Source: an optimization exercise on an open RTL-to-GDS flow (aim: small area, a short achievable clock period and few clock cycles). Production flows keep margins and buffers that such runs may drop. At most, simulation tests tie the RTL to the original design; equivalence was not proved. Some runs may be left out. An edit can pass the tests and still lose a function that they never use. No functional check of the RTL was part of runs 1 and 3 to 9.

### Register map, names as in the netlist, run 1

Other sequential cells in the stronger gray, the rest of the logic in the fainter gray.
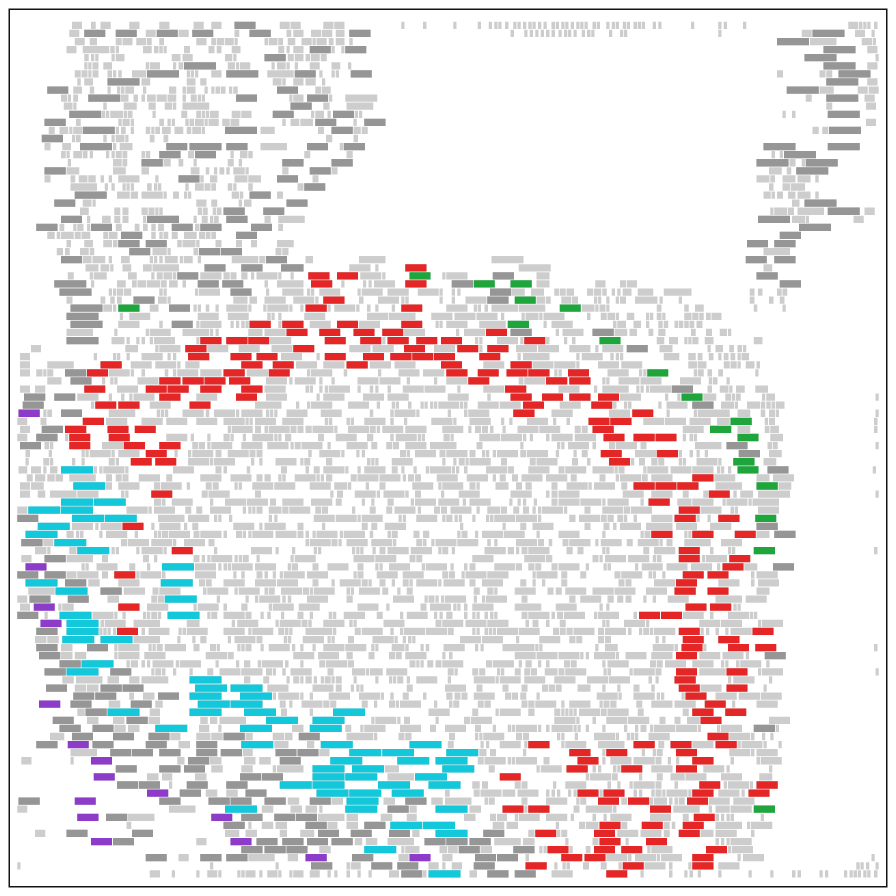
### Layout detail, run 1

The bar under the picture is 10 um long. Region (59, 59) to (89, 89) um. Cells in gray, sequential cells in the stronger gray; small squares are vias.
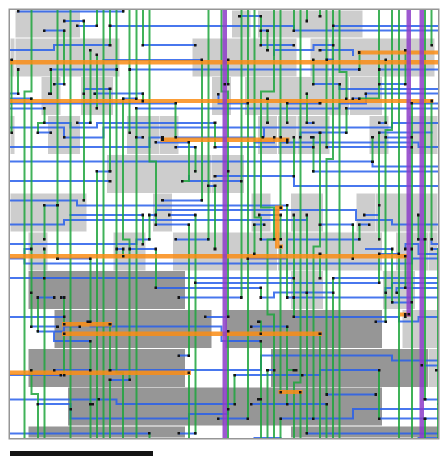
### Cell density map, run 1

29 x 29 tiles, from dark purple (low) to yellow (high), 0 to 100% covered.
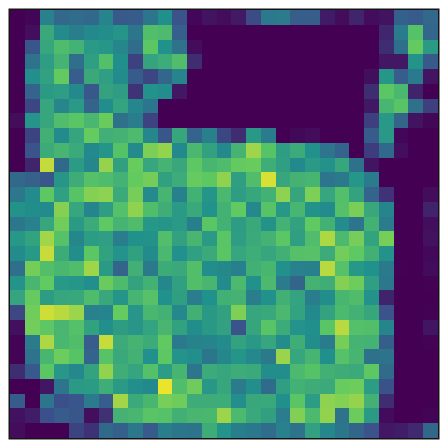
===== design/flow/design.v =====
module MyDesign(
      output reg        dut_busy                   ,
      input  wire       dut_run                    ,
      input  wire       reset_b                    ,
      input  wire       clk                        ,
      output            input_sram_write_enable    ,
      output     [11:0] input_sram_write_addresss  ,
      output     [15:0] input_sram_write_data      ,
      output     [11:0] input_sram_read_address    ,
      input wire [15:0] input_sram_read_data       ,
      output reg        output_sram_write_enable    ,
      output reg [11:0] output_sram_write_addresss  ,
      output reg [15:0] output_sram_write_data      ,
      output     [11:0] output_sram_read_address    ,
      input wire [15:0] output_sram_read_data       ,
      output            scratchpad_sram_write_enable    ,
      output     [11:0] scratchpad_sram_write_addresss  ,
      output     [15:0] scratchpad_sram_write_data      ,
      output     [11:0] scratchpad_sram_read_address    ,
      input wire [15:0] scratchpad_sram_read_data       ,
      output            weights_sram_write_enable    ,
      output     [11:0] weights_sram_write_addresss  ,
      output     [15:0] weights_sram_write_data      ,
      output reg [11:0] weights_sram_read_address    ,
      input wire [15:0] weights_sram_read_data
);
  assign input_sram_write_enable        = 1'b0;
  assign input_sram_write_addresss      = 12'd0;
  assign input_sram_write_data          = 16'd0;
  assign output_sram_read_address       = 12'd0;
  assign scratchpad_sram_write_enable   = 1'b0;
  assign scratchpad_sram_write_addresss = 12'd0;
  assign scratchpad_sram_write_data     = 16'd0;
  assign scratchpad_sram_read_address   = 12'd0;
  assign weights_sram_write_enable      = 1'b0;
  assign weights_sram_write_addresss    = 12'd0;
  assign weights_sram_write_data        = 16'd0;
  localparam S_IDLE = 3'd0,    
             S_HDR  = 3'd1,    
             S_RUN  = 3'd2,    
             S_HW   = 3'd3,    
             S_DONE = 3'd4;    
  reg  [2:0]  state;
  reg  [11:0] addr;            
  reg  [11:0] cb;              
  reg  [5:0]  half;            
  reg  [1:0]  j;               
  reg  [4:0]  s;               
  reg  [4:0]  a;               
  reg  [2:0]  dcnt;            
  reg  last_s, last_a;
  always @(posedge clk) begin
    last_s <= (s == half[4:0] - 5'd1);
    last_a <= (a == half[4:0] - 5'd2);
  end
  wire hdr_end = (input_sram_read_data[7:0] == 8'hFF);
  wire        use_cb  = (j == 2'd3) && !(last_s && last_a);
  wire [11:0] abase   = use_cb ? cb : addr;
  wire [5:0]  ainc    = (j != 2'd3) ? half : 6'd0;
  wire        acin    = (j == 2'd3);
  wire [5:0]  ainc2   = (j == 2'd3 && last_s && !last_a) ? half : ainc;
  wire [11:0] addr_nx = abase + {6'd0, ainc2} + {11'd0, acin};
  always @(posedge clk) begin
    if (!reset_b) begin
      state <= S_IDLE;
      addr  <= 12'd0;
      dut_busy <= 1'b0;
      j <= 2'd0; s <= 5'd0; a <= 5'd0;
      dcnt <= 3'd0;
    end else begin
      case (state)
        S_IDLE: begin
          addr <= 12'd0;
          if (dut_run) begin
            state    <= S_HDR;
            dut_busy <= 1'b1;
          end
        end
        S_HDR: begin
          half <= input_sram_read_data[6:1];
          j <= 2'd0; s <= 5'd0; a <= 5'd0;
          addr <= addr + 12'd1;
          cb   <= addr + 12'd1;
          dcnt <= 3'd0;
          state <= hdr_end ? S_DONE : S_RUN;
        end
        S_RUN: begin
          addr <= addr_nx;
          j <= j + 2'd1;
          if (j == 2'd3) begin
            cb <= addr_nx;
            if (last_s) begin
              s <= 5'd0;
              a <= a + 5'd1;
              if (last_a) state <= S_HW;
            end else begin
              s <= s + 5'd1;
            end
          end
        end
        S_HW: begin
          state <= S_HDR;
        end
        S_DONE: begin
          dcnt <= dcnt + 3'd1;
          if (dcnt == 3'd6) begin
            dut_busy <= 1'b0;
            state    <= S_IDLE;
            addr     <= 12'd0;
          end
        end
        default: state <= S_IDLE;
      endcase
    end
  end
  assign input_sram_read_address = addr;
  reg  [2:0]  waddr;
  reg  [7:0]  kr [0:8];
  always @(posedge clk) begin
    if (!reset_b) begin
      waddr <= 3'd0;
    end else if (state == S_IDLE && dut_run) begin
      waddr <= 3'd1;
    end else if (waddr != 3'd0) begin
      waddr <= (waddr == 3'd5) ? 3'd0 : waddr + 3'd1;
    end
    case (waddr)
      3'd1: begin kr[0] <= weights_sram_read_data[15:8]; kr[1] <= weights_sram_read_data[7:0]; end
      3'd2: begin kr[2] <= weights_sram_read_data[15:8]; kr[3] <= weights_sram_read_data[7:0]; end
      3'd3: begin kr[4] <= weights_sram_read_data[15:8]; kr[5] <= weights_sram_read_data[7:0]; end
      3'd4: begin kr[6] <= weights_sram_read_data[15:8]; kr[7] <= weights_sram_read_data[7:0]; end
      3'd5: begin kr[8] <= weights_sram_read_data[15:8]; end
      default: ;
    endcase
  end
  always @(*) weights_sram_read_address = {9'd0, waddr};
  reg [15:0] sr0, sr1, sr2, sr3, sr4, sr5, sr6;
  reg [7:0]  sr7, sr8;        
  always @(posedge clk) begin
    sr0 <= input_sram_read_data;
    sr1 <= sr0; sr2 <= sr1; sr3 <= sr2; sr4 <= sr3; sr5 <= sr4; sr6 <= sr5;
    sr7 <= sr6[7:0]; sr8 <= sr7;
  end
  wire tag_start = (state == S_RUN) && (j == 2'd2) && (s != 5'd0);
  wire tag_last  = tag_start && last_s && last_a;
  reg  [9:1] tg, lt;
  reg        sel_a, sel_b;
  always @(posedge clk) begin
    if (!reset_b) begin
      tg <= 9'd0; lt <= 9'd0; sel_a <= 1'b0; sel_b <= 1'b0;
    end else begin
      tg <= {tg[8:1], tag_start};
      lt <= {lt[8:1], tag_last};
      sel_a <= tg[1] | tg[2];
      sel_b <= tg[3] | tg[4];
    end
  end
  wire [7:0] x00 = sel_a ? sr6[15:8] : sr8;
  wire [7:0] x01 = sel_a ? sr6[7:0]  : sr4[15:8];
  wire [7:0] x02 = sel_a ? sr2[15:8] : sr4[7:0];
  wire [7:0] x10 = sel_b ? sr7 : sr5[15:8];
  wire [7:0] x11 = sel_b ? sr3[15:8] : sr5[7:0];
  wire [7:0] x12 = sel_b ? sr3[7:0] : sr1[15:8];
  wire [7:0] x20 = sel_b ? sr6[7:0] : sr4[15:8];
  wire [7:0] x21 = sel_b ? sr2[15:8] : sr4[7:0];
  wire [7:0] x22 = sel_b ? sr2[7:0] : sr0[15:8];
  wire [18:0] ra, rb;
  conv_tree u_tree (
    .clk(clk),
    .k({kr[8], kr[7], kr[6], kr[5], kr[4], kr[3], kr[2], kr[1], kr[0]}),
    .x({x22, x21, x20, x12, x11, x10, x02, x01, x00}),
    .ra(ra), .rb(rb)
  );
  wire [18:0] conv = ra + rb;
  wire [6:0]  cl   = conv[18] ? 7'd0 : ((|conv[17:7]) ? 7'd127 : conv[6:0]);
  reg  [6:0]  clr;
  reg  [6:0]  pool;
  always @(posedge clk) begin
    clr <= cl;
    if (tg[5] || clr > pool) pool <= clr;
  end
  reg hi_full;
  always @(posedge clk) begin
    if (!reset_b) begin
      output_sram_write_enable <= 1'b0;
      output_sram_write_addresss <= 12'd0;
      hi_full <= 1'b0;
    end else begin
      output_sram_write_enable <= 1'b0;
      if (output_sram_write_enable)
        output_sram_write_addresss <= output_sram_write_addresss + 12'd1;
      if (state == S_IDLE) begin
        output_sram_write_addresss <= 12'd0;
        hi_full <= 1'b0;
      end
      if (tg[9]) begin
        if (!hi_full) begin
          output_sram_write_data[15:8] <= {1'b0, pool};
          output_sram_write_data[7:0]  <= 8'd0;
          if (lt[9]) output_sram_write_enable <= 1'b1;
          else       hi_full <= 1'b1;
        end else begin
          output_sram_write_data[7:0] <= {1'b0, pool};
          output_sram_write_enable <= 1'b1;
          hi_full <= 1'b0;
        end
      end
    end
  end
endmodule
module conv_tree(input clk, input [71:0] k, input [71:0] x, output reg [18:0] ra, output reg [18:0] rb);
  reg [195:0] mid;
  wire p1 = x[0] & k[0];
  wire p2 = x[0] & k[1];
  wire p3 = x[0] & k[2];
  wire p4 = x[0] & k[3];
  wire p5 = x[0] & k[4];
  wire p6 = x[0] & k[5];
  wire p7 = x[0] & k[6];
  wire p8 = ~(x[0] & k[7]);
  wire p9 = x[1] & k[0];
  wire p10 = x[1] & k[1];
  wire p11 = x[1] & k[2];
  wire p12 = x[1] & k[3];
  wire p13 = x[1] & k[4];
  wire p14 = x[1] & k[5];
  wire p15 = x[1] & k[6];
  wire p16 = ~(x[1] & k[7]);
  wire p17 = x[2] & k[0];
  wire p18 = x[2] & k[1];
  wire p19 = x[2] & k[2];
  wire p20 = x[2] & k[3];
  wire p21 = x[2] & k[4];
  wire p22 = x[2] & k[5];
  wire p23 = x[2] & k[6];
  wire p24 = ~(x[2] & k[7]);
  wire p25 = x[3] & k[0];
  wire p26 = x[3] & k[1];
  wire p27 = x[3] & k[2];
  wire p28 = x[3] & k[3];
  wire p29 = x[3] & k[4];
  wire p30 = x[3] & k[5];
  wire p31 = x[3] & k[6];
  wire p32 = ~(x[3] & k[7]);
  wire p33 = x[4] & k[0];
  wire p34 = x[4] & k[1];
  wire p35 = x[4] & k[2];
  wire p36 = x[4] & k[3];
  wire p37 = x[4] & k[4];
  wire p38 = x[4] & k[5];
  wire p39 = x[4] & k[6];
  wire p40 = ~(x[4] & k[7]);
  wire p41 = x[5] & k[0];
  wire p42 = x[5] & k[1];
  wire p43 = x[5] & k[2];
  wire p44 = x[5] & k[3];
  wire p45 = x[5] & k[4];
  wire p46 = x[5] & k[5];
  wire p47 = x[5] & k[6];
  wire p48 = ~(x[5] & k[7]);
  wire p49 = x[6] & k[0];
  wire p50 = x[6] & k[1];
  wire p51 = x[6] & k[2];
  wire p52 = x[6] & k[3];
  wire p53 = x[6] & k[4];
  wire p54 = x[6] & k[5];
  wire p55 = x[6] & k[6];
  wire p56 = ~(x[6] & k[7]);
  wire p57 = ~(x[7] & k[0]);
  wire p58 = ~(x[7] & k[1]);
  wire p59 = ~(x[7] & k[2]);
  wire p60 = ~(x[7] & k[3]);
  wire p61 = ~(x[7] & k[4]);
  wire p62 = ~(x[7] & k[5]);
  wire p63 = ~(x[7] & k[6]);
  wire p64 = x[7] & k[7];
  wire p65 = x[8] & k[8];
  wire p66 = x[8] & k[9];
  wire p67 = x[8] & k[10];
  wire p68 = x[8] & k[11];
  wire p69 = x[8] & k[12];
  wire p70 = x[8] & k[13];
  wire p71 = x[8] & k[14];
  wire p72 = ~(x[8] & k[15]);
  wire p73 = x[9] & k[8];
  wire p74 = x[9] & k[9];
  wire p75 = x[9] & k[10];
  wire p76 = x[9] & k[11];
  wire p77 = x[9] & k[12];
  wire p78 = x[9] & k[13];
  wire p79 = x[9] & k[14];
  wire p80 = ~(x[9] & k[15]);
  wire p81 = x[10] & k[8];
  wire p82 = x[10] & k[9];
  wire p83 = x[10] & k[10];
  wire p84 = x[10] & k[11];
  wire p85 = x[10] & k[12];
  wire p86 = x[10] & k[13];
  wire p87 = x[10] & k[14];
  wire p88 = ~(x[10] & k[15]);
  wire p89 = x[11] & k[8];
  wire p90 = x[11] & k[9];
  wire p91 = x[11] & k[10];
  wire p92 = x[11] & k[11];
  wire p93 = x[11] & k[12];
  wire p94 = x[11] & k[13];
  wire p95 = x[11] & k[14];
  wire p96 = ~(x[11] & k[15]);
  wire p97 = x[12] & k[8];
  wire p98 = x[12] & k[9];
  wire p99 = x[12] & k[10];
  wire p100 = x[12] & k[11];
  wire p101 = x[12] & k[12];
  wire p102 = x[12] & k[13];
  wire p103 = x[12] & k[14];
  wire p104 = ~(x[12] & k[15]);
  wire p105 = x[13] & k[8];
  wire p106 = x[13] & k[9];
  wire p107 = x[13] & k[10];
  wire p108 = x[13] & k[11];
  wire p109 = x[13] & k[12];
  wire p110 = x[13] & k[13];
  wire p111 = x[13] & k[14];
  wire p112 = ~(x[13] & k[15]);
  wire p113 = x[14] & k[8];
  wire p114 = x[14] & k[9];
  wire p115 = x[14] & k[10];
  wire p116 = x[14] & k[11];
  wire p117 = x[14] & k[12];
  wire p118 = x[14] & k[13];
  wire p119 = x[14] & k[14];
  wire p120 = ~(x[14] & k[15]);
  wire p121 = ~(x[15] & k[8]);
  wire p122 = ~(x[15] & k[9]);
  wire p123 = ~(x[15] & k[10]);
  wire p124 = ~(x[15] & k[11]);
  wire p125 = ~(x[15] & k[12]);
  wire p126 = ~(x[15] & k[13]);
  wire p127 = ~(x[15] & k[14]);
  wire p128 = x[15] & k[15];
  wire p129 = x[16] & k[16];
  wire p130 = x[16] & k[17];
  wire p131 = x[16] & k[18];
  wire p132 = x[16] & k[19];
  wire p133 = x[16] & k[20];
  wire p134 = x[16] & k[21];
  wire p135 = x[16] & k[22];
  wire p136 = ~(x[16] & k[23]);
  wire p137 = x[17] & k[16];
  wire p138 = x[17] & k[17];
  wire p139 = x[17] & k[18];
  wire p140 = x[17] & k[19];
  wire p141 = x[17] & k[20];
  wire p142 = x[17] & k[21];
  wire p143 = x[17] & k[22];
  wire p144 = ~(x[17] & k[23]);
  wire p145 = x[18] & k[16];
  wire p146 = x[18] & k[17];
  wire p147 = x[18] & k[18];
  wire p148 = x[18] & k[19];
  wire p149 = x[18] & k[20];
  wire p150 = x[18] & k[21];
  wire p151 = x[18] & k[22];
  wire p152 = ~(x[18] & k[23]);
  wire p153 = x[19] & k[16];
  wire p154 = x[19] & k[17];
  wire p155 = x[19] & k[18];
  wire p156 = x[19] & k[19];
  wire p157 = x[19] & k[20];
  wire p158 = x[19] & k[21];
  wire p159 = x[19] & k[22];
  wire p160 = ~(x[19] & k[23]);
  wire p161 = x[20] & k[16];
  wire p162 = x[20] & k[17];
  wire p163 = x[20] & k[18];
  wire p164 = x[20] & k[19];
  wire p165 = x[20] & k[20];
  wire p166 = x[20] & k[21];
  wire p167 = x[20] & k[22];
  wire p168 = ~(x[20] & k[23]);
  wire p169 = x[21] & k[16];
  wire p170 = x[21] & k[17];
  wire p171 = x[21] & k[18];
  wire p172 = x[21] & k[19];
  wire p173 = x[21] & k[20];
  wire p174 = x[21] & k[21];
  wire p175 = x[21] & k[22];
  wire p176 = ~(x[21] & k[23]);
  wire p177 = x[22] & k[16];
  wire p178 = x[22] & k[17];
  wire p179 = x[22] & k[18];
  wire p180 = x[22] & k[19];
  wire p181 = x[22] & k[20];
  wire p182 = x[22] & k[21];
  wire p183 = x[22] & k[22];
  wire p184 = ~(x[22] & k[23]);
  wire p185 = ~(x[23] & k[16]);
  wire p186 = ~(x[23] & k[17]);
  wire p187 = ~(x[23] & k[18]);
  wire p188 = ~(x[23] & k[19]);
  wire p189 = ~(x[23] & k[20]);
  wire p190 = ~(x[23] & k[21]);
  wire p191 = ~(x[23] & k[22]);
  wire p192 = x[23] & k[23];
  wire p193 = x[24] & k[24];
  wire p194 = x[24] & k[25];
  wire p195 = x[24] & k[26];
  wire p196 = x[24] & k[27];
  wire p197 = x[24] & k[28];
  wire p198 = x[24] & k[29];
  wire p199 = x[24] & k[30];
  wire p200 = ~(x[24] & k[31]);
  wire p201 = x[25] & k[24];
  wire p202 = x[25] & k[25];
  wire p203 = x[25] & k[26];
  wire p204 = x[25] & k[27];
  wire p205 = x[25] & k[28];
  wire p206 = x[25] & k[29];
  wire p207 = x[25] & k[30];
  wire p208 = ~(x[25] & k[31]);
  wire p209 = x[26] & k[24];
  wire p210 = x[26] & k[25];
  wire p211 = x[26] & k[26];
  wire p212 = x[26] & k[27];
  wire p213 = x[26] & k[28];
  wire p214 = x[26] & k[29];
  wire p215 = x[26] & k[30];
  wire p216 = ~(x[26] & k[31]);
  wire p217 = x[27] & k[24];
  wire p218 = x[27] & k[25];
  wire p219 = x[27] & k[26];
  wire p220 = x[27] & k[27];
  wire p221 = x[27] & k[28];
  wire p222 = x[27] & k[29];
  wire p223 = x[27] & k[30];
  wire p224 = ~(x[27] & k[31]);
  wire p225 = x[28] & k[24];
  wire p226 = x[28] & k[25];
  wire p227 = x[28] & k[26];
  wire p228 = x[28] & k[27];
  wire p229 = x[28] & k[28];
  wire p230 = x[28] & k[29];
  wire p231 = x[28] & k[30];
  wire p232 = ~(x[28] & k[31]);
  wire p233 = x[29] & k[24];
  wire p234 = x[29] & k[25];
  wire p235 = x[29] & k[26];
  wire p236 = x[29] & k[27];
  wire p237 = x[29] & k[28];
  wire p238 = x[29] & k[29];
  wire p239 = x[29] & k[30];
  wire p240 = ~(x[29] & k[31]);
  wire p241 = x[30] & k[24];
  wire p242 = x[30] & k[25];
  wire p243 = x[30] & k[26];
  wire p244 = x[30] & k[27];
  wire p245 = x[30] & k[28];
  wire p246 = x[30] & k[29];
  wire p247 = x[30] & k[30];
  wire p248 = ~(x[30] & k[31]);
  wire p249 = ~(x[31] & k[24]);
  wire p250 = ~(x[31] & k[25]);
  wire p251 = ~(x[31] & k[26]);
  wire p252 = ~(x[31] & k[27]);
  wire p253 = ~(x[31] & k[28]);
  wire p254 = ~(x[31] & k[29]);
  wire p255 = ~(x[31] & k[30]);
  wire p256 = x[31] & k[31];
  wire p257 = x[32] & k[32];
  wire p258 = x[32] & k[33];
  wire p259 = x[32] & k[34];
  wire p260 = x[32] & k[35];
  wire p261 = x[32] & k[36];
  wire p262 = x[32] & k[37];
  wire p263 = x[32] & k[38];
  wire p264 = ~(x[32] & k[39]);
  wire p265 = x[33] & k[32];
  wire p266 = x[33] & k[33];
  wire p267 = x[33] & k[34];
  wire p268 = x[33] & k[35];
  wire p269 = x[33] & k[36];
  wire p270 = x[33] & k[37];
  wire p271 = x[33] & k[38];
  wire p272 = ~(x[33] & k[39]);
  wire p273 = x[34] & k[32];
  wire p274 = x[34] & k[33];
  wire p275 = x[34] & k[34];
  wire p276 = x[34] & k[35];
  wire p277 = x[34] & k[36];
  wire p278 = x[34] & k[37];
  wire p279 = x[34] & k[38];
  wire p280 = ~(x[34] & k[39]);
  wire p281 = x[35] & k[32];
  wire p282 = x[35] & k[33];
  wire p283 = x[35] & k[34];
  wire p284 = x[35] & k[35];
  wire p285 = x[35] & k[36];
  wire p286 = x[35] & k[37];
  wire p287 = x[35] & k[38];
  wire p288 = ~(x[35] & k[39]);
  wire p289 = x[36] & k[32];
  wire p290 = x[36] & k[33];
  wire p291 = x[36] & k[34];
  wire p292 = x[36] & k[35];
  wire p293 = x[36] & k[36];
  wire p294 = x[36] & k[37];
  wire p295 = x[36] & k[38];
  wire p296 = ~(x[36] & k[39]);
  wire p297 = x[37] & k[32];
  wire p298 = x[37] & k[33];
  wire p299 = x[37] & k[34];
  wire p300 = x[37] & k[35];
  wire p301 = x[37] & k[36];
  wire p302 = x[37] & k[37];
  wire p303 = x[37] & k[38];
  wire p304 = ~(x[37] & k[39]);
  wire p305 = x[38] & k[32];
  wire p306 = x[38] & k[33];
  wire p307 = x[38] & k[34];
  wire p308 = x[38] & k[35];
  wire p309 = x[38] & k[36];
  wire p310 = x[38] & k[37];
  wire p311 = x[38] & k[38];
  wire p312 = ~(x[38] & k[39]);
  wire p313 = ~(x[39] & k[32]);
  wire p314 = ~(x[39] & k[33]);
  wire p315 = ~(x[39] & k[34]);
  wire p316 = ~(x[39] & k[35]);
  wire p317 = ~(x[39] & k[36]);
  wire p318 = ~(x[39] & k[37]);
  wire p319 = ~(x[39] & k[38]);
  wire p320 = x[39] & k[39];
  wire p321 = x[40] & k[40];
  wire p322 = x[40] & k[41];
  wire p323 = x[40] & k[42];
  wire p324 = x[40] & k[43];
  wire p325 = x[40] & k[44];
  wire p326 = x[40] & k[45];
  wire p327 = x[40] & k[46];
  wire p328 = ~(x[40] & k[47]);
  wire p329 = x[41] & k[40];
  wire p330 = x[41] & k[41];
  wire p331 = x[41] & k[42];
  wire p332 = x[41] & k[43];
  wire p333 = x[41] & k[44];
  wire p334 = x[41] & k[45];
  wire p335 = x[41] & k[46];
  wire p336 = ~(x[41] & k[47]);
  wire p337 = x[42] & k[40];
  wire p338 = x[42] & k[41];
  wire p339 = x[42] & k[42];
  wire p340 = x[42] & k[43];
  wire p341 = x[42] & k[44];
  wire p342 = x[42] & k[45];
  wire p343 = x[42] & k[46];
  wire p344 = ~(x[42] & k[47]);
  wire p345 = x[43] & k[40];
  wire p346 = x[43] & k[41];
  wire p347 = x[43] & k[42];
  wire p348 = x[43] & k[43];
  wire p349 = x[43] & k[44];
  wire p350 = x[43] & k[45];
  wire p351 = x[43] & k[46];
  wire p352 = ~(x[43] & k[47]);
  wire p353 = x[44] & k[40];
  wire p354 = x[44] & k[41];
  wire p355 = x[44] & k[42];
  wire p356 = x[44] & k[43];
  wire p357 = x[44] & k[44];
  wire p358 = x[44] & k[45];
  wire p359 = x[44] & k[46];
  wire p360 = ~(x[44] & k[47]);
  wire p361 = x[45] & k[40];
  wire p362 = x[45] & k[41];
  wire p363 = x[45] & k[42];
  wire p364 = x[45] & k[43];
  wire p365 = x[45] & k[44];
  wire p366 = x[45] & k[45];
  wire p367 = x[45] & k[46];
  wire p368 = ~(x[45] & k[47]);
  wire p369 = x[46] & k[40];
  wire p370 = x[46] & k[41];
  wire p371 = x[46] & k[42];
  wire p372 = x[46] & k[43];
  wire p373 = x[46] & k[44];
  wire p374 = x[46] & k[45];
  wire p375 = x[46] & k[46];
  wire p376 = ~(x[46] & k[47]);
  wire p377 = ~(x[47] & k[40]);
  wire p378 = ~(x[47] & k[41]);
  wire p379 = ~(x[47] & k[42]);
  wire p380 = ~(x[47] & k[43]);
  wire p381 = ~(x[47] & k[44]);
  wire p382 = ~(x[47] & k[45]);
  wire p383 = ~(x[47] & k[46]);
  wire p384 = x[47] & k[47];
  wire p385 = x[48] & k[48];
  wire p386 = x[48] & k[49];
  wire p387 = x[48] & k[50];
  wire p388 = x[48] & k[51];
  wire p389 = x[48] & k[52];
  wire p390 = x[48] & k[53];
  wire p391 = x[48] & k[54];
  wire p392 = ~(x[48] & k[55]);
  wire p393 = x[49] & k[48];
  wire p394 = x[49] & k[49];
  wire p395 = x[49] & k[50];
  wire p396 = x[49] & k[51];
  wire p397 = x[49] & k[52];
  wire p398 = x[49] & k[53];
  wire p399 = x[49] & k[54];
  wire p400 = ~(x[49] & k[55]);
  wire p401 = x[50] & k[48];
  wire p402 = x[50] & k[49];
  wire p403 = x[50] & k[50];
  wire p404 = x[50] & k[51];
  wire p405 = x[50] & k[52];
  wire p406 = x[50] & k[53];
  wire p407 = x[50] & k[54];
  wire p408 = ~(x[50] & k[55]);
  wire p409 = x[51] & k[48];
  wire p410 = x[51] & k[49];
  wire p411 = x[51] & k[50];
  wire p412 = x[51] & k[51];
  wire p413 = x[51] & k[52];
  wire p414 = x[51] & k[53];
  wire p415 = x[51] & k[54];
  wire p416 = ~(x[51] & k[55]);
  wire p417 = x[52] & k[48];
  wire p418 = x[52] & k[49];
  wire p419 = x[52] & k[50];
  wire p420 = x[52] & k[51];
  wire p421 = x[52] & k[52];
  wire p422 = x[52] & k[53];
  wire p423 = x[52] & k[54];
  wire p424 = ~(x[52] & k[55]);
  wire p425 = x[53] & k[48];
  wire p426 = x[53] & k[49];
  wire p427 = x[53] & k[50];
  wire p428 = x[53] & k[51];
  wire p429 = x[53] & k[52];
  wire p430 = x[53] & k[53];
  wire p431 = x[53] & k[54];
  wire p432 = ~(x[53] & k[55]);
  wire p433 = x[54] & k[48];
  wire p434 = x[54] & k[49];
  wire p435 = x[54] & k[50];
  wire p436 = x[54] & k[51];
  wire p437 = x[54] & k[52];
  wire p438 = x[54] & k[53];
  wire p439 = x[54] & k[54];
  wire p440 = ~(x[54] & k[55]);
  wire p441 = ~(x[55] & k[48]);
  wire p442 = ~(x[55] & k[49]);
  wire p443 = ~(x[55] & k[50]);
  wire p444 = ~(x[55] & k[51]);
  wire p445 = ~(x[55] & k[52]);
  wire p446 = ~(x[55] & k[53]);
  wire p447 = ~(x[55] & k[54]);
  wire p448 = x[55] & k[55];
  wire p449 = x[56] & k[56];
  wire p450 = x[56] & k[57];
  wire p451 = x[56] & k[58];
  wire p452 = x[56] & k[59];
  wire p453 = x[56] & k[60];
  wire p454 = x[56] & k[61];
  wire p455 = x[56] & k[62];
  wire p456 = ~(x[56] & k[63]);
  wire p457 = x[57] & k[56];
  wire p458 = x[57] & k[57];
  wire p459 = x[57] & k[58];
  wire p460 = x[57] & k[59];
  wire p461 = x[57] & k[60];
  wire p462 = x[57] & k[61];
  wire p463 = x[57] & k[62];
  wire p464 = ~(x[57] & k[63]);
  wire p465 = x[58] & k[56];
  wire p466 = x[58] & k[57];
  wire p467 = x[58] & k[58];
  wire p468 = x[58] & k[59];
  wire p469 = x[58] & k[60];
  wire p470 = x[58] & k[61];
  wire p471 = x[58] & k[62];
  wire p472 = ~(x[58] & k[63]);
  wire p473 = x[59] & k[56];
  wire p474 = x[59] & k[57];
  wire p475 = x[59] & k[58];
  wire p476 = x[59] & k[59];
  wire p477 = x[59] & k[60];
  wire p478 = x[59] & k[61];
  wire p479 = x[59] & k[62];
  wire p480 = ~(x[59] & k[63]);
  wire p481 = x[60] & k[56];
  wire p482 = x[60] & k[57];
  wire p483 = x[60] & k[58];
  wire p484 = x[60] & k[59];
  wire p485 = x[60] & k[60];
  wire p486 = x[60] & k[61];
  wire p487 = x[60] & k[62];
  wire p488 = ~(x[60] & k[63]);
  wire p489 = x[61] & k[56];
  wire p490 = x[61] & k[57];
  wire p491 = x[61] & k[58];
  wire p492 = x[61] & k[59];
  wire p493 = x[61] & k[60];
  wire p494 = x[61] & k[61];
  wire p495 = x[61] & k[62];
  wire p496 = ~(x[61] & k[63]);
  wire p497 = x[62] & k[56];
  wire p498 = x[62] & k[57];
  wire p499 = x[62] & k[58];
  wire p500 = x[62] & k[59];
  wire p501 = x[62] & k[60];
  wire p502 = x[62] & k[61];
  wire p503 = x[62] & k[62];
  wire p504 = ~(x[62] & k[63]);
  wire p505 = ~(x[63] & k[56]);
  wire p506 = ~(x[63] & k[57]);
  wire p507 = ~(x[63] & k[58]);
  wire p508 = ~(x[63] & k[59]);
  wire p509 = ~(x[63] & k[60]);
  wire p510 = ~(x[63] & k[61]);
  wire p511 = ~(x[63] & k[62]);
  wire p512 = x[63] & k[63];
  wire p513 = x[64] & k[64];
  wire p514 = x[64] & k[65];
  wire p515 = x[64] & k[66];
  wire p516 = x[64] & k[67];
  wire p517 = x[64] & k[68];
  wire p518 = x[64] & k[69];
  wire p519 = x[64] & k[70];
  wire p520 = ~(x[64] & k[71]);
  wire p521 = x[65] & k[64];
  wire p522 = x[65] & k[65];
  wire p523 = x[65] & k[66];
  wire p524 = x[65] & k[67];
  wire p525 = x[65] & k[68];
  wire p526 = x[65] & k[69];
  wire p527 = x[65] & k[70];
  wire p528 = ~(x[65] & k[71]);
  wire p529 = x[66] & k[64];
  wire p530 = x[66] & k[65];
  wire p531 = x[66] & k[66];
  wire p532 = x[66] & k[67];
  wire p533 = x[66] & k[68];
  wire p534 = x[66] & k[69];
  wire p535 = x[66] & k[70];
  wire p536 = ~(x[66] & k[71]);
  wire p537 = x[67] & k[64];
  wire p538 = x[67] & k[65];
  wire p539 = x[67] & k[66];
  wire p540 = x[67] & k[67];
  wire p541 = x[67] & k[68];
  wire p542 = x[67] & k[69];
  wire p543 = x[67] & k[70];
  wire p544 = ~(x[67] & k[71]);
  wire p545 = x[68] & k[64];
  wire p546 = x[68] & k[65];
  wire p547 = x[68] & k[66];
  wire p548 = x[68] & k[67];
  wire p549 = x[68] & k[68];
  wire p550 = x[68] & k[69];
  wire p551 = x[68] & k[70];
  wire p552 = ~(x[68] & k[71]);
  wire p553 = x[69] & k[64];
  wire p554 = x[69] & k[65];
  wire p555 = x[69] & k[66];
  wire p556 = x[69] & k[67];
  wire p557 = x[69] & k[68];
  wire p558 = x[69] & k[69];
  wire p559 = x[69] & k[70];
  wire p560 = ~(x[69] & k[71]);
  wire p561 = x[70] & k[64];
  wire p562 = x[70] & k[65];
  wire p563 = x[70] & k[66];
  wire p564 = x[70] & k[67];
  wire p565 = x[70] & k[68];
  wire p566 = x[70] & k[69];
  wire p567 = x[70] & k[70];
  wire p568 = ~(x[70] & k[71]);
  wire p569 = ~(x[71] & k[64]);
  wire p570 = ~(x[71] & k[65]);
  wire p571 = ~(x[71] & k[66]);
  wire p572 = ~(x[71] & k[67]);
  wire p573 = ~(x[71] & k[68]);
  wire p574 = ~(x[71] & k[69]);
  wire p575 = ~(x[71] & k[70]);
  wire p576 = x[71] & k[71];
  wire s577 = p8 ^ p15 ^ p22;
  wire c578 = (p8 & p15) | (p8 & p22) | (p15 & p22);
  wire s579 = p29 ^ p36 ^ p43;
  wire c580 = (p29 & p36) | (p29 & p43) | (p36 & p43);
  wire s581 = p50 ^ p57 ^ p72;
  wire c582 = (p50 & p57) | (p50 & p72) | (p57 & p72);
  wire s583 = p79 ^ p86 ^ p93;
  wire c584 = (p79 & p86) | (p79 & p93) | (p86 & p93);
  wire s585 = p100 ^ p107;
  wire c586 = p100 & p107;
  wire s587 = p16 ^ p23 ^ p30;
  wire c588 = (p16 & p23) | (p16 & p30) | (p23 & p30);
  wire s589 = p37 ^ p44 ^ p51;
  wire c590 = (p37 & p44) | (p37 & p51) | (p44 & p51);
  wire s591 = p58 ^ p80 ^ p87;
  wire c592 = (p58 & p80) | (p58 & p87) | (p80 & p87);
  wire s593 = p5 ^ p12 ^ p19;
  wire c594 = (p5 & p12) | (p5 & p19) | (p12 & p19);
  wire s595 = p26 ^ p33;
  wire c596 = p26 & p33;
  wire s597 = p6 ^ p13 ^ p20;
  wire c598 = (p6 & p13) | (p6 & p20) | (p13 & p20);
  wire s599 = p27 ^ p34 ^ p41;
  wire c600 = (p27 & p34) | (p27 & p41) | (p34 & p41);
  wire s601 = p70 ^ p77 ^ p84;
  wire c602 = (p70 & p77) | (p70 & p84) | (p77 & p84);
  wire s603 = p91 ^ p98 ^ p105;
  wire c604 = (p91 & p98) | (p91 & p105) | (p98 & p105);
  wire s605 = p134 ^ p141 ^ p148;
  wire c606 = (p134 & p141) | (p134 & p148) | (p141 & p148);
  wire s607 = p155 ^ p162 ^ p169;
  wire c608 = (p155 & p162) | (p155 & p169) | (p162 & p169);
  wire s609 = p198 ^ p205 ^ p212;
  wire c610 = (p198 & p205) | (p198 & p212) | (p205 & p212);
  wire s611 = p7 ^ p14 ^ p21;
  wire c612 = (p7 & p14) | (p7 & p21) | (p14 & p21);
  wire s613 = p28 ^ p35 ^ p42;
  wire c614 = (p28 & p35) | (p28 & p42) | (p35 & p42);
  wire s615 = p49 ^ p71 ^ p78;
  wire c616 = (p49 & p71) | (p49 & p78) | (p71 & p78);
  wire s617 = p85 ^ p92 ^ p99;
  wire c618 = (p85 & p92) | (p85 & p99) | (p92 & p99);
  wire s619 = p106 ^ p113 ^ p135;
  wire c620 = (p106 & p113) | (p106 & p135) | (p113 & p135);
  wire s621 = p142 ^ p149 ^ p156;
  wire c622 = (p142 & p149) | (p142 & p156) | (p149 & p156);
  wire s623 = p163 ^ p170 ^ p177;
  wire c624 = (p163 & p170) | (p163 & p177) | (p170 & p177);
  wire s625 = p199 ^ p206 ^ p213;
  wire c626 = (p199 & p206) | (p199 & p213) | (p206 & p213);
  wire s627 = p220 ^ p227 ^ p234;
  wire c628 = (p220 & p227) | (p220 & p234) | (p227 & p234);
  wire s629 = p241 ^ p263 ^ p270;
  wire c630 = (p241 & p263) | (p241 & p270) | (p263 & p270);
  wire s631 = p277 ^ p284 ^ p291;
  wire c632 = (p277 & p284) | (p277 & p291) | (p284 & p291);
  wire s633 = p298 ^ p305 ^ p327;
  wire c634 = (p298 & p305) | (p298 & p327) | (p305 & p327);
  wire s635 = p334 ^ p341 ^ p348;
  wire c636 = (p334 & p341) | (p334 & p348) | (p341 & p348);
  wire s637 = p355 ^ p362 ^ p369;
  wire c638 = (p355 & p362) | (p355 & p369) | (p362 & p369);
  wire s639 = p114 ^ p121 ^ p136;
  wire c640 = (p114 & p121) | (p114 & p136) | (p121 & p136);
  wire s641 = p143 ^ p150 ^ p157;
  wire c642 = (p143 & p150) | (p143 & p157) | (p150 & p157);
  wire s643 = p164 ^ p171 ^ p178;
  wire c644 = (p164 & p171) | (p164 & p178) | (p171 & p178);
  wire s645 = p185 ^ p200 ^ p207;
  wire c646 = (p185 & p200) | (p185 & p207) | (p200 & p207);
  wire s647 = p214 ^ p221 ^ p228;
  wire c648 = (p214 & p221) | (p214 & p228) | (p221 & p228);
  wire s649 = p235 ^ p242 ^ p249;
  wire c650 = (p235 & p242) | (p235 & p249) | (p242 & p249);
  wire s651 = p264 ^ p271 ^ p278;
  wire c652 = (p264 & p271) | (p264 & p278) | (p271 & p278);
  wire s653 = p285 ^ p292 ^ p299;
  wire c654 = (p285 & p292) | (p285 & p299) | (p292 & p299);
  wire s655 = p306 ^ p313 ^ p328;
  wire c656 = (p306 & p313) | (p306 & p328) | (p313 & p328);
  wire s657 = p335 ^ p342 ^ p349;
  wire c658 = (p335 & p342) | (p335 & p349) | (p342 & p349);
  wire s659 = p356 ^ p363 ^ p370;
  wire c660 = (p356 & p363) | (p356 & p370) | (p363 & p370);
  wire s661 = p377 ^ p392 ^ p399;
  wire c662 = (p377 & p392) | (p377 & p399) | (p392 & p399);
  wire s663 = p406 ^ p413 ^ p420;
  wire c664 = (p406 & p413) | (p406 & p420) | (p413 & p420);
  wire s665 = p427 ^ p434 ^ p441;
  wire c666 = (p427 & p434) | (p427 & p441) | (p434 & p441);
  wire s667 = p456 ^ p463 ^ p470;
  wire c668 = (p456 & p463) | (p456 & p470) | (p463 & p470);
  wire s669 = p477 ^ p484 ^ p491;
  wire c670 = (p477 & p484) | (p477 & p491) | (p484 & p491);
  wire s671 = p498 ^ p505 ^ p520;
  wire c672 = (p498 & p505) | (p498 & p520) | (p505 & p520);
  wire s673 = p527 ^ p534;
  wire c674 = p527 & p534;
  wire s675 = p94 ^ p101 ^ p108;
  wire c676 = (p94 & p101) | (p94 & p108) | (p101 & p108);
  wire s677 = p115 ^ p122 ^ p144;
  wire c678 = (p115 & p122) | (p115 & p144) | (p122 & p144);
  wire s679 = p151 ^ p158 ^ p165;
  wire c680 = (p151 & p158) | (p151 & p165) | (p158 & p165);
  wire s681 = p172 ^ p179 ^ p186;
  wire c682 = (p172 & p179) | (p172 & p186) | (p179 & p186);
  wire s683 = p208 ^ p215 ^ p222;
  wire c684 = (p208 & p215) | (p208 & p222) | (p215 & p222);
  wire s685 = p229 ^ p236 ^ p243;
  wire c686 = (p229 & p236) | (p229 & p243) | (p236 & p243);
  wire s687 = p250 ^ p272 ^ p279;
  wire c688 = (p250 & p272) | (p250 & p279) | (p272 & p279);
  wire s689 = p286 ^ p293 ^ p300;
  wire c690 = (p286 & p293) | (p286 & p300) | (p293 & p300);
  wire s691 = p307 ^ p314 ^ p336;
  wire c692 = (p307 & p314) | (p307 & p336) | (p314 & p336);
  wire s693 = p343 ^ p350 ^ p357;
  wire c694 = (p343 & p350) | (p343 & p357) | (p350 & p357);
  wire s695 = p364 ^ p371 ^ p378;
  wire c696 = (p364 & p371) | (p364 & p378) | (p371 & p378);
  wire s697 = p400 ^ p407 ^ p414;
  wire c698 = (p400 & p407) | (p400 & p414) | (p407 & p414);
  wire s699 = p421 ^ p428 ^ p435;
  wire c700 = (p421 & p428) | (p421 & p435) | (p428 & p435);
  wire s701 = p442 ^ p464 ^ p471;
  wire c702 = (p442 & p464) | (p442 & p471) | (p464 & p471);
  wire s703 = p478 ^ p485 ^ p492;
  wire c704 = (p478 & p485) | (p478 & p492) | (p485 & p492);
  wire s705 = p499 ^ p506 ^ p528;
  wire c706 = (p499 & p506) | (p499 & p528) | (p506 & p528);
  wire s707 = p535 ^ p542 ^ p549;
  wire c708 = (p535 & p542) | (p535 & p549) | (p542 & p549);
  wire s709 = p556 ^ p563 ^ p570;
  wire c710 = (p556 & p563) | (p556 & p570) | (p563 & p570);
  wire s711 = 1'b1 ^ s587 ^ s589;
  wire c712 = (1'b1 & s587) | (1'b1 & s589) | (s587 & s589);
  wire s713 = s591 ^ c578;
  wire c714 = s591 & c578;
  wire s715 = p24 ^ p31 ^ p38;
  wire c716 = (p24 & p31) | (p24 & p38) | (p31 & p38);
  wire s717 = p45 ^ p52 ^ p59;
  wire c718 = (p45 & p52) | (p45 & p59) | (p52 & p59);
  wire s719 = p88 ^ p95 ^ p102;
  wire c720 = (p88 & p95) | (p88 & p102) | (p95 & p102);
  wire s721 = p109 ^ p116 ^ p123;
  wire c722 = (p109 & p116) | (p109 & p123) | (p116 & p123);
  wire s723 = p152 ^ p159 ^ p166;
  wire c724 = (p152 & p159) | (p152 & p166) | (p159 & p166);
  wire s725 = p173 ^ p180 ^ p187;
  wire c726 = (p173 & p180) | (p173 & p187) | (p180 & p187);
  wire s727 = p216 ^ p223 ^ p230;
  wire c728 = (p216 & p223) | (p216 & p230) | (p223 & p230);
  wire s729 = p237 ^ p244 ^ p251;
  wire c730 = (p237 & p244) | (p237 & p251) | (p244 & p251);
  wire s731 = p280 ^ p287 ^ p294;
  wire c732 = (p280 & p287) | (p280 & p294) | (p287 & p294);
  wire s733 = p301 ^ p308 ^ p315;
  wire c734 = (p301 & p308) | (p301 & p315) | (p308 & p315);
  wire s735 = p344 ^ p351 ^ p358;
  wire c736 = (p344 & p351) | (p344 & p358) | (p351 & p358);
  wire s737 = p365 ^ p372 ^ p379;
  wire c738 = (p365 & p372) | (p365 & p379) | (p372 & p379);
  wire s739 = p408 ^ p415 ^ p422;
  wire c740 = (p408 & p415) | (p408 & p422) | (p415 & p422);
  wire s741 = p429 ^ p436 ^ p443;
  wire c742 = (p429 & p436) | (p429 & p443) | (p436 & p443);
  wire s743 = p472 ^ p479 ^ p486;
  wire c744 = (p472 & p479) | (p472 & p486) | (p479 & p486);
  wire s745 = p493 ^ p500 ^ p507;
  wire c746 = (p493 & p500) | (p493 & p507) | (p500 & p507);
  wire s747 = p536 ^ p543 ^ p550;
  wire c748 = (p536 & p543) | (p536 & p550) | (p543 & p550);
  wire s749 = p557 ^ p564;
  wire c750 = p557 & p564;
  wire s751 = p32 ^ p39 ^ p46;
  wire c752 = (p32 & p39) | (p32 & p46) | (p39 & p46);
  wire s753 = p53 ^ p60 ^ p96;
  wire c754 = (p53 & p60) | (p53 & p96) | (p60 & p96);
  wire s755 = p103 ^ p110 ^ p117;
  wire c756 = (p103 & p110) | (p103 & p117) | (p110 & p117);
  wire s757 = p124 ^ p160 ^ p167;
  wire c758 = (p124 & p160) | (p124 & p167) | (p160 & p167);
  wire s759 = p174 ^ p181 ^ p188;
  wire c760 = (p174 & p181) | (p174 & p188) | (p181 & p188);
  wire s761 = p224 ^ p231 ^ p238;
  wire c762 = (p224 & p231) | (p224 & p238) | (p231 & p238);
  wire s763 = p245 ^ p252 ^ p288;
  wire c764 = (p245 & p252) | (p245 & p288) | (p252 & p288);
  wire s765 = p295 ^ p302 ^ p309;
  wire c766 = (p295 & p302) | (p295 & p309) | (p302 & p309);
  wire s767 = p316 ^ p352 ^ p359;
  wire c768 = (p316 & p352) | (p316 & p359) | (p352 & p359);
  wire s769 = p366 ^ p373 ^ p380;
  wire c770 = (p366 & p373) | (p366 & p380) | (p373 & p380);
  wire s771 = p416 ^ p423;
  wire c772 = p416 & p423;
  wire s773 = p40 ^ p47 ^ p54;
  wire c774 = (p40 & p47) | (p40 & p54) | (p47 & p54);
  wire s775 = p61 ^ p104 ^ p111;
  wire c776 = (p61 & p104) | (p61 & p111) | (p104 & p111);
  wire s777 = p118 ^ p125 ^ p168;
  wire c778 = (p118 & p125) | (p118 & p168) | (p125 & p168);
  wire s779 = p4 ^ p11 ^ p18;
  wire c780 = (p4 & p11) | (p4 & p18) | (p11 & p18);
  wire s781 = p25 ^ p68 ^ p75;
  wire c782 = (p25 & p68) | (p25 & p75) | (p68 & p75);
  wire s783 = p82 ^ p89 ^ p132;
  wire c784 = (p82 & p89) | (p82 & p132) | (p89 & p132);
  wire s785 = p139 ^ p146 ^ p153;
  wire c786 = (p139 & p146) | (p139 & p153) | (p146 & p153);
  wire s787 = p69 ^ p76 ^ p83;
  wire c788 = (p69 & p76) | (p69 & p83) | (p76 & p83);
  wire s789 = p90 ^ p97 ^ p133;
  wire c790 = (p90 & p97) | (p90 & p133) | (p97 & p133);
  wire s791 = p140 ^ p147 ^ p154;
  wire c792 = (p140 & p147) | (p140 & p154) | (p147 & p154);
  wire s793 = p161 ^ p197 ^ p204;
  wire c794 = (p161 & p197) | (p161 & p204) | (p197 & p204);
  wire s795 = p211 ^ p218 ^ p225;
  wire c796 = (p211 & p218) | (p211 & p225) | (p218 & p225);
  wire s797 = p261 ^ p268 ^ p275;
  wire c798 = (p261 & p268) | (p261 & p275) | (p268 & p275);
  wire s799 = p282 ^ p289 ^ p325;
  wire c800 = (p282 & p289) | (p282 & p325) | (p289 & p325);
  wire s801 = p332 ^ p339 ^ p346;
  wire c802 = (p332 & p339) | (p332 & p346) | (p339 & p346);
  wire s803 = p353 ^ p389 ^ p396;
  wire c804 = (p353 & p389) | (p353 & p396) | (p389 & p396);
  wire s805 = p219 ^ p226 ^ p233;
  wire c806 = (p219 & p226) | (p219 & p233) | (p226 & p233);
  wire s807 = p262 ^ p269 ^ p276;
  wire c808 = (p262 & p269) | (p262 & p276) | (p269 & p276);
  wire s809 = p283 ^ p290 ^ p297;
  wire c810 = (p283 & p290) | (p283 & p297) | (p290 & p297);
  wire s811 = p326 ^ p333 ^ p340;
  wire c812 = (p326 & p333) | (p326 & p340) | (p333 & p340);
  wire s813 = p347 ^ p354 ^ p361;
  wire c814 = (p347 & p354) | (p347 & p361) | (p354 & p361);
  wire s815 = p390 ^ p397 ^ p404;
  wire c816 = (p390 & p397) | (p390 & p404) | (p397 & p404);
  wire s817 = p411 ^ p418 ^ p425;
  wire c818 = (p411 & p418) | (p411 & p425) | (p418 & p425);
  wire s819 = p454 ^ p461 ^ p468;
  wire c820 = (p454 & p461) | (p454 & p468) | (p461 & p468);
  wire s821 = p475 ^ p482 ^ p489;
  wire c822 = (p475 & p482) | (p475 & p489) | (p482 & p489);
  wire s823 = p518 ^ p525 ^ p532;
  wire c824 = (p518 & p525) | (p518 & p532) | (p525 & p532);
  wire s825 = p539 ^ p546 ^ p553;
  wire c826 = (p539 & p546) | (p539 & p553) | (p546 & p553);
  wire s827 = s597 ^ s599;
  wire c828 = s597 & s599;
  wire s829 = p391 ^ p398 ^ p405;
  wire c830 = (p391 & p398) | (p391 & p405) | (p398 & p405);
  wire s831 = p412 ^ p419 ^ p426;
  wire c832 = (p412 & p419) | (p412 & p426) | (p419 & p426);
  wire s833 = p433 ^ p455 ^ p462;
  wire c834 = (p433 & p455) | (p433 & p462) | (p455 & p462);
  wire s835 = p469 ^ p476 ^ p483;
  wire c836 = (p469 & p476) | (p469 & p483) | (p476 & p483);
  wire s837 = p490 ^ p497 ^ p519;
  wire c838 = (p490 & p497) | (p490 & p519) | (p497 & p519);
  wire s839 = p526 ^ p533 ^ p540;
  wire c840 = (p526 & p533) | (p526 & p540) | (p533 & p540);
  wire s841 = p547 ^ p554 ^ p561;
  wire c842 = (p547 & p554) | (p547 & p561) | (p554 & p561);
  wire s843 = s611 ^ s613 ^ s615;
  wire c844 = (s611 & s613) | (s611 & s615) | (s613 & s615);
  wire s845 = s617 ^ s619 ^ s621;
  wire c846 = (s617 & s619) | (s617 & s621) | (s619 & s621);
  wire s847 = s623 ^ s625 ^ s627;
  wire c848 = (s623 & s625) | (s623 & s627) | (s625 & s627);
  wire s849 = s629 ^ s631 ^ s633;
  wire c850 = (s629 & s631) | (s629 & s633) | (s631 & s633);
  wire s851 = s635 ^ s637 ^ c598;
  wire c852 = (s635 & s637) | (s635 & c598) | (s637 & c598);
  wire s853 = c600 ^ c602 ^ c604;
  wire c854 = (c600 & c602) | (c600 & c604) | (c602 & c604);
  wire s855 = p541 ^ p548 ^ p555;
  wire c856 = (p541 & p548) | (p541 & p555) | (p548 & p555);
  wire s857 = p562 ^ p569 ^ s577;
  wire c858 = (p562 & p569) | (p562 & s577) | (p569 & s577);
  wire s859 = s579 ^ s581 ^ s583;
  wire c860 = (s579 & s581) | (s579 & s583) | (s581 & s583);
  wire s861 = s585 ^ s639 ^ s641;
  wire c862 = (s585 & s639) | (s585 & s641) | (s639 & s641);
  wire s863 = s643 ^ s645 ^ s647;
  wire c864 = (s643 & s645) | (s643 & s647) | (s645 & s647);
  wire s865 = s649 ^ s651 ^ s653;
  wire c866 = (s649 & s651) | (s649 & s653) | (s651 & s653);
  wire s867 = s655 ^ s657 ^ s659;
  wire c868 = (s655 & s657) | (s655 & s659) | (s657 & s659);
  wire s869 = s661 ^ s663 ^ s665;
  wire c870 = (s661 & s663) | (s661 & s665) | (s663 & s665);
  wire s871 = s667 ^ s669 ^ s671;
  wire c872 = (s667 & s669) | (s667 & s671) | (s669 & s671);
  wire s873 = s673 ^ c612 ^ c614;
  wire c874 = (s673 & c612) | (s673 & c614) | (c612 & c614);
  wire s875 = c616 ^ c618 ^ c620;
  wire c876 = (c616 & c618) | (c616 & c620) | (c618 & c620);
  wire s877 = c622 ^ c624 ^ c626;
  wire c878 = (c622 & c624) | (c622 & c626) | (c624 & c626);
  wire s879 = c628 ^ c630 ^ c632;
  wire c880 = (c628 & c630) | (c628 & c632) | (c630 & c632);
  wire s881 = c634 ^ c636;
  wire c882 = c634 & c636;
  wire s883 = c580 ^ c582 ^ c584;
  wire c884 = (c580 & c582) | (c580 & c584) | (c582 & c584);
  wire s885 = c586 ^ s675 ^ s677;
  wire c886 = (c586 & s675) | (c586 & s677) | (s675 & s677);
  wire s887 = s679 ^ s681 ^ s683;
  wire c888 = (s679 & s681) | (s679 & s683) | (s681 & s683);
  wire s889 = s685 ^ s687 ^ s689;
  wire c890 = (s685 & s687) | (s685 & s689) | (s687 & s689);
  wire s891 = s691 ^ s693 ^ s695;
  wire c892 = (s691 & s693) | (s691 & s695) | (s693 & s695);
  wire s893 = s697 ^ s699 ^ s701;
  wire c894 = (s697 & s699) | (s697 & s701) | (s699 & s701);
  wire s895 = s703 ^ s705 ^ s707;
  wire c896 = (s703 & s705) | (s703 & s707) | (s705 & s707);
  wire s897 = s709 ^ s711 ^ s713;
  wire c898 = (s709 & s711) | (s709 & s713) | (s711 & s713);
  wire s899 = c640 ^ c642 ^ c644;
  wire c900 = (c640 & c642) | (c640 & c644) | (c642 & c644);
  wire s901 = c646 ^ c648 ^ c650;
  wire c902 = (c646 & c648) | (c646 & c650) | (c648 & c650);
  wire s903 = c652 ^ c654 ^ c656;
  wire c904 = (c652 & c654) | (c652 & c656) | (c654 & c656);
  wire s905 = c658 ^ c660 ^ c662;
  wire c906 = (c658 & c660) | (c658 & c662) | (c660 & c662);
  wire s907 = c664 ^ c666 ^ c668;
  wire c908 = (c664 & c666) | (c664 & c668) | (c666 & c668);
  wire s909 = c670 ^ c672 ^ c674;
  wire c910 = (c670 & c672) | (c670 & c674) | (c672 & c674);
  wire s911 = p571 ^ c588 ^ c590;
  wire c912 = (p571 & c588) | (p571 & c590) | (c588 & c590);
  wire s913 = c592 ^ s715 ^ s717;
  wire c914 = (c592 & s715) | (c592 & s717) | (s715 & s717);
  wire s915 = s719 ^ s721 ^ s723;
  wire c916 = (s719 & s721) | (s719 & s723) | (s721 & s723);
  wire s917 = s725 ^ s727 ^ s729;
  wire c918 = (s725 & s727) | (s725 & s729) | (s727 & s729);
  wire s919 = s731 ^ s733 ^ s735;
  wire c920 = (s731 & s733) | (s731 & s735) | (s733 & s735);
  wire s921 = s737 ^ s739 ^ s741;
  wire c922 = (s737 & s739) | (s737 & s741) | (s739 & s741);
  wire s923 = s743 ^ s745 ^ s747;
  wire c924 = (s743 & s745) | (s743 & s747) | (s745 & s747);
  wire s925 = s749 ^ c676 ^ c678;
  wire c926 = (s749 & c676) | (s749 & c678) | (c676 & c678);
  wire s927 = c680 ^ c682 ^ c684;
  wire c928 = (c680 & c682) | (c680 & c684) | (c682 & c684);
  wire s929 = c686 ^ c688 ^ c690;
  wire c930 = (c686 & c688) | (c686 & c690) | (c688 & c690);
  wire s931 = c692 ^ c694 ^ c696;
  wire c932 = (c692 & c694) | (c692 & c696) | (c694 & c696);
  wire s933 = c698 ^ c700 ^ c702;
  wire c934 = (c698 & c700) | (c698 & c702) | (c700 & c702);
  wire s935 = c704 ^ c706 ^ c708;
  wire c936 = (c704 & c706) | (c704 & c708) | (c706 & c708);
  wire s937 = c710 ^ c712 ^ c714;
  wire c938 = (c710 & c712) | (c710 & c714) | (c712 & c714);
  wire s939 = p430 ^ p437 ^ p444;
  wire c940 = (p430 & p437) | (p430 & p444) | (p437 & p444);
  wire s941 = p480 ^ p487 ^ p494;
  wire c942 = (p480 & p487) | (p480 & p494) | (p487 & p494);
  wire s943 = p501 ^ p508 ^ p544;
  wire c944 = (p501 & p508) | (p501 & p544) | (p508 & p544);
  wire s945 = p551 ^ p558 ^ p565;
  wire c946 = (p551 & p558) | (p551 & p565) | (p558 & p565);
  wire s947 = p572 ^ s751 ^ s753;
  wire c948 = (p572 & s751) | (p572 & s753) | (s751 & s753);
  wire s949 = s755 ^ s757 ^ s759;
  wire c950 = (s755 & s757) | (s755 & s759) | (s757 & s759);
  wire s951 = s761 ^ s763 ^ s765;
  wire c952 = (s761 & s763) | (s761 & s765) | (s763 & s765);
  wire s953 = s767 ^ s769 ^ s771;
  wire c954 = (s767 & s769) | (s767 & s771) | (s769 & s771);
  wire s955 = c716 ^ c718 ^ c720;
  wire c956 = (c716 & c718) | (c716 & c720) | (c718 & c720);
  wire s957 = c722 ^ c724 ^ c726;
  wire c958 = (c722 & c724) | (c722 & c726) | (c724 & c726);
  wire s959 = c728 ^ c730 ^ c732;
  wire c960 = (c728 & c730) | (c728 & c732) | (c730 & c732);
  wire s961 = c734 ^ c736 ^ c738;
  wire c962 = (c734 & c736) | (c734 & c738) | (c736 & c738);
  wire s963 = c740 ^ c742 ^ c744;
  wire c964 = (c740 & c742) | (c740 & c744) | (c742 & c744);
  wire s965 = c746 ^ c748 ^ c750;
  wire c966 = (c746 & c748) | (c746 & c750) | (c748 & c750);
  wire s967 = p175 ^ p182 ^ p189;
  wire c968 = (p175 & p182) | (p175 & p189) | (p182 & p189);
  wire s969 = p232 ^ p239 ^ p246;
  wire c970 = (p232 & p239) | (p232 & p246) | (p239 & p246);
  wire s971 = p253 ^ p296 ^ p303;
  wire c972 = (p253 & p296) | (p253 & p303) | (p296 & p303);
  wire s973 = p310 ^ p317 ^ p360;
  wire c974 = (p310 & p317) | (p310 & p360) | (p317 & p360);
  wire s975 = p367 ^ p374 ^ p381;
  wire c976 = (p367 & p374) | (p367 & p381) | (p374 & p381);
  wire s977 = p424 ^ p431 ^ p438;
  wire c978 = (p424 & p431) | (p424 & p438) | (p431 & p438);
  wire s979 = p445 ^ p488 ^ p495;
  wire c980 = (p445 & p488) | (p445 & p495) | (p488 & p495);
  wire s981 = p502 ^ p509 ^ p552;
  wire c982 = (p502 & p509) | (p502 & p552) | (p509 & p552);
  wire s983 = p559 ^ p566 ^ p573;
  wire c984 = (p559 & p566) | (p559 & p573) | (p566 & p573);
  wire s985 = 1'b1 ^ s773 ^ s775;
  wire c986 = (1'b1 & s773) | (1'b1 & s775) | (s773 & s775);
  wire s987 = s777 ^ c752 ^ c754;
  wire c988 = (s777 & c752) | (s777 & c754) | (c752 & c754);
  wire s989 = c756 ^ c758 ^ c760;
  wire c990 = (c756 & c758) | (c756 & c760) | (c758 & c760);
  wire s991 = c762 ^ c764 ^ c766;
  wire c992 = (c762 & c764) | (c762 & c766) | (c764 & c766);
  wire s993 = c768 ^ c770 ^ c772;
  wire c994 = (c768 & c770) | (c768 & c772) | (c770 & c772);
  wire s995 = p48 ^ p55 ^ p62;
  wire c996 = (p48 & p55) | (p48 & p62) | (p55 & p62);
  wire s997 = p112 ^ p119 ^ p126;
  wire c998 = (p112 & p119) | (p112 & p126) | (p119 & p126);
  wire s999 = p176 ^ p183 ^ p190;
  wire c1000 = (p176 & p183) | (p176 & p190) | (p183 & p190);
  wire s1001 = p240 ^ p247 ^ p254;
  wire c1002 = (p240 & p247) | (p240 & p254) | (p247 & p254);
  wire s1003 = p304 ^ p311 ^ p318;
  wire c1004 = (p304 & p311) | (p304 & p318) | (p311 & p318);
  wire s1005 = p368 ^ p375 ^ p382;
  wire c1006 = (p368 & p375) | (p368 & p382) | (p375 & p382);
  wire s1007 = p432 ^ p439 ^ p446;
  wire c1008 = (p432 & p439) | (p432 & p446) | (p439 & p446);
  wire s1009 = p496 ^ p503 ^ p510;
  wire c1010 = (p496 & p503) | (p496 & p510) | (p503 & p510);
  wire s1011 = p3 ^ p10 ^ p17;
  wire c1012 = (p3 & p10) | (p3 & p17) | (p10 & p17);
  wire s1013 = p67 ^ p74 ^ p81;
  wire c1014 = (p67 & p74) | (p67 & p81) | (p74 & p81);
  wire s1015 = p131 ^ p138 ^ p145;
  wire c1016 = (p131 & p138) | (p131 & p145) | (p138 & p145);
  wire s1017 = p195 ^ p202 ^ p209;
  wire c1018 = (p195 & p202) | (p195 & p209) | (p202 & p209);
  wire s1019 = p196 ^ p203 ^ p210;
  wire c1020 = (p196 & p203) | (p196 & p210) | (p203 & p210);
  wire s1021 = p217 ^ p260 ^ p267;
  wire c1022 = (p217 & p260) | (p217 & p267) | (p260 & p267);
  wire s1023 = p274 ^ p281 ^ p324;
  wire c1024 = (p274 & p281) | (p274 & p324) | (p281 & p324);
  wire s1025 = p331 ^ p338 ^ p345;
  wire c1026 = (p331 & p338) | (p331 & p345) | (p338 & p345);
  wire s1027 = p388 ^ p395 ^ p402;
  wire c1028 = (p388 & p395) | (p388 & p402) | (p395 & p402);
  wire s1029 = p409 ^ p452 ^ p459;
  wire c1030 = (p409 & p452) | (p409 & p459) | (p452 & p459);
  wire s1031 = p466 ^ p473;
  wire c1032 = p466 & p473;
  wire s1033 = p403 ^ p410 ^ p417;
  wire c1034 = (p403 & p410) | (p403 & p417) | (p410 & p417);
  wire s1035 = p453 ^ p460 ^ p467;
  wire c1036 = (p453 & p460) | (p453 & p467) | (p460 & p467);
  wire s1037 = p474 ^ p481 ^ p517;
  wire c1038 = (p474 & p481) | (p474 & p517) | (p481 & p517);
  wire s1039 = p524 ^ p531 ^ p538;
  wire c1040 = (p524 & p531) | (p524 & p538) | (p531 & p538);
  wire s1041 = p545 ^ s593 ^ s595;
  wire c1042 = (p545 & s593) | (p545 & s595) | (s593 & s595);
  wire s1043 = s787 ^ s789 ^ s791;
  wire c1044 = (s787 & s789) | (s787 & s791) | (s789 & s791);
  wire s1045 = s793 ^ s795 ^ s797;
  wire c1046 = (s793 & s795) | (s793 & s797) | (s795 & s797);
  wire s1047 = s799 ^ s801 ^ s803;
  wire c1048 = (s799 & s801) | (s799 & s803) | (s801 & s803);
  wire s1049 = s601 ^ s603 ^ s605;
  wire c1050 = (s601 & s603) | (s601 & s605) | (s603 & s605);
  wire s1051 = s607 ^ s609 ^ c594;
  wire c1052 = (s607 & s609) | (s607 & c594) | (s609 & c594);
  wire s1053 = c596 ^ s805 ^ s807;
  wire c1054 = (c596 & s805) | (c596 & s807) | (s805 & s807);
  wire s1055 = s809 ^ s811 ^ s813;
  wire c1056 = (s809 & s811) | (s809 & s813) | (s811 & s813);
  wire s1057 = s815 ^ s817 ^ s819;
  wire c1058 = (s815 & s817) | (s815 & s819) | (s817 & s819);
  wire s1059 = s821 ^ s823 ^ s825;
  wire c1060 = (s821 & s823) | (s821 & s825) | (s823 & s825);
  wire s1061 = s827 ^ c788 ^ c790;
  wire c1062 = (s827 & c788) | (s827 & c790) | (c788 & c790);
  wire s1063 = c792 ^ c794 ^ c796;
  wire c1064 = (c792 & c794) | (c792 & c796) | (c794 & c796);
  wire s1065 = c798 ^ c800;
  wire c1066 = c798 & c800;
  wire s1067 = c606 ^ c608 ^ c610;
  wire c1068 = (c606 & c608) | (c606 & c610) | (c608 & c610);
  wire s1069 = s829 ^ s831 ^ s833;
  wire c1070 = (s829 & s831) | (s829 & s833) | (s831 & s833);
  wire s1071 = s835 ^ s837 ^ s839;
  wire c1072 = (s835 & s837) | (s835 & s839) | (s837 & s839);
  wire s1073 = s841 ^ s843 ^ s845;
  wire c1074 = (s841 & s843) | (s841 & s845) | (s843 & s845);
  wire s1075 = s847 ^ s849 ^ s851;
  wire c1076 = (s847 & s849) | (s847 & s851) | (s849 & s851);
  wire s1077 = s853 ^ c806 ^ c808;
  wire c1078 = (s853 & c806) | (s853 & c808) | (c806 & c808);
  wire s1079 = c810 ^ c812 ^ c814;
  wire c1080 = (c810 & c812) | (c810 & c814) | (c812 & c814);
  wire s1081 = c816 ^ c818 ^ c820;
  wire c1082 = (c816 & c818) | (c816 & c820) | (c818 & c820);
  wire s1083 = c822 ^ c824 ^ c826;
  wire c1084 = (c822 & c824) | (c822 & c826) | (c824 & c826);
  wire s1085 = c638 ^ s855 ^ s857;
  wire c1086 = (c638 & s855) | (c638 & s857) | (s855 & s857);
  wire s1087 = s859 ^ s861 ^ s863;
  wire c1088 = (s859 & s861) | (s859 & s863) | (s861 & s863);
  wire s1089 = s865 ^ s867 ^ s869;
  wire c1090 = (s865 & s867) | (s865 & s869) | (s867 & s869);
  wire s1091 = s871 ^ s873 ^ s875;
  wire c1092 = (s871 & s873) | (s871 & s875) | (s873 & s875);
  wire s1093 = s877 ^ s879 ^ s881;
  wire c1094 = (s877 & s879) | (s877 & s881) | (s879 & s881);
  wire s1095 = c830 ^ c832 ^ c834;
  wire c1096 = (c830 & c832) | (c830 & c834) | (c832 & c834);
  wire s1097 = c836 ^ c838 ^ c840;
  wire c1098 = (c836 & c838) | (c836 & c840) | (c838 & c840);
  wire s1099 = c842 ^ c844 ^ c846;
  wire c1100 = (c842 & c844) | (c842 & c846) | (c844 & c846);
  wire s1101 = c848 ^ c850 ^ c852;
  wire c1102 = (c848 & c850) | (c848 & c852) | (c850 & c852);
  wire s1103 = s883 ^ s885 ^ s887;
  wire c1104 = (s883 & s885) | (s883 & s887) | (s885 & s887);
  wire s1105 = s889 ^ s891 ^ s893;
  wire c1106 = (s889 & s891) | (s889 & s893) | (s891 & s893);
  wire s1107 = s895 ^ s897 ^ s899;
  wire c1108 = (s895 & s897) | (s895 & s899) | (s897 & s899);
  wire s1109 = s901 ^ s903 ^ s905;
  wire c1110 = (s901 & s903) | (s901 & s905) | (s903 & s905);
  wire s1111 = s907 ^ s909 ^ c856;
  wire c1112 = (s907 & s909) | (s907 & c856) | (s909 & c856);
  wire s1113 = c858 ^ c860 ^ c862;
  wire c1114 = (c858 & c860) | (c858 & c862) | (c860 & c862);
  wire s1115 = c864 ^ c866 ^ c868;
  wire c1116 = (c864 & c866) | (c864 & c868) | (c866 & c868);
  wire s1117 = c870 ^ c872 ^ c874;
  wire c1118 = (c870 & c872) | (c870 & c874) | (c872 & c874);
  wire s1119 = c876 ^ c878 ^ c880;
  wire c1120 = (c876 & c878) | (c876 & c880) | (c878 & c880);
  wire s1121 = s911 ^ s913 ^ s915;
  wire c1122 = (s911 & s913) | (s911 & s915) | (s913 & s915);
  wire s1123 = s917 ^ s919 ^ s921;
  wire c1124 = (s917 & s919) | (s917 & s921) | (s919 & s921);
  wire s1125 = s923 ^ s925 ^ s927;
  wire c1126 = (s923 & s925) | (s923 & s927) | (s925 & s927);
  wire s1127 = s929 ^ s931 ^ s933;
  wire c1128 = (s929 & s931) | (s929 & s933) | (s931 & s933);
  wire s1129 = s935 ^ s937 ^ c884;
  wire c1130 = (s935 & s937) | (s935 & c884) | (s937 & c884);
  wire s1131 = c886 ^ c888 ^ c890;
  wire c1132 = (c886 & c888) | (c886 & c890) | (c888 & c890);
  wire s1133 = c892 ^ c894 ^ c896;
  wire c1134 = (c892 & c894) | (c892 & c896) | (c894 & c896);
  wire s1135 = c898 ^ c900 ^ c902;
  wire c1136 = (c898 & c900) | (c898 & c902) | (c900 & c902);
  wire s1137 = c904 ^ c906 ^ c908;
  wire c1138 = (c904 & c906) | (c904 & c908) | (c906 & c908);
  wire s1139 = s939 ^ s941 ^ s943;
  wire c1140 = (s939 & s941) | (s939 & s943) | (s941 & s943);
  wire s1141 = s945 ^ s947 ^ s949;
  wire c1142 = (s945 & s947) | (s945 & s949) | (s947 & s949);
  wire s1143 = s951 ^ s953 ^ s955;
  wire c1144 = (s951 & s953) | (s951 & s955) | (s953 & s955);
  wire s1145 = s957 ^ s959 ^ s961;
  wire c1146 = (s957 & s959) | (s957 & s961) | (s959 & s961);
  wire s1147 = s963 ^ s965 ^ c912;
  wire c1148 = (s963 & s965) | (s963 & c912) | (s965 & c912);
  wire s1149 = c914 ^ c916 ^ c918;
  wire c1150 = (c914 & c916) | (c914 & c918) | (c916 & c918);
  wire s1151 = c920 ^ c922 ^ c924;
  wire c1152 = (c920 & c922) | (c920 & c924) | (c922 & c924);
  wire s1153 = c926 ^ c928 ^ c930;
  wire c1154 = (c926 & c928) | (c926 & c930) | (c928 & c930);
  wire s1155 = c932 ^ c934 ^ c936;
  wire c1156 = (c932 & c934) | (c932 & c936) | (c934 & c936);
  wire s1157 = s967 ^ s969 ^ s971;
  wire c1158 = (s967 & s969) | (s967 & s971) | (s969 & s971);
  wire s1159 = s973 ^ s975 ^ s977;
  wire c1160 = (s973 & s975) | (s973 & s977) | (s975 & s977);
  wire s1161 = s979 ^ s981 ^ s983;
  wire c1162 = (s979 & s981) | (s979 & s983) | (s981 & s983);
  wire s1163 = s985 ^ s987 ^ s989;
  wire c1164 = (s985 & s987) | (s985 & s989) | (s987 & s989);
  wire s1165 = s991 ^ s993 ^ c940;
  wire c1166 = (s991 & s993) | (s991 & c940) | (s993 & c940);
  wire s1167 = c942 ^ c944 ^ c946;
  wire c1168 = (c942 & c944) | (c942 & c946) | (c944 & c946);
  wire s1169 = c948 ^ c950 ^ c952;
  wire c1170 = (c948 & c950) | (c948 & c952) | (c950 & c952);
  wire s1171 = c954 ^ c956 ^ c958;
  wire c1172 = (c954 & c956) | (c954 & c958) | (c956 & c958);
  wire s1173 = c960 ^ c962 ^ c964;
  wire c1174 = (c960 & c962) | (c960 & c964) | (c962 & c964);
  wire s1175 = p560 ^ p567 ^ p574;
  wire c1176 = (p560 & p567) | (p560 & p574) | (p567 & p574);
  wire s1177 = c774 ^ c776 ^ c778;
  wire c1178 = (c774 & c776) | (c774 & c778) | (c776 & c778);
  wire s1179 = s995 ^ s997 ^ s999;
  wire c1180 = (s995 & s997) | (s995 & s999) | (s997 & s999);
  wire s1181 = s1001 ^ s1003 ^ s1005;
  wire c1182 = (s1001 & s1003) | (s1001 & s1005) | (s1003 & s1005);
  wire s1183 = s1007 ^ s1009 ^ c968;
  wire c1184 = (s1007 & s1009) | (s1007 & c968) | (s1009 & c968);
  wire s1185 = c970 ^ c972 ^ c974;
  wire c1186 = (c970 & c972) | (c970 & c974) | (c972 & c974);
  wire s1187 = c976 ^ c978 ^ c980;
  wire c1188 = (c976 & c978) | (c976 & c980) | (c978 & c980);
  wire s1189 = c982 ^ c984 ^ c986;
  wire c1190 = (c982 & c984) | (c982 & c986) | (c984 & c986);
  wire s1191 = c988 ^ c990 ^ c992;
  wire c1192 = (c988 & c990) | (c988 & c992) | (c990 & c992);
  wire s1193 = p56 ^ p63 ^ p120;
  wire c1194 = (p56 & p63) | (p56 & p120) | (p63 & p120);
  wire s1195 = p127 ^ p184 ^ p191;
  wire c1196 = (p127 & p184) | (p127 & p191) | (p184 & p191);
  wire s1197 = p248 ^ p255 ^ p312;
  wire c1198 = (p248 & p255) | (p248 & p312) | (p255 & p312);
  wire s1199 = p319 ^ p376 ^ p383;
  wire c1200 = (p319 & p376) | (p319 & p383) | (p376 & p383);
  wire s1201 = p440 ^ p447 ^ p504;
  wire c1202 = (p440 & p447) | (p440 & p504) | (p447 & p504);
  wire s1203 = p511 ^ p568 ^ p575;
  wire c1204 = (p511 & p568) | (p511 & p575) | (p568 & p575);
  wire s1205 = c996 ^ c998 ^ c1000;
  wire c1206 = (c996 & c998) | (c996 & c1000) | (c998 & c1000);
  wire s1207 = c1002 ^ c1004 ^ c1006;
  wire c1208 = (c1002 & c1004) | (c1002 & c1006) | (c1004 & c1006);
  wire s1209 = p2 ^ p9 ^ p66;
  wire c1210 = (p2 & p9) | (p2 & p66) | (p9 & p66);
  wire s1211 = p73 ^ p130 ^ p137;
  wire c1212 = (p73 & p130) | (p73 & p137) | (p130 & p137);
  wire s1213 = p194 ^ p201;
  wire c1214 = p194 & p201;
  wire s1215 = p259 ^ p266 ^ p273;
  wire c1216 = (p259 & p266) | (p259 & p273) | (p266 & p273);
  wire s1217 = p323 ^ p330 ^ p337;
  wire c1218 = (p323 & p330) | (p323 & p337) | (p330 & p337);
  wire s1219 = p387 ^ p394 ^ p401;
  wire c1220 = (p387 & p394) | (p387 & p401) | (p394 & p401);
  wire s1221 = p451 ^ p458 ^ p465;
  wire c1222 = (p451 & p458) | (p451 & p465) | (p458 & p465);
  wire s1223 = p515 ^ p522;
  wire c1224 = p515 & p522;
  wire s1225 = p516 ^ p523 ^ p530;
  wire c1226 = (p516 & p523) | (p516 & p530) | (p523 & p530);
  wire s1227 = p537 ^ s779 ^ s781;
  wire c1228 = (p537 & s779) | (p537 & s781) | (s779 & s781);
  wire s1229 = s783 ^ s785 ^ s1019;
  wire c1230 = (s783 & s785) | (s783 & s1019) | (s785 & s1019);
  wire s1231 = s1021 ^ s1023 ^ s1025;
  wire c1232 = (s1021 & s1023) | (s1021 & s1025) | (s1023 & s1025);
  wire s1233 = s1027 ^ s1029 ^ s1031;
  wire c1234 = (s1027 & s1029) | (s1027 & s1031) | (s1029 & s1031);
  wire s1235 = c1012 ^ c1014;
  wire c1236 = c1012 & c1014;
  wire s1237 = c780 ^ c782 ^ c784;
  wire c1238 = (c780 & c782) | (c780 & c784) | (c782 & c784);
  wire s1239 = c786 ^ s1033 ^ s1035;
  wire c1240 = (c786 & s1033) | (c786 & s1035) | (s1033 & s1035);
  wire s1241 = s1037 ^ s1039 ^ s1041;
  wire c1242 = (s1037 & s1039) | (s1037 & s1041) | (s1039 & s1041);
  wire s1243 = s1043 ^ s1045 ^ s1047;
  wire c1244 = (s1043 & s1045) | (s1043 & s1047) | (s1045 & s1047);
  wire s1245 = c1020 ^ c1022 ^ c1024;
  wire c1246 = (c1020 & c1022) | (c1020 & c1024) | (c1022 & c1024);
  wire s1247 = c1026 ^ c1028 ^ c1030;
  wire c1248 = (c1026 & c1028) | (c1026 & c1030) | (c1028 & c1030);
  wire s1249 = c802 ^ c804 ^ s1049;
  wire c1250 = (c802 & c804) | (c802 & s1049) | (c804 & s1049);
  wire s1251 = s1051 ^ s1053 ^ s1055;
  wire c1252 = (s1051 & s1053) | (s1051 & s1055) | (s1053 & s1055);
  wire s1253 = s1057 ^ s1059 ^ s1061;
  wire c1254 = (s1057 & s1059) | (s1057 & s1061) | (s1059 & s1061);
  wire s1255 = s1063 ^ s1065 ^ c1034;
  wire c1256 = (s1063 & s1065) | (s1063 & c1034) | (s1065 & c1034);
  wire s1257 = c1036 ^ c1038 ^ c1040;
  wire c1258 = (c1036 & c1038) | (c1036 & c1040) | (c1038 & c1040);
  wire s1259 = c1042 ^ c1044 ^ c1046;
  wire c1260 = (c1042 & c1044) | (c1042 & c1046) | (c1044 & c1046);
  wire s1261 = c828 ^ s1067 ^ s1069;
  wire c1262 = (c828 & s1067) | (c828 & s1069) | (s1067 & s1069);
  wire s1263 = s1071 ^ s1073 ^ s1075;
  wire c1264 = (s1071 & s1073) | (s1071 & s1075) | (s1073 & s1075);
  wire s1265 = s1077 ^ s1079 ^ s1081;
  wire c1266 = (s1077 & s1079) | (s1077 & s1081) | (s1079 & s1081);
  wire s1267 = s1083 ^ c1050 ^ c1052;
  wire c1268 = (s1083 & c1050) | (s1083 & c1052) | (c1050 & c1052);
  wire s1269 = c1054 ^ c1056 ^ c1058;
  wire c1270 = (c1054 & c1056) | (c1054 & c1058) | (c1056 & c1058);
  wire s1271 = c1060 ^ c1062 ^ c1064;
  wire c1272 = (c1060 & c1062) | (c1060 & c1064) | (c1062 & c1064);
  wire s1273 = c854 ^ s1085 ^ s1087;
  wire c1274 = (c854 & s1085) | (c854 & s1087) | (s1085 & s1087);
  wire s1275 = s1089 ^ s1091 ^ s1093;
  wire c1276 = (s1089 & s1091) | (s1089 & s1093) | (s1091 & s1093);
  wire s1277 = s1095 ^ s1097 ^ s1099;
  wire c1278 = (s1095 & s1097) | (s1095 & s1099) | (s1097 & s1099);
  wire s1279 = s1101 ^ c1068 ^ c1070;
  wire c1280 = (s1101 & c1068) | (s1101 & c1070) | (c1068 & c1070);
  wire s1281 = c1072 ^ c1074 ^ c1076;
  wire c1282 = (c1072 & c1074) | (c1072 & c1076) | (c1074 & c1076);
  wire s1283 = c1078 ^ c1080 ^ c1082;
  wire c1284 = (c1078 & c1080) | (c1078 & c1082) | (c1080 & c1082);
  wire s1285 = c882 ^ s1103 ^ s1105;
  wire c1286 = (c882 & s1103) | (c882 & s1105) | (s1103 & s1105);
  wire s1287 = s1107 ^ s1109 ^ s1111;
  wire c1288 = (s1107 & s1109) | (s1107 & s1111) | (s1109 & s1111);
  wire s1289 = s1113 ^ s1115 ^ s1117;
  wire c1290 = (s1113 & s1115) | (s1113 & s1117) | (s1115 & s1117);
  wire s1291 = s1119 ^ c1086 ^ c1088;
  wire c1292 = (s1119 & c1086) | (s1119 & c1088) | (c1086 & c1088);
  wire s1293 = c1090 ^ c1092 ^ c1094;
  wire c1294 = (c1090 & c1092) | (c1090 & c1094) | (c1092 & c1094);
  wire s1295 = c1096 ^ c1098 ^ c1100;
  wire c1296 = (c1096 & c1098) | (c1096 & c1100) | (c1098 & c1100);
  wire s1297 = c910 ^ s1121 ^ s1123;
  wire c1298 = (c910 & s1121) | (c910 & s1123) | (s1121 & s1123);
  wire s1299 = s1125 ^ s1127 ^ s1129;
  wire c1300 = (s1125 & s1127) | (s1125 & s1129) | (s1127 & s1129);
  wire s1301 = s1131 ^ s1133 ^ s1135;
  wire c1302 = (s1131 & s1133) | (s1131 & s1135) | (s1133 & s1135);
  wire s1303 = s1137 ^ c1104 ^ c1106;
  wire c1304 = (s1137 & c1104) | (s1137 & c1106) | (c1104 & c1106);
  wire s1305 = c1108 ^ c1110 ^ c1112;
  wire c1306 = (c1108 & c1110) | (c1108 & c1112) | (c1110 & c1112);
  wire s1307 = c1114 ^ c1116 ^ c1118;
  wire c1308 = (c1114 & c1116) | (c1114 & c1118) | (c1116 & c1118);
  wire s1309 = c938 ^ s1139 ^ s1141;
  wire c1310 = (c938 & s1139) | (c938 & s1141) | (s1139 & s1141);
  wire s1311 = s1143 ^ s1145 ^ s1147;
  wire c1312 = (s1143 & s1145) | (s1143 & s1147) | (s1145 & s1147);
  wire s1313 = s1149 ^ s1151 ^ s1153;
  wire c1314 = (s1149 & s1151) | (s1149 & s1153) | (s1151 & s1153);
  wire s1315 = s1155 ^ c1122 ^ c1124;
  wire c1316 = (s1155 & c1122) | (s1155 & c1124) | (c1122 & c1124);
  wire s1317 = c1126 ^ c1128 ^ c1130;
  wire c1318 = (c1126 & c1128) | (c1126 & c1130) | (c1128 & c1130);
  wire s1319 = c1132 ^ c1134 ^ c1136;
  wire c1320 = (c1132 & c1134) | (c1132 & c1136) | (c1134 & c1136);
  wire s1321 = c966 ^ s1157 ^ s1159;
  wire c1322 = (c966 & s1157) | (c966 & s1159) | (s1157 & s1159);
  wire s1323 = s1161 ^ s1163 ^ s1165;
  wire c1324 = (s1161 & s1163) | (s1161 & s1165) | (s1163 & s1165);
  wire s1325 = s1167 ^ s1169 ^ s1171;
  wire c1326 = (s1167 & s1169) | (s1167 & s1171) | (s1169 & s1171);
  wire s1327 = s1173 ^ c1140 ^ c1142;
  wire c1328 = (s1173 & c1140) | (s1173 & c1142) | (c1140 & c1142);
  wire s1329 = c1144 ^ c1146 ^ c1148;
  wire c1330 = (c1144 & c1146) | (c1144 & c1148) | (c1146 & c1148);
  wire s1331 = c1150 ^ c1152 ^ c1154;
  wire c1332 = (c1150 & c1152) | (c1150 & c1154) | (c1152 & c1154);
  wire s1333 = c994 ^ s1175 ^ s1177;
  wire c1334 = (c994 & s1175) | (c994 & s1177) | (s1175 & s1177);
  wire s1335 = s1179 ^ s1181 ^ s1183;
  wire c1336 = (s1179 & s1181) | (s1179 & s1183) | (s1181 & s1183);
  wire s1337 = s1185 ^ s1187 ^ s1189;
  wire c1338 = (s1185 & s1187) | (s1185 & s1189) | (s1187 & s1189);
  wire s1339 = s1191 ^ c1158 ^ c1160;
  wire c1340 = (s1191 & c1158) | (s1191 & c1160) | (c1158 & c1160);
  wire s1341 = c1162 ^ c1164 ^ c1166;
  wire c1342 = (c1162 & c1164) | (c1162 & c1166) | (c1164 & c1166);
  wire s1343 = c1168 ^ c1170 ^ c1172;
  wire c1344 = (c1168 & c1170) | (c1168 & c1172) | (c1170 & c1172);
  wire s1345 = c1008 ^ c1010 ^ s1193;
  wire c1346 = (c1008 & c1010) | (c1008 & s1193) | (c1010 & s1193);
  wire s1347 = s1195 ^ s1197 ^ s1199;
  wire c1348 = (s1195 & s1197) | (s1195 & s1199) | (s1197 & s1199);
  wire s1349 = s1201 ^ s1203 ^ s1205;
  wire c1350 = (s1201 & s1203) | (s1201 & s1205) | (s1203 & s1205);
  wire s1351 = s1207 ^ c1176 ^ c1178;
  wire c1352 = (s1207 & c1176) | (s1207 & c1178) | (c1176 & c1178);
  wire s1353 = c1180 ^ c1182 ^ c1184;
  wire c1354 = (c1180 & c1182) | (c1180 & c1184) | (c1182 & c1184);
  wire s1355 = c1186 ^ c1188 ^ c1190;
  wire c1356 = (c1186 & c1188) | (c1186 & c1190) | (c1188 & c1190);
  wire s1357 = p64 ^ p128 ^ p192;
  wire c1358 = (p64 & p128) | (p64 & p192) | (p128 & p192);
  wire s1359 = p256 ^ p320 ^ p384;
  wire c1360 = (p256 & p320) | (p256 & p384) | (p320 & p384);
  wire s1361 = p448 ^ p512 ^ p576;
  wire c1362 = (p448 & p512) | (p448 & p576) | (p512 & p576);
  wire s1363 = c1194 ^ c1196 ^ c1198;
  wire c1364 = (c1194 & c1196) | (c1194 & c1198) | (c1196 & c1198);
  wire s1365 = c1200 ^ c1202 ^ c1204;
  wire c1366 = (c1200 & c1202) | (c1200 & c1204) | (c1202 & c1204);
  wire s1367 = mid[9] ^ mid[10] ^ mid[11];
  wire c1368 = (mid[9] & mid[10]) | (mid[9] & mid[11]) | (mid[10] & mid[11]);
  wire s1369 = mid[12] ^ mid[13] ^ mid[14];
  wire c1370 = (mid[12] & mid[13]) | (mid[12] & mid[14]) | (mid[13] & mid[14]);
  wire s1371 = mid[22] ^ mid[23] ^ mid[24];
  wire c1372 = (mid[22] & mid[23]) | (mid[22] & mid[24]) | (mid[23] & mid[24]);
  wire s1373 = mid[25] ^ mid[26] ^ mid[27];
  wire c1374 = (mid[25] & mid[26]) | (mid[25] & mid[27]) | (mid[26] & mid[27]);
  wire s1375 = mid[28] ^ mid[29] ^ mid[30];
  wire c1376 = (mid[28] & mid[29]) | (mid[28] & mid[30]) | (mid[29] & mid[30]);
  wire s1377 = mid[35] ^ mid[36] ^ mid[37];
  wire c1378 = (mid[35] & mid[36]) | (mid[35] & mid[37]) | (mid[36] & mid[37]);
  wire s1379 = mid[38] ^ mid[39] ^ mid[40];
  wire c1380 = (mid[38] & mid[39]) | (mid[38] & mid[40]) | (mid[39] & mid[40]);
  wire s1381 = mid[41] ^ mid[42] ^ mid[43];
  wire c1382 = (mid[41] & mid[42]) | (mid[41] & mid[43]) | (mid[42] & mid[43]);
  wire s1383 = mid[44] ^ mid[45];
  wire c1384 = mid[44] & mid[45];
  wire s1385 = mid[48] ^ mid[49] ^ mid[50];
  wire c1386 = (mid[48] & mid[49]) | (mid[48] & mid[50]) | (mid[49] & mid[50]);
  wire s1387 = mid[51] ^ mid[52] ^ mid[53];
  wire c1388 = (mid[51] & mid[52]) | (mid[51] & mid[53]) | (mid[52] & mid[53]);
  wire s1389 = mid[54] ^ mid[55] ^ mid[56];
  wire c1390 = (mid[54] & mid[55]) | (mid[54] & mid[56]) | (mid[55] & mid[56]);
  wire s1391 = mid[57] ^ mid[58] ^ mid[59];
  wire c1392 = (mid[57] & mid[58]) | (mid[57] & mid[59]) | (mid[58] & mid[59]);
  wire s1393 = mid[61] ^ mid[62] ^ mid[63];
  wire c1394 = (mid[61] & mid[62]) | (mid[61] & mid[63]) | (mid[62] & mid[63]);
  wire s1395 = mid[64] ^ mid[65] ^ mid[66];
  wire c1396 = (mid[64] & mid[65]) | (mid[64] & mid[66]) | (mid[65] & mid[66]);
  wire s1397 = mid[67] ^ mid[68] ^ mid[69];
  wire c1398 = (mid[67] & mid[68]) | (mid[67] & mid[69]) | (mid[68] & mid[69]);
  wire s1399 = mid[70] ^ mid[71] ^ mid[72];
  wire c1400 = (mid[70] & mid[71]) | (mid[70] & mid[72]) | (mid[71] & mid[72]);
  wire s1401 = mid[74] ^ mid[75] ^ mid[76];
  wire c1402 = (mid[74] & mid[75]) | (mid[74] & mid[76]) | (mid[75] & mid[76]);
  wire s1403 = mid[77] ^ mid[78] ^ mid[79];
  wire c1404 = (mid[77] & mid[78]) | (mid[77] & mid[79]) | (mid[78] & mid[79]);
  wire s1405 = mid[80] ^ mid[81] ^ mid[82];
  wire c1406 = (mid[80] & mid[81]) | (mid[80] & mid[82]) | (mid[81] & mid[82]);
  wire s1407 = mid[83] ^ mid[84] ^ mid[85];
  wire c1408 = (mid[83] & mid[84]) | (mid[83] & mid[85]) | (mid[84] & mid[85]);
  wire s1409 = mid[87] ^ mid[88] ^ mid[89];
  wire c1410 = (mid[87] & mid[88]) | (mid[87] & mid[89]) | (mid[88] & mid[89]);
  wire s1411 = mid[90] ^ mid[91] ^ mid[92];
  wire c1412 = (mid[90] & mid[91]) | (mid[90] & mid[92]) | (mid[91] & mid[92]);
  wire s1413 = mid[93] ^ mid[94] ^ mid[95];
  wire c1414 = (mid[93] & mid[94]) | (mid[93] & mid[95]) | (mid[94] & mid[95]);
  wire s1415 = mid[96] ^ mid[97] ^ mid[98];
  wire c1416 = (mid[96] & mid[97]) | (mid[96] & mid[98]) | (mid[97] & mid[98]);
  wire s1417 = mid[100] ^ mid[101] ^ mid[102];
  wire c1418 = (mid[100] & mid[101]) | (mid[100] & mid[102]) | (mid[101] & mid[102]);
  wire s1419 = mid[103] ^ mid[104] ^ mid[105];
  wire c1420 = (mid[103] & mid[104]) | (mid[103] & mid[105]) | (mid[104] & mid[105]);
  wire s1421 = mid[106] ^ mid[107] ^ mid[108];
  wire c1422 = (mid[106] & mid[107]) | (mid[106] & mid[108]) | (mid[107] & mid[108]);
  wire s1423 = mid[109] ^ mid[110] ^ mid[111];
  wire c1424 = (mid[109] & mid[110]) | (mid[109] & mid[111]) | (mid[110] & mid[111]);
  wire s1425 = mid[113] ^ mid[114] ^ mid[115];
  wire c1426 = (mid[113] & mid[114]) | (mid[113] & mid[115]) | (mid[114] & mid[115]);
  wire s1427 = mid[116] ^ mid[117] ^ mid[118];
  wire c1428 = (mid[116] & mid[117]) | (mid[116] & mid[118]) | (mid[117] & mid[118]);
  wire s1429 = mid[119] ^ mid[120] ^ mid[121];
  wire c1430 = (mid[119] & mid[120]) | (mid[119] & mid[121]) | (mid[120] & mid[121]);
  wire s1431 = mid[122] ^ mid[123] ^ mid[124];
  wire c1432 = (mid[122] & mid[123]) | (mid[122] & mid[124]) | (mid[123] & mid[124]);
  wire s1433 = mid[126] ^ mid[127] ^ mid[128];
  wire c1434 = (mid[126] & mid[127]) | (mid[126] & mid[128]) | (mid[127] & mid[128]);
  wire s1435 = mid[129] ^ mid[130] ^ mid[131];
  wire c1436 = (mid[129] & mid[130]) | (mid[129] & mid[131]) | (mid[130] & mid[131]);
  wire s1437 = mid[132] ^ mid[133] ^ mid[134];
  wire c1438 = (mid[132] & mid[133]) | (mid[132] & mid[134]) | (mid[133] & mid[134]);
  wire s1439 = mid[135] ^ mid[136] ^ mid[137];
  wire c1440 = (mid[135] & mid[136]) | (mid[135] & mid[137]) | (mid[136] & mid[137]);
  wire s1441 = mid[139] ^ mid[140] ^ mid[141];
  wire c1442 = (mid[139] & mid[140]) | (mid[139] & mid[141]) | (mid[140] & mid[141]);
  wire s1443 = mid[142] ^ mid[143] ^ mid[144];
  wire c1444 = (mid[142] & mid[143]) | (mid[142] & mid[144]) | (mid[143] & mid[144]);
  wire s1445 = mid[145] ^ mid[146] ^ mid[147];
  wire c1446 = (mid[145] & mid[146]) | (mid[145] & mid[147]) | (mid[146] & mid[147]);
  wire s1447 = mid[148] ^ mid[149] ^ mid[150];
  wire c1448 = (mid[148] & mid[149]) | (mid[148] & mid[150]) | (mid[149] & mid[150]);
  wire s1449 = mid[152] ^ mid[153] ^ mid[154];
  wire c1450 = (mid[152] & mid[153]) | (mid[152] & mid[154]) | (mid[153] & mid[154]);
  wire s1451 = mid[155] ^ mid[156] ^ mid[157];
  wire c1452 = (mid[155] & mid[156]) | (mid[155] & mid[157]) | (mid[156] & mid[157]);
  wire s1453 = mid[158] ^ mid[159] ^ mid[160];
  wire c1454 = (mid[158] & mid[159]) | (mid[158] & mid[160]) | (mid[159] & mid[160]);
  wire s1455 = mid[161] ^ mid[162] ^ mid[163];
  wire c1456 = (mid[161] & mid[162]) | (mid[161] & mid[163]) | (mid[162] & mid[163]);
  wire s1457 = mid[165] ^ mid[166] ^ mid[167];
  wire c1458 = (mid[165] & mid[166]) | (mid[165] & mid[167]) | (mid[166] & mid[167]);
  wire s1459 = mid[168] ^ mid[169] ^ mid[170];
  wire c1460 = (mid[168] & mid[169]) | (mid[168] & mid[170]) | (mid[169] & mid[170]);
  wire s1461 = mid[171] ^ mid[172] ^ mid[173];
  wire c1462 = (mid[171] & mid[172]) | (mid[171] & mid[173]) | (mid[172] & mid[173]);
  wire s1463 = mid[174] ^ mid[175] ^ mid[176];
  wire c1464 = (mid[174] & mid[175]) | (mid[174] & mid[176]) | (mid[175] & mid[176]);
  wire s1465 = mid[178] ^ mid[179] ^ mid[180];
  wire c1466 = (mid[178] & mid[179]) | (mid[178] & mid[180]) | (mid[179] & mid[180]);
  wire s1467 = mid[181] ^ mid[182] ^ mid[183];
  wire c1468 = (mid[181] & mid[182]) | (mid[181] & mid[183]) | (mid[182] & mid[183]);
  wire s1469 = mid[184] ^ mid[185] ^ mid[186];
  wire c1470 = (mid[184] & mid[185]) | (mid[184] & mid[186]) | (mid[185] & mid[186]);
  wire s1471 = mid[187] ^ mid[188] ^ mid[189];
  wire c1472 = (mid[187] & mid[188]) | (mid[187] & mid[189]) | (mid[188] & mid[189]);
  wire s1473 = 1'b1 ^ mid[191];
  wire c1474 = 1'b1 & mid[191];
  wire s1475 = mid[0] ^ mid[1] ^ mid[2];
  wire c1476 = (mid[0] & mid[1]) | (mid[0] & mid[2]) | (mid[1] & mid[2]);
  wire s1477 = mid[3] ^ mid[4];
  wire c1478 = mid[3] & mid[4];
  wire s1479 = mid[15] ^ mid[16] ^ mid[17];
  wire c1480 = (mid[15] & mid[16]) | (mid[15] & mid[17]) | (mid[16] & mid[17]);
  wire s1481 = mid[18] ^ mid[19] ^ mid[20];
  wire c1482 = (mid[18] & mid[19]) | (mid[18] & mid[20]) | (mid[19] & mid[20]);
  wire s1483 = mid[21] ^ s1367;
  wire c1484 = mid[21] & s1367;
  wire s1485 = mid[31] ^ mid[32] ^ mid[33];
  wire c1486 = (mid[31] & mid[32]) | (mid[31] & mid[33]) | (mid[32] & mid[33]);
  wire s1487 = mid[34] ^ s1371 ^ s1373;
  wire c1488 = (mid[34] & s1371) | (mid[34] & s1373) | (s1371 & s1373);
  wire s1489 = s1375 ^ c1368 ^ c1370;
  wire c1490 = (s1375 & c1368) | (s1375 & c1370) | (c1368 & c1370);
  wire s1491 = mid[46] ^ mid[47] ^ s1377;
  wire c1492 = (mid[46] & mid[47]) | (mid[46] & s1377) | (mid[47] & s1377);
  wire s1493 = s1379 ^ s1381 ^ s1383;
  wire c1494 = (s1379 & s1381) | (s1379 & s1383) | (s1381 & s1383);
  wire s1495 = c1372 ^ c1374 ^ c1376;
  wire c1496 = (c1372 & c1374) | (c1372 & c1376) | (c1374 & c1376);
  wire s1497 = mid[60] ^ s1385 ^ s1387;
  wire c1498 = (mid[60] & s1385) | (mid[60] & s1387) | (s1385 & s1387);
  wire s1499 = s1389 ^ s1391 ^ c1378;
  wire c1500 = (s1389 & s1391) | (s1389 & c1378) | (s1391 & c1378);
  wire s1501 = c1380 ^ c1382 ^ c1384;
  wire c1502 = (c1380 & c1382) | (c1380 & c1384) | (c1382 & c1384);
  wire s1503 = mid[73] ^ s1393 ^ s1395;
  wire c1504 = (mid[73] & s1393) | (mid[73] & s1395) | (s1393 & s1395);
  wire s1505 = s1397 ^ s1399 ^ c1386;
  wire c1506 = (s1397 & s1399) | (s1397 & c1386) | (s1399 & c1386);
  wire s1507 = c1388 ^ c1390 ^ c1392;
  wire c1508 = (c1388 & c1390) | (c1388 & c1392) | (c1390 & c1392);
  wire s1509 = mid[86] ^ s1401 ^ s1403;
  wire c1510 = (mid[86] & s1401) | (mid[86] & s1403) | (s1401 & s1403);
  wire s1511 = s1405 ^ s1407 ^ c1394;
  wire c1512 = (s1405 & s1407) | (s1405 & c1394) | (s1407 & c1394);
  wire s1513 = c1396 ^ c1398 ^ c1400;
  wire c1514 = (c1396 & c1398) | (c1396 & c1400) | (c1398 & c1400);
  wire s1515 = mid[99] ^ s1409 ^ s1411;
  wire c1516 = (mid[99] & s1409) | (mid[99] & s1411) | (s1409 & s1411);
  wire s1517 = s1413 ^ s1415 ^ c1402;
  wire c1518 = (s1413 & s1415) | (s1413 & c1402) | (s1415 & c1402);
  wire s1519 = c1404 ^ c1406 ^ c1408;
  wire c1520 = (c1404 & c1406) | (c1404 & c1408) | (c1406 & c1408);
  wire s1521 = mid[112] ^ s1417 ^ s1419;
  wire c1522 = (mid[112] & s1417) | (mid[112] & s1419) | (s1417 & s1419);
  wire s1523 = s1421 ^ s1423 ^ c1410;
  wire c1524 = (s1421 & s1423) | (s1421 & c1410) | (s1423 & c1410);
  wire s1525 = c1412 ^ c1414 ^ c1416;
  wire c1526 = (c1412 & c1414) | (c1412 & c1416) | (c1414 & c1416);
  wire s1527 = mid[125] ^ s1425 ^ s1427;
  wire c1528 = (mid[125] & s1425) | (mid[125] & s1427) | (s1425 & s1427);
  wire s1529 = s1429 ^ s1431 ^ c1418;
  wire c1530 = (s1429 & s1431) | (s1429 & c1418) | (s1431 & c1418);
  wire s1531 = c1420 ^ c1422 ^ c1424;
  wire c1532 = (c1420 & c1422) | (c1420 & c1424) | (c1422 & c1424);
  wire s1533 = mid[138] ^ s1433 ^ s1435;
  wire c1534 = (mid[138] & s1433) | (mid[138] & s1435) | (s1433 & s1435);
  wire s1535 = s1437 ^ s1439 ^ c1426;
  wire c1536 = (s1437 & s1439) | (s1437 & c1426) | (s1439 & c1426);
  wire s1537 = c1428 ^ c1430 ^ c1432;
  wire c1538 = (c1428 & c1430) | (c1428 & c1432) | (c1430 & c1432);
  wire s1539 = mid[151] ^ s1441 ^ s1443;
  wire c1540 = (mid[151] & s1441) | (mid[151] & s1443) | (s1441 & s1443);
  wire s1541 = s1445 ^ s1447 ^ c1434;
  wire c1542 = (s1445 & s1447) | (s1445 & c1434) | (s1447 & c1434);
  wire s1543 = c1436 ^ c1438 ^ c1440;
  wire c1544 = (c1436 & c1438) | (c1436 & c1440) | (c1438 & c1440);
  wire s1545 = mid[164] ^ s1449 ^ s1451;
  wire c1546 = (mid[164] & s1449) | (mid[164] & s1451) | (s1449 & s1451);
  wire s1547 = s1453 ^ s1455 ^ c1442;
  wire c1548 = (s1453 & s1455) | (s1453 & c1442) | (s1455 & c1442);
  wire s1549 = c1444 ^ c1446 ^ c1448;
  wire c1550 = (c1444 & c1446) | (c1444 & c1448) | (c1446 & c1448);
  wire s1551 = mid[177] ^ s1457 ^ s1459;
  wire c1552 = (mid[177] & s1457) | (mid[177] & s1459) | (s1457 & s1459);
  wire s1553 = s1461 ^ s1463 ^ c1450;
  wire c1554 = (s1461 & s1463) | (s1461 & c1450) | (s1463 & c1450);
  wire s1555 = c1452 ^ c1454 ^ c1456;
  wire c1556 = (c1452 & c1454) | (c1452 & c1456) | (c1454 & c1456);
  wire s1557 = mid[190] ^ s1465 ^ s1467;
  wire c1558 = (mid[190] & s1465) | (mid[190] & s1467) | (s1465 & s1467);
  wire s1559 = s1469 ^ s1471 ^ c1458;
  wire c1560 = (s1469 & s1471) | (s1469 & c1458) | (s1471 & c1458);
  wire s1561 = c1460 ^ c1462 ^ c1464;
  wire c1562 = (c1460 & c1462) | (c1460 & c1464) | (c1462 & c1464);
  wire s1563 = mid[192] ^ mid[193] ^ mid[194];
  wire c1564 = (mid[192] & mid[193]) | (mid[192] & mid[194]) | (mid[193] & mid[194]);
  wire s1565 = mid[195] ^ s1473 ^ c1466;
  wire c1566 = (mid[195] & s1473) | (mid[195] & c1466) | (s1473 & c1466);
  wire s1567 = c1468 ^ c1470 ^ c1472;
  wire c1568 = (c1468 & c1470) | (c1468 & c1472) | (c1470 & c1472);
  wire s1569 = mid[5] ^ mid[6] ^ mid[7];
  wire c1570 = (mid[5] & mid[6]) | (mid[5] & mid[7]) | (mid[6] & mid[7]);
  wire s1571 = s1369 ^ s1479 ^ s1481;
  wire c1572 = (s1369 & s1479) | (s1369 & s1481) | (s1479 & s1481);
  wire s1573 = s1483 ^ c1476;
  wire c1574 = s1483 & c1476;
  wire s1575 = s1485 ^ s1487 ^ s1489;
  wire c1576 = (s1485 & s1487) | (s1485 & s1489) | (s1487 & s1489);
  wire s1577 = c1480 ^ c1482 ^ c1484;
  wire c1578 = (c1480 & c1482) | (c1480 & c1484) | (c1482 & c1484);
  wire s1579 = s1491 ^ s1493 ^ s1495;
  wire c1580 = (s1491 & s1493) | (s1491 & s1495) | (s1493 & s1495);
  wire s1581 = c1486 ^ c1488 ^ c1490;
  wire c1582 = (c1486 & c1488) | (c1486 & c1490) | (c1488 & c1490);
  wire s1583 = s1497 ^ s1499 ^ s1501;
  wire c1584 = (s1497 & s1499) | (s1497 & s1501) | (s1499 & s1501);
  wire s1585 = c1492 ^ c1494 ^ c1496;
  wire c1586 = (c1492 & c1494) | (c1492 & c1496) | (c1494 & c1496);
  wire s1587 = s1503 ^ s1505 ^ s1507;
  wire c1588 = (s1503 & s1505) | (s1503 & s1507) | (s1505 & s1507);
  wire s1589 = c1498 ^ c1500 ^ c1502;
  wire c1590 = (c1498 & c1500) | (c1498 & c1502) | (c1500 & c1502);
  wire s1591 = s1509 ^ s1511 ^ s1513;
  wire c1592 = (s1509 & s1511) | (s1509 & s1513) | (s1511 & s1513);
  wire s1593 = c1504 ^ c1506 ^ c1508;
  wire c1594 = (c1504 & c1506) | (c1504 & c1508) | (c1506 & c1508);
  wire s1595 = s1515 ^ s1517 ^ s1519;
  wire c1596 = (s1515 & s1517) | (s1515 & s1519) | (s1517 & s1519);
  wire s1597 = c1510 ^ c1512 ^ c1514;
  wire c1598 = (c1510 & c1512) | (c1510 & c1514) | (c1512 & c1514);
  wire s1599 = s1521 ^ s1523 ^ s1525;
  wire c1600 = (s1521 & s1523) | (s1521 & s1525) | (s1523 & s1525);
  wire s1601 = c1516 ^ c1518 ^ c1520;
  wire c1602 = (c1516 & c1518) | (c1516 & c1520) | (c1518 & c1520);
  wire s1603 = s1527 ^ s1529 ^ s1531;
  wire c1604 = (s1527 & s1529) | (s1527 & s1531) | (s1529 & s1531);
  wire s1605 = c1522 ^ c1524 ^ c1526;
  wire c1606 = (c1522 & c1524) | (c1522 & c1526) | (c1524 & c1526);
  wire s1607 = s1533 ^ s1535 ^ s1537;
  wire c1608 = (s1533 & s1535) | (s1533 & s1537) | (s1535 & s1537);
  wire s1609 = c1528 ^ c1530 ^ c1532;
  wire c1610 = (c1528 & c1530) | (c1528 & c1532) | (c1530 & c1532);
  wire s1611 = s1539 ^ s1541 ^ s1543;
  wire c1612 = (s1539 & s1541) | (s1539 & s1543) | (s1541 & s1543);
  wire s1613 = c1534 ^ c1536 ^ c1538;
  wire c1614 = (c1534 & c1536) | (c1534 & c1538) | (c1536 & c1538);
  wire s1615 = s1545 ^ s1547 ^ s1549;
  wire c1616 = (s1545 & s1547) | (s1545 & s1549) | (s1547 & s1549);
  wire s1617 = c1540 ^ c1542 ^ c1544;
  wire c1618 = (c1540 & c1542) | (c1540 & c1544) | (c1542 & c1544);
  wire s1619 = s1551 ^ s1553 ^ s1555;
  wire c1620 = (s1551 & s1553) | (s1551 & s1555) | (s1553 & s1555);
  wire s1621 = c1546 ^ c1548 ^ c1550;
  wire c1622 = (c1546 & c1548) | (c1546 & c1550) | (c1548 & c1550);
  wire s1623 = s1557 ^ s1559 ^ s1561;
  wire c1624 = (s1557 & s1559) | (s1557 & s1561) | (s1559 & s1561);
  wire s1625 = c1552 ^ c1554 ^ c1556;
  wire c1626 = (c1552 & c1554) | (c1552 & c1556) | (c1554 & c1556);
  wire s1627 = s1563 ^ s1565 ^ s1567;
  wire c1628 = (s1563 & s1565) | (s1563 & s1567) | (s1565 & s1567);
  wire s1629 = c1558 ^ c1560 ^ c1562;
  wire c1630 = (c1558 & c1560) | (c1558 & c1562) | (c1560 & c1562);
  wire s1631 = 1'b1 ^ c1474 ^ c1564;
  wire c1632 = (1'b1 & c1474) | (1'b1 & c1564) | (c1474 & c1564);
  wire s1633 = c1566 ^ c1568;
  wire c1634 = c1566 & c1568;
  wire s1635 = mid[8] ^ s1475;
  wire c1636 = mid[8] & s1475;
  wire s1637 = c1478 ^ s1571 ^ s1573;
  wire c1638 = (c1478 & s1571) | (c1478 & s1573) | (s1571 & s1573);
  wire s1639 = s1575 ^ s1577 ^ c1572;
  wire c1640 = (s1575 & s1577) | (s1575 & c1572) | (s1577 & c1572);
  wire s1641 = s1579 ^ s1581 ^ c1576;
  wire c1642 = (s1579 & s1581) | (s1579 & c1576) | (s1581 & c1576);
  wire s1643 = s1583 ^ s1585 ^ c1580;
  wire c1644 = (s1583 & s1585) | (s1583 & c1580) | (s1585 & c1580);
  wire s1645 = s1587 ^ s1589 ^ c1584;
  wire c1646 = (s1587 & s1589) | (s1587 & c1584) | (s1589 & c1584);
  wire s1647 = s1591 ^ s1593 ^ c1588;
  wire c1648 = (s1591 & s1593) | (s1591 & c1588) | (s1593 & c1588);
  wire s1649 = s1595 ^ s1597 ^ c1592;
  wire c1650 = (s1595 & s1597) | (s1595 & c1592) | (s1597 & c1592);
  wire s1651 = s1599 ^ s1601 ^ c1596;
  wire c1652 = (s1599 & s1601) | (s1599 & c1596) | (s1601 & c1596);
  wire s1653 = s1603 ^ s1605 ^ c1600;
  wire c1654 = (s1603 & s1605) | (s1603 & c1600) | (s1605 & c1600);
  wire s1655 = s1607 ^ s1609 ^ c1604;
  wire c1656 = (s1607 & s1609) | (s1607 & c1604) | (s1609 & c1604);
  wire s1657 = s1611 ^ s1613 ^ c1608;
  wire c1658 = (s1611 & s1613) | (s1611 & c1608) | (s1613 & c1608);
  wire s1659 = s1615 ^ s1617 ^ c1612;
  wire c1660 = (s1615 & s1617) | (s1615 & c1612) | (s1617 & c1612);
  wire s1661 = s1619 ^ s1621 ^ c1616;
  wire c1662 = (s1619 & s1621) | (s1619 & c1616) | (s1621 & c1616);
  wire s1663 = s1623 ^ s1625 ^ c1620;
  wire c1664 = (s1623 & s1625) | (s1623 & c1620) | (s1625 & c1620);
  wire s1665 = s1627 ^ s1629 ^ c1624;
  wire c1666 = (s1627 & s1629) | (s1627 & c1624) | (s1629 & c1624);
  wire s1667 = s1631 ^ s1633 ^ c1628;
  wire c1668 = (s1631 & s1633) | (s1631 & c1628) | (s1633 & c1628);
  wire s1669 = 1'b1 ^ c1632;
  wire c1670 = 1'b1 & c1632;
  wire s1671 = s1477 ^ s1569;
  wire c1672 = s1477 & s1569;
  wire s1673 = c1570 ^ s1637 ^ c1636;
  wire c1674 = (c1570 & s1637) | (c1570 & c1636) | (s1637 & c1636);
  wire s1675 = c1574 ^ s1639 ^ c1638;
  wire c1676 = (c1574 & s1639) | (c1574 & c1638) | (s1639 & c1638);
  wire s1677 = c1578 ^ s1641 ^ c1640;
  wire c1678 = (c1578 & s1641) | (c1578 & c1640) | (s1641 & c1640);
  wire s1679 = c1582 ^ s1643 ^ c1642;
  wire c1680 = (c1582 & s1643) | (c1582 & c1642) | (s1643 & c1642);
  wire s1681 = c1586 ^ s1645 ^ c1644;
  wire c1682 = (c1586 & s1645) | (c1586 & c1644) | (s1645 & c1644);
  wire s1683 = c1590 ^ s1647 ^ c1646;
  wire c1684 = (c1590 & s1647) | (c1590 & c1646) | (s1647 & c1646);
  wire s1685 = c1594 ^ s1649 ^ c1648;
  wire c1686 = (c1594 & s1649) | (c1594 & c1648) | (s1649 & c1648);
  wire s1687 = c1598 ^ s1651 ^ c1650;
  wire c1688 = (c1598 & s1651) | (c1598 & c1650) | (s1651 & c1650);
  wire s1689 = c1602 ^ s1653 ^ c1652;
  wire c1690 = (c1602 & s1653) | (c1602 & c1652) | (s1653 & c1652);
  wire s1691 = c1606 ^ s1655 ^ c1654;
  wire c1692 = (c1606 & s1655) | (c1606 & c1654) | (s1655 & c1654);
  wire s1693 = c1610 ^ s1657 ^ c1656;
  wire c1694 = (c1610 & s1657) | (c1610 & c1656) | (s1657 & c1656);
  wire s1695 = c1614 ^ s1659 ^ c1658;
  wire c1696 = (c1614 & s1659) | (c1614 & c1658) | (s1659 & c1658);
  wire s1697 = c1618 ^ s1661 ^ c1660;
  wire c1698 = (c1618 & s1661) | (c1618 & c1660) | (s1661 & c1660);
  wire s1699 = c1622 ^ s1663 ^ c1662;
  wire c1700 = (c1622 & s1663) | (c1622 & c1662) | (s1663 & c1662);
  wire s1701 = c1626 ^ s1665 ^ c1664;
  wire c1702 = (c1626 & s1665) | (c1626 & c1664) | (s1665 & c1664);
  wire s1703 = c1630 ^ s1667 ^ c1666;
  wire c1704 = (c1630 & s1667) | (c1630 & c1666) | (s1667 & c1666);
  wire s1705 = c1634 ^ s1669 ^ c1668;
  wire c1706 = (c1634 & s1669) | (c1634 & c1668) | (s1669 & c1668);
  always @(posedge clk) begin
    mid[0] <= p1;
    mid[1] <= p65;
    mid[2] <= p129;
    mid[3] <= p193;
    mid[4] <= p257;
    mid[5] <= p321;
    mid[6] <= p385;
    mid[7] <= p449;
    mid[8] <= p513;
    mid[9] <= p258;
    mid[10] <= p265;
    mid[11] <= p322;
    mid[12] <= p329;
    mid[13] <= p386;
    mid[14] <= p393;
    mid[15] <= p450;
    mid[16] <= p457;
    mid[17] <= p514;
    mid[18] <= p521;
    mid[19] <= s1209;
    mid[20] <= s1211;
    mid[21] <= s1213;
    mid[22] <= p529;
    mid[23] <= s1011;
    mid[24] <= s1013;
    mid[25] <= s1015;
    mid[26] <= s1017;
    mid[27] <= s1215;
    mid[28] <= s1217;
    mid[29] <= s1219;
    mid[30] <= s1221;
    mid[31] <= s1223;
    mid[32] <= c1210;
    mid[33] <= c1212;
    mid[34] <= c1214;
    mid[35] <= c1016;
    mid[36] <= c1018;
    mid[37] <= s1225;
    mid[38] <= s1227;
    mid[39] <= s1229;
    mid[40] <= s1231;
    mid[41] <= s1233;
    mid[42] <= s1235;
    mid[43] <= c1216;
    mid[44] <= c1218;
    mid[45] <= c1220;
    mid[46] <= c1222;
    mid[47] <= c1224;
    mid[48] <= c1032;
    mid[49] <= s1237;
    mid[50] <= s1239;
    mid[51] <= s1241;
    mid[52] <= s1243;
    mid[53] <= s1245;
    mid[54] <= s1247;
    mid[55] <= c1226;
    mid[56] <= c1228;
    mid[57] <= c1230;
    mid[58] <= c1232;
    mid[59] <= c1234;
    mid[60] <= c1236;
    mid[61] <= c1048;
    mid[62] <= s1249;
    mid[63] <= s1251;
    mid[64] <= s1253;
    mid[65] <= s1255;
    mid[66] <= s1257;
    mid[67] <= s1259;
    mid[68] <= c1238;
    mid[69] <= c1240;
    mid[70] <= c1242;
    mid[71] <= c1244;
    mid[72] <= c1246;
    mid[73] <= c1248;
    mid[74] <= c1066;
    mid[75] <= s1261;
    mid[76] <= s1263;
    mid[77] <= s1265;
    mid[78] <= s1267;
    mid[79] <= s1269;
    mid[80] <= s1271;
    mid[81] <= c1250;
    mid[82] <= c1252;
    mid[83] <= c1254;
    mid[84] <= c1256;
    mid[85] <= c1258;
    mid[86] <= c1260;
    mid[87] <= c1084;
    mid[88] <= s1273;
    mid[89] <= s1275;
    mid[90] <= s1277;
    mid[91] <= s1279;
    mid[92] <= s1281;
    mid[93] <= s1283;
    mid[94] <= c1262;
    mid[95] <= c1264;
    mid[96] <= c1266;
    mid[97] <= c1268;
    mid[98] <= c1270;
    mid[99] <= c1272;
    mid[100] <= c1102;
    mid[101] <= s1285;
    mid[102] <= s1287;
    mid[103] <= s1289;
    mid[104] <= s1291;
    mid[105] <= s1293;
    mid[106] <= s1295;
    mid[107] <= c1274;
    mid[108] <= c1276;
    mid[109] <= c1278;
    mid[110] <= c1280;
    mid[111] <= c1282;
    mid[112] <= c1284;
    mid[113] <= c1120;
    mid[114] <= s1297;
    mid[115] <= s1299;
    mid[116] <= s1301;
    mid[117] <= s1303;
    mid[118] <= s1305;
    mid[119] <= s1307;
    mid[120] <= c1286;
    mid[121] <= c1288;
    mid[122] <= c1290;
    mid[123] <= c1292;
    mid[124] <= c1294;
    mid[125] <= c1296;
    mid[126] <= c1138;
    mid[127] <= s1309;
    mid[128] <= s1311;
    mid[129] <= s1313;
    mid[130] <= s1315;
    mid[131] <= s1317;
    mid[132] <= s1319;
    mid[133] <= c1298;
    mid[134] <= c1300;
    mid[135] <= c1302;
    mid[136] <= c1304;
    mid[137] <= c1306;
    mid[138] <= c1308;
    mid[139] <= c1156;
    mid[140] <= s1321;
    mid[141] <= s1323;
    mid[142] <= s1325;
    mid[143] <= s1327;
    mid[144] <= s1329;
    mid[145] <= s1331;
    mid[146] <= c1310;
    mid[147] <= c1312;
    mid[148] <= c1314;
    mid[149] <= c1316;
    mid[150] <= c1318;
    mid[151] <= c1320;
    mid[152] <= c1174;
    mid[153] <= s1333;
    mid[154] <= s1335;
    mid[155] <= s1337;
    mid[156] <= s1339;
    mid[157] <= s1341;
    mid[158] <= s1343;
    mid[159] <= c1322;
    mid[160] <= c1324;
    mid[161] <= c1326;
    mid[162] <= c1328;
    mid[163] <= c1330;
    mid[164] <= c1332;
    mid[165] <= c1192;
    mid[166] <= s1345;
    mid[167] <= s1347;
    mid[168] <= s1349;
    mid[169] <= s1351;
    mid[170] <= s1353;
    mid[171] <= s1355;
    mid[172] <= c1334;
    mid[173] <= c1336;
    mid[174] <= c1338;
    mid[175] <= c1340;
    mid[176] <= c1342;
    mid[177] <= c1344;
    mid[178] <= c1206;
    mid[179] <= c1208;
    mid[180] <= s1357;
    mid[181] <= s1359;
    mid[182] <= s1361;
    mid[183] <= s1363;
    mid[184] <= s1365;
    mid[185] <= c1346;
    mid[186] <= c1348;
    mid[187] <= c1350;
    mid[188] <= c1352;
    mid[189] <= c1354;
    mid[190] <= c1356;
    mid[191] <= c1358;
    mid[192] <= c1360;
    mid[193] <= c1362;
    mid[194] <= c1364;
    mid[195] <= c1366;
    ra <= {c1670, s1705, s1703, s1701, s1699, s1697, s1695, s1693, s1691, s1689, s1687, s1685, s1683, s1681, s1679, s1677, s1675, s1673, s1635};
    rb <= {c1706, c1704, c1702, c1700, c1698, c1696, c1694, c1692, c1690, c1688, c1686, c1684, c1682, c1680, c1678, c1676, c1674, c1672, s1671};
  end
endmodule

===== design/flow/run.sh =====
#!/bin/bash
# synth_recipe.tcl (not shown) runs the flow's synth.tcl, then flattens the netlist and writes it again
# the make line also repeats each setting of config.mk as NAME=value (left out here)
make -C /OpenROAD-flow-scripts/flow DESIGN_CONFIG=/design/flow/config.mk WORK_HOME=/design/flow/orfs CLKGATE_MAP_FILE= SYNTH_SCRIPT=/design/flow/synth_recipe.tcl finish

===== design/flow/config.mk =====
export PLATFORM = sky130hd
export DESIGN_NAME = MyDesign
export DESIGN_NICKNAME = MyDesign
export VERILOG_FILES = /design/flow/design.v
export SDC_FILE = /design/flow/constraint.sdc
export NUM_CORES = 4
export LEC_CHECK = 0
export CAP_MARGIN = 20
export CORE_MARGIN = 2
export CORE_UTILIZATION = 40
export SLEW_MARGIN = 20

===== design/flow/constraint.sdc =====
create_clock -name core_clock -period 13.0 [get_ports {clk}]
set_input_delay 2.6000 -clock core_clock [delete_from_list [all_inputs] [get_ports {clk}]]
set_output_delay 2.6000 -clock core_clock [all_outputs]
set_load 0.01 [all_outputs]

==> key figures, run 1 <==
Cells and area
  – Total inserted antenna cells: 3
  – P&R area growth vs syn: 11.32%
  – Non-clock buffer share: 0.02551
  – Fraction of area in multi-input gates: 0.5040
  – Area-dominant cell class after layout: multi-input gates
  – Seq Cell Count: 550
  – Post-layout instance count excluding filler cells: 4364
  – Count of plain and timing-repair buffers: 103
  – Comb_multi_in: 1888
  – # clk buffers: 81
  – Summed area of non-filler cells in the final layout: 37670 um2
  – Max reg flops: 196
  – Multi-input logic area: 18980 um2
  – Final-layout clock-cell area share: 0.05314
  – Nets: 3856
  – Register containing the most flip-flops in the final layout: u_tree.mid
  – Number of logic inverters in the finished layout: 579
  – Sequential share of cell area: 0.3218
  – Share of cells above drive strength 1: 0.06198
  – Largest registers in the final layout: u_tree.mid x196, kr x72
  – Most frequent cells in the layout: sky130_fd_sc_hd__inv_1, sky130_fd_sc_hd__fa_1, sky130_fd_sc_hd__dfxtp_1, sky130_fd_sc_hd__nand2_1, sky130_fd_sc_hd__and2_1
  – Most common cell after layout, fill and taps aside: sky130_fd_sc_hd__inv_1
  – Count of fill cells added during filler insertion: 7875

Drt
  – Detailed-route wire length per cell: 20.90 um
  – Detail Route met2 WL: 42720 um
  – DR vias/cell: 4.752
  – Violation count after the first detailed-route iteration: 1510
  – Aggregate routed wire length: 91220 um
  – DRC violation count after routing: 0
  – WL met3: 7223 um
  – Uppermost routed layer: met4
  – Pre-antenna DRT Iters: 5
  – Number of routed nets with antenna violations: 0
  – DRT met1 WL: 37020 um
  – Count of vias placed by the detailed router: 20737

GRT
  – Met2 track utilization from global routing: 0.3578
  – Tot GR Track Use: 0.2179
  – Global route overflow: 0
  – Via count of the first global-routing pass: 21880
  – Busiest layer in global routing: met2
  – Met3 Track Usage GR: 0.04834
  – Wire length of the first global-routing pass: 136700 um
  – Antenna violations before repair: 4
  – Pin count of the biggest net entering global routing: 49
  – Met1 Resource Use GR: 0.2787

Logic synthesis
  – Simple logic cell fraction of the synthesized area: 0.1295
  – Largest family of logic cells by synthesized area: adder cells
  – Instance count of the mapped netlist: 3050
  – Most used DFF post-synth: sky130_fd_sc_hd__dfxtp_1
  – Adder and majority cell fraction of the synthesized area: 0.3456
  – Area of the mapped netlist: 33840 um2
  – Most frequent cell after synthesis: sky130_fd_sc_hd__inv_1
  – Portion of netlist area occupied by mux cells: 0.02640
  – EDFF count, synth: 111
  – Synth top area share: 0.3212
  – Ranking of synthesized cells by area: sky130_fd_sc_hd__fa_1, sky130_fd_sc_hd__dfxtp_1, sky130_fd_sc_hd__edfxtp_1
  – Count of state elements after synthesis: 550
  – Post-synth cell types: 65
  – Average instance area after synthesis: 11.09 um2
  – Cell type with the highest aggregate area in the netlist: sky130_fd_sc_hd__fa_1
  – Xor/xnor cell area share of the yosys netlist: 0.01605
  – Yosys Warn Count: 3
  – Seq/Total Area, Yosys: 0.3582
  – Proportion of register bits with asynchronous set or reset after synthesis: 0
  – Ranking of synthesized cells by instance count: sky130_fd_sc_hd__inv_1, sky130_fd_sc_hd__fa_1, sky130_fd_sc_hd__dfxtp_1
  – Fraction of the mapped netlist area in compound gates: 0.02906

Worst setup path
  – Required time at the endpoint of the critical path: 13.48 ns
  – Cell depth of the worst flop-to-flop path: 9
  – Worst path top cell family by delay: adder cells
  – Crit Path Max Fanout: 48
  – Type of the worst setup path: register to register
  – Largest stage delay on the critical path: 1.07 ns
  – Capturing element type of the critical path: register
  – Critical path's most frequent cell: sky130_fd_sc_hd__fa_1
  – Endpoint of the worst setup timing path: u_tree.mid[89]$_DFF_P_
  – R2r startpoint: sel_b$_SDFF_PN0_
  – Reg-to-reg endpoint: u_tree.mid[89]$_DFF_P_
  – Logic depth of the worst path, buffers included: 9
  – Buf+Inv Stages, Crit Path: 3
  – Reg2Reg Setup Slack: 8.34 ns
  – Slowest stage cell on the critical path: sky130_fd_sc_hd__mux2i_1
  – Worst Setup SP: sel_b$_SDFF_PN0_
  – Crit path cell chain: buf_4 -> mux2i_1 -> nor2b_1 -> fa_1 -> inv_1 -> fa_1 -> inv_1 -> fa_1 -> fa_1
  – Worst EP arrival: 5.14 ns
  – Startpoint class of the critical path: register

Place
  – Final RePlAce weighted congestion: 0.9721
  – Worst-case setup slack after placement: 8.438 ns
  – Detail Placement HPWL: 71640 um
  – Cell total after placement: 4254
  – Instance area at placement: 35660 um2
  – IO Port Bufs: 77

Clocking
  – Number of sinks on the clock net: 550
  – Root Driver: sky130_fd_sc_hd__clkbuf_16
  – CTS clock-pin slew for the worst setup and hold paths: 0.06 ns
  – TritonCTS clock tree: yes
  – Clock latency of the later-clocked register in the worst-skew pair: 0.66 ns
  – Clock Tree Buf Depth: 3
  – Count of cells resized by post-cts repair: 0
  – Postcts setup bufs: 0
  – Inserted Clock Buffers: 58
  – Number of buffers added to fix hold violations after cts: 0
  – Number of H-tree levels: 2

Floorplanning
  – Horizontal die dimension: 294.9 um
  – FP Rows: 106
  – Tapcells inserted: 1134
  – Number of top-level design ports: 232
  – Full die area: 86940 um2
  – Vertical die dimension: 294.9 um

Timing
  – Hold violation total from the final report: 0
  – Post-layout minimum cycle time: 4.664 ns
  – Maximum frequency from static timing analysis: 0.2144 GHz
  – Fraction of the cycle the final worst path needs: 0.3588
  – RSZ-0062 raised after global routing: false
  – Worst hold slack after final layout: 0.3271 ns
  – Setup-violating endpoint count in the final report: 0
  – Largest clock skew in the final design: 0.06083 ns
  – Worst slew margin relative to its limit: 0.1554
  – Worst Setup Slack, final: 8.336 ns
  – Slew Viols, Final: 0
  – Worst slew pin tran: 1.232 ns
  – Sum of negative setup slack: 0 ns

Min path
  – Worst Min Path Start: sr1[0]$_DFF_P_
  – Classification of the worst-slack hold path: register to register
  – Endpoint, Worst Hold: sr2[0]$_DFF_P_
  – Hold depth: 0

Outcome
  – Status: timing/DRC/antenna clean

Flow run
  – Max_cap viols: 0
## Picture notes: 'Register map, names as in the netlist'
name in the netlist	color	placed flops
`u_tree.rb`	green	19
`kr`	cyan	72
`u_tree.mid`	red	196
`sr1`	purple	16
not colored	247
Core Util, Final: 0.4501
flip-flop and latch area: 12120 um2

## Picture notes: 'Layout detail'
layer	color
M1	blue
M3	orange
M4	purple
M2	green
netlist names of flops here include	`kr` (7)
most frequent	fa_1 (10), nand2_1 (7), edfxtp_1 (7)
cells with their middle in the window	41
sequential cells in the window	7

## Picture notes: 'Cell density map'
mean over tiles	42%
tiles over 75% full	8.4%
nearly empty tiles	20%
fullest tile	97%
initial standard-cell utilization of the core: 0.4043
area of the core: 83690 um2

### Gate-type map, run 1

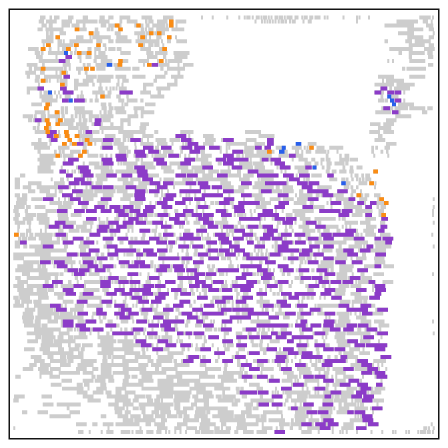

==> run 2, diff against run 1 <==
--- a/design/flow/design.v
+++ b/design/flow/design.v
@@ -50,7 +50,4 @@
   reg  [2:0]  dcnt;            
-  reg  last_s, last_a;
-  always @(posedge clk) begin
-    last_s <= (s == half[4:0] - 5'd1);
-    last_a <= (a == half[4:0] - 5'd2);
-  end
+  wire last_s = (s == half[4:0] - 5'd1);
+  wire last_a = (a == half[4:0] - 5'd2);
   wire hdr_end = (input_sram_read_data[7:0] == 8'hFF);
@@ -105,3 +102,3 @@
           dcnt <= dcnt + 3'd1;
-          if (dcnt == 3'd6) begin
+          if (dcnt == 3'd5) begin
             dut_busy <= 1'b0;
@@ -145,12 +142,11 @@
   wire tag_last  = tag_start && last_s && last_a;
-  reg  [9:1] tg, lt;
-  reg        sel_a, sel_b;
+  reg  [8:1] tg, lt;
+  reg        sel_a;
   always @(posedge clk) begin
     if (!reset_b) begin
-      tg <= 9'd0; lt <= 9'd0; sel_a <= 1'b0; sel_b <= 1'b0;
+      tg <= 8'd0; lt <= 8'd0; sel_a <= 1'b0;
     end else begin
-      tg <= {tg[8:1], tag_start};
-      lt <= {lt[8:1], tag_last};
+      tg <= {tg[7:1], tag_start};
+      lt <= {lt[7:1], tag_last};
       sel_a <= tg[1] | tg[2];
-      sel_b <= tg[3] | tg[4];
     end
@@ -160,8 +156,8 @@
   wire [7:0] x02 = sel_a ? sr2[15:8] : sr4[7:0];
-  wire [7:0] x10 = sel_b ? sr7 : sr5[15:8];
-  wire [7:0] x11 = sel_b ? sr3[15:8] : sr5[7:0];
-  wire [7:0] x12 = sel_b ? sr3[7:0] : sr1[15:8];
-  wire [7:0] x20 = sel_b ? sr6[7:0] : sr4[15:8];
-  wire [7:0] x21 = sel_b ? sr2[15:8] : sr4[7:0];
-  wire [7:0] x22 = sel_b ? sr2[7:0] : sr0[15:8];
+  wire [7:0] x10 = sel_a ? sr5[15:8] : sr7;
+  wire [7:0] x11 = sel_a ? sr5[7:0]  : sr3[15:8];
+  wire [7:0] x12 = sel_a ? sr1[15:8] : sr3[7:0];
+  wire [7:0] x20 = sel_a ? sr4[15:8] : sr6[7:0];
+  wire [7:0] x21 = sel_a ? sr4[7:0]  : sr2[15:8];
+  wire [7:0] x22 = sel_a ? sr0[15:8] : sr2[7:0];
   wire [18:0] ra, rb;
@@ -175,7 +171,5 @@
   wire [6:0]  cl   = conv[18] ? 7'd0 : ((|conv[17:7]) ? 7'd127 : conv[6:0]);
-  reg  [6:0]  clr;
   reg  [6:0]  pool;
   always @(posedge clk) begin
-    clr <= cl;
-    if (tg[5] || clr > pool) pool <= clr;
+    if (tg[4] || cl > pool) pool <= cl;
   end
@@ -195,3 +189,3 @@
       end
-      if (tg[9]) begin
+      if (tg[8]) begin
         if (!hi_full) begin
@@ -199,3 +193,3 @@
           output_sram_write_data[7:0]  <= 8'd0;
-          if (lt[9]) output_sram_write_enable <= 1'b1;
+          if (lt[8]) output_sram_write_enable <= 1'b1;
           else       hi_full <= 1'b1;
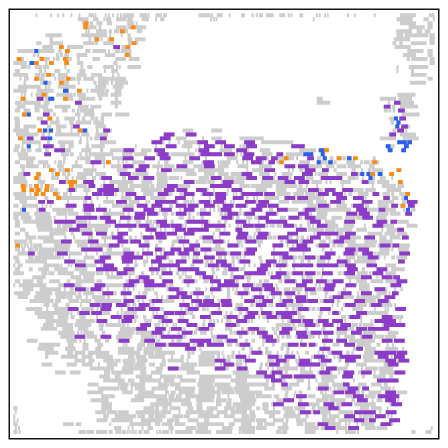
*Gate-type map, run 2*
family	color	cells
xor and xnor cells	orange	63
fa/ha/maj cells	purple	609
non-inverting ao/oa cells	blue	36
post-layout instance count excluding filler cells: 4218
fraction of area in multi-input gates: 0.5121

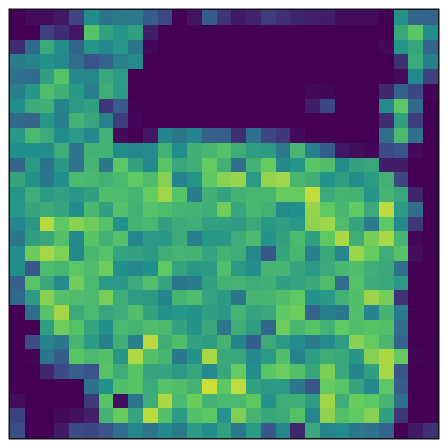
*Cell density map, run 2*
29 x 29 tiles, from dark purple (low) to yellow (high), 0 to 100% covered.
fullest tile	92%
mean over tiles	42%
emptiest ninth of the die	top middle
Core Util, Final: 0.4461
initial standard-cell utilization of the core: 0.4021

==> run 2 against run 1 <==
Final area decreased by 1.4%. Still clean on timing, DRC and antenna. Global-route usage decreased by 0.30 points. Count of clock-buffer cells in the layout increased by 3. Die area decreased by 1.0%. Core utilization decreased by 0.40 points. Synthesized cell count decreased by 2.6%.
==> key figures, run 2 <==
Floorplanning
  – Number of top-level design ports: 232 (unchanged)
  – Vertical die dimension: 293.3 um (was 294.9 um)
  – Tapcells inserted: 1080 (was 1134)
  – FP Rows: 106 (unchanged)
  – Horizontal die dimension: 293.3 um (was 294.9 um)

Cells and area
  – Final-layout clock-cell area share: 0.05270 (was 0.05314)
  – Count of plain and timing-repair buffers: 99 (was 103)
  – Max reg flops: 196 (unchanged)
  – Register containing the most flip-flops in the final layout: u_tree.mid (unchanged)
  – Share of cells above drive strength 1: 0.06246 (was 0.06198)
  – Largest registers in the final layout: u_tree.mid x196, kr x72 (unchanged)
  – Flip-flop and latch area: 11890 um2 (was 12120 um2)
  – # clk buffers: 84 (was 81)

Drt
  – Number of routed nets with antenna violations: 0 (unchanged)
  – Detailed-route wire length per cell: 21.29 um (was 20.90 um)
  – Violation count after the first detailed-route iteration: 1367 (was 1510)
  – Detail Route met2 WL: 41620 um (was 42720 um)
  – DRC violation count after routing: 0 (unchanged)
  – DR vias/cell: 4.776 (was 4.752)
  – Aggregate routed wire length: 89800 um (was 91220 um)

Worst setup path
  – Buf+Inv Stages, Crit Path: 0 (was 3)
  – Capturing element type of the critical path: register (unchanged)
  – Required time at the endpoint of the critical path: 13.26 ns (was 13.48 ns)
  – Logic depth of the worst path, buffers included: 19 (was 9)
  – Crit Path Max Fanout: 8 (was 48)
  – Cell depth of the worst flop-to-flop path: 19 (was 9)
  – Slowest stage cell on the critical path: sky130_fd_sc_hd__or4_1 (was sky130_fd_sc_hd__mux2i_1)
  – Crit path cell chain: ha_1 -> fa_1 -> a211oi_1 -> o21ai_1 -> a211o_1 -> o32ai_1 -> a31oi_1 -> or4_1 -> or4_1 -> o31a_1 -> ha_1 -> nor2b_1 -> o21a_1 -> o21a_1 -> o21a_1 -> o21ai_0 -> nand2b_1 -> a21oi_1 -> o21bai_1 (was buf_4 -> mux2i_1 -> nor2b_1 -> fa_1 -> inv_1 -> fa_1 -> inv_1 -> fa_1 -> fa_1)
  – Reg2Reg Setup Slack: 7.56 ns (was 8.34 ns)
  – Worst path top cell family by delay: compound AO/OA/AOI/OAI gates (was adder cells)
  – R2r startpoint: u_tree.ra[0]$_DFF_P_ (was sel_b$_SDFF_PN0_)

Logic synthesis
  – Most frequent cell after synthesis: sky130_fd_sc_hd__fa_1 (was sky130_fd_sc_hd__inv_1)
  – Area of the mapped netlist: 33490 um2 (was 33840 um2)
  – Xor/xnor cell area share of the yosys netlist: 0.01648 (was 0.01605)
  – Largest family of logic cells by synthesized area: adder cells (unchanged)
  – Fraction of the mapped netlist area in compound gates: 0.03385 (was 0.02906)
  – Adder and majority cell fraction of the synthesized area: 0.3493 (was 0.3456)
  – Ranking of synthesized cells by area: sky130_fd_sc_hd__fa_1, sky130_fd_sc_hd__dfxtp_1, sky130_fd_sc_hd__edfxtp_1 (unchanged)
  – Instance count of the mapped netlist: 2971 (was 3050)
  – Post-synth cell types: 64 (was 65)
  – Proportion of register bits with asynchronous set or reset after synthesis: 0 (unchanged)
  – Cell type with the highest aggregate area in the netlist: sky130_fd_sc_hd__fa_1 (unchanged)

Min path
  – Hold depth: 0 (unchanged)
  – Endpoint, Worst Hold: sr2[2]$_DFF_P_ (was sr2[0]$_DFF_P_)

Clocking
  – Inserted Clock Buffers: 58 (unchanged)
  – TritonCTS clock tree: yes (unchanged)
  – Number of buffers added to fix hold violations after cts: 0 (unchanged)
  – Clock Tree Buf Depth: 3 (unchanged)

Timing
  – RSZ-0062 raised after global routing: false (unchanged)
  – Sum of negative setup slack: 0 ns (unchanged)
  – Post-layout minimum cycle time: 5.442 ns (was 4.664 ns)
  – Setup-violating endpoint count in the final report: 0 (unchanged)
  – Worst slew margin relative to its limit: 0.1875 (was 0.1554)
  – Fraction of the cycle the final worst path needs: 0.4186 (was 0.3588)

GRT
  – Busiest layer in global routing: met2 (unchanged)
  – Met1 Resource Use GR: 0.2727 (was 0.2787)
  – Tot GR Track Use: 0.2149 (was 0.2179)
  – Global route overflow: 0 (unchanged)
  – Pin count of the biggest net entering global routing: 63 (was 49)
  – Antenna violations before repair: 3 (was 4)

Place
  – Final RePlAce weighted congestion: 0.9913 (was 0.9721)
  – Cell total after placement: 4112 (was 4254)
  – IO Port Bufs: 77 (unchanged)

Outcome
  – Status: timing/DRC/antenna clean (unchanged)

Flow run
  – Max_cap viols: 0 (unchanged)
Testbench counts for the RTL of run 2, summed over its fixed seeds: cycles 72,122.
### Register map, names as in the netlist, run 2

Other sequential cells in the stronger gray, the rest of the logic in the fainter gray.
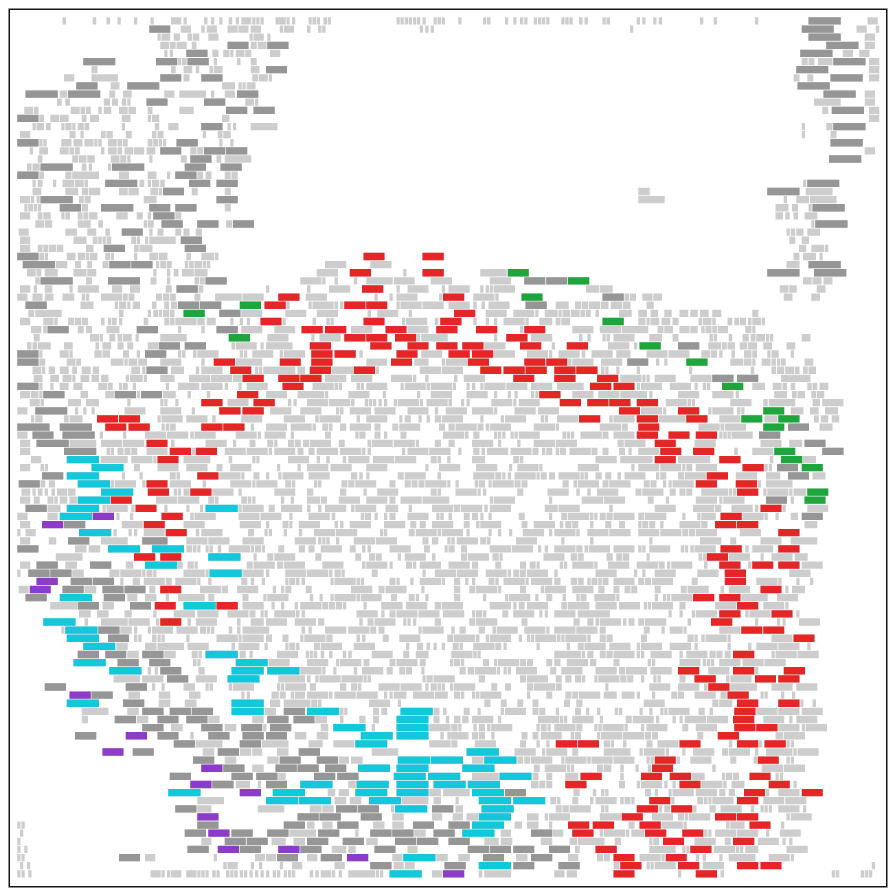

==> run 3, diff against run 2 <==
--- a/design/flow/design.v
+++ b/design/flow/design.v
@@ -50,11 +50,16 @@
   reg  [2:0]  dcnt;            
-  wire last_s = (s == half[4:0] - 5'd1);
-  wire last_a = (a == half[4:0] - 5'd2);
+  reg  last_s, last_a;
+  always @(posedge clk) begin
+    last_s <= (s == half[4:0] - 5'd1);
+    last_a <= (a == half[4:0] - 5'd2);
+  end
   wire hdr_end = (input_sram_read_data[7:0] == 8'hFF);
-  wire        use_cb  = (j == 2'd3) && !(last_s && last_a);
+  reg         use_cb, inc_half, inc_one;
   wire [11:0] abase   = use_cb ? cb : addr;
-  wire [5:0]  ainc    = (j != 2'd3) ? half : 6'd0;
-  wire        acin    = (j == 2'd3);
-  wire [5:0]  ainc2   = (j == 2'd3 && last_s && !last_a) ? half : ainc;
-  wire [11:0] addr_nx = abase + {6'd0, ainc2} + {11'd0, acin};
+  wire [11:0] addr_nx = abase + {6'd0, inc_half ? half : 6'd0} + {11'd0, inc_one};
+  always @(posedge clk) begin
+    use_cb   <= (j == 2'd2) && !(last_s && last_a);
+    inc_half <= (j != 2'd2) || (last_s && !last_a);
+    inc_one  <= (j == 2'd2);
+  end
   always @(posedge clk) begin
@@ -102,3 +107,3 @@
           dcnt <= dcnt + 3'd1;
-          if (dcnt == 3'd5) begin
+          if (dcnt == 3'd6) begin
             dut_busy <= 1'b0;
@@ -133,8 +138,8 @@
   always @(*) weights_sram_read_address = {9'd0, waddr};
-  reg [15:0] sr0, sr1, sr2, sr3, sr4, sr5, sr6;
-  reg [7:0]  sr7, sr8;        
+  reg [15:0] sr0, sr1, sr2, sr3, sr4, sr5;
+  reg [7:0]  sr6, sr7;        
   always @(posedge clk) begin
     sr0 <= input_sram_read_data;
-    sr1 <= sr0; sr2 <= sr1; sr3 <= sr2; sr4 <= sr3; sr5 <= sr4; sr6 <= sr5;
-    sr7 <= sr6[7:0]; sr8 <= sr7;
+    sr1 <= sr0; sr2 <= sr1; sr3 <= sr2; sr4 <= sr3; sr5 <= sr4;
+    sr6 <= sr5[7:0]; sr7 <= sr6;
   end
@@ -142,22 +147,24 @@
   wire tag_last  = tag_start && last_s && last_a;
-  reg  [8:1] tg, lt;
-  reg        sel_a;
+  reg  [9:1] tg, lt;
   always @(posedge clk) begin
     if (!reset_b) begin
-      tg <= 8'd0; lt <= 8'd0; sel_a <= 1'b0;
+      tg <= 9'd0; lt <= 9'd0;
     end else begin
-      tg <= {tg[7:1], tag_start};
-      lt <= {lt[7:1], tag_last};
-      sel_a <= tg[1] | tg[2];
+      tg <= {tg[8:1], tag_start};
+      lt <= {lt[8:1], tag_last};
     end
   end
-  wire [7:0] x00 = sel_a ? sr6[15:8] : sr8;
-  wire [7:0] x01 = sel_a ? sr6[7:0]  : sr4[15:8];
-  wire [7:0] x02 = sel_a ? sr2[15:8] : sr4[7:0];
-  wire [7:0] x10 = sel_a ? sr5[15:8] : sr7;
-  wire [7:0] x11 = sel_a ? sr5[7:0]  : sr3[15:8];
-  wire [7:0] x12 = sel_a ? sr1[15:8] : sr3[7:0];
-  wire [7:0] x20 = sel_a ? sr4[15:8] : sr6[7:0];
-  wire [7:0] x21 = sel_a ? sr4[7:0]  : sr2[15:8];
-  wire [7:0] x22 = sel_a ? sr0[15:8] : sr2[7:0];
+  wire sel_a = tg[1] | tg[2];
+  reg  [7:0] x00, x01, x02, x10, x11, x12, x20, x21, x22;
+  always @(posedge clk) begin
+    x00 <= sel_a ? sr5[15:8] : sr7;
+    x01 <= sel_a ? sr5[7:0]  : sr3[15:8];
+    x02 <= sel_a ? sr1[15:8] : sr3[7:0];
+    x10 <= sel_a ? sr4[15:8] : sr6;
+    x11 <= sel_a ? sr4[7:0]  : sr2[15:8];
+    x12 <= sel_a ? sr0[15:8] : sr2[7:0];
+    x20 <= sel_a ? sr3[15:8] : sr5[7:0];
+    x21 <= sel_a ? sr3[7:0]  : sr1[15:8];
+    x22 <= sel_a ? input_sram_read_data[15:8] : sr1[7:0];
+  end
   wire [18:0] ra, rb;
@@ -171,5 +178,7 @@
   wire [6:0]  cl   = conv[18] ? 7'd0 : ((|conv[17:7]) ? 7'd127 : conv[6:0]);
+  reg  [6:0]  clr;
   reg  [6:0]  pool;
   always @(posedge clk) begin
-    if (tg[4] || cl > pool) pool <= cl;
+    clr <= cl;
+    if (tg[5] || clr > pool) pool <= clr;
   end
@@ -189,3 +198,3 @@
       end
-      if (tg[8]) begin
+      if (tg[9]) begin
         if (!hi_full) begin
@@ -193,3 +202,3 @@
           output_sram_write_data[7:0]  <= 8'd0;
-          if (lt[8]) output_sram_write_enable <= 1'b1;
+          if (lt[9]) output_sram_write_enable <= 1'b1;
           else       hi_full <= 1'b1;
==> design/flow/flow/run.sh (new file) <==
#!/bin/bash
# Own layout flow: the standard flow (standard.sh) with two changes.
#  1. After the standard synthesis, fa_polarity.py chooses each full adder's polarity (a full
#     adder is self-dual) and swaps simple gates for their complements, so that most of the
#     inverters Yosys leaves between the adders of the multiplier tree go away. Registers and
#     their cells are untouched; the netlist computes the same function.
#  2. Ports are buffered with sky130_fd_sc_hd__buf_4 (one buffer per port, as the standard
#     flow does) instead of the buffer buffer_ports picks by itself.
# Each step's full output goes to a log file in the work folder.
set -euo pipefail
W=$PWD
RES=$W/orfs/results/${FLOW_PLATFORM}/MyDesign/base
bash standard.sh synth > 1_std_synth.log 2>&1
cp "$RES/1_2_yosys.v" 1_2_yosys.standard.v
python3 flow/fa_polarity.py 1_2_yosys.standard.v 1_2_yosys.polarity.v --size '^\\x[0-2][0-2]\[=sky130_fd_sc_hd__dfxtp_2' '^\\(addr|waddr|output_sram_write|dut_busy)=sky130_fd_sc_hd__dfxtp_2' > 2_fa_polarity.log 2>&1
cp 1_2_yosys.polarity.v "$RES/1_2_yosys.v"
rm -f "$RES/1_synth.odb" "$RES/1_synth.sdc"
bash standard.sh synth > 3_std_synth_odb.log 2>&1
bash standard.sh "BUFFER_PORTS_ARGS=-buffer_cell sky130_fd_sc_hd__buf_4" finish > 4_std_layout.log 2>&1
==> design/flow/flow/fa_polarity.py (new file) <==
#!/usr/bin/env python3
"""Remove inverters around full adders in a Yosys/ORFS gate netlist by choosing each full
adder's polarity. A full adder is self-dual: FA(~a, ~b, ~c) = (~sum, ~cout), so an FA cell may
compute on complemented inputs and produce complemented outputs. This picks, per FA cell, the
polarity that needs the fewest inverters, then rebuilds the inverters: for each signal at most one
inverter feeds every pin that needs its complement. Flip-flops and all other cells keep their
connections and function; nets connected to ports are left as they are.

Optionally also changes the drive strength of the cells whose instance names match a regular
expression (--size REGEX=CELL, e.g. to give registers that drive many loads a stronger cell).

usage: fa_polarity.py in.v out.v [--size REGEX=CELL ...]
"""
import re
import sys
import random

src = open(sys.argv[1]).read()
SIZES = []
for a in sys.argv[3:]:
    if a.startswith('--size'):
        continue
    rx, cell = a.rsplit('=', 1)
    SIZES.append((re.compile(rx), cell))
cell_re = re.compile(r'^(\s*)(sky130_fd_sc_hd__\w+)\s+(\S+)\s*\((.*?)\);\n', re.S | re.M)
pin_re = re.compile(r'\.(\w+)\(\s*(.*?)\s*\)\s*(?:,|$)', re.S)

cells = []          # [type, name, {pin: net}, order]
spans = []
for m in cell_re.finditer(src):
    typ, name, body = m.group(2), m.group(3), m.group(4)
    pins = [(p, n.strip()) for p, n in pin_re.findall(body)]
    cells.append([typ, name, dict(pins), [p for p, _ in pins]])
    spans.append((m.start(), m.end()))

OUTPINS = {'X', 'Y', 'Q', 'Q_N', 'SUM', 'COUT', 'HI', 'LO'}
# complement pairs with the same inputs: (cell, output pin, area)
PAIRS = [("and2_1", "X", 6.256, "nand2_1", "Y", 3.7536), ("and2_0", "X", 6.256, "nand2_1", "Y", 3.7536),
         ("or2_1", "X", 6.256, "nor2_1", "Y", 3.7536), ("xor2_1", "X", 8.7584, "xnor2_1", "Y", 8.7584),
         ("or2b_1", "X", 7.5072, "nor2b_1", "Y", 6.256), ("and2b_1", "X", 7.5072, "nand2b_1", "Y", 6.256),
         ("a21o_1", "X", 7.5072, "a21oi_1", "Y", 5.0048), ("o21a_1", "X", 7.5072, "o21ai_0", "Y", 5.0048),
         ("a22o_1", "X", 8.7584, "a22oi_1", "Y", 7.5072), ("o22a_1", "X", 8.7584, "o22ai_1", "Y", 6.256),
         ("mux2_1", "X", 11.2608, "mux2i_1", "Y", 10.0096), ("and3_1", "X", 6.256, "nand3_1", "Y", 5.0048),
         ("or3_1", "X", 6.256, "nor3_1", "Y", 5.0048), ("a211o_1", "X", 8.7584, "a211oi_1", "Y", 7.5072),
         ("o211a_1", "X", 10.0096, "o211ai_1", "Y", 7.5072), ("a31o_1", "X", 8.7584, "a31oi_1", "Y", 6.256),
         ("o31a_1", "X", 8.7584, "o31ai_1", "Y", 7.5072), ("or3b_1", "X", 8.7584, "nor3b_1", "Y", 7.5072),
         ("and3b_1", "X", 8.7584, "nand3b_1", "Y", 7.5072), ("xor3_1", "X", 23.7728, "xnor3_1", "X", 22.5216),
         ("a2bb2o_1", "X", 10.0096, "a2bb2oi_1", "Y", 8.7584), ("o2bb2a_1", "X", 10.0096, "o2bb2ai_1", "Y", 8.7584),
         ("a32o_1", "X", 10.0096, "a32oi_1", "Y", 8.7584), ("and4_1", "X", 8.7584, "nand4_1", "Y", 6.256),
         ("or4_1", "X", 7.5072, "nor4_1", "Y", 6.256), ("a21bo_1", "X", 10.0096, "a21boi_0", "Y", 7.5072),
         ("o21ba_1", "X", 10.0096, "o21bai_1", "Y", 7.5072)]
COMP = {}
for a, ap, aa, b, bp, ba in PAIRS:
    COMP["sky130_fd_sc_hd__" + a] = ("sky130_fd_sc_hd__" + b, ap, bp, ba - aa)
    if "sky130_fd_sc_hd__" + b not in COMP:
        COMP["sky130_fd_sc_hd__" + b] = ("sky130_fd_sc_hd__" + a, bp, ap, aa - ba)
INV_AREA = 3.7536
def is_inv(t): return re.search(r'__(clk)?inv_\d+$', t) is not None
def is_fa(t): return re.search(r'__fa_\d+$', t) is not None

# port nets: anything declared input/output (bus bits written as name[i])
ports = set()
for m in re.finditer(r'^\s*(input|output)\s+(\[(\d+):(\d+)\]\s+)?(\S+?)\s*;', src, re.M):
    nm = m.group(5)
    if m.group(2):
        hi, lo = int(m.group(3)), int(m.group(4))
        for i in range(min(hi, lo), max(hi, lo) + 1):
            ports.add(f"{nm}[{i}]")
    ports.add(nm)

driver = {}
loads = {}
for ci, (typ, name, pins, order) in enumerate(cells):
    for p, n in pins.items():
        if p in OUTPINS:
            driver[n] = (ci, p)
        else:
            loads.setdefault(n, []).append((ci, p))

# root and parity through inverter chains
def root_of(n):
    par = 0
    seen = 0
    while n in driver and is_inv(cells[driver[n][0]][0]) and seen < 50:
        n = cells[driver[n][0]][2]['A']
        par ^= 1
        seen += 1
    return n, par

inv_cells = [ci for ci, c in enumerate(cells) if is_inv(c[0])]
fa_cells = [ci for ci, c in enumerate(cells) if is_fa(c[0])]
gate_cells = [ci for ci, c in enumerate(cells) if c[0] in COMP]
fa_index = {ci: k for k, ci in enumerate(fa_cells)}

# terminal loads of each root: (cell, pin, parity), over the root's inverter tree
term = {}
tree_nets = {}
def collect(r):
    res = []
    nets = []
    stack = [(r, 0)]
    while stack:
        n, par = stack.pop()
        nets.append(n)
        for (ci, p) in loads.get(n, []):
            if is_inv(cells[ci][0]):
                stack.append((cells[ci][2]['Y'], par ^ 1))
            else:
                res.append((ci, p, par))
    return res, nets

roots = set()
for ci in inv_cells:
    roots.add(root_of(cells[ci][2]['A'])[0])
for ci in fa_cells:
    for p in ('COUT', 'SUM'):
        roots.add(cells[ci][2][p])
    for p in ('A', 'B', 'CIN'):
        roots.add(root_of(cells[ci][2][p])[0])
for ci in gate_cells:
    roots.add(cells[ci][2][COMP[cells[ci][0]][1]])
frozen = set()
for r in roots:
    t, nets = collect(r)
    term[r] = t
    tree_nets[r] = nets
    if any(n in ports for n in nets) or r.startswith("1'"):
        frozen.add(r)

src_fa = {}
for ci in fa_cells:
    for p in ('COUT', 'SUM'):
        src_fa[cells[ci][2][p]] = fa_index[ci]
NF = len(fa_cells)
gate_var = {}
for k, ci in enumerate(gate_cells):
    gate_var[ci] = NF + k
    src_fa[cells[ci][2][COMP[cells[ci][0]][1]]] = NF + k
var_cell = fa_cells + gate_cells
fixed = set()
for r in frozen:
    if r in src_fa:
        fixed.add(src_fa[r])

# roots touched by each FA (its output roots and the roots feeding its inputs)
fa_roots = [set() for _ in var_cell]
for r in roots:
    if r in src_fa:
        fa_roots[src_fa[r]].add(r)
    for (ci, p, par) in term[r]:
        if ci in fa_index:
            fa_roots[fa_index[ci]].add(r)

pol = [0] * len(var_cell)
def var_cost(k):
    if k < NF or not pol[k]:
        return 0.0
    return COMP[cells[var_cell[k]][0]][3]

def cost_root(r):
    if r in frozen:
        return INV_AREA if any(par for (ci, p, par) in term[r]) else 0.0
    ps = pol[src_fa[r]] if r in src_fa else 0
    need = False
    for (ci, p, par) in term[r]:
        pl = pol[fa_index[ci]] if ci in fa_index else 0
        if par ^ pl ^ ps:
            need = True
            break
    return INV_AREA if need else 0.0

def total():
    return sum(cost_root(r) for r in roots) + sum(var_cost(k) for k in range(len(var_cell)))

before = sum(1 for _ in inv_cells)
start = total()
improved = True
it = 0
order = list(range(len(var_cell)))
rng = random.Random(1)
while improved and it < 50:
    improved = False
    it += 1
    rng.shuffle(order)
    for k in order:
        if k in fixed:
            continue
        rs = fa_roots[k]
        c0 = sum(cost_root(r) for r in rs) + var_cost(k)
        pol[k] ^= 1
        c1 = sum(cost_root(r) for r in rs) + var_cost(k)
        if c1 < c0 - 1e-9:
            improved = True
        else:
            pol[k] ^= 1
# simulated annealing on top of the greedy result
import math
cur = total()
best = cur
best_pol = pol[:]
free = [k for k in range(len(var_cell)) if k not in fixed]
T0, T1, STEPS = 4.0, 0.05, 400000
for step in range(STEPS):
    T = T0 * (T1 / T0) ** (step / STEPS)
    k = free[rng.randrange(len(free))]
    rs = fa_roots[k]
    c0 = sum(cost_root(r) for r in rs) + var_cost(k)
    pol[k] ^= 1
    c1 = sum(cost_root(r) for r in rs) + var_cost(k)
    d = c1 - c0
    if d <= 0 or rng.random() < math.exp(-d / T):
        cur += d
        if cur < best - 1e-9:
            best = cur
            best_pol = pol[:]
    else:
        pol[k] ^= 1
pol = best_pol
end = total()
sys.stderr.write(f"inverters before {before}, cost (um2) before {start:.1f}, after {end:.1f}, "
                 f"fa {len(fa_cells)} flipped {sum(pol[:NF])}, gates {len(gate_cells)} flipped {sum(pol[NF:])}, iterations {it}\n")

# rebuild: drop tree inverters of non-frozen roots, add one inverter per root that needs it
drop = set()
newcells = []
newwires = []
k = 0
for r in roots:
    if r in frozen:
        continue
    tr = term[r]
    ps = pol[src_fa[r]] if r in src_fa else 0
    for n in tree_nets[r]:
        if n in driver and is_inv(cells[driver[n][0]][0]):
            drop.add(driver[n][0])
    inv_net = None
    for (ci, p, par) in tr:
        pl = pol[fa_index[ci]] if ci in fa_index else 0
        if par ^ pl ^ ps:
            if inv_net is None:
                inv_net = f"_polfix_n{k}_"
                newwires.append(inv_net)
                newcells.append(("sky130_fd_sc_hd__inv_1", f"_polfix_i{k}_", {'A': r, 'Y': inv_net}, ['A', 'Y']))
                k += 1
            cells[ci][2][p] = inv_net
        else:
            cells[ci][2][p] = r

for ci, k in gate_var.items():
    if pol[k]:
        typ, name, pins, order = cells[ci]
        nt, op, np_, _ = COMP[typ]
        pins[np_] = pins.pop(op)
        cells[ci] = [nt, name, pins, [np_ if q == op else q for q in order]]
out = []
pos = 0
first = spans[0][0] if spans else len(src)
head = src[:first]
# declare new wires after the last wire declaration of the header
idx = head.rfind('\n  wire ')
idx = head.index('\n', idx + 1) + 1 if idx >= 0 else len(head)
head = head[:idx] + ''.join(f"  wire {w};\n" for w in newwires) + head[idx:]
out.append(head)
def fmt(typ, name, pins, order):
    body = ",\n".join(f"    .{p}({pins[p]}{' ' if pins[p].startswith(chr(92)) else ''})" for p in order)
    return f"  {typ} {name} (\n{body}\n  );\n"
nsized = 0
for ci, (typ, name, pins, order) in enumerate(cells):
    if ci in drop:
        continue
    for rx, cell in SIZES:
        if rx.search(name) and re.sub(r'_\d+$', '', typ) == re.sub(r'_\d+$', '', cell):
            typ = cell
            nsized += 1
            break
    out.append(fmt(typ, name, pins, order))
sys.stderr.write(f"resized {nsized} cells\n")
for c in newcells:
    out.append(fmt(*c))
out.append(src[spans[-1][1]:] if spans else "")
open(sys.argv[2], 'w').write(''.join(out))
sys.stderr.write(f"dropped {len(drop)} inverters, added {len(newcells)}\n")
==> design/flow/standard.sh (new file) <==
#!/bin/bash
# synth_recipe.tcl (not shown) runs the flow's synth.tcl, then flattens the netlist and writes it again
# the make line also repeats each setting of config.mk as NAME=value (left out here)
make -C /OpenROAD-flow-scripts/flow DESIGN_CONFIG=/design/flow/config.mk WORK_HOME=/design/flow/orfs CLKGATE_MAP_FILE= SYNTH_SCRIPT=/design/flow/synth_recipe.tcl "${@:-finish}"
--- a/design/flow/config.mk
+++ b/design/flow/config.mk
@@ -7,5 +7,5 @@
 export LEC_CHECK = 0
-export CAP_MARGIN = 20
+export CAP_MARGIN = 60
 export CORE_MARGIN = 2
 export CORE_UTILIZATION = 40
-export SLEW_MARGIN = 20
+export SLEW_MARGIN = 60
removed: design/flow/run.sh
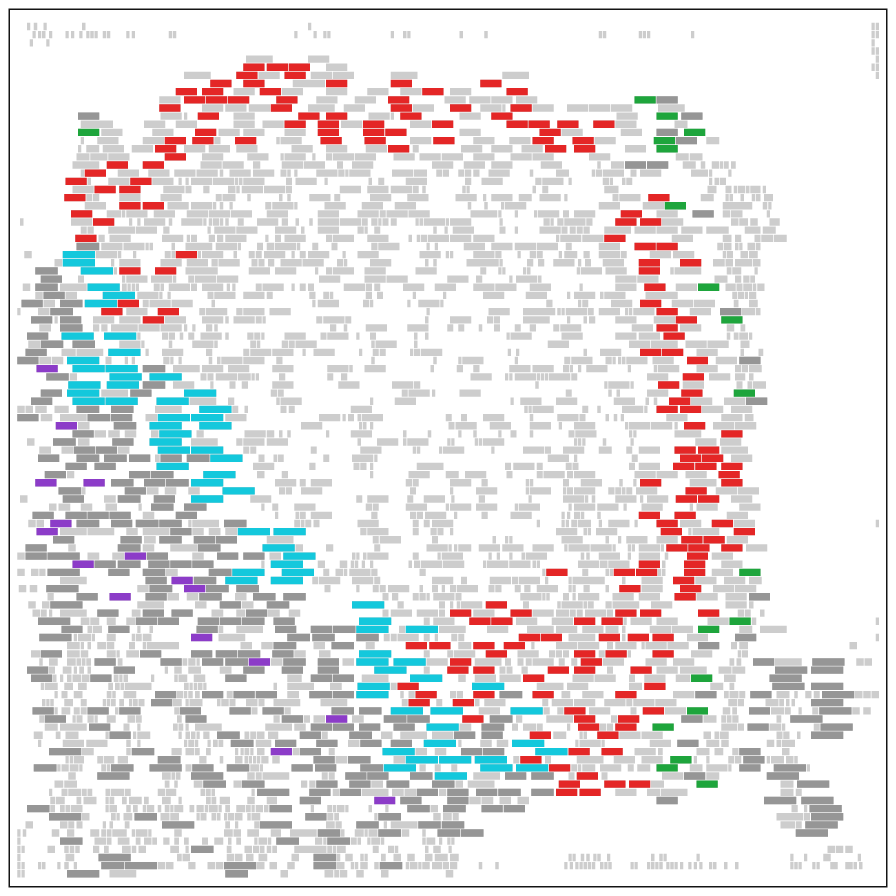
*Register map, names as in the netlist, run 3*
Other sequential cells in the stronger gray, the rest of the logic in the fainter gray.
name in the netlist	color	placed flops
`sr1`	purple	16
`u_tree.rb`	green	19
`u_tree.mid`	red	196
`kr`	cyan	72
flip-flop and latch area: 13390 um2
sequential share of cell area: 0.3607

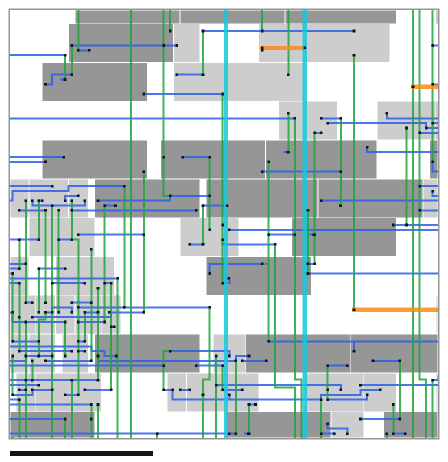
*Layout detail, run 3*
The bar under the picture is 10 um long. Region (58, 58) to (88, 88) um. Cells in gray, sequential cells in the stronger gray; small squares are vias.
layer	color
M2	green
M1	blue
M3	orange
M4	cyan
cells with their middle in the window	44
most frequent	dfxtp_1 (14), mux2_2 (4), and2_1 (4)
sequential cells in the window	16
netlist names of flops here include	`lt` (3), `dcnt` (2), `sr1` (2)

==> run 3 against run 2 <==
Still clean. Synthesized area fell by 0.60%. Die area down 0.59%. Count of clock-buffer cells in the layout increased by 11. Highest routed layer is now met5.
==> key figures, run 3 <==
Flow run
  – Max_cap viols: 0 (unchanged)

Timing
  – Setup-violating endpoint count in the final report: 0 (unchanged)
  – Post-layout minimum cycle time: 3.796 ns (was 5.442 ns)
  – Worst slew pin tran: 0.6632 ns (was 1.185 ns)
  – Sum of negative setup slack: 0 ns (unchanged)
  – Fraction of the cycle the final worst path needs: 0.2920 (was 0.4186)
  – Slew Viols, Final: 0 (unchanged)
  – Worst slew margin relative to its limit: 0.5579 (was 0.1875)
  – Worst Setup Slack, final: 9.204 ns (was 7.558 ns)
  – Maximum frequency from static timing analysis: 0.2635 GHz (was 0.1838 GHz)
  – Hold violation total from the final report: 0 (unchanged)
  – RSZ-0062 raised after global routing: false (unchanged)
  – Worst hold slack after final layout: 0.3244 ns (was 0.3229 ns)
  – Largest clock skew in the final design: 0.04972 ns (was 0.03871 ns)

GRT
  – Antenna violations before repair: 2 (was 3)
  – Met2 track utilization from global routing: 0.3747 (was 0.3492)
  – Via count of the first global-routing pass: 21291 (was 21371)
  – Met1 Resource Use GR: 0.3010 (was 0.2727)
  – Tot GR Track Use: 0.2310 (was 0.2149)
  – Global route overflow: 0 (unchanged)
  – Pin count of the biggest net entering global routing: 55 (was 63)
  – Wire length of the first global-routing pass: 141800 um (was 134000 um)
  – Busiest layer in global routing: met2 (unchanged)
  – Met3 Track Usage GR: 0.04864 (was 0.05061)

Outcome
  – Status: timing/DRC/antenna clean (unchanged)

Drt
  – Pre-antenna DRT Iters: 5 (unchanged)
  – WL met3: 7047 um (was 7244 um)
  – DR vias/cell: 5.045 (was 4.776)
  – Count of vias placed by the detailed router: 19555 (was 20145)
  – Violation count after the first detailed-route iteration: 1351 (was 1367)
  – DRT met1 WL: 39970 um (was 36350 um)
  – Detail Route met2 WL: 45540 um (was 41620 um)
  – DRC violation count after routing: 0 (unchanged)
  – Number of routed nets with antenna violations: 0 (unchanged)
  – Aggregate routed wire length: 96630 um (was 89800 um)
  – Detailed-route wire length per cell: 24.93 um (was 21.29 um)
  – Uppermost routed layer: met5 (was met4)

Cells and area
  – Comb_multi_in: 1853 (was 1862)
  – Seq Cell Count: 607 (was 538)
  – Max reg flops: 196 (unchanged)
  – Total inserted antenna cells: 4 (was 0)
  – Count of fill cells added during filler insertion: 7478 (was 7774)
  – Core Util, Final: 0.4514 (was 0.4461)
  – Largest registers in the final layout: u_tree.mid x196, kr x72 (unchanged)
  – Most common cell after layout, fill and taps aside: sky130_fd_sc_hd__fa_1 (unchanged)
  – Area-dominant cell class after layout: multi-input gates (unchanged)
  – Register containing the most flip-flops in the final layout: u_tree.mid (unchanged)
  – Number of logic inverters in the finished layout: 124 (was 533)
  – Final-layout clock-cell area share: 0.06077 (was 0.05270)
  – Fraction of area in multi-input gates: 0.5093 (was 0.5121)
  – Share of cells above drive strength 1: 0.1474 (was 0.06246)
  – Count of plain and timing-repair buffers: 99 (unchanged)
  – # clk buffers: 95 (was 84)
  – Multi-input logic area: 18910 um2 (was 19030 um2)
  – Summed area of non-filler cells in the final layout: 37120 um2 (was 37160 um2)
  – Most frequent cells in the layout: sky130_fd_sc_hd__fa_1, sky130_fd_sc_hd__dfxtp_1, sky130_fd_sc_hd__and2_1, sky130_fd_sc_hd__nand2_1, sky130_fd_sc_hd__inv_1 (was sky130_fd_sc_hd__fa_1, sky130_fd_sc_hd__inv_1, sky130_fd_sc_hd__dfxtp_1, sky130_fd_sc_hd__nand2_1, sky130_fd_sc_hd__and2_1)
  – P&R area growth vs syn: 11.52% (was 10.96%)
  – Non-clock buffer share: 0.02032 (was 0.02519)
  – Nets: 3427 (was 3768)
  – Post-layout instance count excluding filler cells: 3876 (was 4218)

Floorplanning
  – Number of top-level design ports: 232 (unchanged)
  – Vertical die dimension: 292.5 um (was 293.3 um)
  – Area of the core: 82240 um2 (was 83290 um2)
  – Horizontal die dimension: 292.5 um (was 293.3 um)
  – Full die area: 85540 um2 (was 86050 um2)
  – Initial standard-cell utilization of the core: 0.4047 (was 0.4021)
  – Tapcells inserted: 1070 (was 1080)
  – FP Rows: 105 (was 106)

Worst setup path
  – Cell depth of the worst flop-to-flop path: 7 (was 19)
  – Type of the worst setup path: register to output port (was register to register)
  – Worst Setup SP: addr[6]$_SDFFE_PN0P_ (was u_tree.ra[0]$_DFF_P_)
  – Crit Path Max Fanout: 8 (unchanged)
  – Crit path cell chain: buf_4 (was ha_1 -> fa_1 -> a211oi_1 -> o21ai_1 -> a211o_1 -> o32ai_1 -> a31oi_1 -> or4_1 -> or4_1 -> o31a_1 -> ha_1 -> nor2b_1 -> o21a_1 -> o21a_1 -> o21a_1 -> o21ai_0 -> nand2b_1 -> a21oi_1 -> o21bai_1)
  – Reg2Reg Setup Slack: 9.62 ns (was 7.56 ns)
  – Buf+Inv Stages, Crit Path: 1 (was 0)
  – Startpoint class of the critical path: register (unchanged)
  – Required time at the endpoint of the critical path: 10.40 ns (was 13.26 ns)
  – R2r startpoint: kr[0][4]$_DFFE_PN_ (was u_tree.ra[0]$_DFF_P_)
  – Endpoint of the worst setup timing path: input_sram_read_address[6] (was pool[5]$_DFFE_PP_)
  – Logic depth of the worst path, buffers included: 1 (was 19)
  – Worst EP arrival: 1.20 ns (was 5.70 ns)
  – Reg-to-reg endpoint: u_tree.mid[102]$_DFF_P_ (was pool[5]$_DFFE_PP_)
  – Capturing element type of the critical path: output port (was register)
  – Slowest stage cell on the critical path: sky130_fd_sc_hd__dfxtp_2 (was sky130_fd_sc_hd__or4_1)
  – Worst path top cell family by delay: flip-flops (was compound AO/OA/AOI/OAI gates)
  – Largest stage delay on the critical path: 0.41 ns (was 0.60 ns)

Logic synthesis
  – Area of the mapped netlist: 33290 um2 (was 33490 um2)
  – Instance count of the mapped netlist: 2618 (was 2971)
  – Yosys Warn Count: 3 (unchanged)
  – Average instance area after synthesis: 12.71 um2 (was 11.27 um2)

Clocking
  – Clock latency of the later-clocked register in the worst-skew pair: 0.63 ns (was 0.65 ns)
  – Count of cells resized by post-cts repair: 0 (unchanged)
  – Inserted Clock Buffers: 66 (was 58)
  – TritonCTS clock tree: yes (unchanged)
  – Postcts setup bufs: 0 (unchanged)
  – CTS clock-pin slew for the worst setup and hold paths: 0.06 ns (about the same)
  – Clock Tree Buf Depth: 3 (unchanged)
  – Number of H-tree levels: 3 (was 2)
  – Root Driver: sky130_fd_sc_hd__clkbuf_16 (unchanged)
  – Number of sinks on the clock net: 607 (was 538)
  – Number of buffers added to fix hold violations after cts: 0 (unchanged)

Min path
  – Worst Min Path Start: sr0[3]$_DFF_P_ (was sr1[2]$_DFF_P_)
  – Classification of the worst-slack hold path: register to register (unchanged)
  – Hold depth: 0 (unchanged)
  – Endpoint, Worst Hold: sr1[3]$_DFF_P_ (was sr2[2]$_DFF_P_)

Place
  – Instance area at placement: 34820 um2 (was 35200 um2)
  – Final RePlAce weighted congestion: 0.9382 (was 0.9913)
  – IO Port Bufs: 77 (unchanged)
  – Worst-case setup slack after placement: 8.951 ns (was 7.544 ns)
  – Detail Placement HPWL: 76840 um (was 70670 um)
  – Cell total after placement: 3750 (was 4112)
### Gate-type map, run 3

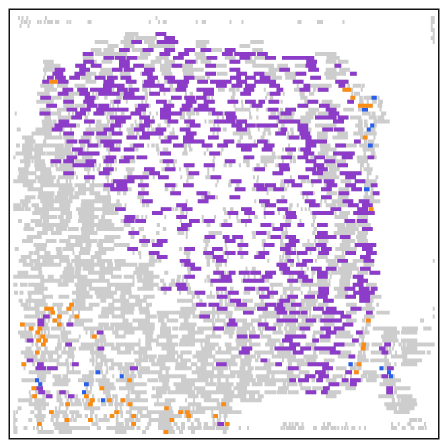

--- run 4: outline of the changes from run 3 ---
design/flow/design.v: 2122 -> 2066 lines; modules unchanged: 0
  MyDesign: edited, 213 -> 209 lines
  conv_tree: edited, 1909 -> 1857 lines
==> module MyDesign as of run 4 <==
module MyDesign(
      output reg        dut_busy                   ,
      input  wire       dut_run                    ,
      input  wire       reset_b                    ,
      input  wire       clk                        ,
      output            input_sram_write_enable    ,
      output     [11:0] input_sram_write_addresss  ,
      output     [15:0] input_sram_write_data      ,
      output     [11:0] input_sram_read_address    ,
      input wire [15:0] input_sram_read_data       ,
      output reg        output_sram_write_enable    ,
      output reg [11:0] output_sram_write_addresss  ,
      output reg [15:0] output_sram_write_data      ,
      output     [11:0] output_sram_read_address    ,
      input wire [15:0] output_sram_read_data       ,
      output            scratchpad_sram_write_enable    ,
      output     [11:0] scratchpad_sram_write_addresss  ,
      output     [15:0] scratchpad_sram_write_data      ,
      output     [11:0] scratchpad_sram_read_address    ,
      input wire [15:0] scratchpad_sram_read_data       ,
      output            weights_sram_write_enable    ,
      output     [11:0] weights_sram_write_addresss  ,
      output     [15:0] weights_sram_write_data      ,
      output reg [11:0] weights_sram_read_address    ,
      input wire [15:0] weights_sram_read_data
);
  assign input_sram_write_enable        = 1'b0;
  assign input_sram_write_addresss      = 12'd0;
  assign input_sram_write_data          = 16'd0;
  assign output_sram_read_address       = 12'd0;
  assign scratchpad_sram_write_enable   = 1'b0;
  assign scratchpad_sram_write_addresss = 12'd0;
  assign scratchpad_sram_write_data     = 16'd0;
  assign scratchpad_sram_read_address   = 12'd0;
  assign weights_sram_write_enable      = 1'b0;
  assign weights_sram_write_addresss    = 12'd0;
  assign weights_sram_write_data        = 16'd0;
  localparam S_IDLE = 3'd0,    
             S_HDR  = 3'd1,    
             S_RUN  = 3'd2,    
             S_HW   = 3'd3,    
             S_DONE = 3'd4;    
  reg  [2:0]  state;
  reg  [11:0] addr;            
  reg  [11:0] cb;              
  reg  [5:0]  half;            
  reg  [1:0]  j;               
  reg  [4:0]  s;               
  reg  [4:0]  a;               
  reg  [2:0]  dcnt;            
  reg  last_s, last_a;
  always @(posedge clk) begin
    last_s <= (s == half[4:0] - 5'd1);
    last_a <= (a == half[4:0] - 5'd2);
  end
  wire hdr_end = (input_sram_read_data[7:0] == 8'hFF);
  reg         use_cb, inc_half, inc_one;
  wire [11:0] abase   = use_cb ? cb : addr;
  wire [11:0] addr_nx = abase + {6'd0, inc_half ? half : 6'd0} + {11'd0, inc_one};
  always @(posedge clk) begin
    use_cb   <= (j == 2'd2) && !(last_s && last_a);
    inc_half <= (j != 2'd2) || (last_s && !last_a);
    inc_one  <= (j == 2'd2);
  end
  always @(posedge clk) begin
    if (!reset_b) begin
      state <= S_IDLE;
      addr  <= 12'd0;
      dut_busy <= 1'b0;
      j <= 2'd0; s <= 5'd0; a <= 5'd0;
      dcnt <= 3'd0;
    end else begin
      case (state)
        S_IDLE: begin
          addr <= 12'd0;
          if (dut_run) begin
            state    <= S_HDR;
            dut_busy <= 1'b1;
          end
        end
        S_HDR: begin
          half <= input_sram_read_data[6:1];
          j <= 2'd0; s <= 5'd0; a <= 5'd0;
          addr <= addr + 12'd1;
          cb   <= addr + 12'd1;
          dcnt <= 3'd0;
          state <= hdr_end ? S_DONE : S_RUN;
        end
        S_RUN: begin
          addr <= addr_nx;
          j <= j + 2'd1;
          if (j == 2'd3) begin
            cb <= addr_nx;
            if (last_s) begin
              s <= 5'd0;
              a <= a + 5'd1;
              if (last_a) state <= S_HW;
            end else begin
              s <= s + 5'd1;
            end
          end
        end
        S_HW: begin
          state <= S_HDR;
        end
        S_DONE: begin
          dcnt <= dcnt + 3'd1;
          if (dcnt == 3'd5) begin
            dut_busy <= 1'b0;
            state    <= S_IDLE;
            addr     <= 12'd0;
          end
        end
        default: state <= S_IDLE;
      endcase
    end
  end
  assign input_sram_read_address = addr;
  reg  [2:0]  waddr;
  reg  [7:0]  kr [0:8];
  always @(posedge clk) begin
    if (!reset_b) begin
      waddr <= 3'd0;
    end else if (state == S_IDLE && dut_run) begin
      waddr <= 3'd1;
    end else if (waddr != 3'd0) begin
      waddr <= (waddr == 3'd5) ? 3'd0 : waddr + 3'd1;
    end
    case (waddr)
      3'd1: begin kr[0] <= weights_sram_read_data[15:8]; kr[1] <= weights_sram_read_data[7:0]; end
      3'd2: begin kr[2] <= weights_sram_read_data[15:8]; kr[3] <= weights_sram_read_data[7:0]; end
      3'd3: begin kr[4] <= weights_sram_read_data[15:8]; kr[5] <= weights_sram_read_data[7:0]; end
      3'd4: begin kr[6] <= weights_sram_read_data[15:8]; kr[7] <= weights_sram_read_data[7:0]; end
      3'd5: begin kr[8] <= weights_sram_read_data[15:8]; end
      default: ;
    endcase
  end
  always @(*) weights_sram_read_address = {9'd0, waddr};
  reg [15:0] sr0, sr1, sr2, sr3, sr4, sr5, sr6;
  reg [7:0]  sr7, sr8;        
  always @(posedge clk) begin
    sr0 <= input_sram_read_data;
    sr1 <= sr0; sr2 <= sr1; sr3 <= sr2; sr4 <= sr3; sr5 <= sr4; sr6 <= sr5;
    sr7 <= sr6[7:0]; sr8 <= sr7;
  end
  wire tag_start = (state == S_RUN) && (j == 2'd2) && (s != 5'd0);
  wire tag_last  = tag_start && last_s && last_a;
  reg  [8:1] tg, lt;
  reg        sel_a, sel_b;
  always @(posedge clk) begin
    if (!reset_b) begin
      tg <= 8'd0; lt <= 8'd0; sel_a <= 1'b0; sel_b <= 1'b0;
    end else begin
      tg <= {tg[7:1], tag_start};
      lt <= {lt[7:1], tag_last};
      sel_a <= tg[1] | tg[2];
      sel_b <= tg[3] | tg[4];
    end
  end
  wire [7:0] x00 = sel_a ? sr6[15:8] : sr8;
  wire [7:0] x01 = sel_a ? sr6[7:0]  : sr4[15:8];
  wire [7:0] x02 = sel_a ? sr2[15:8] : sr4[7:0];
  wire [7:0] x10 = sel_b ? sr7 : sr5[15:8];
  wire [7:0] x11 = sel_b ? sr3[15:8] : sr5[7:0];
  wire [7:0] x12 = sel_b ? sr3[7:0] : sr1[15:8];
  wire [7:0] x20 = sel_b ? sr6[7:0] : sr4[15:8];
  wire [7:0] x21 = sel_b ? sr2[15:8] : sr4[7:0];
  wire [7:0] x22 = sel_b ? sr2[7:0] : sr0[15:8];
  wire [18:0] conv;
  conv_tree u_tree (
    .clk(clk),
    .k({kr[8], kr[7], kr[6], kr[5], kr[4], kr[3], kr[2], kr[1], kr[0]}),
    .x({x22, x21, x20, x12, x11, x10, x02, x01, x00}),
    .conv(conv)
  );
  wire [6:0]  cl   = conv[18] ? 7'd0 : ((|conv[17:7]) ? 7'd127 : conv[6:0]);
  reg  [6:0]  pool;
  always @(posedge clk) begin
    if (tg[4] || cl > pool) pool <= cl;
  end
  reg hi_full;
  always @(posedge clk) begin
    if (!reset_b) begin
      output_sram_write_enable <= 1'b0;
      output_sram_write_addresss <= 12'd0;
      hi_full <= 1'b0;
    end else begin
      output_sram_write_enable <= 1'b0;
      if (output_sram_write_enable)
        output_sram_write_addresss <= output_sram_write_addresss + 12'd1;
      if (state == S_IDLE) begin
        output_sram_write_addresss <= 12'd0;
        hi_full <= 1'b0;
      end
      if (tg[8]) begin
        if (!hi_full) begin
          output_sram_write_data[15:8] <= {1'b0, pool};
          output_sram_write_data[7:0]  <= 8'd0;
          if (lt[8]) output_sram_write_enable <= 1'b1;
          else       hi_full <= 1'b1;
        end else begin
          output_sram_write_data[7:0] <= {1'b0, pool};
          output_sram_write_enable <= 1'b1;
          hi_full <= 1'b0;
        end
      end
    end
  end
endmodule
==> design/flow/run.sh (new file) <==
#!/bin/bash
# synth_recipe.tcl (not shown) runs the flow's synth.tcl, then flattens the netlist and writes it again
# the make line also repeats each setting of config.mk as NAME=value (left out here)
make -C /OpenROAD-flow-scripts/flow DESIGN_CONFIG=/design/flow/config.mk WORK_HOME=/design/flow/orfs CLKGATE_MAP_FILE= SYNTH_SCRIPT=/design/flow/synth_recipe.tcl finish
--- a/design/flow/config.mk
+++ b/design/flow/config.mk
@@ -6,6 +6,6 @@
 export NUM_CORES = 4
 export LEC_CHECK = 0
-export CAP_MARGIN = 60
+export CAP_MARGIN = 20
 export CORE_MARGIN = 2
 export CORE_UTILIZATION = 40
-export SLEW_MARGIN = 60
+export SLEW_MARGIN = 20
removed: design/flow/flow/run.sh
removed: design/flow/flow/fa_polarity.py
removed: design/flow/standard.sh
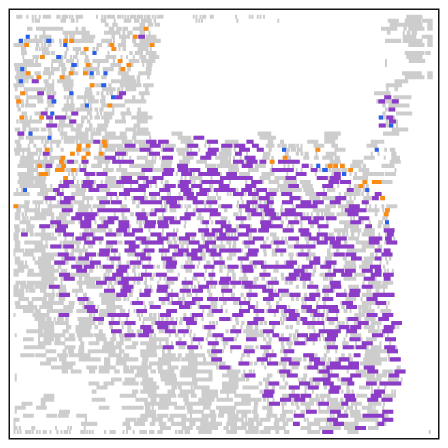
*Gate-type map, run 4*
family	color	cells
xor and xnor cells	orange	60
non-inverting ao/oa cells	blue	29
fa/ha/maj cells	purple	609

==> run 4 against run 3 <==
Still clean on timing, DRC and antenna. Setup slack worse by 1.3 ns. Via count is 1.4% higher. Critical endpoint is now u_tree.mid[91]$_DFF_P_. Count of clock-buffer cells in the layout is 33 lower.
==> key figures, run 4 <==
Logic synthesis
  – Proportion of register bits with asynchronous set or reset after synthesis: 0
  – Post-synth cell types: 76
  – Portion of netlist area occupied by mux cells: 0.02939
  – Fraction of the mapped netlist area in compound gates: 0.03229
  – Synth top area share: 0.3351
  – Ranking of synthesized cells by instance count: sky130_fd_sc_hd__inv_1, sky130_fd_sc_hd__fa_1, sky130_fd_sc_hd__dfxtp_1
  – Instance count of the mapped netlist: 2919 (was 2618)
  – Seq/Total Area, Yosys: 0.3268
  – Yosys Warn Count: 3 (unchanged)
  – EDFF count, synth: 111
  – Average instance area after synthesis: 11.11 um2 (was 12.71 um2)
  – Ranking of synthesized cells by area: sky130_fd_sc_hd__fa_1, sky130_fd_sc_hd__dfxtp_1, sky130_fd_sc_hd__edfxtp_1
  – Adder and majority cell fraction of the synthesized area: 0.3606
  – Cell type with the highest aggregate area in the netlist: sky130_fd_sc_hd__fa_1
  – Largest family of logic cells by synthesized area: adder cells
  – Simple logic cell fraction of the synthesized area: 0.1375
  – Most used DFF post-synth: sky130_fd_sc_hd__dfxtp_1
  – Xor/xnor cell area share of the yosys netlist: 0.01620
  – Area of the mapped netlist: 32430 um2 (was 33290 um2)
  – Count of state elements after synthesis: 474
  – Most frequent cell after synthesis: sky130_fd_sc_hd__inv_1

Cells and area
  – Flip-flop and latch area: 10600 um2 (was 13390 um2)
  – Core Util, Final: 0.4460 (was 0.4514)
  – Seq Cell Count: 474 (was 607)
  – Multi-input logic area: 19180 um2 (was 18910 um2)
  – Sequential share of cell area: 0.2956 (was 0.3607)
  – Number of logic inverters in the finished layout: 555 (was 124)
  – Nets: 3727 (was 3427)
  – P&R area growth vs syn: 10.57% (was 11.52%)
  – Comb_multi_in: 1857 (was 1853)
  – Total inserted antenna cells: 1 (was 4)
  – Area-dominant cell class after layout: multi-input gates (unchanged)
  – Non-clock buffer share: 0.02903 (was 0.02032)
  – Count of fill cells added during filler insertion: 7721 (was 7478)
  – Register containing the most flip-flops in the final layout: u_tree.mid (unchanged)
  – Share of cells above drive strength 1: 0.06404 (was 0.1474)
  – Most frequent cells in the layout: sky130_fd_sc_hd__inv_1, sky130_fd_sc_hd__fa_1, sky130_fd_sc_hd__dfxtp_1, sky130_fd_sc_hd__nand2_1, sky130_fd_sc_hd__nor2b_1 (was sky130_fd_sc_hd__fa_1, sky130_fd_sc_hd__dfxtp_1, sky130_fd_sc_hd__and2_1, sky130_fd_sc_hd__nand2_1, sky130_fd_sc_hd__inv_1)
  – Most common cell after layout, fill and taps aside: sky130_fd_sc_hd__inv_1 (was sky130_fd_sc_hd__fa_1)
  – Largest registers in the final layout: u_tree.mid x145, kr x72, u_tree.conv x19 (was u_tree.mid x196, kr x72)
  – Summed area of non-filler cells in the final layout: 35860 um2 (was 37120 um2)
  – Post-layout instance count excluding filler cells: 4153 (was 3876)
  – # clk buffers: 62 (was 95)
  – Final-layout clock-cell area share: 0.04549 (was 0.06077)
  – Fraction of area in multi-input gates: 0.5347 (was 0.5093)
  – Count of plain and timing-repair buffers: 113 (was 99)
  – Max reg flops: 145 (was 196)

Worst setup path
  – Worst EP arrival: 5.51 ns (was 1.20 ns)
  – Worst Setup SP: sel_b$_SDFF_PN0_ (was addr[6]$_SDFFE_PN0P_)
  – Crit path cell chain: buf_4 -> mux2i_1 -> nor2b_1 -> fa_1 -> fa_1 -> fa_1 -> fa_1 -> inv_1 -> fa_1 (was buf_4)
  – Type of the worst setup path: register to register (was register to output port)
  – R2r startpoint: sel_b$_SDFF_PN0_ (was kr[0][4]$_DFFE_PN_)
  – Cell depth of the worst flop-to-flop path: 9 (was 7)
  – Slowest stage cell on the critical path: sky130_fd_sc_hd__mux2i_1 (was sky130_fd_sc_hd__dfxtp_2)
  – Crit Path Max Fanout: 48 (was 8)
  – Startpoint class of the critical path: register (unchanged)
  – Capturing element type of the critical path: register (was output port)
  – Required time at the endpoint of the critical path: 13.45 ns (was 10.40 ns)
  – Buf+Inv Stages, Crit Path: 2 (was 1)
  – Largest stage delay on the critical path: 0.95 ns (was 0.41 ns)
  – Worst path top cell family by delay: adder cells (was flip-flops)
  – Endpoint of the worst setup timing path: u_tree.mid[91]$_DFF_P_ (was input_sram_read_address[6])
  – Logic depth of the worst path, buffers included: 9 (was 1)
  – Reg2Reg Setup Slack: 7.94 ns (was 9.62 ns)
  – Critical path's most frequent cell: sky130_fd_sc_hd__fa_1
  – Reg-to-reg endpoint: u_tree.mid[91]$_DFF_P_ (was u_tree.mid[102]$_DFF_P_)

Timing
  – Fraction of the cycle the final worst path needs: 0.3896 (was 0.2920)
  – Worst hold slack after final layout: 0.3269 ns (was 0.3244 ns)
  – Maximum frequency from static timing analysis: 0.1975 GHz (was 0.2635 GHz)
  – Worst Setup Slack, final: 7.936 ns (was 9.204 ns)
  – Largest clock skew in the final design: 0.07144 ns (was 0.04972 ns)
  – Sum of negative setup slack: 0 ns (unchanged)
  – Worst slew pin tran: 1.166 ns (was 0.6632 ns)
  – Post-layout minimum cycle time: 5.064 ns (was 3.796 ns)
  – Worst slew margin relative to its limit: 0.2074 (was 0.5579)
  – RSZ-0062 raised after global routing: false (unchanged)
  – Slew Viols, Final: 0 (unchanged)
  – Hold violation total from the final report: 0 (unchanged)
  – Setup-violating endpoint count in the final report: 0 (unchanged)

Clocking
  – Number of H-tree levels: 2 (was 3)
  – Number of sinks on the clock net: 474 (was 607)
  – TritonCTS clock tree: yes (unchanged)
  – Postcts setup bufs: 0 (unchanged)
  – Root Driver: sky130_fd_sc_hd__clkbuf_16 (unchanged)
  – CTS clock-pin slew for the worst setup and hold paths: 0.06 ns (about the same)
  – Inserted Clock Buffers: 50 (was 66)
  – Clock Tree Buf Depth: 3 (unchanged)
  – Clock latency of the later-clocked register in the worst-skew pair: 0.65 ns (was 0.63 ns)
  – Number of buffers added to fix hold violations after cts: 0 (unchanged)
  – Count of cells resized by post-cts repair: 0 (unchanged)

Drt
  – DRT met1 WL: 35520 um (was 39970 um)
  – Number of routed nets with antenna violations: 0 (unchanged)
  – Uppermost routed layer: met4 (was met5)
  – Aggregate routed wire length: 88810 um (was 96630 um)
  – DR vias/cell: 4.773 (was 5.045)
  – Detailed-route wire length per cell: 21.38 um (was 24.93 um)
  – DRC violation count after routing: 0 (unchanged)
  – Detail Route met2 WL: 41380 um (was 45540 um)
  – Violation count after the first detailed-route iteration: 1331 (was 1351)
  – Count of vias placed by the detailed router: 19821 (was 19555)
  – WL met3: 7695 um (was 7047 um)
  – Pre-antenna DRT Iters: 5 (unchanged)

Place
  – Final RePlAce weighted congestion: 0.9671 (was 0.9382)
  – Instance area at placement: 34230 um2 (was 34820 um2)
  – IO Port Bufs: 77 (unchanged)
  – Detail Placement HPWL: 70900 um (was 76840 um)
  – Worst-case setup slack after placement: 8.003 ns (was 8.951 ns)
  – Cell total after placement: 4059 (was 3750)

Min path
  – Endpoint, Worst Hold: sr2[0]$_DFF_P_ (was sr1[3]$_DFF_P_)
  – Hold depth: 0 (unchanged)
  – Worst Min Path Start: sr1[0]$_DFF_P_ (was sr0[3]$_DFF_P_)
  – Classification of the worst-slack hold path: register to register (unchanged)

Flow run
  – Max_cap viols: 0 (unchanged)

Floorplanning
  – Tapcells inserted: 1060 (was 1070)
  – Number of top-level design ports: 232 (unchanged)
  – Horizontal die dimension: 288.8 um (was 292.5 um)
  – FP Rows: 104 (was 105)
  – Area of the core: 80420 um2 (was 82240 um2)
  – Initial standard-cell utilization of the core: 0.4033 (was 0.4047)
  – Full die area: 83380 um2 (was 85540 um2)
  – Vertical die dimension: 288.8 um (was 292.5 um)

GRT
  – Global route overflow: 0 (unchanged)
  – Busiest layer in global routing: met2 (unchanged)
  – Met3 Track Usage GR: 0.05727 (was 0.04864)
  – Via count of the first global-routing pass: 21534 (was 21291)
  – Tot GR Track Use: 0.2229 (was 0.2310)
  – Met1 Resource Use GR: 0.2820 (was 0.3010)
  – Pin count of the biggest net entering global routing: 49 (was 55)
  – Antenna violations before repair: 2 (unchanged)
  – Met2 track utilization from global routing: 0.3636 (was 0.3747)
  – Wire length of the first global-routing pass: 134400 um (was 141800 um)

Outcome
  – Status: timing/DRC/antenna clean (unchanged)
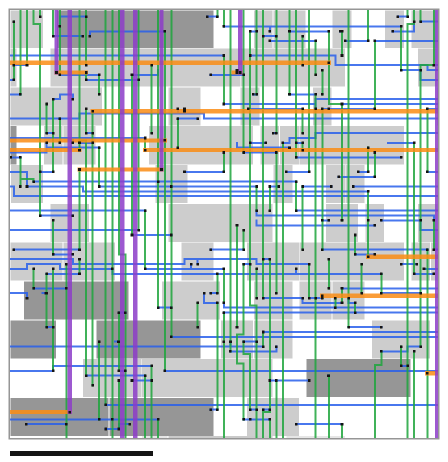
*Layout detail, run 4*
The bar under the picture is 10 um long. Region (57, 57) to (87, 87) um. Cells in gray, sequential cells in the stronger gray; small squares are vias.
layer	color
M1	blue
M2	green
M4	purple
M3	orange
cells with their middle in the window	50
sequential cells in the window	6
netlist names of flops here include	`sr8` (2)
most frequent	and2_1 (8), inv_1 (8), fa_1 (7)

### Register map, names as in the netlist, run 4

Other sequential cells in the stronger gray, the rest of the logic in the fainter gray.
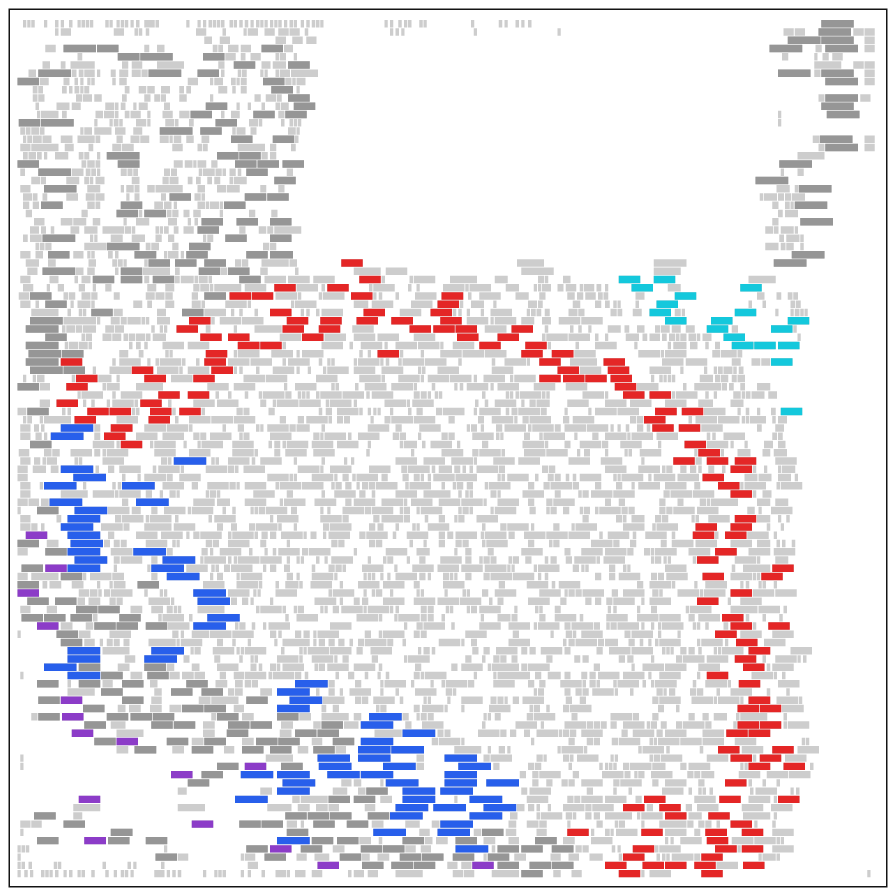

==> run 5, diff against run 4 <==
--- a/design/flow/design.v
+++ b/design/flow/design.v
@@ -107,3 +107,3 @@
           dcnt <= dcnt + 3'd1;
-          if (dcnt == 3'd5) begin
+          if (dcnt == 3'd6) begin
             dut_busy <= 1'b0;
@@ -138,8 +138,8 @@
   always @(*) weights_sram_read_address = {9'd0, waddr};
-  reg [15:0] sr0, sr1, sr2, sr3, sr4, sr5, sr6;
-  reg [7:0]  sr7, sr8;        
+  reg [15:0] sr0, sr1, sr2, sr3, sr4, sr5;
+  reg [7:0]  sr6, sr7;        
   always @(posedge clk) begin
     sr0 <= input_sram_read_data;
-    sr1 <= sr0; sr2 <= sr1; sr3 <= sr2; sr4 <= sr3; sr5 <= sr4; sr6 <= sr5;
-    sr7 <= sr6[7:0]; sr8 <= sr7;
+    sr1 <= sr0; sr2 <= sr1; sr3 <= sr2; sr4 <= sr3; sr5 <= sr4;
+    sr6 <= sr5[7:0]; sr7 <= sr6;
   end
@@ -147,24 +147,25 @@
   wire tag_last  = tag_start && last_s && last_a;
-  reg  [8:1] tg, lt;
-  reg        sel_a, sel_b;
+  reg  [9:1] tg, lt;
   always @(posedge clk) begin
     if (!reset_b) begin
-      tg <= 8'd0; lt <= 8'd0; sel_a <= 1'b0; sel_b <= 1'b0;
+      tg <= 9'd0; lt <= 9'd0;
     end else begin
-      tg <= {tg[7:1], tag_start};
-      lt <= {lt[7:1], tag_last};
-      sel_a <= tg[1] | tg[2];
-      sel_b <= tg[3] | tg[4];
+      tg <= {tg[8:1], tag_start};
+      lt <= {lt[8:1], tag_last};
     end
   end
-  wire [7:0] x00 = sel_a ? sr6[15:8] : sr8;
-  wire [7:0] x01 = sel_a ? sr6[7:0]  : sr4[15:8];
-  wire [7:0] x02 = sel_a ? sr2[15:8] : sr4[7:0];
-  wire [7:0] x10 = sel_b ? sr7 : sr5[15:8];
-  wire [7:0] x11 = sel_b ? sr3[15:8] : sr5[7:0];
-  wire [7:0] x12 = sel_b ? sr3[7:0] : sr1[15:8];
-  wire [7:0] x20 = sel_b ? sr6[7:0] : sr4[15:8];
-  wire [7:0] x21 = sel_b ? sr2[15:8] : sr4[7:0];
-  wire [7:0] x22 = sel_b ? sr2[7:0] : sr0[15:8];
-  wire [18:0] conv;
+  wire sel_a = tg[1] | tg[2];
+  reg  [7:0] x00, x01, x02, x10, x11, x12, x20, x21, x22;
+  always @(posedge clk) begin
+    x00 <= sel_a ? sr5[15:8] : sr7;
+    x01 <= sel_a ? sr5[7:0]  : sr3[15:8];
+    x02 <= sel_a ? sr1[15:8] : sr3[7:0];
+    x10 <= sel_a ? sr4[15:8] : sr6;
+    x11 <= sel_a ? sr4[7:0]  : sr2[15:8];
+    x12 <= sel_a ? sr0[15:8] : sr2[7:0];
+    x20 <= sel_a ? sr3[15:8] : sr5[7:0];
+    x21 <= sel_a ? sr3[7:0]  : sr1[15:8];
+    x22 <= sel_a ? input_sram_read_data[15:8] : sr1[7:0];
+  end
+  wire [18:0] ra, rb;
   conv_tree u_tree (
@@ -173,8 +174,11 @@
     .x({x22, x21, x20, x12, x11, x10, x02, x01, x00}),
-    .conv(conv)
+    .ra(ra), .rb(rb)
   );
+  wire [18:0] conv = ra + rb;
   wire [6:0]  cl   = conv[18] ? 7'd0 : ((|conv[17:7]) ? 7'd127 : conv[6:0]);
+  reg  [6:0]  clr;
   reg  [6:0]  pool;
   always @(posedge clk) begin
-    if (tg[4] || cl > pool) pool <= cl;
+    clr <= cl;
+    if (tg[5] || clr > pool) pool <= clr;
   end
@@ -194,3 +198,3 @@
       end
-      if (tg[8]) begin
+      if (tg[9]) begin
         if (!hi_full) begin
@@ -198,3 +202,3 @@
           output_sram_write_data[7:0]  <= 8'd0;
-          if (lt[8]) output_sram_write_enable <= 1'b1;
+          if (lt[9]) output_sram_write_enable <= 1'b1;
           else       hi_full <= 1'b1;
@@ -209,3 +213,3 @@
 endmodule
-module conv_tree(input clk, input [71:0] k, input [71:0] x, output reg [18:0] conv);
+module conv_tree(input clk, input [71:0] k, input [71:0] x, output reg [18:0] ra, output reg [18:0] rb);
   reg [144:0] mid;
@@ -2063,3 +2067,4 @@
     mid[144] <= c1474;
-    conv <= {c1670, s1705, s1703, s1701, s1699, s1697, s1695, s1693, s1691, s1689, s1687, s1685, s1683, s1681, s1679, s1677, s1675, s1673, s1635} + {c1706, c1704, c1702, c1700, c1698, c1696, c1694, c1692, c1690, c1688, c1686, c1684, c1682, c1680, c1678, c1676, c1674, c1672, s1671};
+    ra <= {c1670, s1705, s1703, s1701, s1699, s1697, s1695, s1693, s1691, s1689, s1687, s1685, s1683, s1681, s1679, s1677, s1675, s1673, s1635};
+    rb <= {c1706, c1704, c1702, c1700, c1698, c1696, c1694, c1692, c1690, c1688, c1686, c1684, c1682, c1680, c1678, c1676, c1674, c1672, s1671};
   end
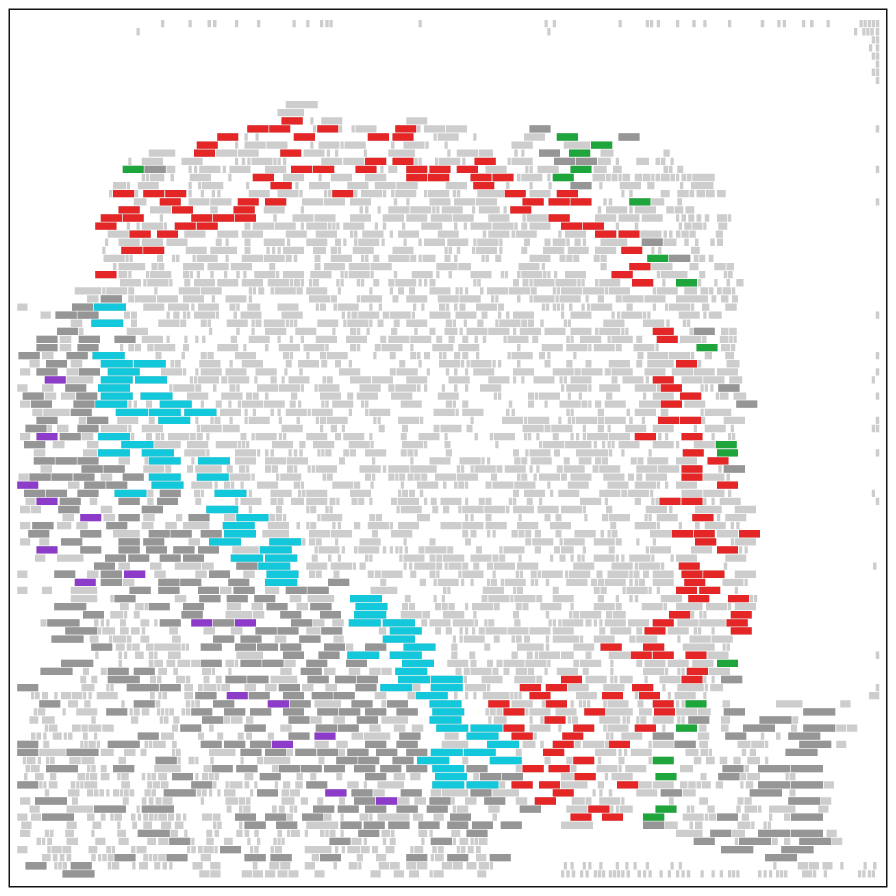
*Register map, names as in the netlist, run 5*
Other sequential cells in the stronger gray, the rest of the logic in the fainter gray.
name in the netlist	color	placed flops
`u_tree.mid`	red	145
`sr1`	purple	16
`u_tree.rb`	green	19
`kr`	cyan	72
not colored	304
Core Util, Final: 0.4476
sequential share of cell area: 0.3273
flip-flop and latch area: 12240 um2

==> run 5 against run 4 <==
Register-to-register slack better by 0.98 ns. Global-route usage fell by 1.5 points. Sequential share of layout area increased by 3.2 points. Highest routed layer unchanged. Setup slack better by 0.71 ns.
==> key figures, run 5 <==
Drt
  – Aggregate routed wire length: 87150 um (was 88810 um)
  – Uppermost routed layer: met4 (unchanged)
  – DR vias/cell: 4.795 (was 4.773)
  – Pre-antenna DRT Iters: 6 (was 5)
  – Detailed-route wire length per cell: 20.61 um (was 21.38 um)
  – Detail Route met2 WL: 40800 um (was 41380 um)
  – Count of vias placed by the detailed router: 20275 (was 19821)
  – Number of routed nets with antenna violations: 0 (unchanged)
  – DRT met1 WL: 36430 um (was 35520 um)
  – DRC violation count after routing: 0 (unchanged)
  – Violation count after the first detailed-route iteration: 1398 (was 1331)
  – WL met3: 6201 um (was 7695 um)

Logic synthesis
  – Area of the mapped netlist: 33700 um2 (was 32430 um2)
  – Xor/xnor cell area share of the yosys netlist: 0.01637 (was 0.01620)
  – Yosys Warn Count: 3 (unchanged)
  – Average instance area after synthesis: 11.32 um2 (was 11.11 um2)
  – Most used DFF post-synth: sky130_fd_sc_hd__dfxtp_1 (unchanged)
  – Ranking of synthesized cells by area: sky130_fd_sc_hd__fa_1, sky130_fd_sc_hd__dfxtp_1, sky130_fd_sc_hd__edfxtp_1 (unchanged)
  – Adder and majority cell fraction of the synthesized area: 0.3471 (was 0.3606)
  – Count of state elements after synthesis: 556 (was 474)
  – Instance count of the mapped netlist: 2976 (was 2919)
  – Synth top area share: 0.3226 (was 0.3351)
  – Portion of netlist area occupied by mux cells: 0.02933 (was 0.02939)
  – Proportion of register bits with asynchronous set or reset after synthesis: 0 (unchanged)
  – Largest family of logic cells by synthesized area: adder cells (unchanged)
  – Seq/Total Area, Yosys: 0.3632 (was 0.3268)
  – Ranking of synthesized cells by instance count: sky130_fd_sc_hd__fa_1, sky130_fd_sc_hd__inv_1, sky130_fd_sc_hd__dfxtp_1 (was sky130_fd_sc_hd__inv_1, sky130_fd_sc_hd__fa_1, sky130_fd_sc_hd__dfxtp_1)
  – Simple logic cell fraction of the synthesized area: 0.1254 (was 0.1375)
  – Cell type with the highest aggregate area in the netlist: sky130_fd_sc_hd__fa_1 (unchanged)
  – Fraction of the mapped netlist area in compound gates: 0.02810 (was 0.03229)
  – Most frequent cell after synthesis: sky130_fd_sc_hd__fa_1 (was sky130_fd_sc_hd__inv_1)
  – Post-synth cell types: 53 (was 76)
  – EDFF count, synth: 111 (unchanged)

Worst setup path
  – Crit path cell chain: clkdlybuf4s50_1 (was buf_4 -> mux2i_1 -> nor2b_1 -> fa_1 -> fa_1 -> fa_1 -> fa_1 -> inv_1 -> fa_1)
  – Crit Path Max Fanout: 8 (was 48)
  – Logic depth of the worst path, buffers included: 1 (was 9)
  – R2r startpoint: kr[0][4]$_DFFE_PN_ (was sel_b$_SDFF_PN0_)
  – Worst Setup SP: addr[6]$_SDFFE_PN0P_ (was sel_b$_SDFF_PN0_)
  – Largest stage delay on the critical path: 0.61 ns (was 0.95 ns)
  – Capturing element type of the critical path: output port (was register)
  – Slowest stage cell on the critical path: sky130_fd_sc_hd__clkdlybuf4s50_1 (was sky130_fd_sc_hd__mux2i_1)
  – Reg2Reg Setup Slack: 8.92 ns (was 7.94 ns)
  – Type of the worst setup path: register to output port (was register to register)
  – Endpoint of the worst setup timing path: input_sram_read_address[6] (was u_tree.mid[91]$_DFF_P_)
  – Buf+Inv Stages, Crit Path: 1 (was 2)
  – Worst path top cell family by delay: buffers and inverters (was adder cells)
  – Worst EP arrival: 1.75 ns (was 5.51 ns)
  – Required time at the endpoint of the critical path: 10.40 ns (was 13.45 ns)
  – Startpoint class of the critical path: register (unchanged)
  – Cell depth of the worst flop-to-flop path: 11 (was 9)
  – Reg-to-reg endpoint: u_tree.mid[73]$_DFF_P_ (was u_tree.mid[91]$_DFF_P_)

Timing
  – Slew Viols, Final: 0 (unchanged)
  – Worst slew pin tran: 1.042 ns (was 1.166 ns)
  – Largest clock skew in the final design: 0.06363 ns (was 0.07144 ns)
  – Sum of negative setup slack: 0 ns (unchanged)
  – Worst hold slack after final layout: 0.3271 ns (was 0.3269 ns)
  – Post-layout minimum cycle time: 4.349 ns (was 5.064 ns)
  – Maximum frequency from static timing analysis: 0.2299 GHz (was 0.1975 GHz)
  – Fraction of the cycle the final worst path needs: 0.3346 (was 0.3896)
  – Worst slew margin relative to its limit: 0.3051 (was 0.2074)
  – Hold violation total from the final report: 0 (unchanged)
  – RSZ-0062 raised after global routing: false (unchanged)
  – Setup-violating endpoint count in the final report: 0 (unchanged)
  – Worst Setup Slack, final: 8.651 ns (was 7.936 ns)

Cells and area
  – Non-clock buffer share: 0.02402 (was 0.02903)
  – Final-layout clock-cell area share: 0.05352 (was 0.04549)
  – Most frequent cells in the layout: sky130_fd_sc_hd__fa_1, sky130_fd_sc_hd__inv_1, sky130_fd_sc_hd__dfxtp_1, sky130_fd_sc_hd__and2_1, sky130_fd_sc_hd__nand2_1 (was sky130_fd_sc_hd__inv_1, sky130_fd_sc_hd__fa_1, sky130_fd_sc_hd__dfxtp_1, sky130_fd_sc_hd__nand2_1, sky130_fd_sc_hd__nor2b_1)
  – Register containing the most flip-flops in the final layout: u_tree.mid (unchanged)
  – Largest registers in the final layout: u_tree.mid x145, kr x72 (was u_tree.mid x145, kr x72, u_tree.conv x19)
  – # clk buffers: 73 (was 62)
  – Max reg flops: 145 (unchanged)
  – Total inserted antenna cells: 8 (was 1)
  – Number of logic inverters in the finished layout: 533 (was 555)
  – Area-dominant cell class after layout: multi-input gates (unchanged)
  – Count of fill cells added during filler insertion: 7847 (was 7721)
  – Nets: 3770 (was 3727)
  – Summed area of non-filler cells in the final layout: 37400 um2 (was 35860 um2)
  – Comb_multi_in: 1852 (was 1857)
  – Count of plain and timing-repair buffers: 94 (was 113)
  – Seq Cell Count: 556 (was 474)
  – Multi-input logic area: 18890 um2 (was 19180 um2)
  – P&R area growth vs syn: 10.98% (was 10.57%)
  – Share of cells above drive strength 1: 0.06369 (was 0.06404)

GRT
  – Via count of the first global-routing pass: 21264 (was 21534)
  – Tot GR Track Use: 0.2078 (was 0.2229)
  – Wire length of the first global-routing pass: 131700 um (was 134400 um)
  – Antenna violations before repair: 3 (was 2)
  – Met3 Track Usage GR: 0.03620 (was 0.05727)
  – Busiest layer in global routing: met2 (unchanged)
  – Global route overflow: 0 (unchanged)
  – Met1 Resource Use GR: 0.2739 (was 0.2820)
  – Met2 track utilization from global routing: 0.3403 (was 0.3636)
  – Pin count of the biggest net entering global routing: 73 (was 49)

Floorplanning
  – FP Rows: 106 (was 104)
  – Initial standard-cell utilization of the core: 0.4033 (about the same)
  – Horizontal die dimension: 294.3 um (was 288.8 um)
  – Tapcells inserted: 1080 (was 1060)
  – Vertical die dimension: 294.3 um (was 288.8 um)
  – Number of top-level design ports: 232 (unchanged)
  – Full die area: 86590 um2 (was 83380 um2)
  – Area of the core: 83560 um2 (was 80420 um2)

Min path
  – Classification of the worst-slack hold path: register to register (unchanged)
  – Worst Min Path Start: sr0[2]$_DFF_P_ (was sr1[0]$_DFF_P_)
  – Endpoint, Worst Hold: sr1[2]$_DFF_P_ (was sr2[0]$_DFF_P_)
  – Hold depth: 0 (unchanged)

Clocking
  – TritonCTS clock tree: yes (unchanged)
  – Clock Tree Buf Depth: 3 (unchanged)
  – Inserted Clock Buffers: 57 (was 50)
  – Count of cells resized by post-cts repair: 0 (unchanged)
  – Clock latency of the later-clocked register in the worst-skew pair: 0.64 ns (was 0.65 ns)
  – CTS clock-pin slew for the worst setup and hold paths: 0.06 ns (about the same)
  – Number of H-tree levels: 2 (unchanged)
  – Number of sinks on the clock net: 556 (was 474)
  – Number of buffers added to fix hold violations after cts: 0 (unchanged)
  – Postcts setup bufs: 0 (unchanged)
  – Root Driver: sky130_fd_sc_hd__clkbuf_16 (unchanged)

Place
  – IO Port Bufs: 77 (unchanged)
  – Worst-case setup slack after placement: 8.452 ns (was 8.003 ns)
  – Detail Placement HPWL: 69110 um (was 70900 um)
  – Final RePlAce weighted congestion: 0.9557 (was 0.9671)
  – Instance area at placement: 35380 um2 (was 34230 um2)
  – Cell total after placement: 4115 (was 4059)

Outcome
  – Status: timing/DRC/antenna clean (unchanged)

Flow run
  – Max_cap viols: 0 (unchanged)
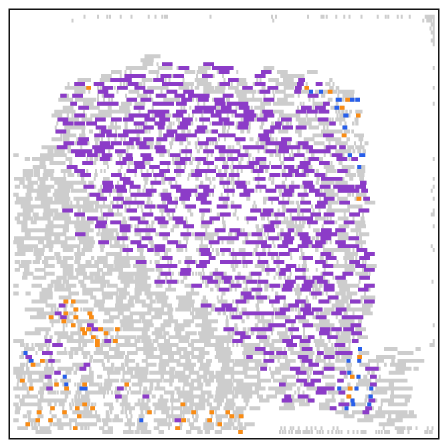
*Gate-type map, run 5*
family	color	cells
non-inverting ao/oa cells	blue	31
xor and xnor cells	orange	63
fa/ha/maj cells	purple	609
fraction of area in multi-input gates: 0.5050
post-layout instance count excluding filler cells: 4228
most common cell after layout, fill and taps aside: sky130_fd_sc_hd__fa_1

### Cell density map, run 5

29 x 29 tiles, from dark purple (low) to yellow (high), 0 to 100% covered.
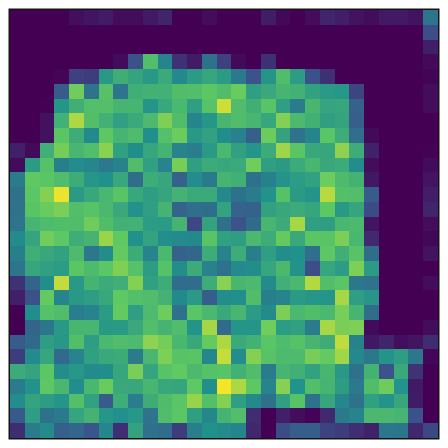

==> run 6, diff against run 5 <==
--- a/design/flow/config.mk
+++ b/design/flow/config.mk
@@ -9,3 +9,5 @@
 export CORE_MARGIN = 2
-export CORE_UTILIZATION = 40
+export CORE_UTILIZATION = 60
+export CTS_BUF_LIST = sky130_fd_sc_hd__clkbuf_4 sky130_fd_sc_hd__clkbuf_8
+export PLACE_DENSITY = 0.75
 export SLEW_MARGIN = 20
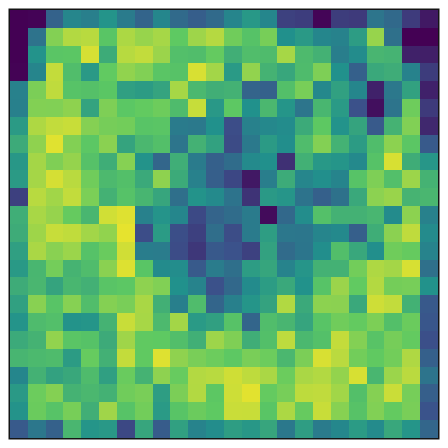
*Cell density map, run 6*
24 x 24 tiles, from dark purple (low) to yellow (high), 0 to 100% covered.
fullest tile	96%
mean over tiles	62%
tiles over 75% full	33%
nearly empty tiles	1.4%

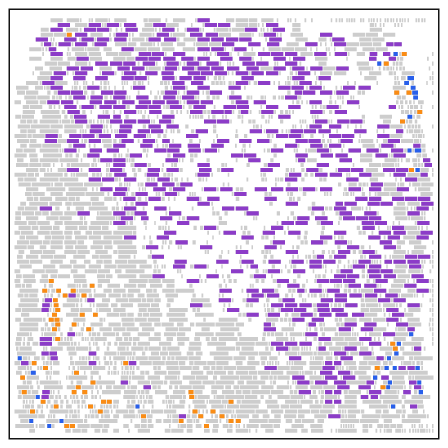
*Gate-type map, run 6*
family	color	cells	where
xor and xnor cells	orange	63	all over the die
non-inverting ao/oa cells	blue	31	all over the die
fa/ha/maj cells	purple	609	all over the die

==> run 6 against run 5 <==
Synthesized cell count unchanged. Final area is 1.8% lower. Critical path type unchanged. Final cell count decreased by 7.0%. Hold slack worse by 0.0020 ns. Setup slack worse by 0.058 ns. Core utilization increased by 22 points. Clock skew fell by 0.037 ns. First-iteration DRC count is 23% higher. Global-route usage is 12 points higher. Still clean on timing, DRC and antenna.
==> key figures, run 6 <==
Outcome
  – Status: timing/DRC/antenna clean (unchanged)

Drt
  – WL met3: 7508 um (was 6201 um)
  – Uppermost routed layer: met4 (unchanged)
  – Number of routed nets with antenna violations: 0 (unchanged)
  – Count of vias placed by the detailed router: 20915 (was 20275)
  – DR vias/cell: 5.319 (was 4.795)
  – Detailed-route wire length per cell: 23.10 um (was 20.61 um)
  – Aggregate routed wire length: 90810 um (was 87150 um)
  – DRT met1 WL: 35070 um (was 36430 um)
  – Detail Route met2 WL: 43110 um (was 40800 um)
  – Violation count after the first detailed-route iteration: 1721 (was 1398)
  – Pre-antenna DRT Iters: 5 (was 6)

GRT
  – Met3 Track Usage GR: 0.07503 (was 0.03620)
  – Via count of the first global-routing pass: 22682 (was 21264)
  – Tot GR Track Use: 0.3286 (was 0.2078)
  – Pin count of the biggest net entering global routing: 73 (unchanged)
  – Antenna violations before repair: 5 (was 3)
  – Global route overflow: 0 (unchanged)
  – Wire length of the first global-routing pass: 136000 um (was 131700 um)
  – Met1 Resource Use GR: 0.4126 (was 0.2739)
  – Met2 track utilization from global routing: 0.5386 (was 0.3403)

Logic synthesis
  – EDFF count, synth: 111 (unchanged)
  – Cell type with the highest aggregate area in the netlist: sky130_fd_sc_hd__fa_1 (unchanged)
  – Area of the mapped netlist: 33700 um2 (unchanged)
  – Portion of netlist area occupied by mux cells: 0.02933 (unchanged)
  – Post-synth cell types: 53 (unchanged)
  – Average instance area after synthesis: 11.32 um2 (unchanged)
  – Seq/Total Area, Yosys: 0.3632 (unchanged)
  – Instance count of the mapped netlist: 2976 (unchanged)
  – Fraction of the mapped netlist area in compound gates: 0.02810 (unchanged)
  – Yosys Warn Count: 3 (unchanged)
  – Xor/xnor cell area share of the yosys netlist: 0.01637 (unchanged)
  – Ranking of synthesized cells by instance count: sky130_fd_sc_hd__fa_1, sky130_fd_sc_hd__inv_1, sky130_fd_sc_hd__dfxtp_1 (unchanged)
  – Ranking of synthesized cells by area: sky130_fd_sc_hd__fa_1, sky130_fd_sc_hd__dfxtp_1, sky130_fd_sc_hd__edfxtp_1 (unchanged)
  – Proportion of register bits with asynchronous set or reset after synthesis: 0 (unchanged)

Clocking
  – Count of cells resized by post-cts repair: 0 (unchanged)
  – Number of buffers added to fix hold violations after cts: 0 (unchanged)
  – CTS clock-pin slew for the worst setup and hold paths: 0.06 ns (about the same)
  – Number of sinks on the clock net: 556 (unchanged)
  – Number of H-tree levels: 3 (was 2)
  – Inserted Clock Buffers: 86 (was 57)
  – Postcts setup bufs: 0 (unchanged)
  – Root Driver: sky130_fd_sc_hd__clkbuf_8 (was sky130_fd_sc_hd__clkbuf_16)
  – Clock Tree Buf Depth: 3 (unchanged)
  – Clock latency of the later-clocked register in the worst-skew pair: 0.70 ns (was 0.64 ns)
  – TritonCTS clock tree: yes (unchanged)

Worst setup path
  – Largest stage delay on the critical path: 0.61 ns (about the same)
  – R2r startpoint: kr[0][3]$_DFFE_PN_ (was kr[0][4]$_DFFE_PN_)
  – Logic depth of the worst path, buffers included: 1 (unchanged)
  – Reg-to-reg endpoint: u_tree.mid[73]$_DFF_P_ (unchanged)
  – Worst EP arrival: 1.81 ns (was 1.75 ns)
  – Startpoint class of the critical path: register (unchanged)
  – Cell depth of the worst flop-to-flop path: 11 (unchanged)
  – Buf+Inv Stages, Crit Path: 1 (unchanged)
  – Required time at the endpoint of the critical path: 10.40 ns (about the same)
  – Worst Setup SP: addr[8]$_SDFFE_PN0P_ (was addr[6]$_SDFFE_PN0P_)
  – Type of the worst setup path: register to output port (unchanged)
  – Crit path cell chain: clkdlybuf4s50_1 (unchanged)
  – Endpoint of the worst setup timing path: input_sram_read_address[8] (was input_sram_read_address[6])
  – Capturing element type of the critical path: output port (unchanged)
  – Reg2Reg Setup Slack: 8.89 ns (was 8.92 ns)
  – Crit Path Max Fanout: 8 (unchanged)
  – Slowest stage cell on the critical path: sky130_fd_sc_hd__clkdlybuf4s50_1 (unchanged)

Floorplanning
  – Full die area: 58080 um2 (was 86590 um2)
  – Vertical die dimension: 241 um (was 294.3 um)
  – Area of the core: 55310 um2 (was 83560 um2)
  – FP Rows: 86 (was 106)
  – Number of top-level design ports: 232 (unchanged)
  – Tapcells inserted: 748 (was 1080)
  – Horizontal die dimension: 241 um (was 294.3 um)
  – Initial standard-cell utilization of the core: 0.6093 (was 0.4033)

Cells and area
  – Flip-flop and latch area: 12240 um2 (unchanged)
  – Final-layout clock-cell area share: 0.04908 (was 0.05352)
  – Most frequent cells in the layout: sky130_fd_sc_hd__fa_1, sky130_fd_sc_hd__inv_1, sky130_fd_sc_hd__dfxtp_1, sky130_fd_sc_hd__and2_1, sky130_fd_sc_hd__nand2_1 (unchanged)
  – Max reg flops: 145 (unchanged)
  – Number of logic inverters in the finished layout: 533 (unchanged)
  – Fraction of area in multi-input gates: 0.5145 (was 0.5050)
  – Nets: 3790 (was 3770)
  – Seq Cell Count: 556 (unchanged)
  – Register containing the most flip-flops in the final layout: u_tree.mid (unchanged)
  – Largest registers in the final layout: u_tree.mid x145, kr x72 (unchanged)
  – Non-clock buffer share: 0.02263 (was 0.02402)
  – Summed area of non-filler cells in the final layout: 36710 um2 (was 37400 um2)
  – Most common cell after layout, fill and taps aside: sky130_fd_sc_hd__fa_1 (unchanged)
  – Sequential share of cell area: 0.3334 (was 0.3273)
  – P&R area growth vs syn: 8.936% (was 10.98%)
  – Comb_multi_in: 1852 (unchanged)
  – Share of cells above drive strength 1: 0.07707 (was 0.06369)
  – Count of plain and timing-repair buffers: 85 (was 94)
  – Total inserted antenna cells: 5 (was 8)
  – Core Util, Final: 0.6638 (was 0.4476)
  – # clk buffers: 137 (was 73)
  – Count of fill cells added during filler insertion: 4233 (was 7847)

Timing
  – Worst slew margin relative to its limit: 0.2620 (was 0.3051)
  – Worst slew pin tran: 1.107 ns (was 1.042 ns)
  – Maximum frequency from static timing analysis: 0.2269 GHz (was 0.2299 GHz)
  – Post-layout minimum cycle time: 4.408 ns (was 4.349 ns)
  – Hold violation total from the final report: 0 (unchanged)
  – Worst hold slack after final layout: 0.3252 ns (was 0.3271 ns)
  – Largest clock skew in the final design: 0.02677 ns (was 0.06363 ns)
  – Setup-violating endpoint count in the final report: 0 (unchanged)
  – Worst Setup Slack, final: 8.592 ns (was 8.651 ns)
  – RSZ-0062 raised after global routing: false (unchanged)

Place
  – Cell total after placement: 3774 (was 4115)
  – Worst-case setup slack after placement: 8.106 ns (was 8.452 ns)
  – Instance area at placement: 34900 um2 (was 35380 um2)
  – Detail Placement HPWL: 71860 um (was 69110 um)
  – IO Port Bufs: 77 (unchanged)

Flow run
  – Max_cap viols: 0 (unchanged)

Min path
  – Endpoint, Worst Hold: sr1[4]$_DFF_P_ (was sr1[2]$_DFF_P_)
  – Classification of the worst-slack hold path: register to register (unchanged)
  – Hold depth: 0 (unchanged)
### Layout detail, run 6

The bar under the picture is 10 um long. Region (45, 45) to (75, 75) um. Cells in gray, sequential cells in the stronger gray; small squares are vias.
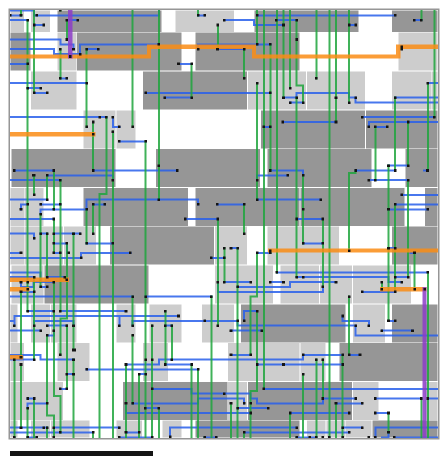

==> run 7, diff against run 6 <==
==> design/flow/flow/run.sh (new file) <==
#!/bin/bash
# Own layout flow: the standard flow (standard.sh) with two changes.
#  1. After the standard synthesis, fa_polarity.py chooses each full adder's polarity (a full
#     adder is self-dual) and swaps simple gates for their complements, so that most of the
#     inverters Yosys leaves between the adders of the multiplier tree go away. Registers and
#     their cells are untouched; the netlist computes the same function.
#  2. Ports are buffered with sky130_fd_sc_hd__buf_4 (one buffer per port, as the standard
#     flow does) instead of the buffer buffer_ports picks by itself.
# Each step's full output goes to a log file in the work folder.
set -euo pipefail
W=$PWD
RES=$W/orfs/results/${FLOW_PLATFORM}/MyDesign/base
bash standard.sh synth > 1_std_synth.log 2>&1
cp "$RES/1_2_yosys.v" 1_2_yosys.standard.v
python3 flow/fa_polarity.py 1_2_yosys.standard.v 1_2_yosys.polarity.v > 2_fa_polarity.log 2>&1
cp 1_2_yosys.polarity.v "$RES/1_2_yosys.v"
rm -f "$RES/1_synth.odb" "$RES/1_synth.sdc"
bash standard.sh synth > 3_std_synth_odb.log 2>&1
bash standard.sh "BUFFER_PORTS_ARGS=-buffer_cell sky130_fd_sc_hd__buf_4" finish > 4_std_layout.log 2>&1
==> design/flow/flow/fa_polarity.py (new file) <==
#!/usr/bin/env python3
"""Remove inverters around full adders in a Yosys/ORFS gate netlist by choosing each full
adder's polarity. A full adder is self-dual: FA(~a, ~b, ~c) = (~sum, ~cout), so an FA cell may
compute on complemented inputs and produce complemented outputs. This picks, per FA cell, the
polarity that needs the fewest inverters, then rebuilds the inverters: for each signal at most one
inverter feeds every pin that needs its complement. Flip-flops and all other cells keep their
connections and function; nets connected to ports are left as they are.

usage: fa_polarity.py in.v out.v
"""
import re
import sys
import random

src = open(sys.argv[1]).read()
cell_re = re.compile(r'^(\s*)(sky130_fd_sc_hd__\w+)\s+(\S+)\s*\((.*?)\);\n', re.S | re.M)
pin_re = re.compile(r'\.(\w+)\(\s*(.*?)\s*\)\s*(?:,|$)', re.S)

cells = []          # [type, name, {pin: net}, order]
spans = []
for m in cell_re.finditer(src):
    typ, name, body = m.group(2), m.group(3), m.group(4)
    pins = [(p, n.strip()) for p, n in pin_re.findall(body)]
    cells.append([typ, name, dict(pins), [p for p, _ in pins]])
    spans.append((m.start(), m.end()))

OUTPINS = {'X', 'Y', 'Q', 'Q_N', 'SUM', 'COUT', 'HI', 'LO'}
# complement pairs with the same inputs: (cell, output pin, area)
PAIRS = [("and2_1", "X", 6.256, "nand2_1", "Y", 3.7536), ("and2_0", "X", 6.256, "nand2_1", "Y", 3.7536),
         ("or2_1", "X", 6.256, "nor2_1", "Y", 3.7536), ("xor2_1", "X", 8.7584, "xnor2_1", "Y", 8.7584),
         ("or2b_1", "X", 7.5072, "nor2b_1", "Y", 6.256), ("and2b_1", "X", 7.5072, "nand2b_1", "Y", 6.256),
         ("a21o_1", "X", 7.5072, "a21oi_1", "Y", 5.0048), ("o21a_1", "X", 7.5072, "o21ai_0", "Y", 5.0048),
         ("a22o_1", "X", 8.7584, "a22oi_1", "Y", 7.5072), ("o22a_1", "X", 8.7584, "o22ai_1", "Y", 6.256),
         ("mux2_1", "X", 11.2608, "mux2i_1", "Y", 10.0096), ("and3_1", "X", 6.256, "nand3_1", "Y", 5.0048),
         ("or3_1", "X", 6.256, "nor3_1", "Y", 5.0048), ("a211o_1", "X", 8.7584, "a211oi_1", "Y", 7.5072),
         ("o211a_1", "X", 10.0096, "o211ai_1", "Y", 7.5072), ("a31o_1", "X", 8.7584, "a31oi_1", "Y", 6.256),
         ("o31a_1", "X", 8.7584, "o31ai_1", "Y", 7.5072), ("or3b_1", "X", 8.7584, "nor3b_1", "Y", 7.5072),
         ("and3b_1", "X", 8.7584, "nand3b_1", "Y", 7.5072), ("xor3_1", "X", 23.7728, "xnor3_1", "X", 22.5216),
         ("a2bb2o_1", "X", 10.0096, "a2bb2oi_1", "Y", 8.7584), ("o2bb2a_1", "X", 10.0096, "o2bb2ai_1", "Y", 8.7584),
         ("a32o_1", "X", 10.0096, "a32oi_1", "Y", 8.7584), ("and4_1", "X", 8.7584, "nand4_1", "Y", 6.256),
         ("or4_1", "X", 7.5072, "nor4_1", "Y", 6.256), ("a21bo_1", "X", 10.0096, "a21boi_0", "Y", 7.5072),
         ("o21ba_1", "X", 10.0096, "o21bai_1", "Y", 7.5072)]
COMP = {}
for a, ap, aa, b, bp, ba in PAIRS:
    COMP["sky130_fd_sc_hd__" + a] = ("sky130_fd_sc_hd__" + b, ap, bp, ba - aa)
    if "sky130_fd_sc_hd__" + b not in COMP:
        COMP["sky130_fd_sc_hd__" + b] = ("sky130_fd_sc_hd__" + a, bp, ap, aa - ba)
INV_AREA = 3.7536
def is_inv(t): return re.search(r'__(clk)?inv_\d+$', t) is not None
def is_fa(t): return re.search(r'__fa_\d+$', t) is not None

# port nets: anything declared input/output (bus bits written as name[i])
ports = set()
for m in re.finditer(r'^\s*(input|output)\s+(\[(\d+):(\d+)\]\s+)?(\S+?)\s*;', src, re.M):
    nm = m.group(5)
    if m.group(2):
        hi, lo = int(m.group(3)), int(m.group(4))
        for i in range(min(hi, lo), max(hi, lo) + 1):
            ports.add(f"{nm}[{i}]")
    ports.add(nm)

driver = {}
loads = {}
for ci, (typ, name, pins, order) in enumerate(cells):
    for p, n in pins.items():
        if p in OUTPINS:
            driver[n] = (ci, p)
        else:
            loads.setdefault(n, []).append((ci, p))

# root and parity through inverter chains
def root_of(n):
    par = 0
    seen = 0
    while n in driver and is_inv(cells[driver[n][0]][0]) and seen < 50:
        n = cells[driver[n][0]][2]['A']
        par ^= 1
        seen += 1
    return n, par

inv_cells = [ci for ci, c in enumerate(cells) if is_inv(c[0])]
fa_cells = [ci for ci, c in enumerate(cells) if is_fa(c[0])]
gate_cells = [ci for ci, c in enumerate(cells) if c[0] in COMP]
fa_index = {ci: k for k, ci in enumerate(fa_cells)}

# terminal loads of each root: (cell, pin, parity), over the root's inverter tree
term = {}
tree_nets = {}
def collect(r):
    res = []
    nets = []
    stack = [(r, 0)]
    while stack:
        n, par = stack.pop()
        nets.append(n)
        for (ci, p) in loads.get(n, []):
            if is_inv(cells[ci][0]):
                stack.append((cells[ci][2]['Y'], par ^ 1))
            else:
                res.append((ci, p, par))
    return res, nets

roots = set()
for ci in inv_cells:
    roots.add(root_of(cells[ci][2]['A'])[0])
for ci in fa_cells:
    for p in ('COUT', 'SUM'):
        roots.add(cells[ci][2][p])
    for p in ('A', 'B', 'CIN'):
        roots.add(root_of(cells[ci][2][p])[0])
for ci in gate_cells:
    roots.add(cells[ci][2][COMP[cells[ci][0]][1]])
frozen = set()
for r in roots:
    t, nets = collect(r)
    term[r] = t
    tree_nets[r] = nets
    if any(n in ports for n in nets) or r.startswith("1'"):
        frozen.add(r)

src_fa = {}
for ci in fa_cells:
    for p in ('COUT', 'SUM'):
        src_fa[cells[ci][2][p]] = fa_index[ci]
NF = len(fa_cells)
gate_var = {}
for k, ci in enumerate(gate_cells):
    gate_var[ci] = NF + k
    src_fa[cells[ci][2][COMP[cells[ci][0]][1]]] = NF + k
var_cell = fa_cells + gate_cells
fixed = set()
for r in frozen:
    if r in src_fa:
        fixed.add(src_fa[r])

# roots touched by each FA (its output roots and the roots feeding its inputs)
fa_roots = [set() for _ in var_cell]
for r in roots:
    if r in src_fa:
        fa_roots[src_fa[r]].add(r)
    for (ci, p, par) in term[r]:
        if ci in fa_index:
            fa_roots[fa_index[ci]].add(r)

pol = [0] * len(var_cell)
def var_cost(k):
    if k < NF or not pol[k]:
        return 0.0
    return COMP[cells[var_cell[k]][0]][3]

def cost_root(r):
    if r in frozen:
        return INV_AREA if any(par for (ci, p, par) in term[r]) else 0.0
    ps = pol[src_fa[r]] if r in src_fa else 0
    need = False
    for (ci, p, par) in term[r]:
        pl = pol[fa_index[ci]] if ci in fa_index else 0
        if par ^ pl ^ ps:
            need = True
            break
    return INV_AREA if need else 0.0

def total():
    return sum(cost_root(r) for r in roots) + sum(var_cost(k) for k in range(len(var_cell)))

before = sum(1 for _ in inv_cells)
start = total()
improved = True
it = 0
order = list(range(len(var_cell)))
rng = random.Random(1)
while improved and it < 50:
    improved = False
    it += 1
    rng.shuffle(order)
    for k in order:
        if k in fixed:
            continue
        rs = fa_roots[k]
        c0 = sum(cost_root(r) for r in rs) + var_cost(k)
        pol[k] ^= 1
        c1 = sum(cost_root(r) for r in rs) + var_cost(k)
        if c1 < c0 - 1e-9:
            improved = True
        else:
            pol[k] ^= 1
# simulated annealing on top of the greedy result
import math
cur = total()
best = cur
best_pol = pol[:]
free = [k for k in range(len(var_cell)) if k not in fixed]
T0, T1, STEPS = 4.0, 0.05, 400000
for step in range(STEPS):
    T = T0 * (T1 / T0) ** (step / STEPS)
    k = free[rng.randrange(len(free))]
    rs = fa_roots[k]
    c0 = sum(cost_root(r) for r in rs) + var_cost(k)
    pol[k] ^= 1
    c1 = sum(cost_root(r) for r in rs) + var_cost(k)
    d = c1 - c0
    if d <= 0 or rng.random() < math.exp(-d / T):
        cur += d
        if cur < best - 1e-9:
            best = cur
            best_pol = pol[:]
    else:
        pol[k] ^= 1
pol = best_pol
end = total()
sys.stderr.write(f"inverters before {before}, cost (um2) before {start:.1f}, after {end:.1f}, "
                 f"fa {len(fa_cells)} flipped {sum(pol[:NF])}, gates {len(gate_cells)} flipped {sum(pol[NF:])}, iterations {it}\n")

# rebuild: drop tree inverters of non-frozen roots, add one inverter per root that needs it
drop = set()
newcells = []
newwires = []
k = 0
for r in roots:
    if r in frozen:
        continue
    tr = term[r]
    ps = pol[src_fa[r]] if r in src_fa else 0
    for n in tree_nets[r]:
        if n in driver and is_inv(cells[driver[n][0]][0]):
            drop.add(driver[n][0])
    inv_net = None
    for (ci, p, par) in tr:
        pl = pol[fa_index[ci]] if ci in fa_index else 0
        if par ^ pl ^ ps:
            if inv_net is None:
                inv_net = f"_polfix_n{k}_"
                newwires.append(inv_net)
                newcells.append(("sky130_fd_sc_hd__inv_1", f"_polfix_i{k}_", {'A': r, 'Y': inv_net}, ['A', 'Y']))
                k += 1
            cells[ci][2][p] = inv_net
        else:
            cells[ci][2][p] = r

for ci, k in gate_var.items():
    if pol[k]:
        typ, name, pins, order = cells[ci]
        nt, op, np_, _ = COMP[typ]
        pins[np_] = pins.pop(op)
        cells[ci] = [nt, name, pins, [np_ if q == op else q for q in order]]
out = []
pos = 0
first = spans[0][0] if spans else len(src)
head = src[:first]
# declare new wires after the last wire declaration of the header
idx = head.rfind('\n  wire ')
idx = head.index('\n', idx + 1) + 1 if idx >= 0 else len(head)
head = head[:idx] + ''.join(f"  wire {w};\n" for w in newwires) + head[idx:]
out.append(head)
def fmt(typ, name, pins, order):
    body = ",\n".join(f"    .{p}({pins[p]}{' ' if pins[p].startswith(chr(92)) else ''})" for p in order)
    return f"  {typ} {name} (\n{body}\n  );\n"
for ci, (typ, name, pins, order) in enumerate(cells):
    if ci in drop:
        continue
    out.append(fmt(typ, name, pins, order))
for c in newcells:
    out.append(fmt(*c))
out.append(src[spans[-1][1]:] if spans else "")
open(sys.argv[2], 'w').write(''.join(out))
sys.stderr.write(f"dropped {len(drop)} inverters, added {len(newcells)}\n")
==> design/flow/standard.sh (new file) <==
#!/bin/bash
# synth_recipe.tcl (not shown) runs the flow's synth.tcl, then flattens the netlist and writes it again
# the make line also repeats each setting of config.mk as NAME=value (left out here)
make -C /OpenROAD-flow-scripts/flow DESIGN_CONFIG=/design/flow/config.mk WORK_HOME=/design/flow/orfs CLKGATE_MAP_FILE= SYNTH_SCRIPT=/design/flow/synth_recipe.tcl "${@:-finish}"
--- a/design/flow/config.mk
+++ b/design/flow/config.mk
@@ -9,5 +9,3 @@
 export CORE_MARGIN = 2
-export CORE_UTILIZATION = 60
-export CTS_BUF_LIST = sky130_fd_sc_hd__clkbuf_4 sky130_fd_sc_hd__clkbuf_8
-export PLACE_DENSITY = 0.75
+export CORE_UTILIZATION = 40
 export SLEW_MARGIN = 20
removed: design/flow/run.sh
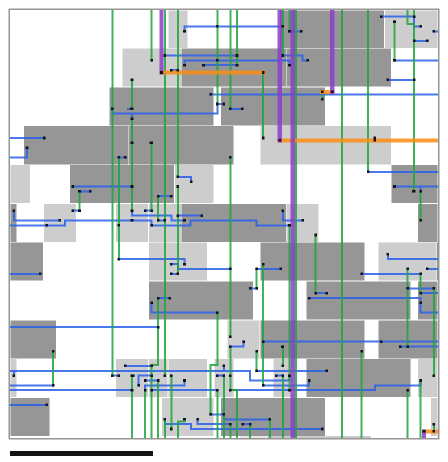
*Layout detail, run 7*
The bar under the picture is 10 um long. Region (57, 57) to (87, 87) um. Cells in gray, sequential cells in the stronger gray; small squares are vias.
layer	color
M1	blue
M2	green
M3	orange
M4	purple
cells with their middle in the window	35
sequential cells in the window	16
netlist names of flops here include	`lt` (3), `tg` (3), `sr0` (2)
most frequent	dfxtp_1 (16), and2_1 (6), mux2_2 (3)

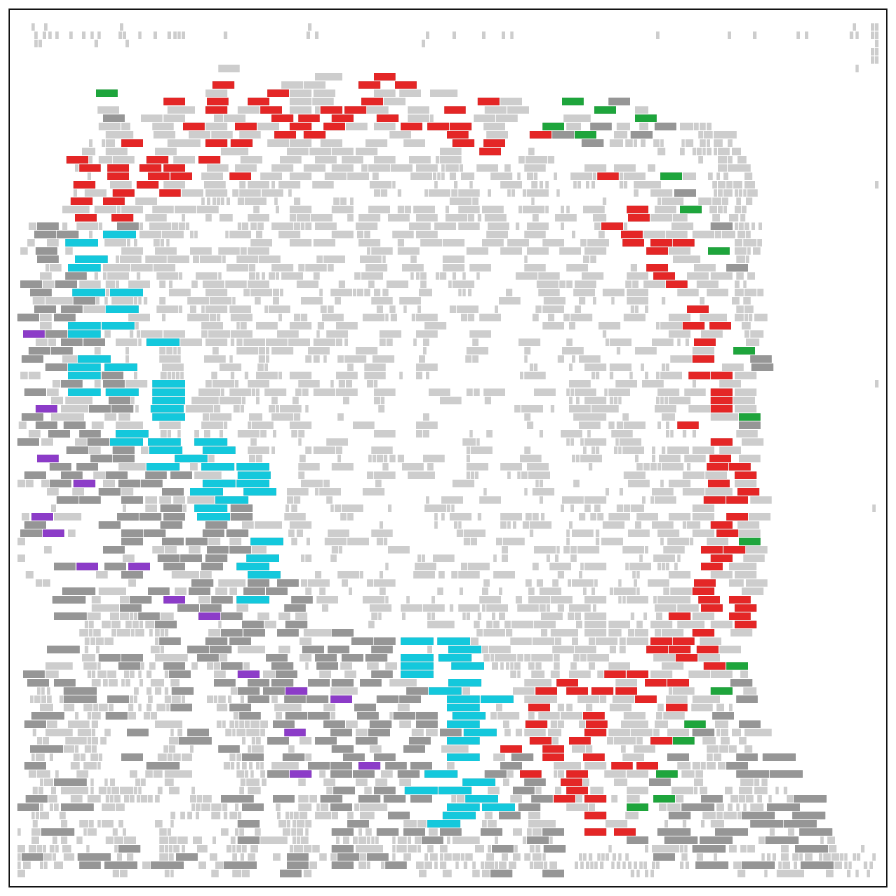
*Register map, names as in the netlist, run 7*
Other sequential cells in the stronger gray, the rest of the logic in the fainter gray.
name in the netlist	color	placed flops
`kr`	cyan	72
`sr1`	purple	16
`u_tree.mid`	red	145
`u_tree.rb`	green	19
not colored	304
sequential share of cell area: 0.3461
Core Util, Final: 0.4470

==> run 7 against run 6 <==
Count of clock-buffer cells in the layout shrank 69. Sequential share of layout area grew 1.3 points. First-iteration DRC count shrank 24%. Still clean. Setup slack gained 0.25 ns. Clock skew grew 0.025 ns. Die area grew 42%. Highest routed layer unchanged. Synthesized cell count shrank 14%.
==> key figures, run 7 <==
Cells and area
  – Share of cells above drive strength 1: 0.09897 (was 0.07707)
  – Final-layout clock-cell area share: 0.05337 (was 0.04908)
  – Summed area of non-filler cells in the final layout: 35370 um2 (was 36710 um2)
  – Nets: 3349 (was 3790)
  – # clk buffers: 68 (was 137)
  – Fraction of area in multi-input gates: 0.5315 (was 0.5145)
  – Count of fill cells added during filler insertion: 7261 (was 4233)
  – Most frequent cells in the layout: sky130_fd_sc_hd__fa_1, sky130_fd_sc_hd__dfxtp_1, sky130_fd_sc_hd__and2_1, sky130_fd_sc_hd__nand2_1, sky130_fd_sc_hd__conb_1 (was sky130_fd_sc_hd__fa_1, sky130_fd_sc_hd__inv_1, sky130_fd_sc_hd__dfxtp_1, sky130_fd_sc_hd__and2_1, sky130_fd_sc_hd__nand2_1)
  – Count of plain and timing-repair buffers: 90 (was 85)
  – Most common cell after layout, fill and taps aside: sky130_fd_sc_hd__fa_1 (unchanged)
  – Comb_multi_in: 1852 (unchanged)
  – Total inserted antenna cells: 1 (was 5)
  – Flip-flop and latch area: 12240 um2 (unchanged)
  – Multi-input logic area: 18800 um2 (was 18890 um2)
  – Area-dominant cell class after layout: multi-input gates (unchanged)
  – Non-clock buffer share: 0.01931 (was 0.02263)
  – Max reg flops: 145 (unchanged)
  – P&R area growth vs syn: 10.37% (was 8.936%)
  – Post-layout instance count excluding filler cells: 3769 (was 3932)
  – Number of logic inverters in the finished layout: 118 (was 533)
  – Largest registers in the final layout: u_tree.mid x145, kr x72 (unchanged)
  – Seq Cell Count: 556 (unchanged)
  – Register containing the most flip-flops in the final layout: u_tree.mid (unchanged)

GRT
  – Global route overflow: 0 (unchanged)
  – Via count of the first global-routing pass: 20918 (was 22682)
  – Met3 Track Usage GR: 0.04087 (was 0.07503)
  – Antenna violations before repair: 5 (unchanged)
  – Wire length of the first global-routing pass: 136900 um (was 136000 um)
  – Busiest layer in global routing: met2 (unchanged)
  – Met2 track utilization from global routing: 0.3817 (was 0.5386)
  – Met1 Resource Use GR: 0.2986 (was 0.4126)
  – Tot GR Track Use: 0.2304 (was 0.3286)
  – Pin count of the biggest net entering global routing: 73 (unchanged)

Drt
  – Uppermost routed layer: met4 (unchanged)
  – Detail Route met2 WL: 43850 um (was 43110 um)
  – DR vias/cell: 5.026 (was 5.319)
  – DRC violation count after routing: 0 (unchanged)
  – Count of vias placed by the detailed router: 18942 (was 20915)
  – DRT met1 WL: 38120 um (was 35070 um)
  – Violation count after the first detailed-route iteration: 1313 (was 1721)
  – Detailed-route wire length per cell: 24.47 um (was 23.10 um)
  – Pre-antenna DRT Iters: 5 (unchanged)
  – Aggregate routed wire length: 92240 um (was 90810 um)
  – WL met3: 5911 um (was 7508 um)
  – Number of routed nets with antenna violations: 0 (unchanged)

Worst setup path
  – Critical path's most frequent cell: sky130_fd_sc_hd__fa_1
  – R2r startpoint: x00[4]$_DFF_P_ (was kr[0][3]$_DFFE_PN_)
  – Reg-to-reg endpoint: u_tree.mid[73]$_DFF_P_ (unchanged)
  – Worst EP arrival: 4.62 ns (was 1.81 ns)
  – Type of the worst setup path: register to register (was register to output port)
  – Crit Path Max Fanout: 8 (unchanged)
  – Endpoint of the worst setup timing path: u_tree.mid[73]$_DFF_P_ (was input_sram_read_address[8])
  – Worst Setup SP: x00[4]$_DFF_P_ (was addr[8]$_SDFFE_PN0P_)
  – Startpoint class of the critical path: register (unchanged)
  – Reg2Reg Setup Slack: 8.84 ns (was 8.89 ns)
  – Buf+Inv Stages, Crit Path: 1 (unchanged)
  – Largest stage delay on the critical path: 0.93 ns (was 0.61 ns)
  – Logic depth of the worst path, buffers included: 8 (was 1)
  – Capturing element type of the critical path: register (was output port)
  – Crit path cell chain: nand2_1 -> fa_1 -> ha_1 -> inv_1 -> fa_1 -> fa_1 -> fa_1 -> fa_1 (was clkdlybuf4s50_1)
  – Cell depth of the worst flop-to-flop path: 8 (was 11)
  – Required time at the endpoint of the critical path: 13.46 ns (was 10.40 ns)
  – Worst path top cell family by delay: adder cells (was buffers and inverters)
  – Slowest stage cell on the critical path: sky130_fd_sc_hd__dfxtp_1 (was sky130_fd_sc_hd__clkdlybuf4s50_1)

Clocking
  – Inserted Clock Buffers: 55 (was 86)
  – Clock Tree Buf Depth: 3 (unchanged)
  – Number of sinks on the clock net: 556 (unchanged)
  – TritonCTS clock tree: yes (unchanged)
  – Number of H-tree levels: 2 (was 3)
  – Postcts setup bufs: 0 (unchanged)
  – Clock latency of the later-clocked register in the worst-skew pair: 0.63 ns (was 0.70 ns)
  – Root Driver: sky130_fd_sc_hd__clkbuf_16 (was sky130_fd_sc_hd__clkbuf_8)
  – CTS clock-pin slew for the worst setup and hold paths: 0.06 ns (about the same)
  – Count of cells resized by post-cts repair: 0 (unchanged)
  – Number of buffers added to fix hold violations after cts: 0 (unchanged)

Floorplanning
  – Initial standard-cell utilization of the core: 0.4050 (was 0.6093)
  – Full die area: 82410 um2 (was 58080 um2)
  – Vertical die dimension: 287.1 um (was 241 um)
  – Tapcells inserted: 1050 (was 748)
  – Horizontal die dimension: 287.1 um (was 241 um)
  – Area of the core: 79130 um2 (was 55310 um2)
  – Number of top-level design ports: 232 (unchanged)
  – FP Rows: 103 (was 86)

Logic synthesis
  – Average instance area after synthesis: 12.51 um2 (was 11.32 um2)
  – Yosys Warn Count: 3 (unchanged)
  – Area of the mapped netlist: 32050 um2 (was 33700 um2)
  – Instance count of the mapped netlist: 2561 (was 2976)

Timing
  – Worst slew pin tran: 0.9813 ns (was 1.107 ns)
  – Setup-violating endpoint count in the final report: 0 (unchanged)
  – Worst Setup Slack, final: 8.840 ns (was 8.592 ns)
  – Maximum frequency from static timing analysis: 0.2404 GHz (was 0.2269 GHz)
  – Post-layout minimum cycle time: 4.160 ns (was 4.408 ns)
  – Slew Viols, Final: 0 (unchanged)
  – Worst hold slack after final layout: 0.3259 ns (was 0.3252 ns)
  – Hold violation total from the final report: 0 (unchanged)
  – Fraction of the cycle the final worst path needs: 0.3200 (was 0.3390)
  – Sum of negative setup slack: 0 ns (unchanged)
  – Largest clock skew in the final design: 0.05224 ns (was 0.02677 ns)
  – Worst slew margin relative to its limit: 0.3451 (was 0.2620)
  – RSZ-0062 raised after global routing: false (unchanged)

Flow run
  – Max_cap viols: 0 (unchanged)

Min path
  – Hold depth: 0 (unchanged)
  – Classification of the worst-slack hold path: register to register (unchanged)
  – Endpoint, Worst Hold: sr1[3]$_DFF_P_ (was sr1[4]$_DFF_P_)
  – Worst Min Path Start: sr0[3]$_DFF_P_ (was sr0[4]$_DFF_P_)

Place
  – Worst-case setup slack after placement: 8.758 ns (was 8.106 ns)
  – Cell total after placement: 3665 (was 3774)
  – Instance area at placement: 33470 um2 (was 34900 um2)
  – IO Port Bufs: 77 (unchanged)
  – Final RePlAce weighted congestion: 0.9378 (was 1.014)
  – Detail Placement HPWL: 73720 um (was 71860 um)

Outcome
  – Status: timing/DRC/antenna clean (unchanged)
### Cell density map, run 7

29 x 29 tiles, from dark purple (low) to yellow (high), 0 to 100% covered.
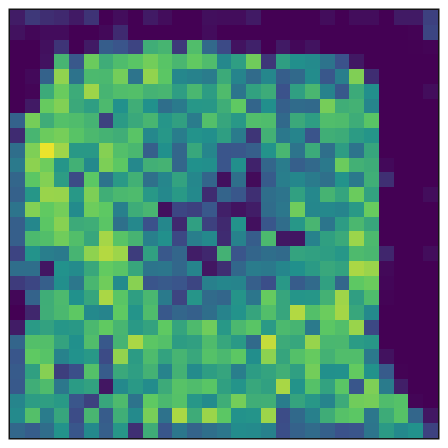

==> run 8, diff against run 7 <==
--- a/design/flow/config.mk
+++ b/design/flow/config.mk
@@ -7,5 +7,5 @@
 export LEC_CHECK = 0
-export CAP_MARGIN = 20
+export CAP_MARGIN = 60
 export CORE_MARGIN = 2
 export CORE_UTILIZATION = 40
-export SLEW_MARGIN = 20
+export SLEW_MARGIN = 60
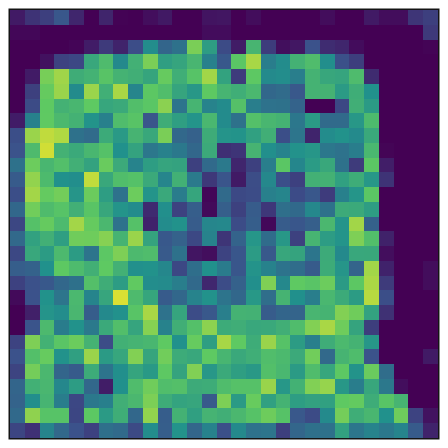
*Cell density map, run 8*
29 x 29 tiles, from dark purple (low) to yellow (high), 0 to 100% covered.
emptiest ninth of the die	top right
fullest tile	94%
tiles over 75% full	9.8%

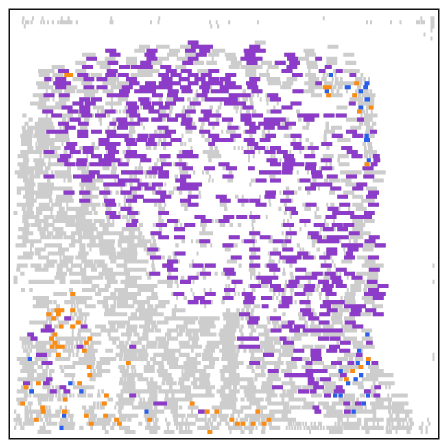
*Gate-type map, run 8*
family	color	cells	where
xor and xnor cells	orange	63	all over the die
non-inverting ao/oa cells	blue	31	all over the die
fa/ha/maj cells	purple	609	all over the die
fraction of area in multi-input gates: 0.5295
post-layout instance count excluding filler cells: 3785

==> run 8 against run 7 <==
Core utilization rose by 0.31 points. Count of clock-buffer cells in the layout is 1 higher. Final area up 0.70%. Die area is the same. Hold slack worse by 0.0077 ns. Routed wire length rose by 0.99%. Critical path type is now register to output port. Synthesized area did not move.
==> key figures, run 8 <==
Timing
  – Maximum frequency from static timing analysis: 0.2541 GHz (was 0.2404 GHz)
  – Worst slew pin tran: 0.6324 ns (was 0.9813 ns)
  – Worst Setup Slack, final: 9.065 ns (was 8.840 ns)
  – RSZ-0062 raised after global routing: false (unchanged)
  – Worst slew margin relative to its limit: 0.5779 (was 0.3451)
  – Fraction of the cycle the final worst path needs: 0.3027 (was 0.3200)
  – Largest clock skew in the final design: 0.03483 ns (was 0.05224 ns)
  – Post-layout minimum cycle time: 3.935 ns (was 4.160 ns)
  – Hold violation total from the final report: 0 (unchanged)
  – Worst hold slack after final layout: 0.3182 ns (was 0.3259 ns)
  – Sum of negative setup slack: 0 ns (unchanged)
  – Setup-violating endpoint count in the final report: 0 (unchanged)
  – Slew Viols, Final: 0 (unchanged)

Clocking
  – Inserted Clock Buffers: 56 (was 55)
  – Postcts setup bufs: 0 (unchanged)
  – Number of buffers added to fix hold violations after cts: 0 (unchanged)
  – Number of H-tree levels: 2 (unchanged)
  – Clock latency of the later-clocked register in the worst-skew pair: 0.63 ns (about the same)
  – TritonCTS clock tree: yes (unchanged)
  – CTS clock-pin slew for the worst setup and hold paths: 0.06 ns (about the same)
  – Count of cells resized by post-cts repair: 0 (unchanged)
  – Number of sinks on the clock net: 556 (unchanged)
  – Root Driver: sky130_fd_sc_hd__clkbuf_16 (unchanged)
  – Clock Tree Buf Depth: 3 (unchanged)

Cells and area
  – Sequential share of cell area: 0.3446 (was 0.3461)
  – Comb_multi_in: 1852 (unchanged)
  – Max reg flops: 145 (unchanged)
  – Final-layout clock-cell area share: 0.05441 (was 0.05337)
  – Count of plain and timing-repair buffers: 100 (was 90)
  – Share of cells above drive strength 1: 0.1153 (was 0.09897)
  – Nets: 3360 (was 3349)
  – Total inserted antenna cells: 4 (was 1)
  – Area-dominant cell class after layout: multi-input gates (unchanged)
  – Largest registers in the final layout: u_tree.mid x145, kr x72 (unchanged)
  – Non-clock buffer share: 0.02195 (was 0.01931)
  – Summed area of non-filler cells in the final layout: 35620 um2 (was 35370 um2)
  – # clk buffers: 69 (was 68)
  – Multi-input logic area: 18860 um2 (was 18800 um2)
  – Most frequent cells in the layout: sky130_fd_sc_hd__fa_1, sky130_fd_sc_hd__dfxtp_1, sky130_fd_sc_hd__and2_1, sky130_fd_sc_hd__nand2_1, sky130_fd_sc_hd__conb_1 (unchanged)
  – P&R area growth vs syn: 11.14% (was 10.37%)
  – Register containing the most flip-flops in the final layout: u_tree.mid (unchanged)
  – Count of fill cells added during filler insertion: 7254 (was 7261)
  – Number of logic inverters in the finished layout: 118 (unchanged)
  – Core Util, Final: 0.4502 (was 0.4470)
  – Flip-flop and latch area: 12270 um2 (was 12240 um2)
  – Most common cell after layout, fill and taps aside: sky130_fd_sc_hd__fa_1 (unchanged)
  – Seq Cell Count: 556 (unchanged)

Place
  – Worst-case setup slack after placement: 8.979 ns (was 8.758 ns)
  – Cell total after placement: 3673 (was 3665)
  – Final RePlAce weighted congestion: 0.9704 (was 0.9378)
  – IO Port Bufs: 77 (unchanged)
  – Detail Placement HPWL: 75280 um (was 73720 um)
  – Instance area at placement: 33620 um2 (was 33470 um2)

Floorplanning
  – Full die area: 82410 um2 (unchanged)
  – Number of top-level design ports: 232 (unchanged)
  – Tapcells inserted: 1050 (unchanged)
  – Initial standard-cell utilization of the core: 0.4050 (unchanged)
  – Horizontal die dimension: 287.1 um (unchanged)
  – Vertical die dimension: 287.1 um (unchanged)
  – FP Rows: 103 (unchanged)
  – Area of the core: 79130 um2 (unchanged)

Min path
  – Endpoint, Worst Hold: sr1[4]$_DFF_P_ (was sr1[3]$_DFF_P_)
  – Classification of the worst-slack hold path: register to register (unchanged)
  – Worst Min Path Start: sr0[4]$_DFF_P_ (was sr0[3]$_DFF_P_)
  – Hold depth: 0 (unchanged)

Drt
  – Uppermost routed layer: met5 (was met4)
  – DRC violation count after routing: 0 (unchanged)
  – Detailed-route wire length per cell: 24.61 um (was 24.47 um)
  – DRT met1 WL: 38060 um (was 38120 um)
  – DR vias/cell: 5.044 (was 5.026)
  – Pre-antenna DRT Iters: 7 (was 5)
  – Detail Route met2 WL: 44720 um (was 43850 um)
  – Aggregate routed wire length: 93150 um (was 92240 um)
  – Number of routed nets with antenna violations: 0 (unchanged)
  – WL met3: 6587 um (was 5911 um)
  – Count of vias placed by the detailed router: 19091 (was 18942)
  – Violation count after the first detailed-route iteration: 1569 (was 1313)

Worst setup path
  – Buf+Inv Stages, Crit Path: 1 (unchanged)
  – Worst path top cell family by delay: flip-flops (was adder cells)
  – Worst EP arrival: 1.34 ns (was 4.62 ns)
  – Crit path cell chain: buf_4 (was nand2_1 -> fa_1 -> ha_1 -> inv_1 -> fa_1 -> fa_1 -> fa_1 -> fa_1)
  – Logic depth of the worst path, buffers included: 1 (was 8)
  – Endpoint of the worst setup timing path: input_sram_read_address[7] (was u_tree.mid[73]$_DFF_P_)
  – Cell depth of the worst flop-to-flop path: 9 (was 8)
  – Worst Setup SP: addr[7]$_SDFFE_PN0P_ (was x00[4]$_DFF_P_)
  – Reg-to-reg endpoint: u_tree.mid[73]$_DFF_P_ (unchanged)
  – Capturing element type of the critical path: output port (was register)
  – Slowest stage cell on the critical path: sky130_fd_sc_hd__dfxtp_1 (unchanged)
  – Required time at the endpoint of the critical path: 10.40 ns (was 13.46 ns)
  – Crit Path Max Fanout: 8 (unchanged)
  – Largest stage delay on the critical path: 0.52 ns (was 0.93 ns)
  – Startpoint class of the critical path: register (unchanged)
  – Reg2Reg Setup Slack: 9.09 ns (was 8.84 ns)
  – R2r startpoint: kr[0][3]$_DFFE_PN_ (was x00[4]$_DFF_P_)
  – Type of the worst setup path: register to output port (was register to register)

GRT
  – Met2 track utilization from global routing: 0.3845 (was 0.3817)
  – Pin count of the biggest net entering global routing: 73 (unchanged)
  – Tot GR Track Use: 0.2326 (was 0.2304)
  – Antenna violations before repair: 6 (was 5)
  – Met1 Resource Use GR: 0.3055 (was 0.2986)
  – Global route overflow: 0 (unchanged)
  – Busiest layer in global routing: met2 (unchanged)
  – Met3 Track Usage GR: 0.04175 (was 0.04087)
  – Via count of the first global-routing pass: 21020 (was 20918)
  – Wire length of the first global-routing pass: 138200 um (was 136900 um)

Logic synthesis
  – Instance count of the mapped netlist: 2561 (unchanged)
  – Average instance area after synthesis: 12.51 um2 (unchanged)
  – Yosys Warn Count: 3 (unchanged)
  – Area of the mapped netlist: 32050 um2 (unchanged)

Outcome
  – Status: timing/DRC/antenna clean (unchanged)

Flow run
  – Max_cap viols: 0 (unchanged)
### Register map, names as in the netlist, run 8

Other sequential cells in the stronger gray, the rest of the logic in the fainter gray.
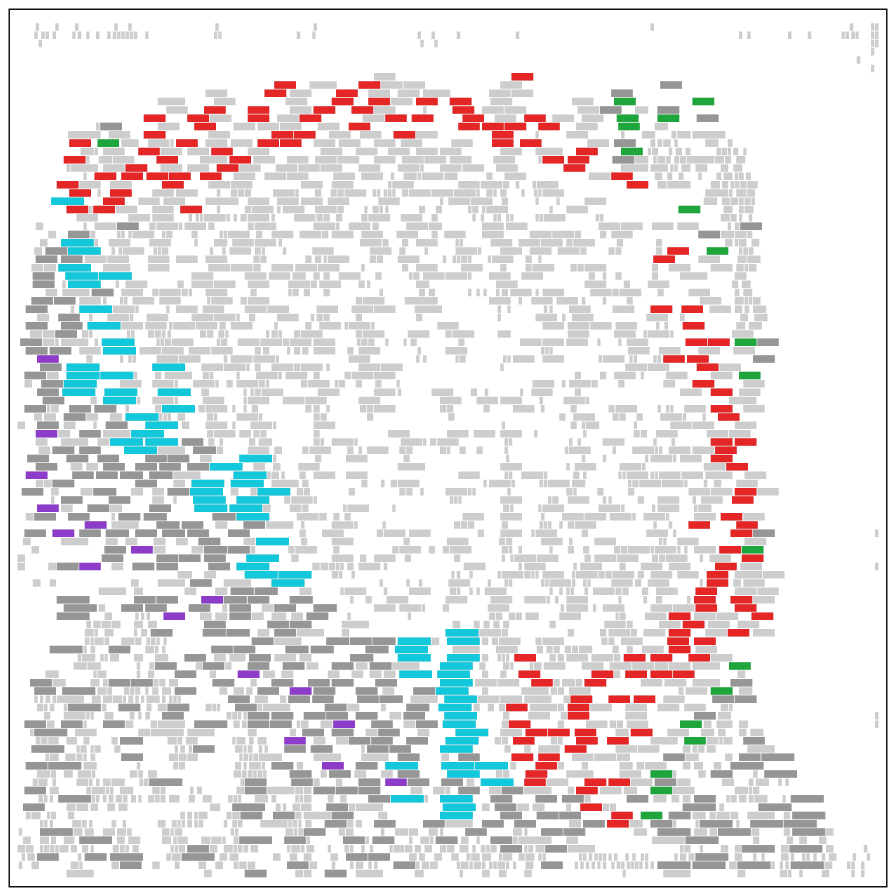

==> run 9, diff against run 8 <==
--- a/design/flow/config.mk
+++ b/design/flow/config.mk
@@ -10,2 +10,3 @@
 export CORE_UTILIZATION = 40
+export CTS_BUF_LIST = sky130_fd_sc_hd__clkbuf_8
 export SLEW_MARGIN = 60
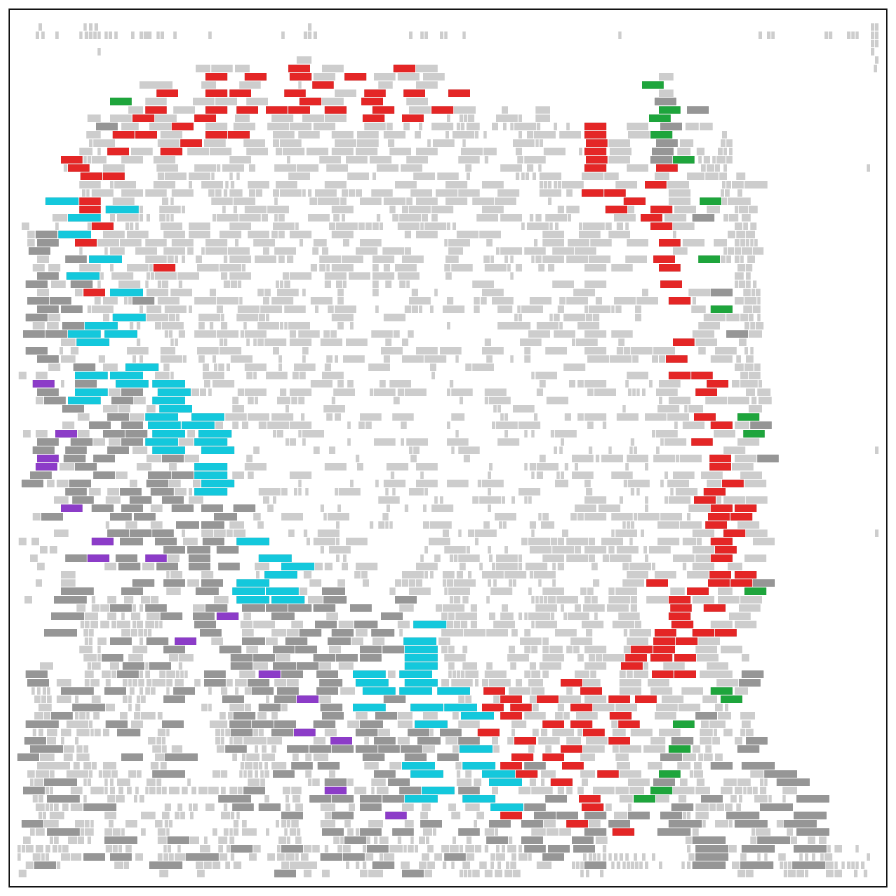
*Register map, names as in the netlist, run 9*
Other sequential cells in the stronger gray, the rest of the logic in the fainter gray.
name in the netlist	color	placed flops
`u_tree.rb`	green	19
`u_tree.mid`	red	145
`sr1`	purple	16
`kr`	cyan	72
not colored	304
flip-flop and latch area: 12270 um2
Core Util, Final: 0.4501
sequential share of cell area: 0.3445

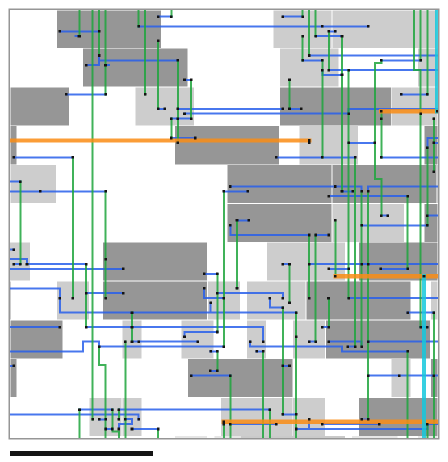
*Layout detail, run 9*
The bar under the picture is 10 um long. Region (57, 57) to (87, 87) um. Cells in gray, sequential cells in the stronger gray; small squares are vias.
layer	color
M4	cyan
M2	green
M3	orange
M1	blue
netlist names of flops here include	`lt` (3), `tg` (3), `sr0` (2)
cells with their middle in the window	38
sequential cells in the window	16
most frequent	dfxtp_1 (15), and2_1 (5), mux2_2 (4)

==> run 9 against run 8 <==
Setup slack worse by 0.10 ns. Hold slack better by 0.0013 ns. Final area about the same. Critical path type unchanged. Final cell count up 1.6%. Critical path depth unchanged. Via count up 1.3%.
==> key figures, run 9 <==
Outcome
  – Status: timing/DRC/antenna clean (unchanged)

Cells and area
  – Count of fill cells added during filler insertion: 7375 (was 7254)
  – Summed area of non-filler cells in the final layout: 35620 um2 (about the same)
  – Multi-input logic area: 18870 um2 (was 18860 um2)
  – Largest registers in the final layout: u_tree.mid x145, kr x72 (unchanged)
  – Max reg flops: 145 (unchanged)
  – Fraction of area in multi-input gates: 0.5299 (was 0.5295)
  – # clk buffers: 109 (was 69)
  – Count of plain and timing-repair buffers: 106 (was 100)
  – Area-dominant cell class after layout: multi-input gates (unchanged)
  – Final-layout clock-cell area share: 0.05273 (was 0.05441)
  – Number of logic inverters in the finished layout: 118 (unchanged)
  – P&R area growth vs syn: 11.13% (was 11.14%)

Floorplanning
  – Tapcells inserted: 1050 (unchanged)
  – Initial standard-cell utilization of the core: 0.4050 (unchanged)
  – Vertical die dimension: 287.1 um (unchanged)
  – Area of the core: 79130 um2 (unchanged)
  – Number of top-level design ports: 232 (unchanged)
  – FP Rows: 103 (unchanged)

Place
  – Worst-case setup slack after placement: 9.000 ns (was 8.979 ns)
  – Instance area at placement: 33650 um2 (was 33620 um2)
  – IO Port Bufs: 77 (unchanged)

Timing
  – Worst slew pin tran: 0.6537 ns (was 0.6324 ns)
  – Sum of negative setup slack: 0 ns (unchanged)
  – Hold violation total from the final report: 0 (unchanged)
  – Fraction of the cycle the final worst path needs: 0.3106 (was 0.3027)
  – Post-layout minimum cycle time: 4.037 ns (was 3.935 ns)
  – Worst hold slack after final layout: 0.3195 ns (was 0.3182 ns)

Clocking
  – CTS clock-pin slew for the worst setup and hold paths: 0.07 ns (was 0.06 ns)
  – Clock latency of the later-clocked register in the worst-skew pair: 0.72 ns (was 0.63 ns)
  – TritonCTS clock tree: yes (unchanged)
  – Count of cells resized by post-cts repair: 0 (unchanged)
  – Clock Tree Buf Depth: 3 (unchanged)

GRT
  – Busiest layer in global routing: met2 (unchanged)
  – Pin count of the biggest net entering global routing: 73 (unchanged)
  – Met3 Track Usage GR: 0.05143 (was 0.04175)
  – Wire length of the first global-routing pass: 138800 um (was 138200 um)
  – Tot GR Track Use: 0.2356 (was 0.2326)

Worst setup path
  – Startpoint class of the critical path: register (unchanged)
  – Worst Setup SP: addr[6]$_SDFFE_PN0P_ (was addr[7]$_SDFFE_PN0P_)
  – R2r startpoint: x01[1]$_DFF_P_ (was kr[0][3]$_DFFE_PN_)
  – Worst EP arrival: 1.44 ns (was 1.34 ns)
  – Buf+Inv Stages, Crit Path: 1 (unchanged)
  – Reg2Reg Setup Slack: 9.16 ns (was 9.09 ns)
  – Logic depth of the worst path, buffers included: 1 (unchanged)
  – Crit path cell chain: buf_4 (unchanged)
  – Largest stage delay on the critical path: 0.52 ns (about the same)

Min path
  – Hold depth: 0 (unchanged)
  – Worst Min Path Start: sr0[2]$_DFF_P_ (was sr0[4]$_DFF_P_)

Drt
  – Aggregate routed wire length: 94720 um (was 93150 um)
  – Count of vias placed by the detailed router: 19346 (was 19091)
  – DRT met1 WL: 38880 um (was 38060 um)
  – Detail Route met2 WL: 45380 um (was 44720 um)
  – Detailed-route wire length per cell: 24.63 um (was 24.61 um)
  – DR vias/cell: 5.031 (was 5.044)
  – Pre-antenna DRT Iters: 6 (was 7)

Logic synthesis
  – Yosys Warn Count: 3 (unchanged)
  – Area of the mapped netlist: 32050 um2 (unchanged)

## Gallery

Cell density map.
29 x 29 tiles, from dark purple (low) to yellow (high), 0 to 100% covered.
picture 1
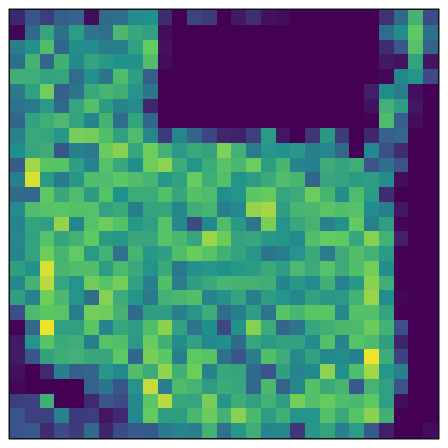
picture 2
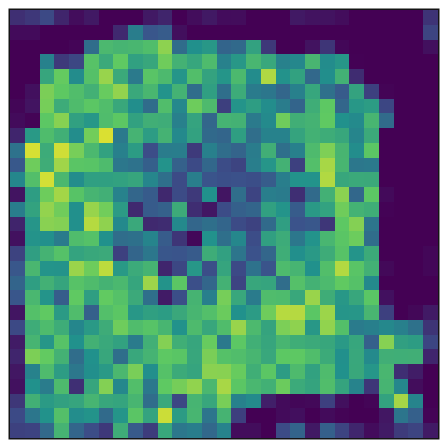
picture 3
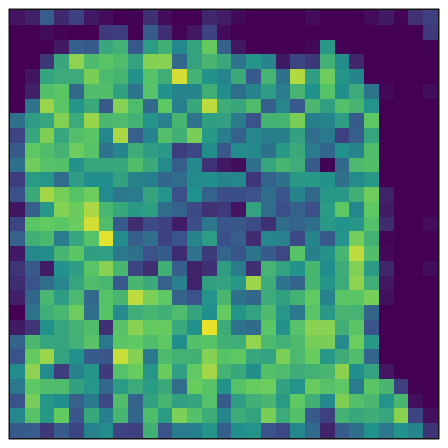
| picture | from |
|---|---|
| picture 1 | run 4 |
| picture 3 | run 9 |
| picture 2 | run 3 |

Key to picture 3:
fullest tile	97%
emptiest ninth of the die	top right
mean over tiles	42%
nearly empty tiles	16%
tiles over 75% full	9.0%


==> gallery <==
Layout detail.
shot_01.png
The bar under the picture is 10 um long. Region (58, 58) to (88, 88) um. Cells in gray, sequential cells in the stronger gray; small squares are vias.
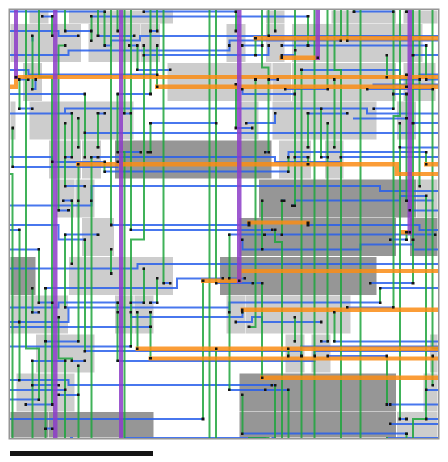
shot_02.png
The bar under the picture is 10 um long. Region (59, 59) to (89, 89) um. Cells in gray, sequential cells in the stronger gray; small squares are vias.
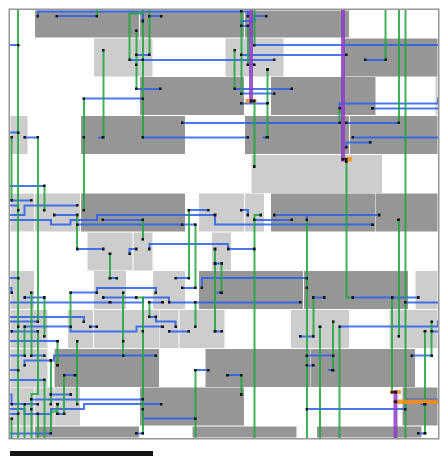
shot_03.png
The bar under the picture is 10 um long. Region (57, 57) to (87, 87) um. Cells in gray, sequential cells in the stronger gray; small squares are vias.
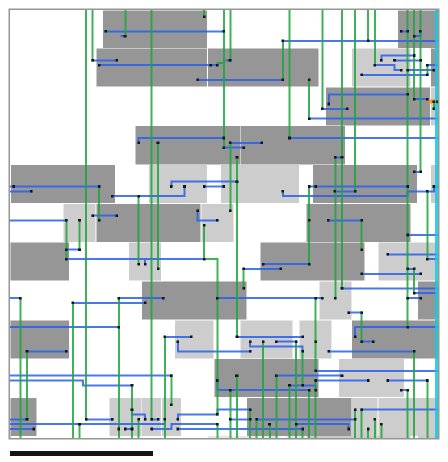
run 2 -> shot_01.png
run 5 -> shot_02.png
run 8 -> shot_03.png

Key to shot_01.png:
layer	color
M3	orange
M2	green
M4	purple
M1	blue
netlist names of flops here include	`kr` (6), `sr7` (1)
cells with their middle in the window	41
most frequent	nand2_1 (12), fa_1 (7), edfxtp_1 (6)
sequential cells in the window	7

[afterwards: timing with drivers on the ports]
No port has a modelled driver above. Below, the same layouts with a new extraction and two added sets of constraints. Step 1: set_driving_cell puts a clkbuf_16 on clk and a buf_2 on each other input, an assumption about the parent block. Step 2 adds t to the input delays and takes it off the output delays; t is the mean of the earliest and latest rising clock arrival at the registers after step 1. Input paths then give back, and output paths get back, about the clock's delay inside the block. Three values: ideal ports, drivers, drivers and shift; two values: the first two.
run	t, ns	slack for setup (ns)	clock arrival spread, ns
run 1	0.696	8.336 / 8.336 / 8.336	0.061 / 0.061
run 2	0.692	7.558 / 7.558 / 7.558	0.044 / 0.044
run 3	0.671	9.204 / 9.141 / 9.047	0.053 / 0.053
run 4	0.676	7.936 / 7.936 / 7.936	0.072 / 0.071
run 5	0.665	8.651 / 8.590 / 8.511	0.064 / 0.064
run 6	0.743	8.592 / 8.533 / 8.113	0.028 / 0.028
run 7	0.662	8.840 / 8.840 / 8.804	0.053 / 0.053
run 8	0.667	9.065 / 9.007 / 9.054	0.039 / 0.039
run 9	0.755	8.963 / 8.908 / 8.992	0.050 / 0.050
After both steps setup and hold are still met in every run listed. The setup slack of run 6, which loses most, moves by -0.059 ns with the drivers and by -0.479 ns with both steps.
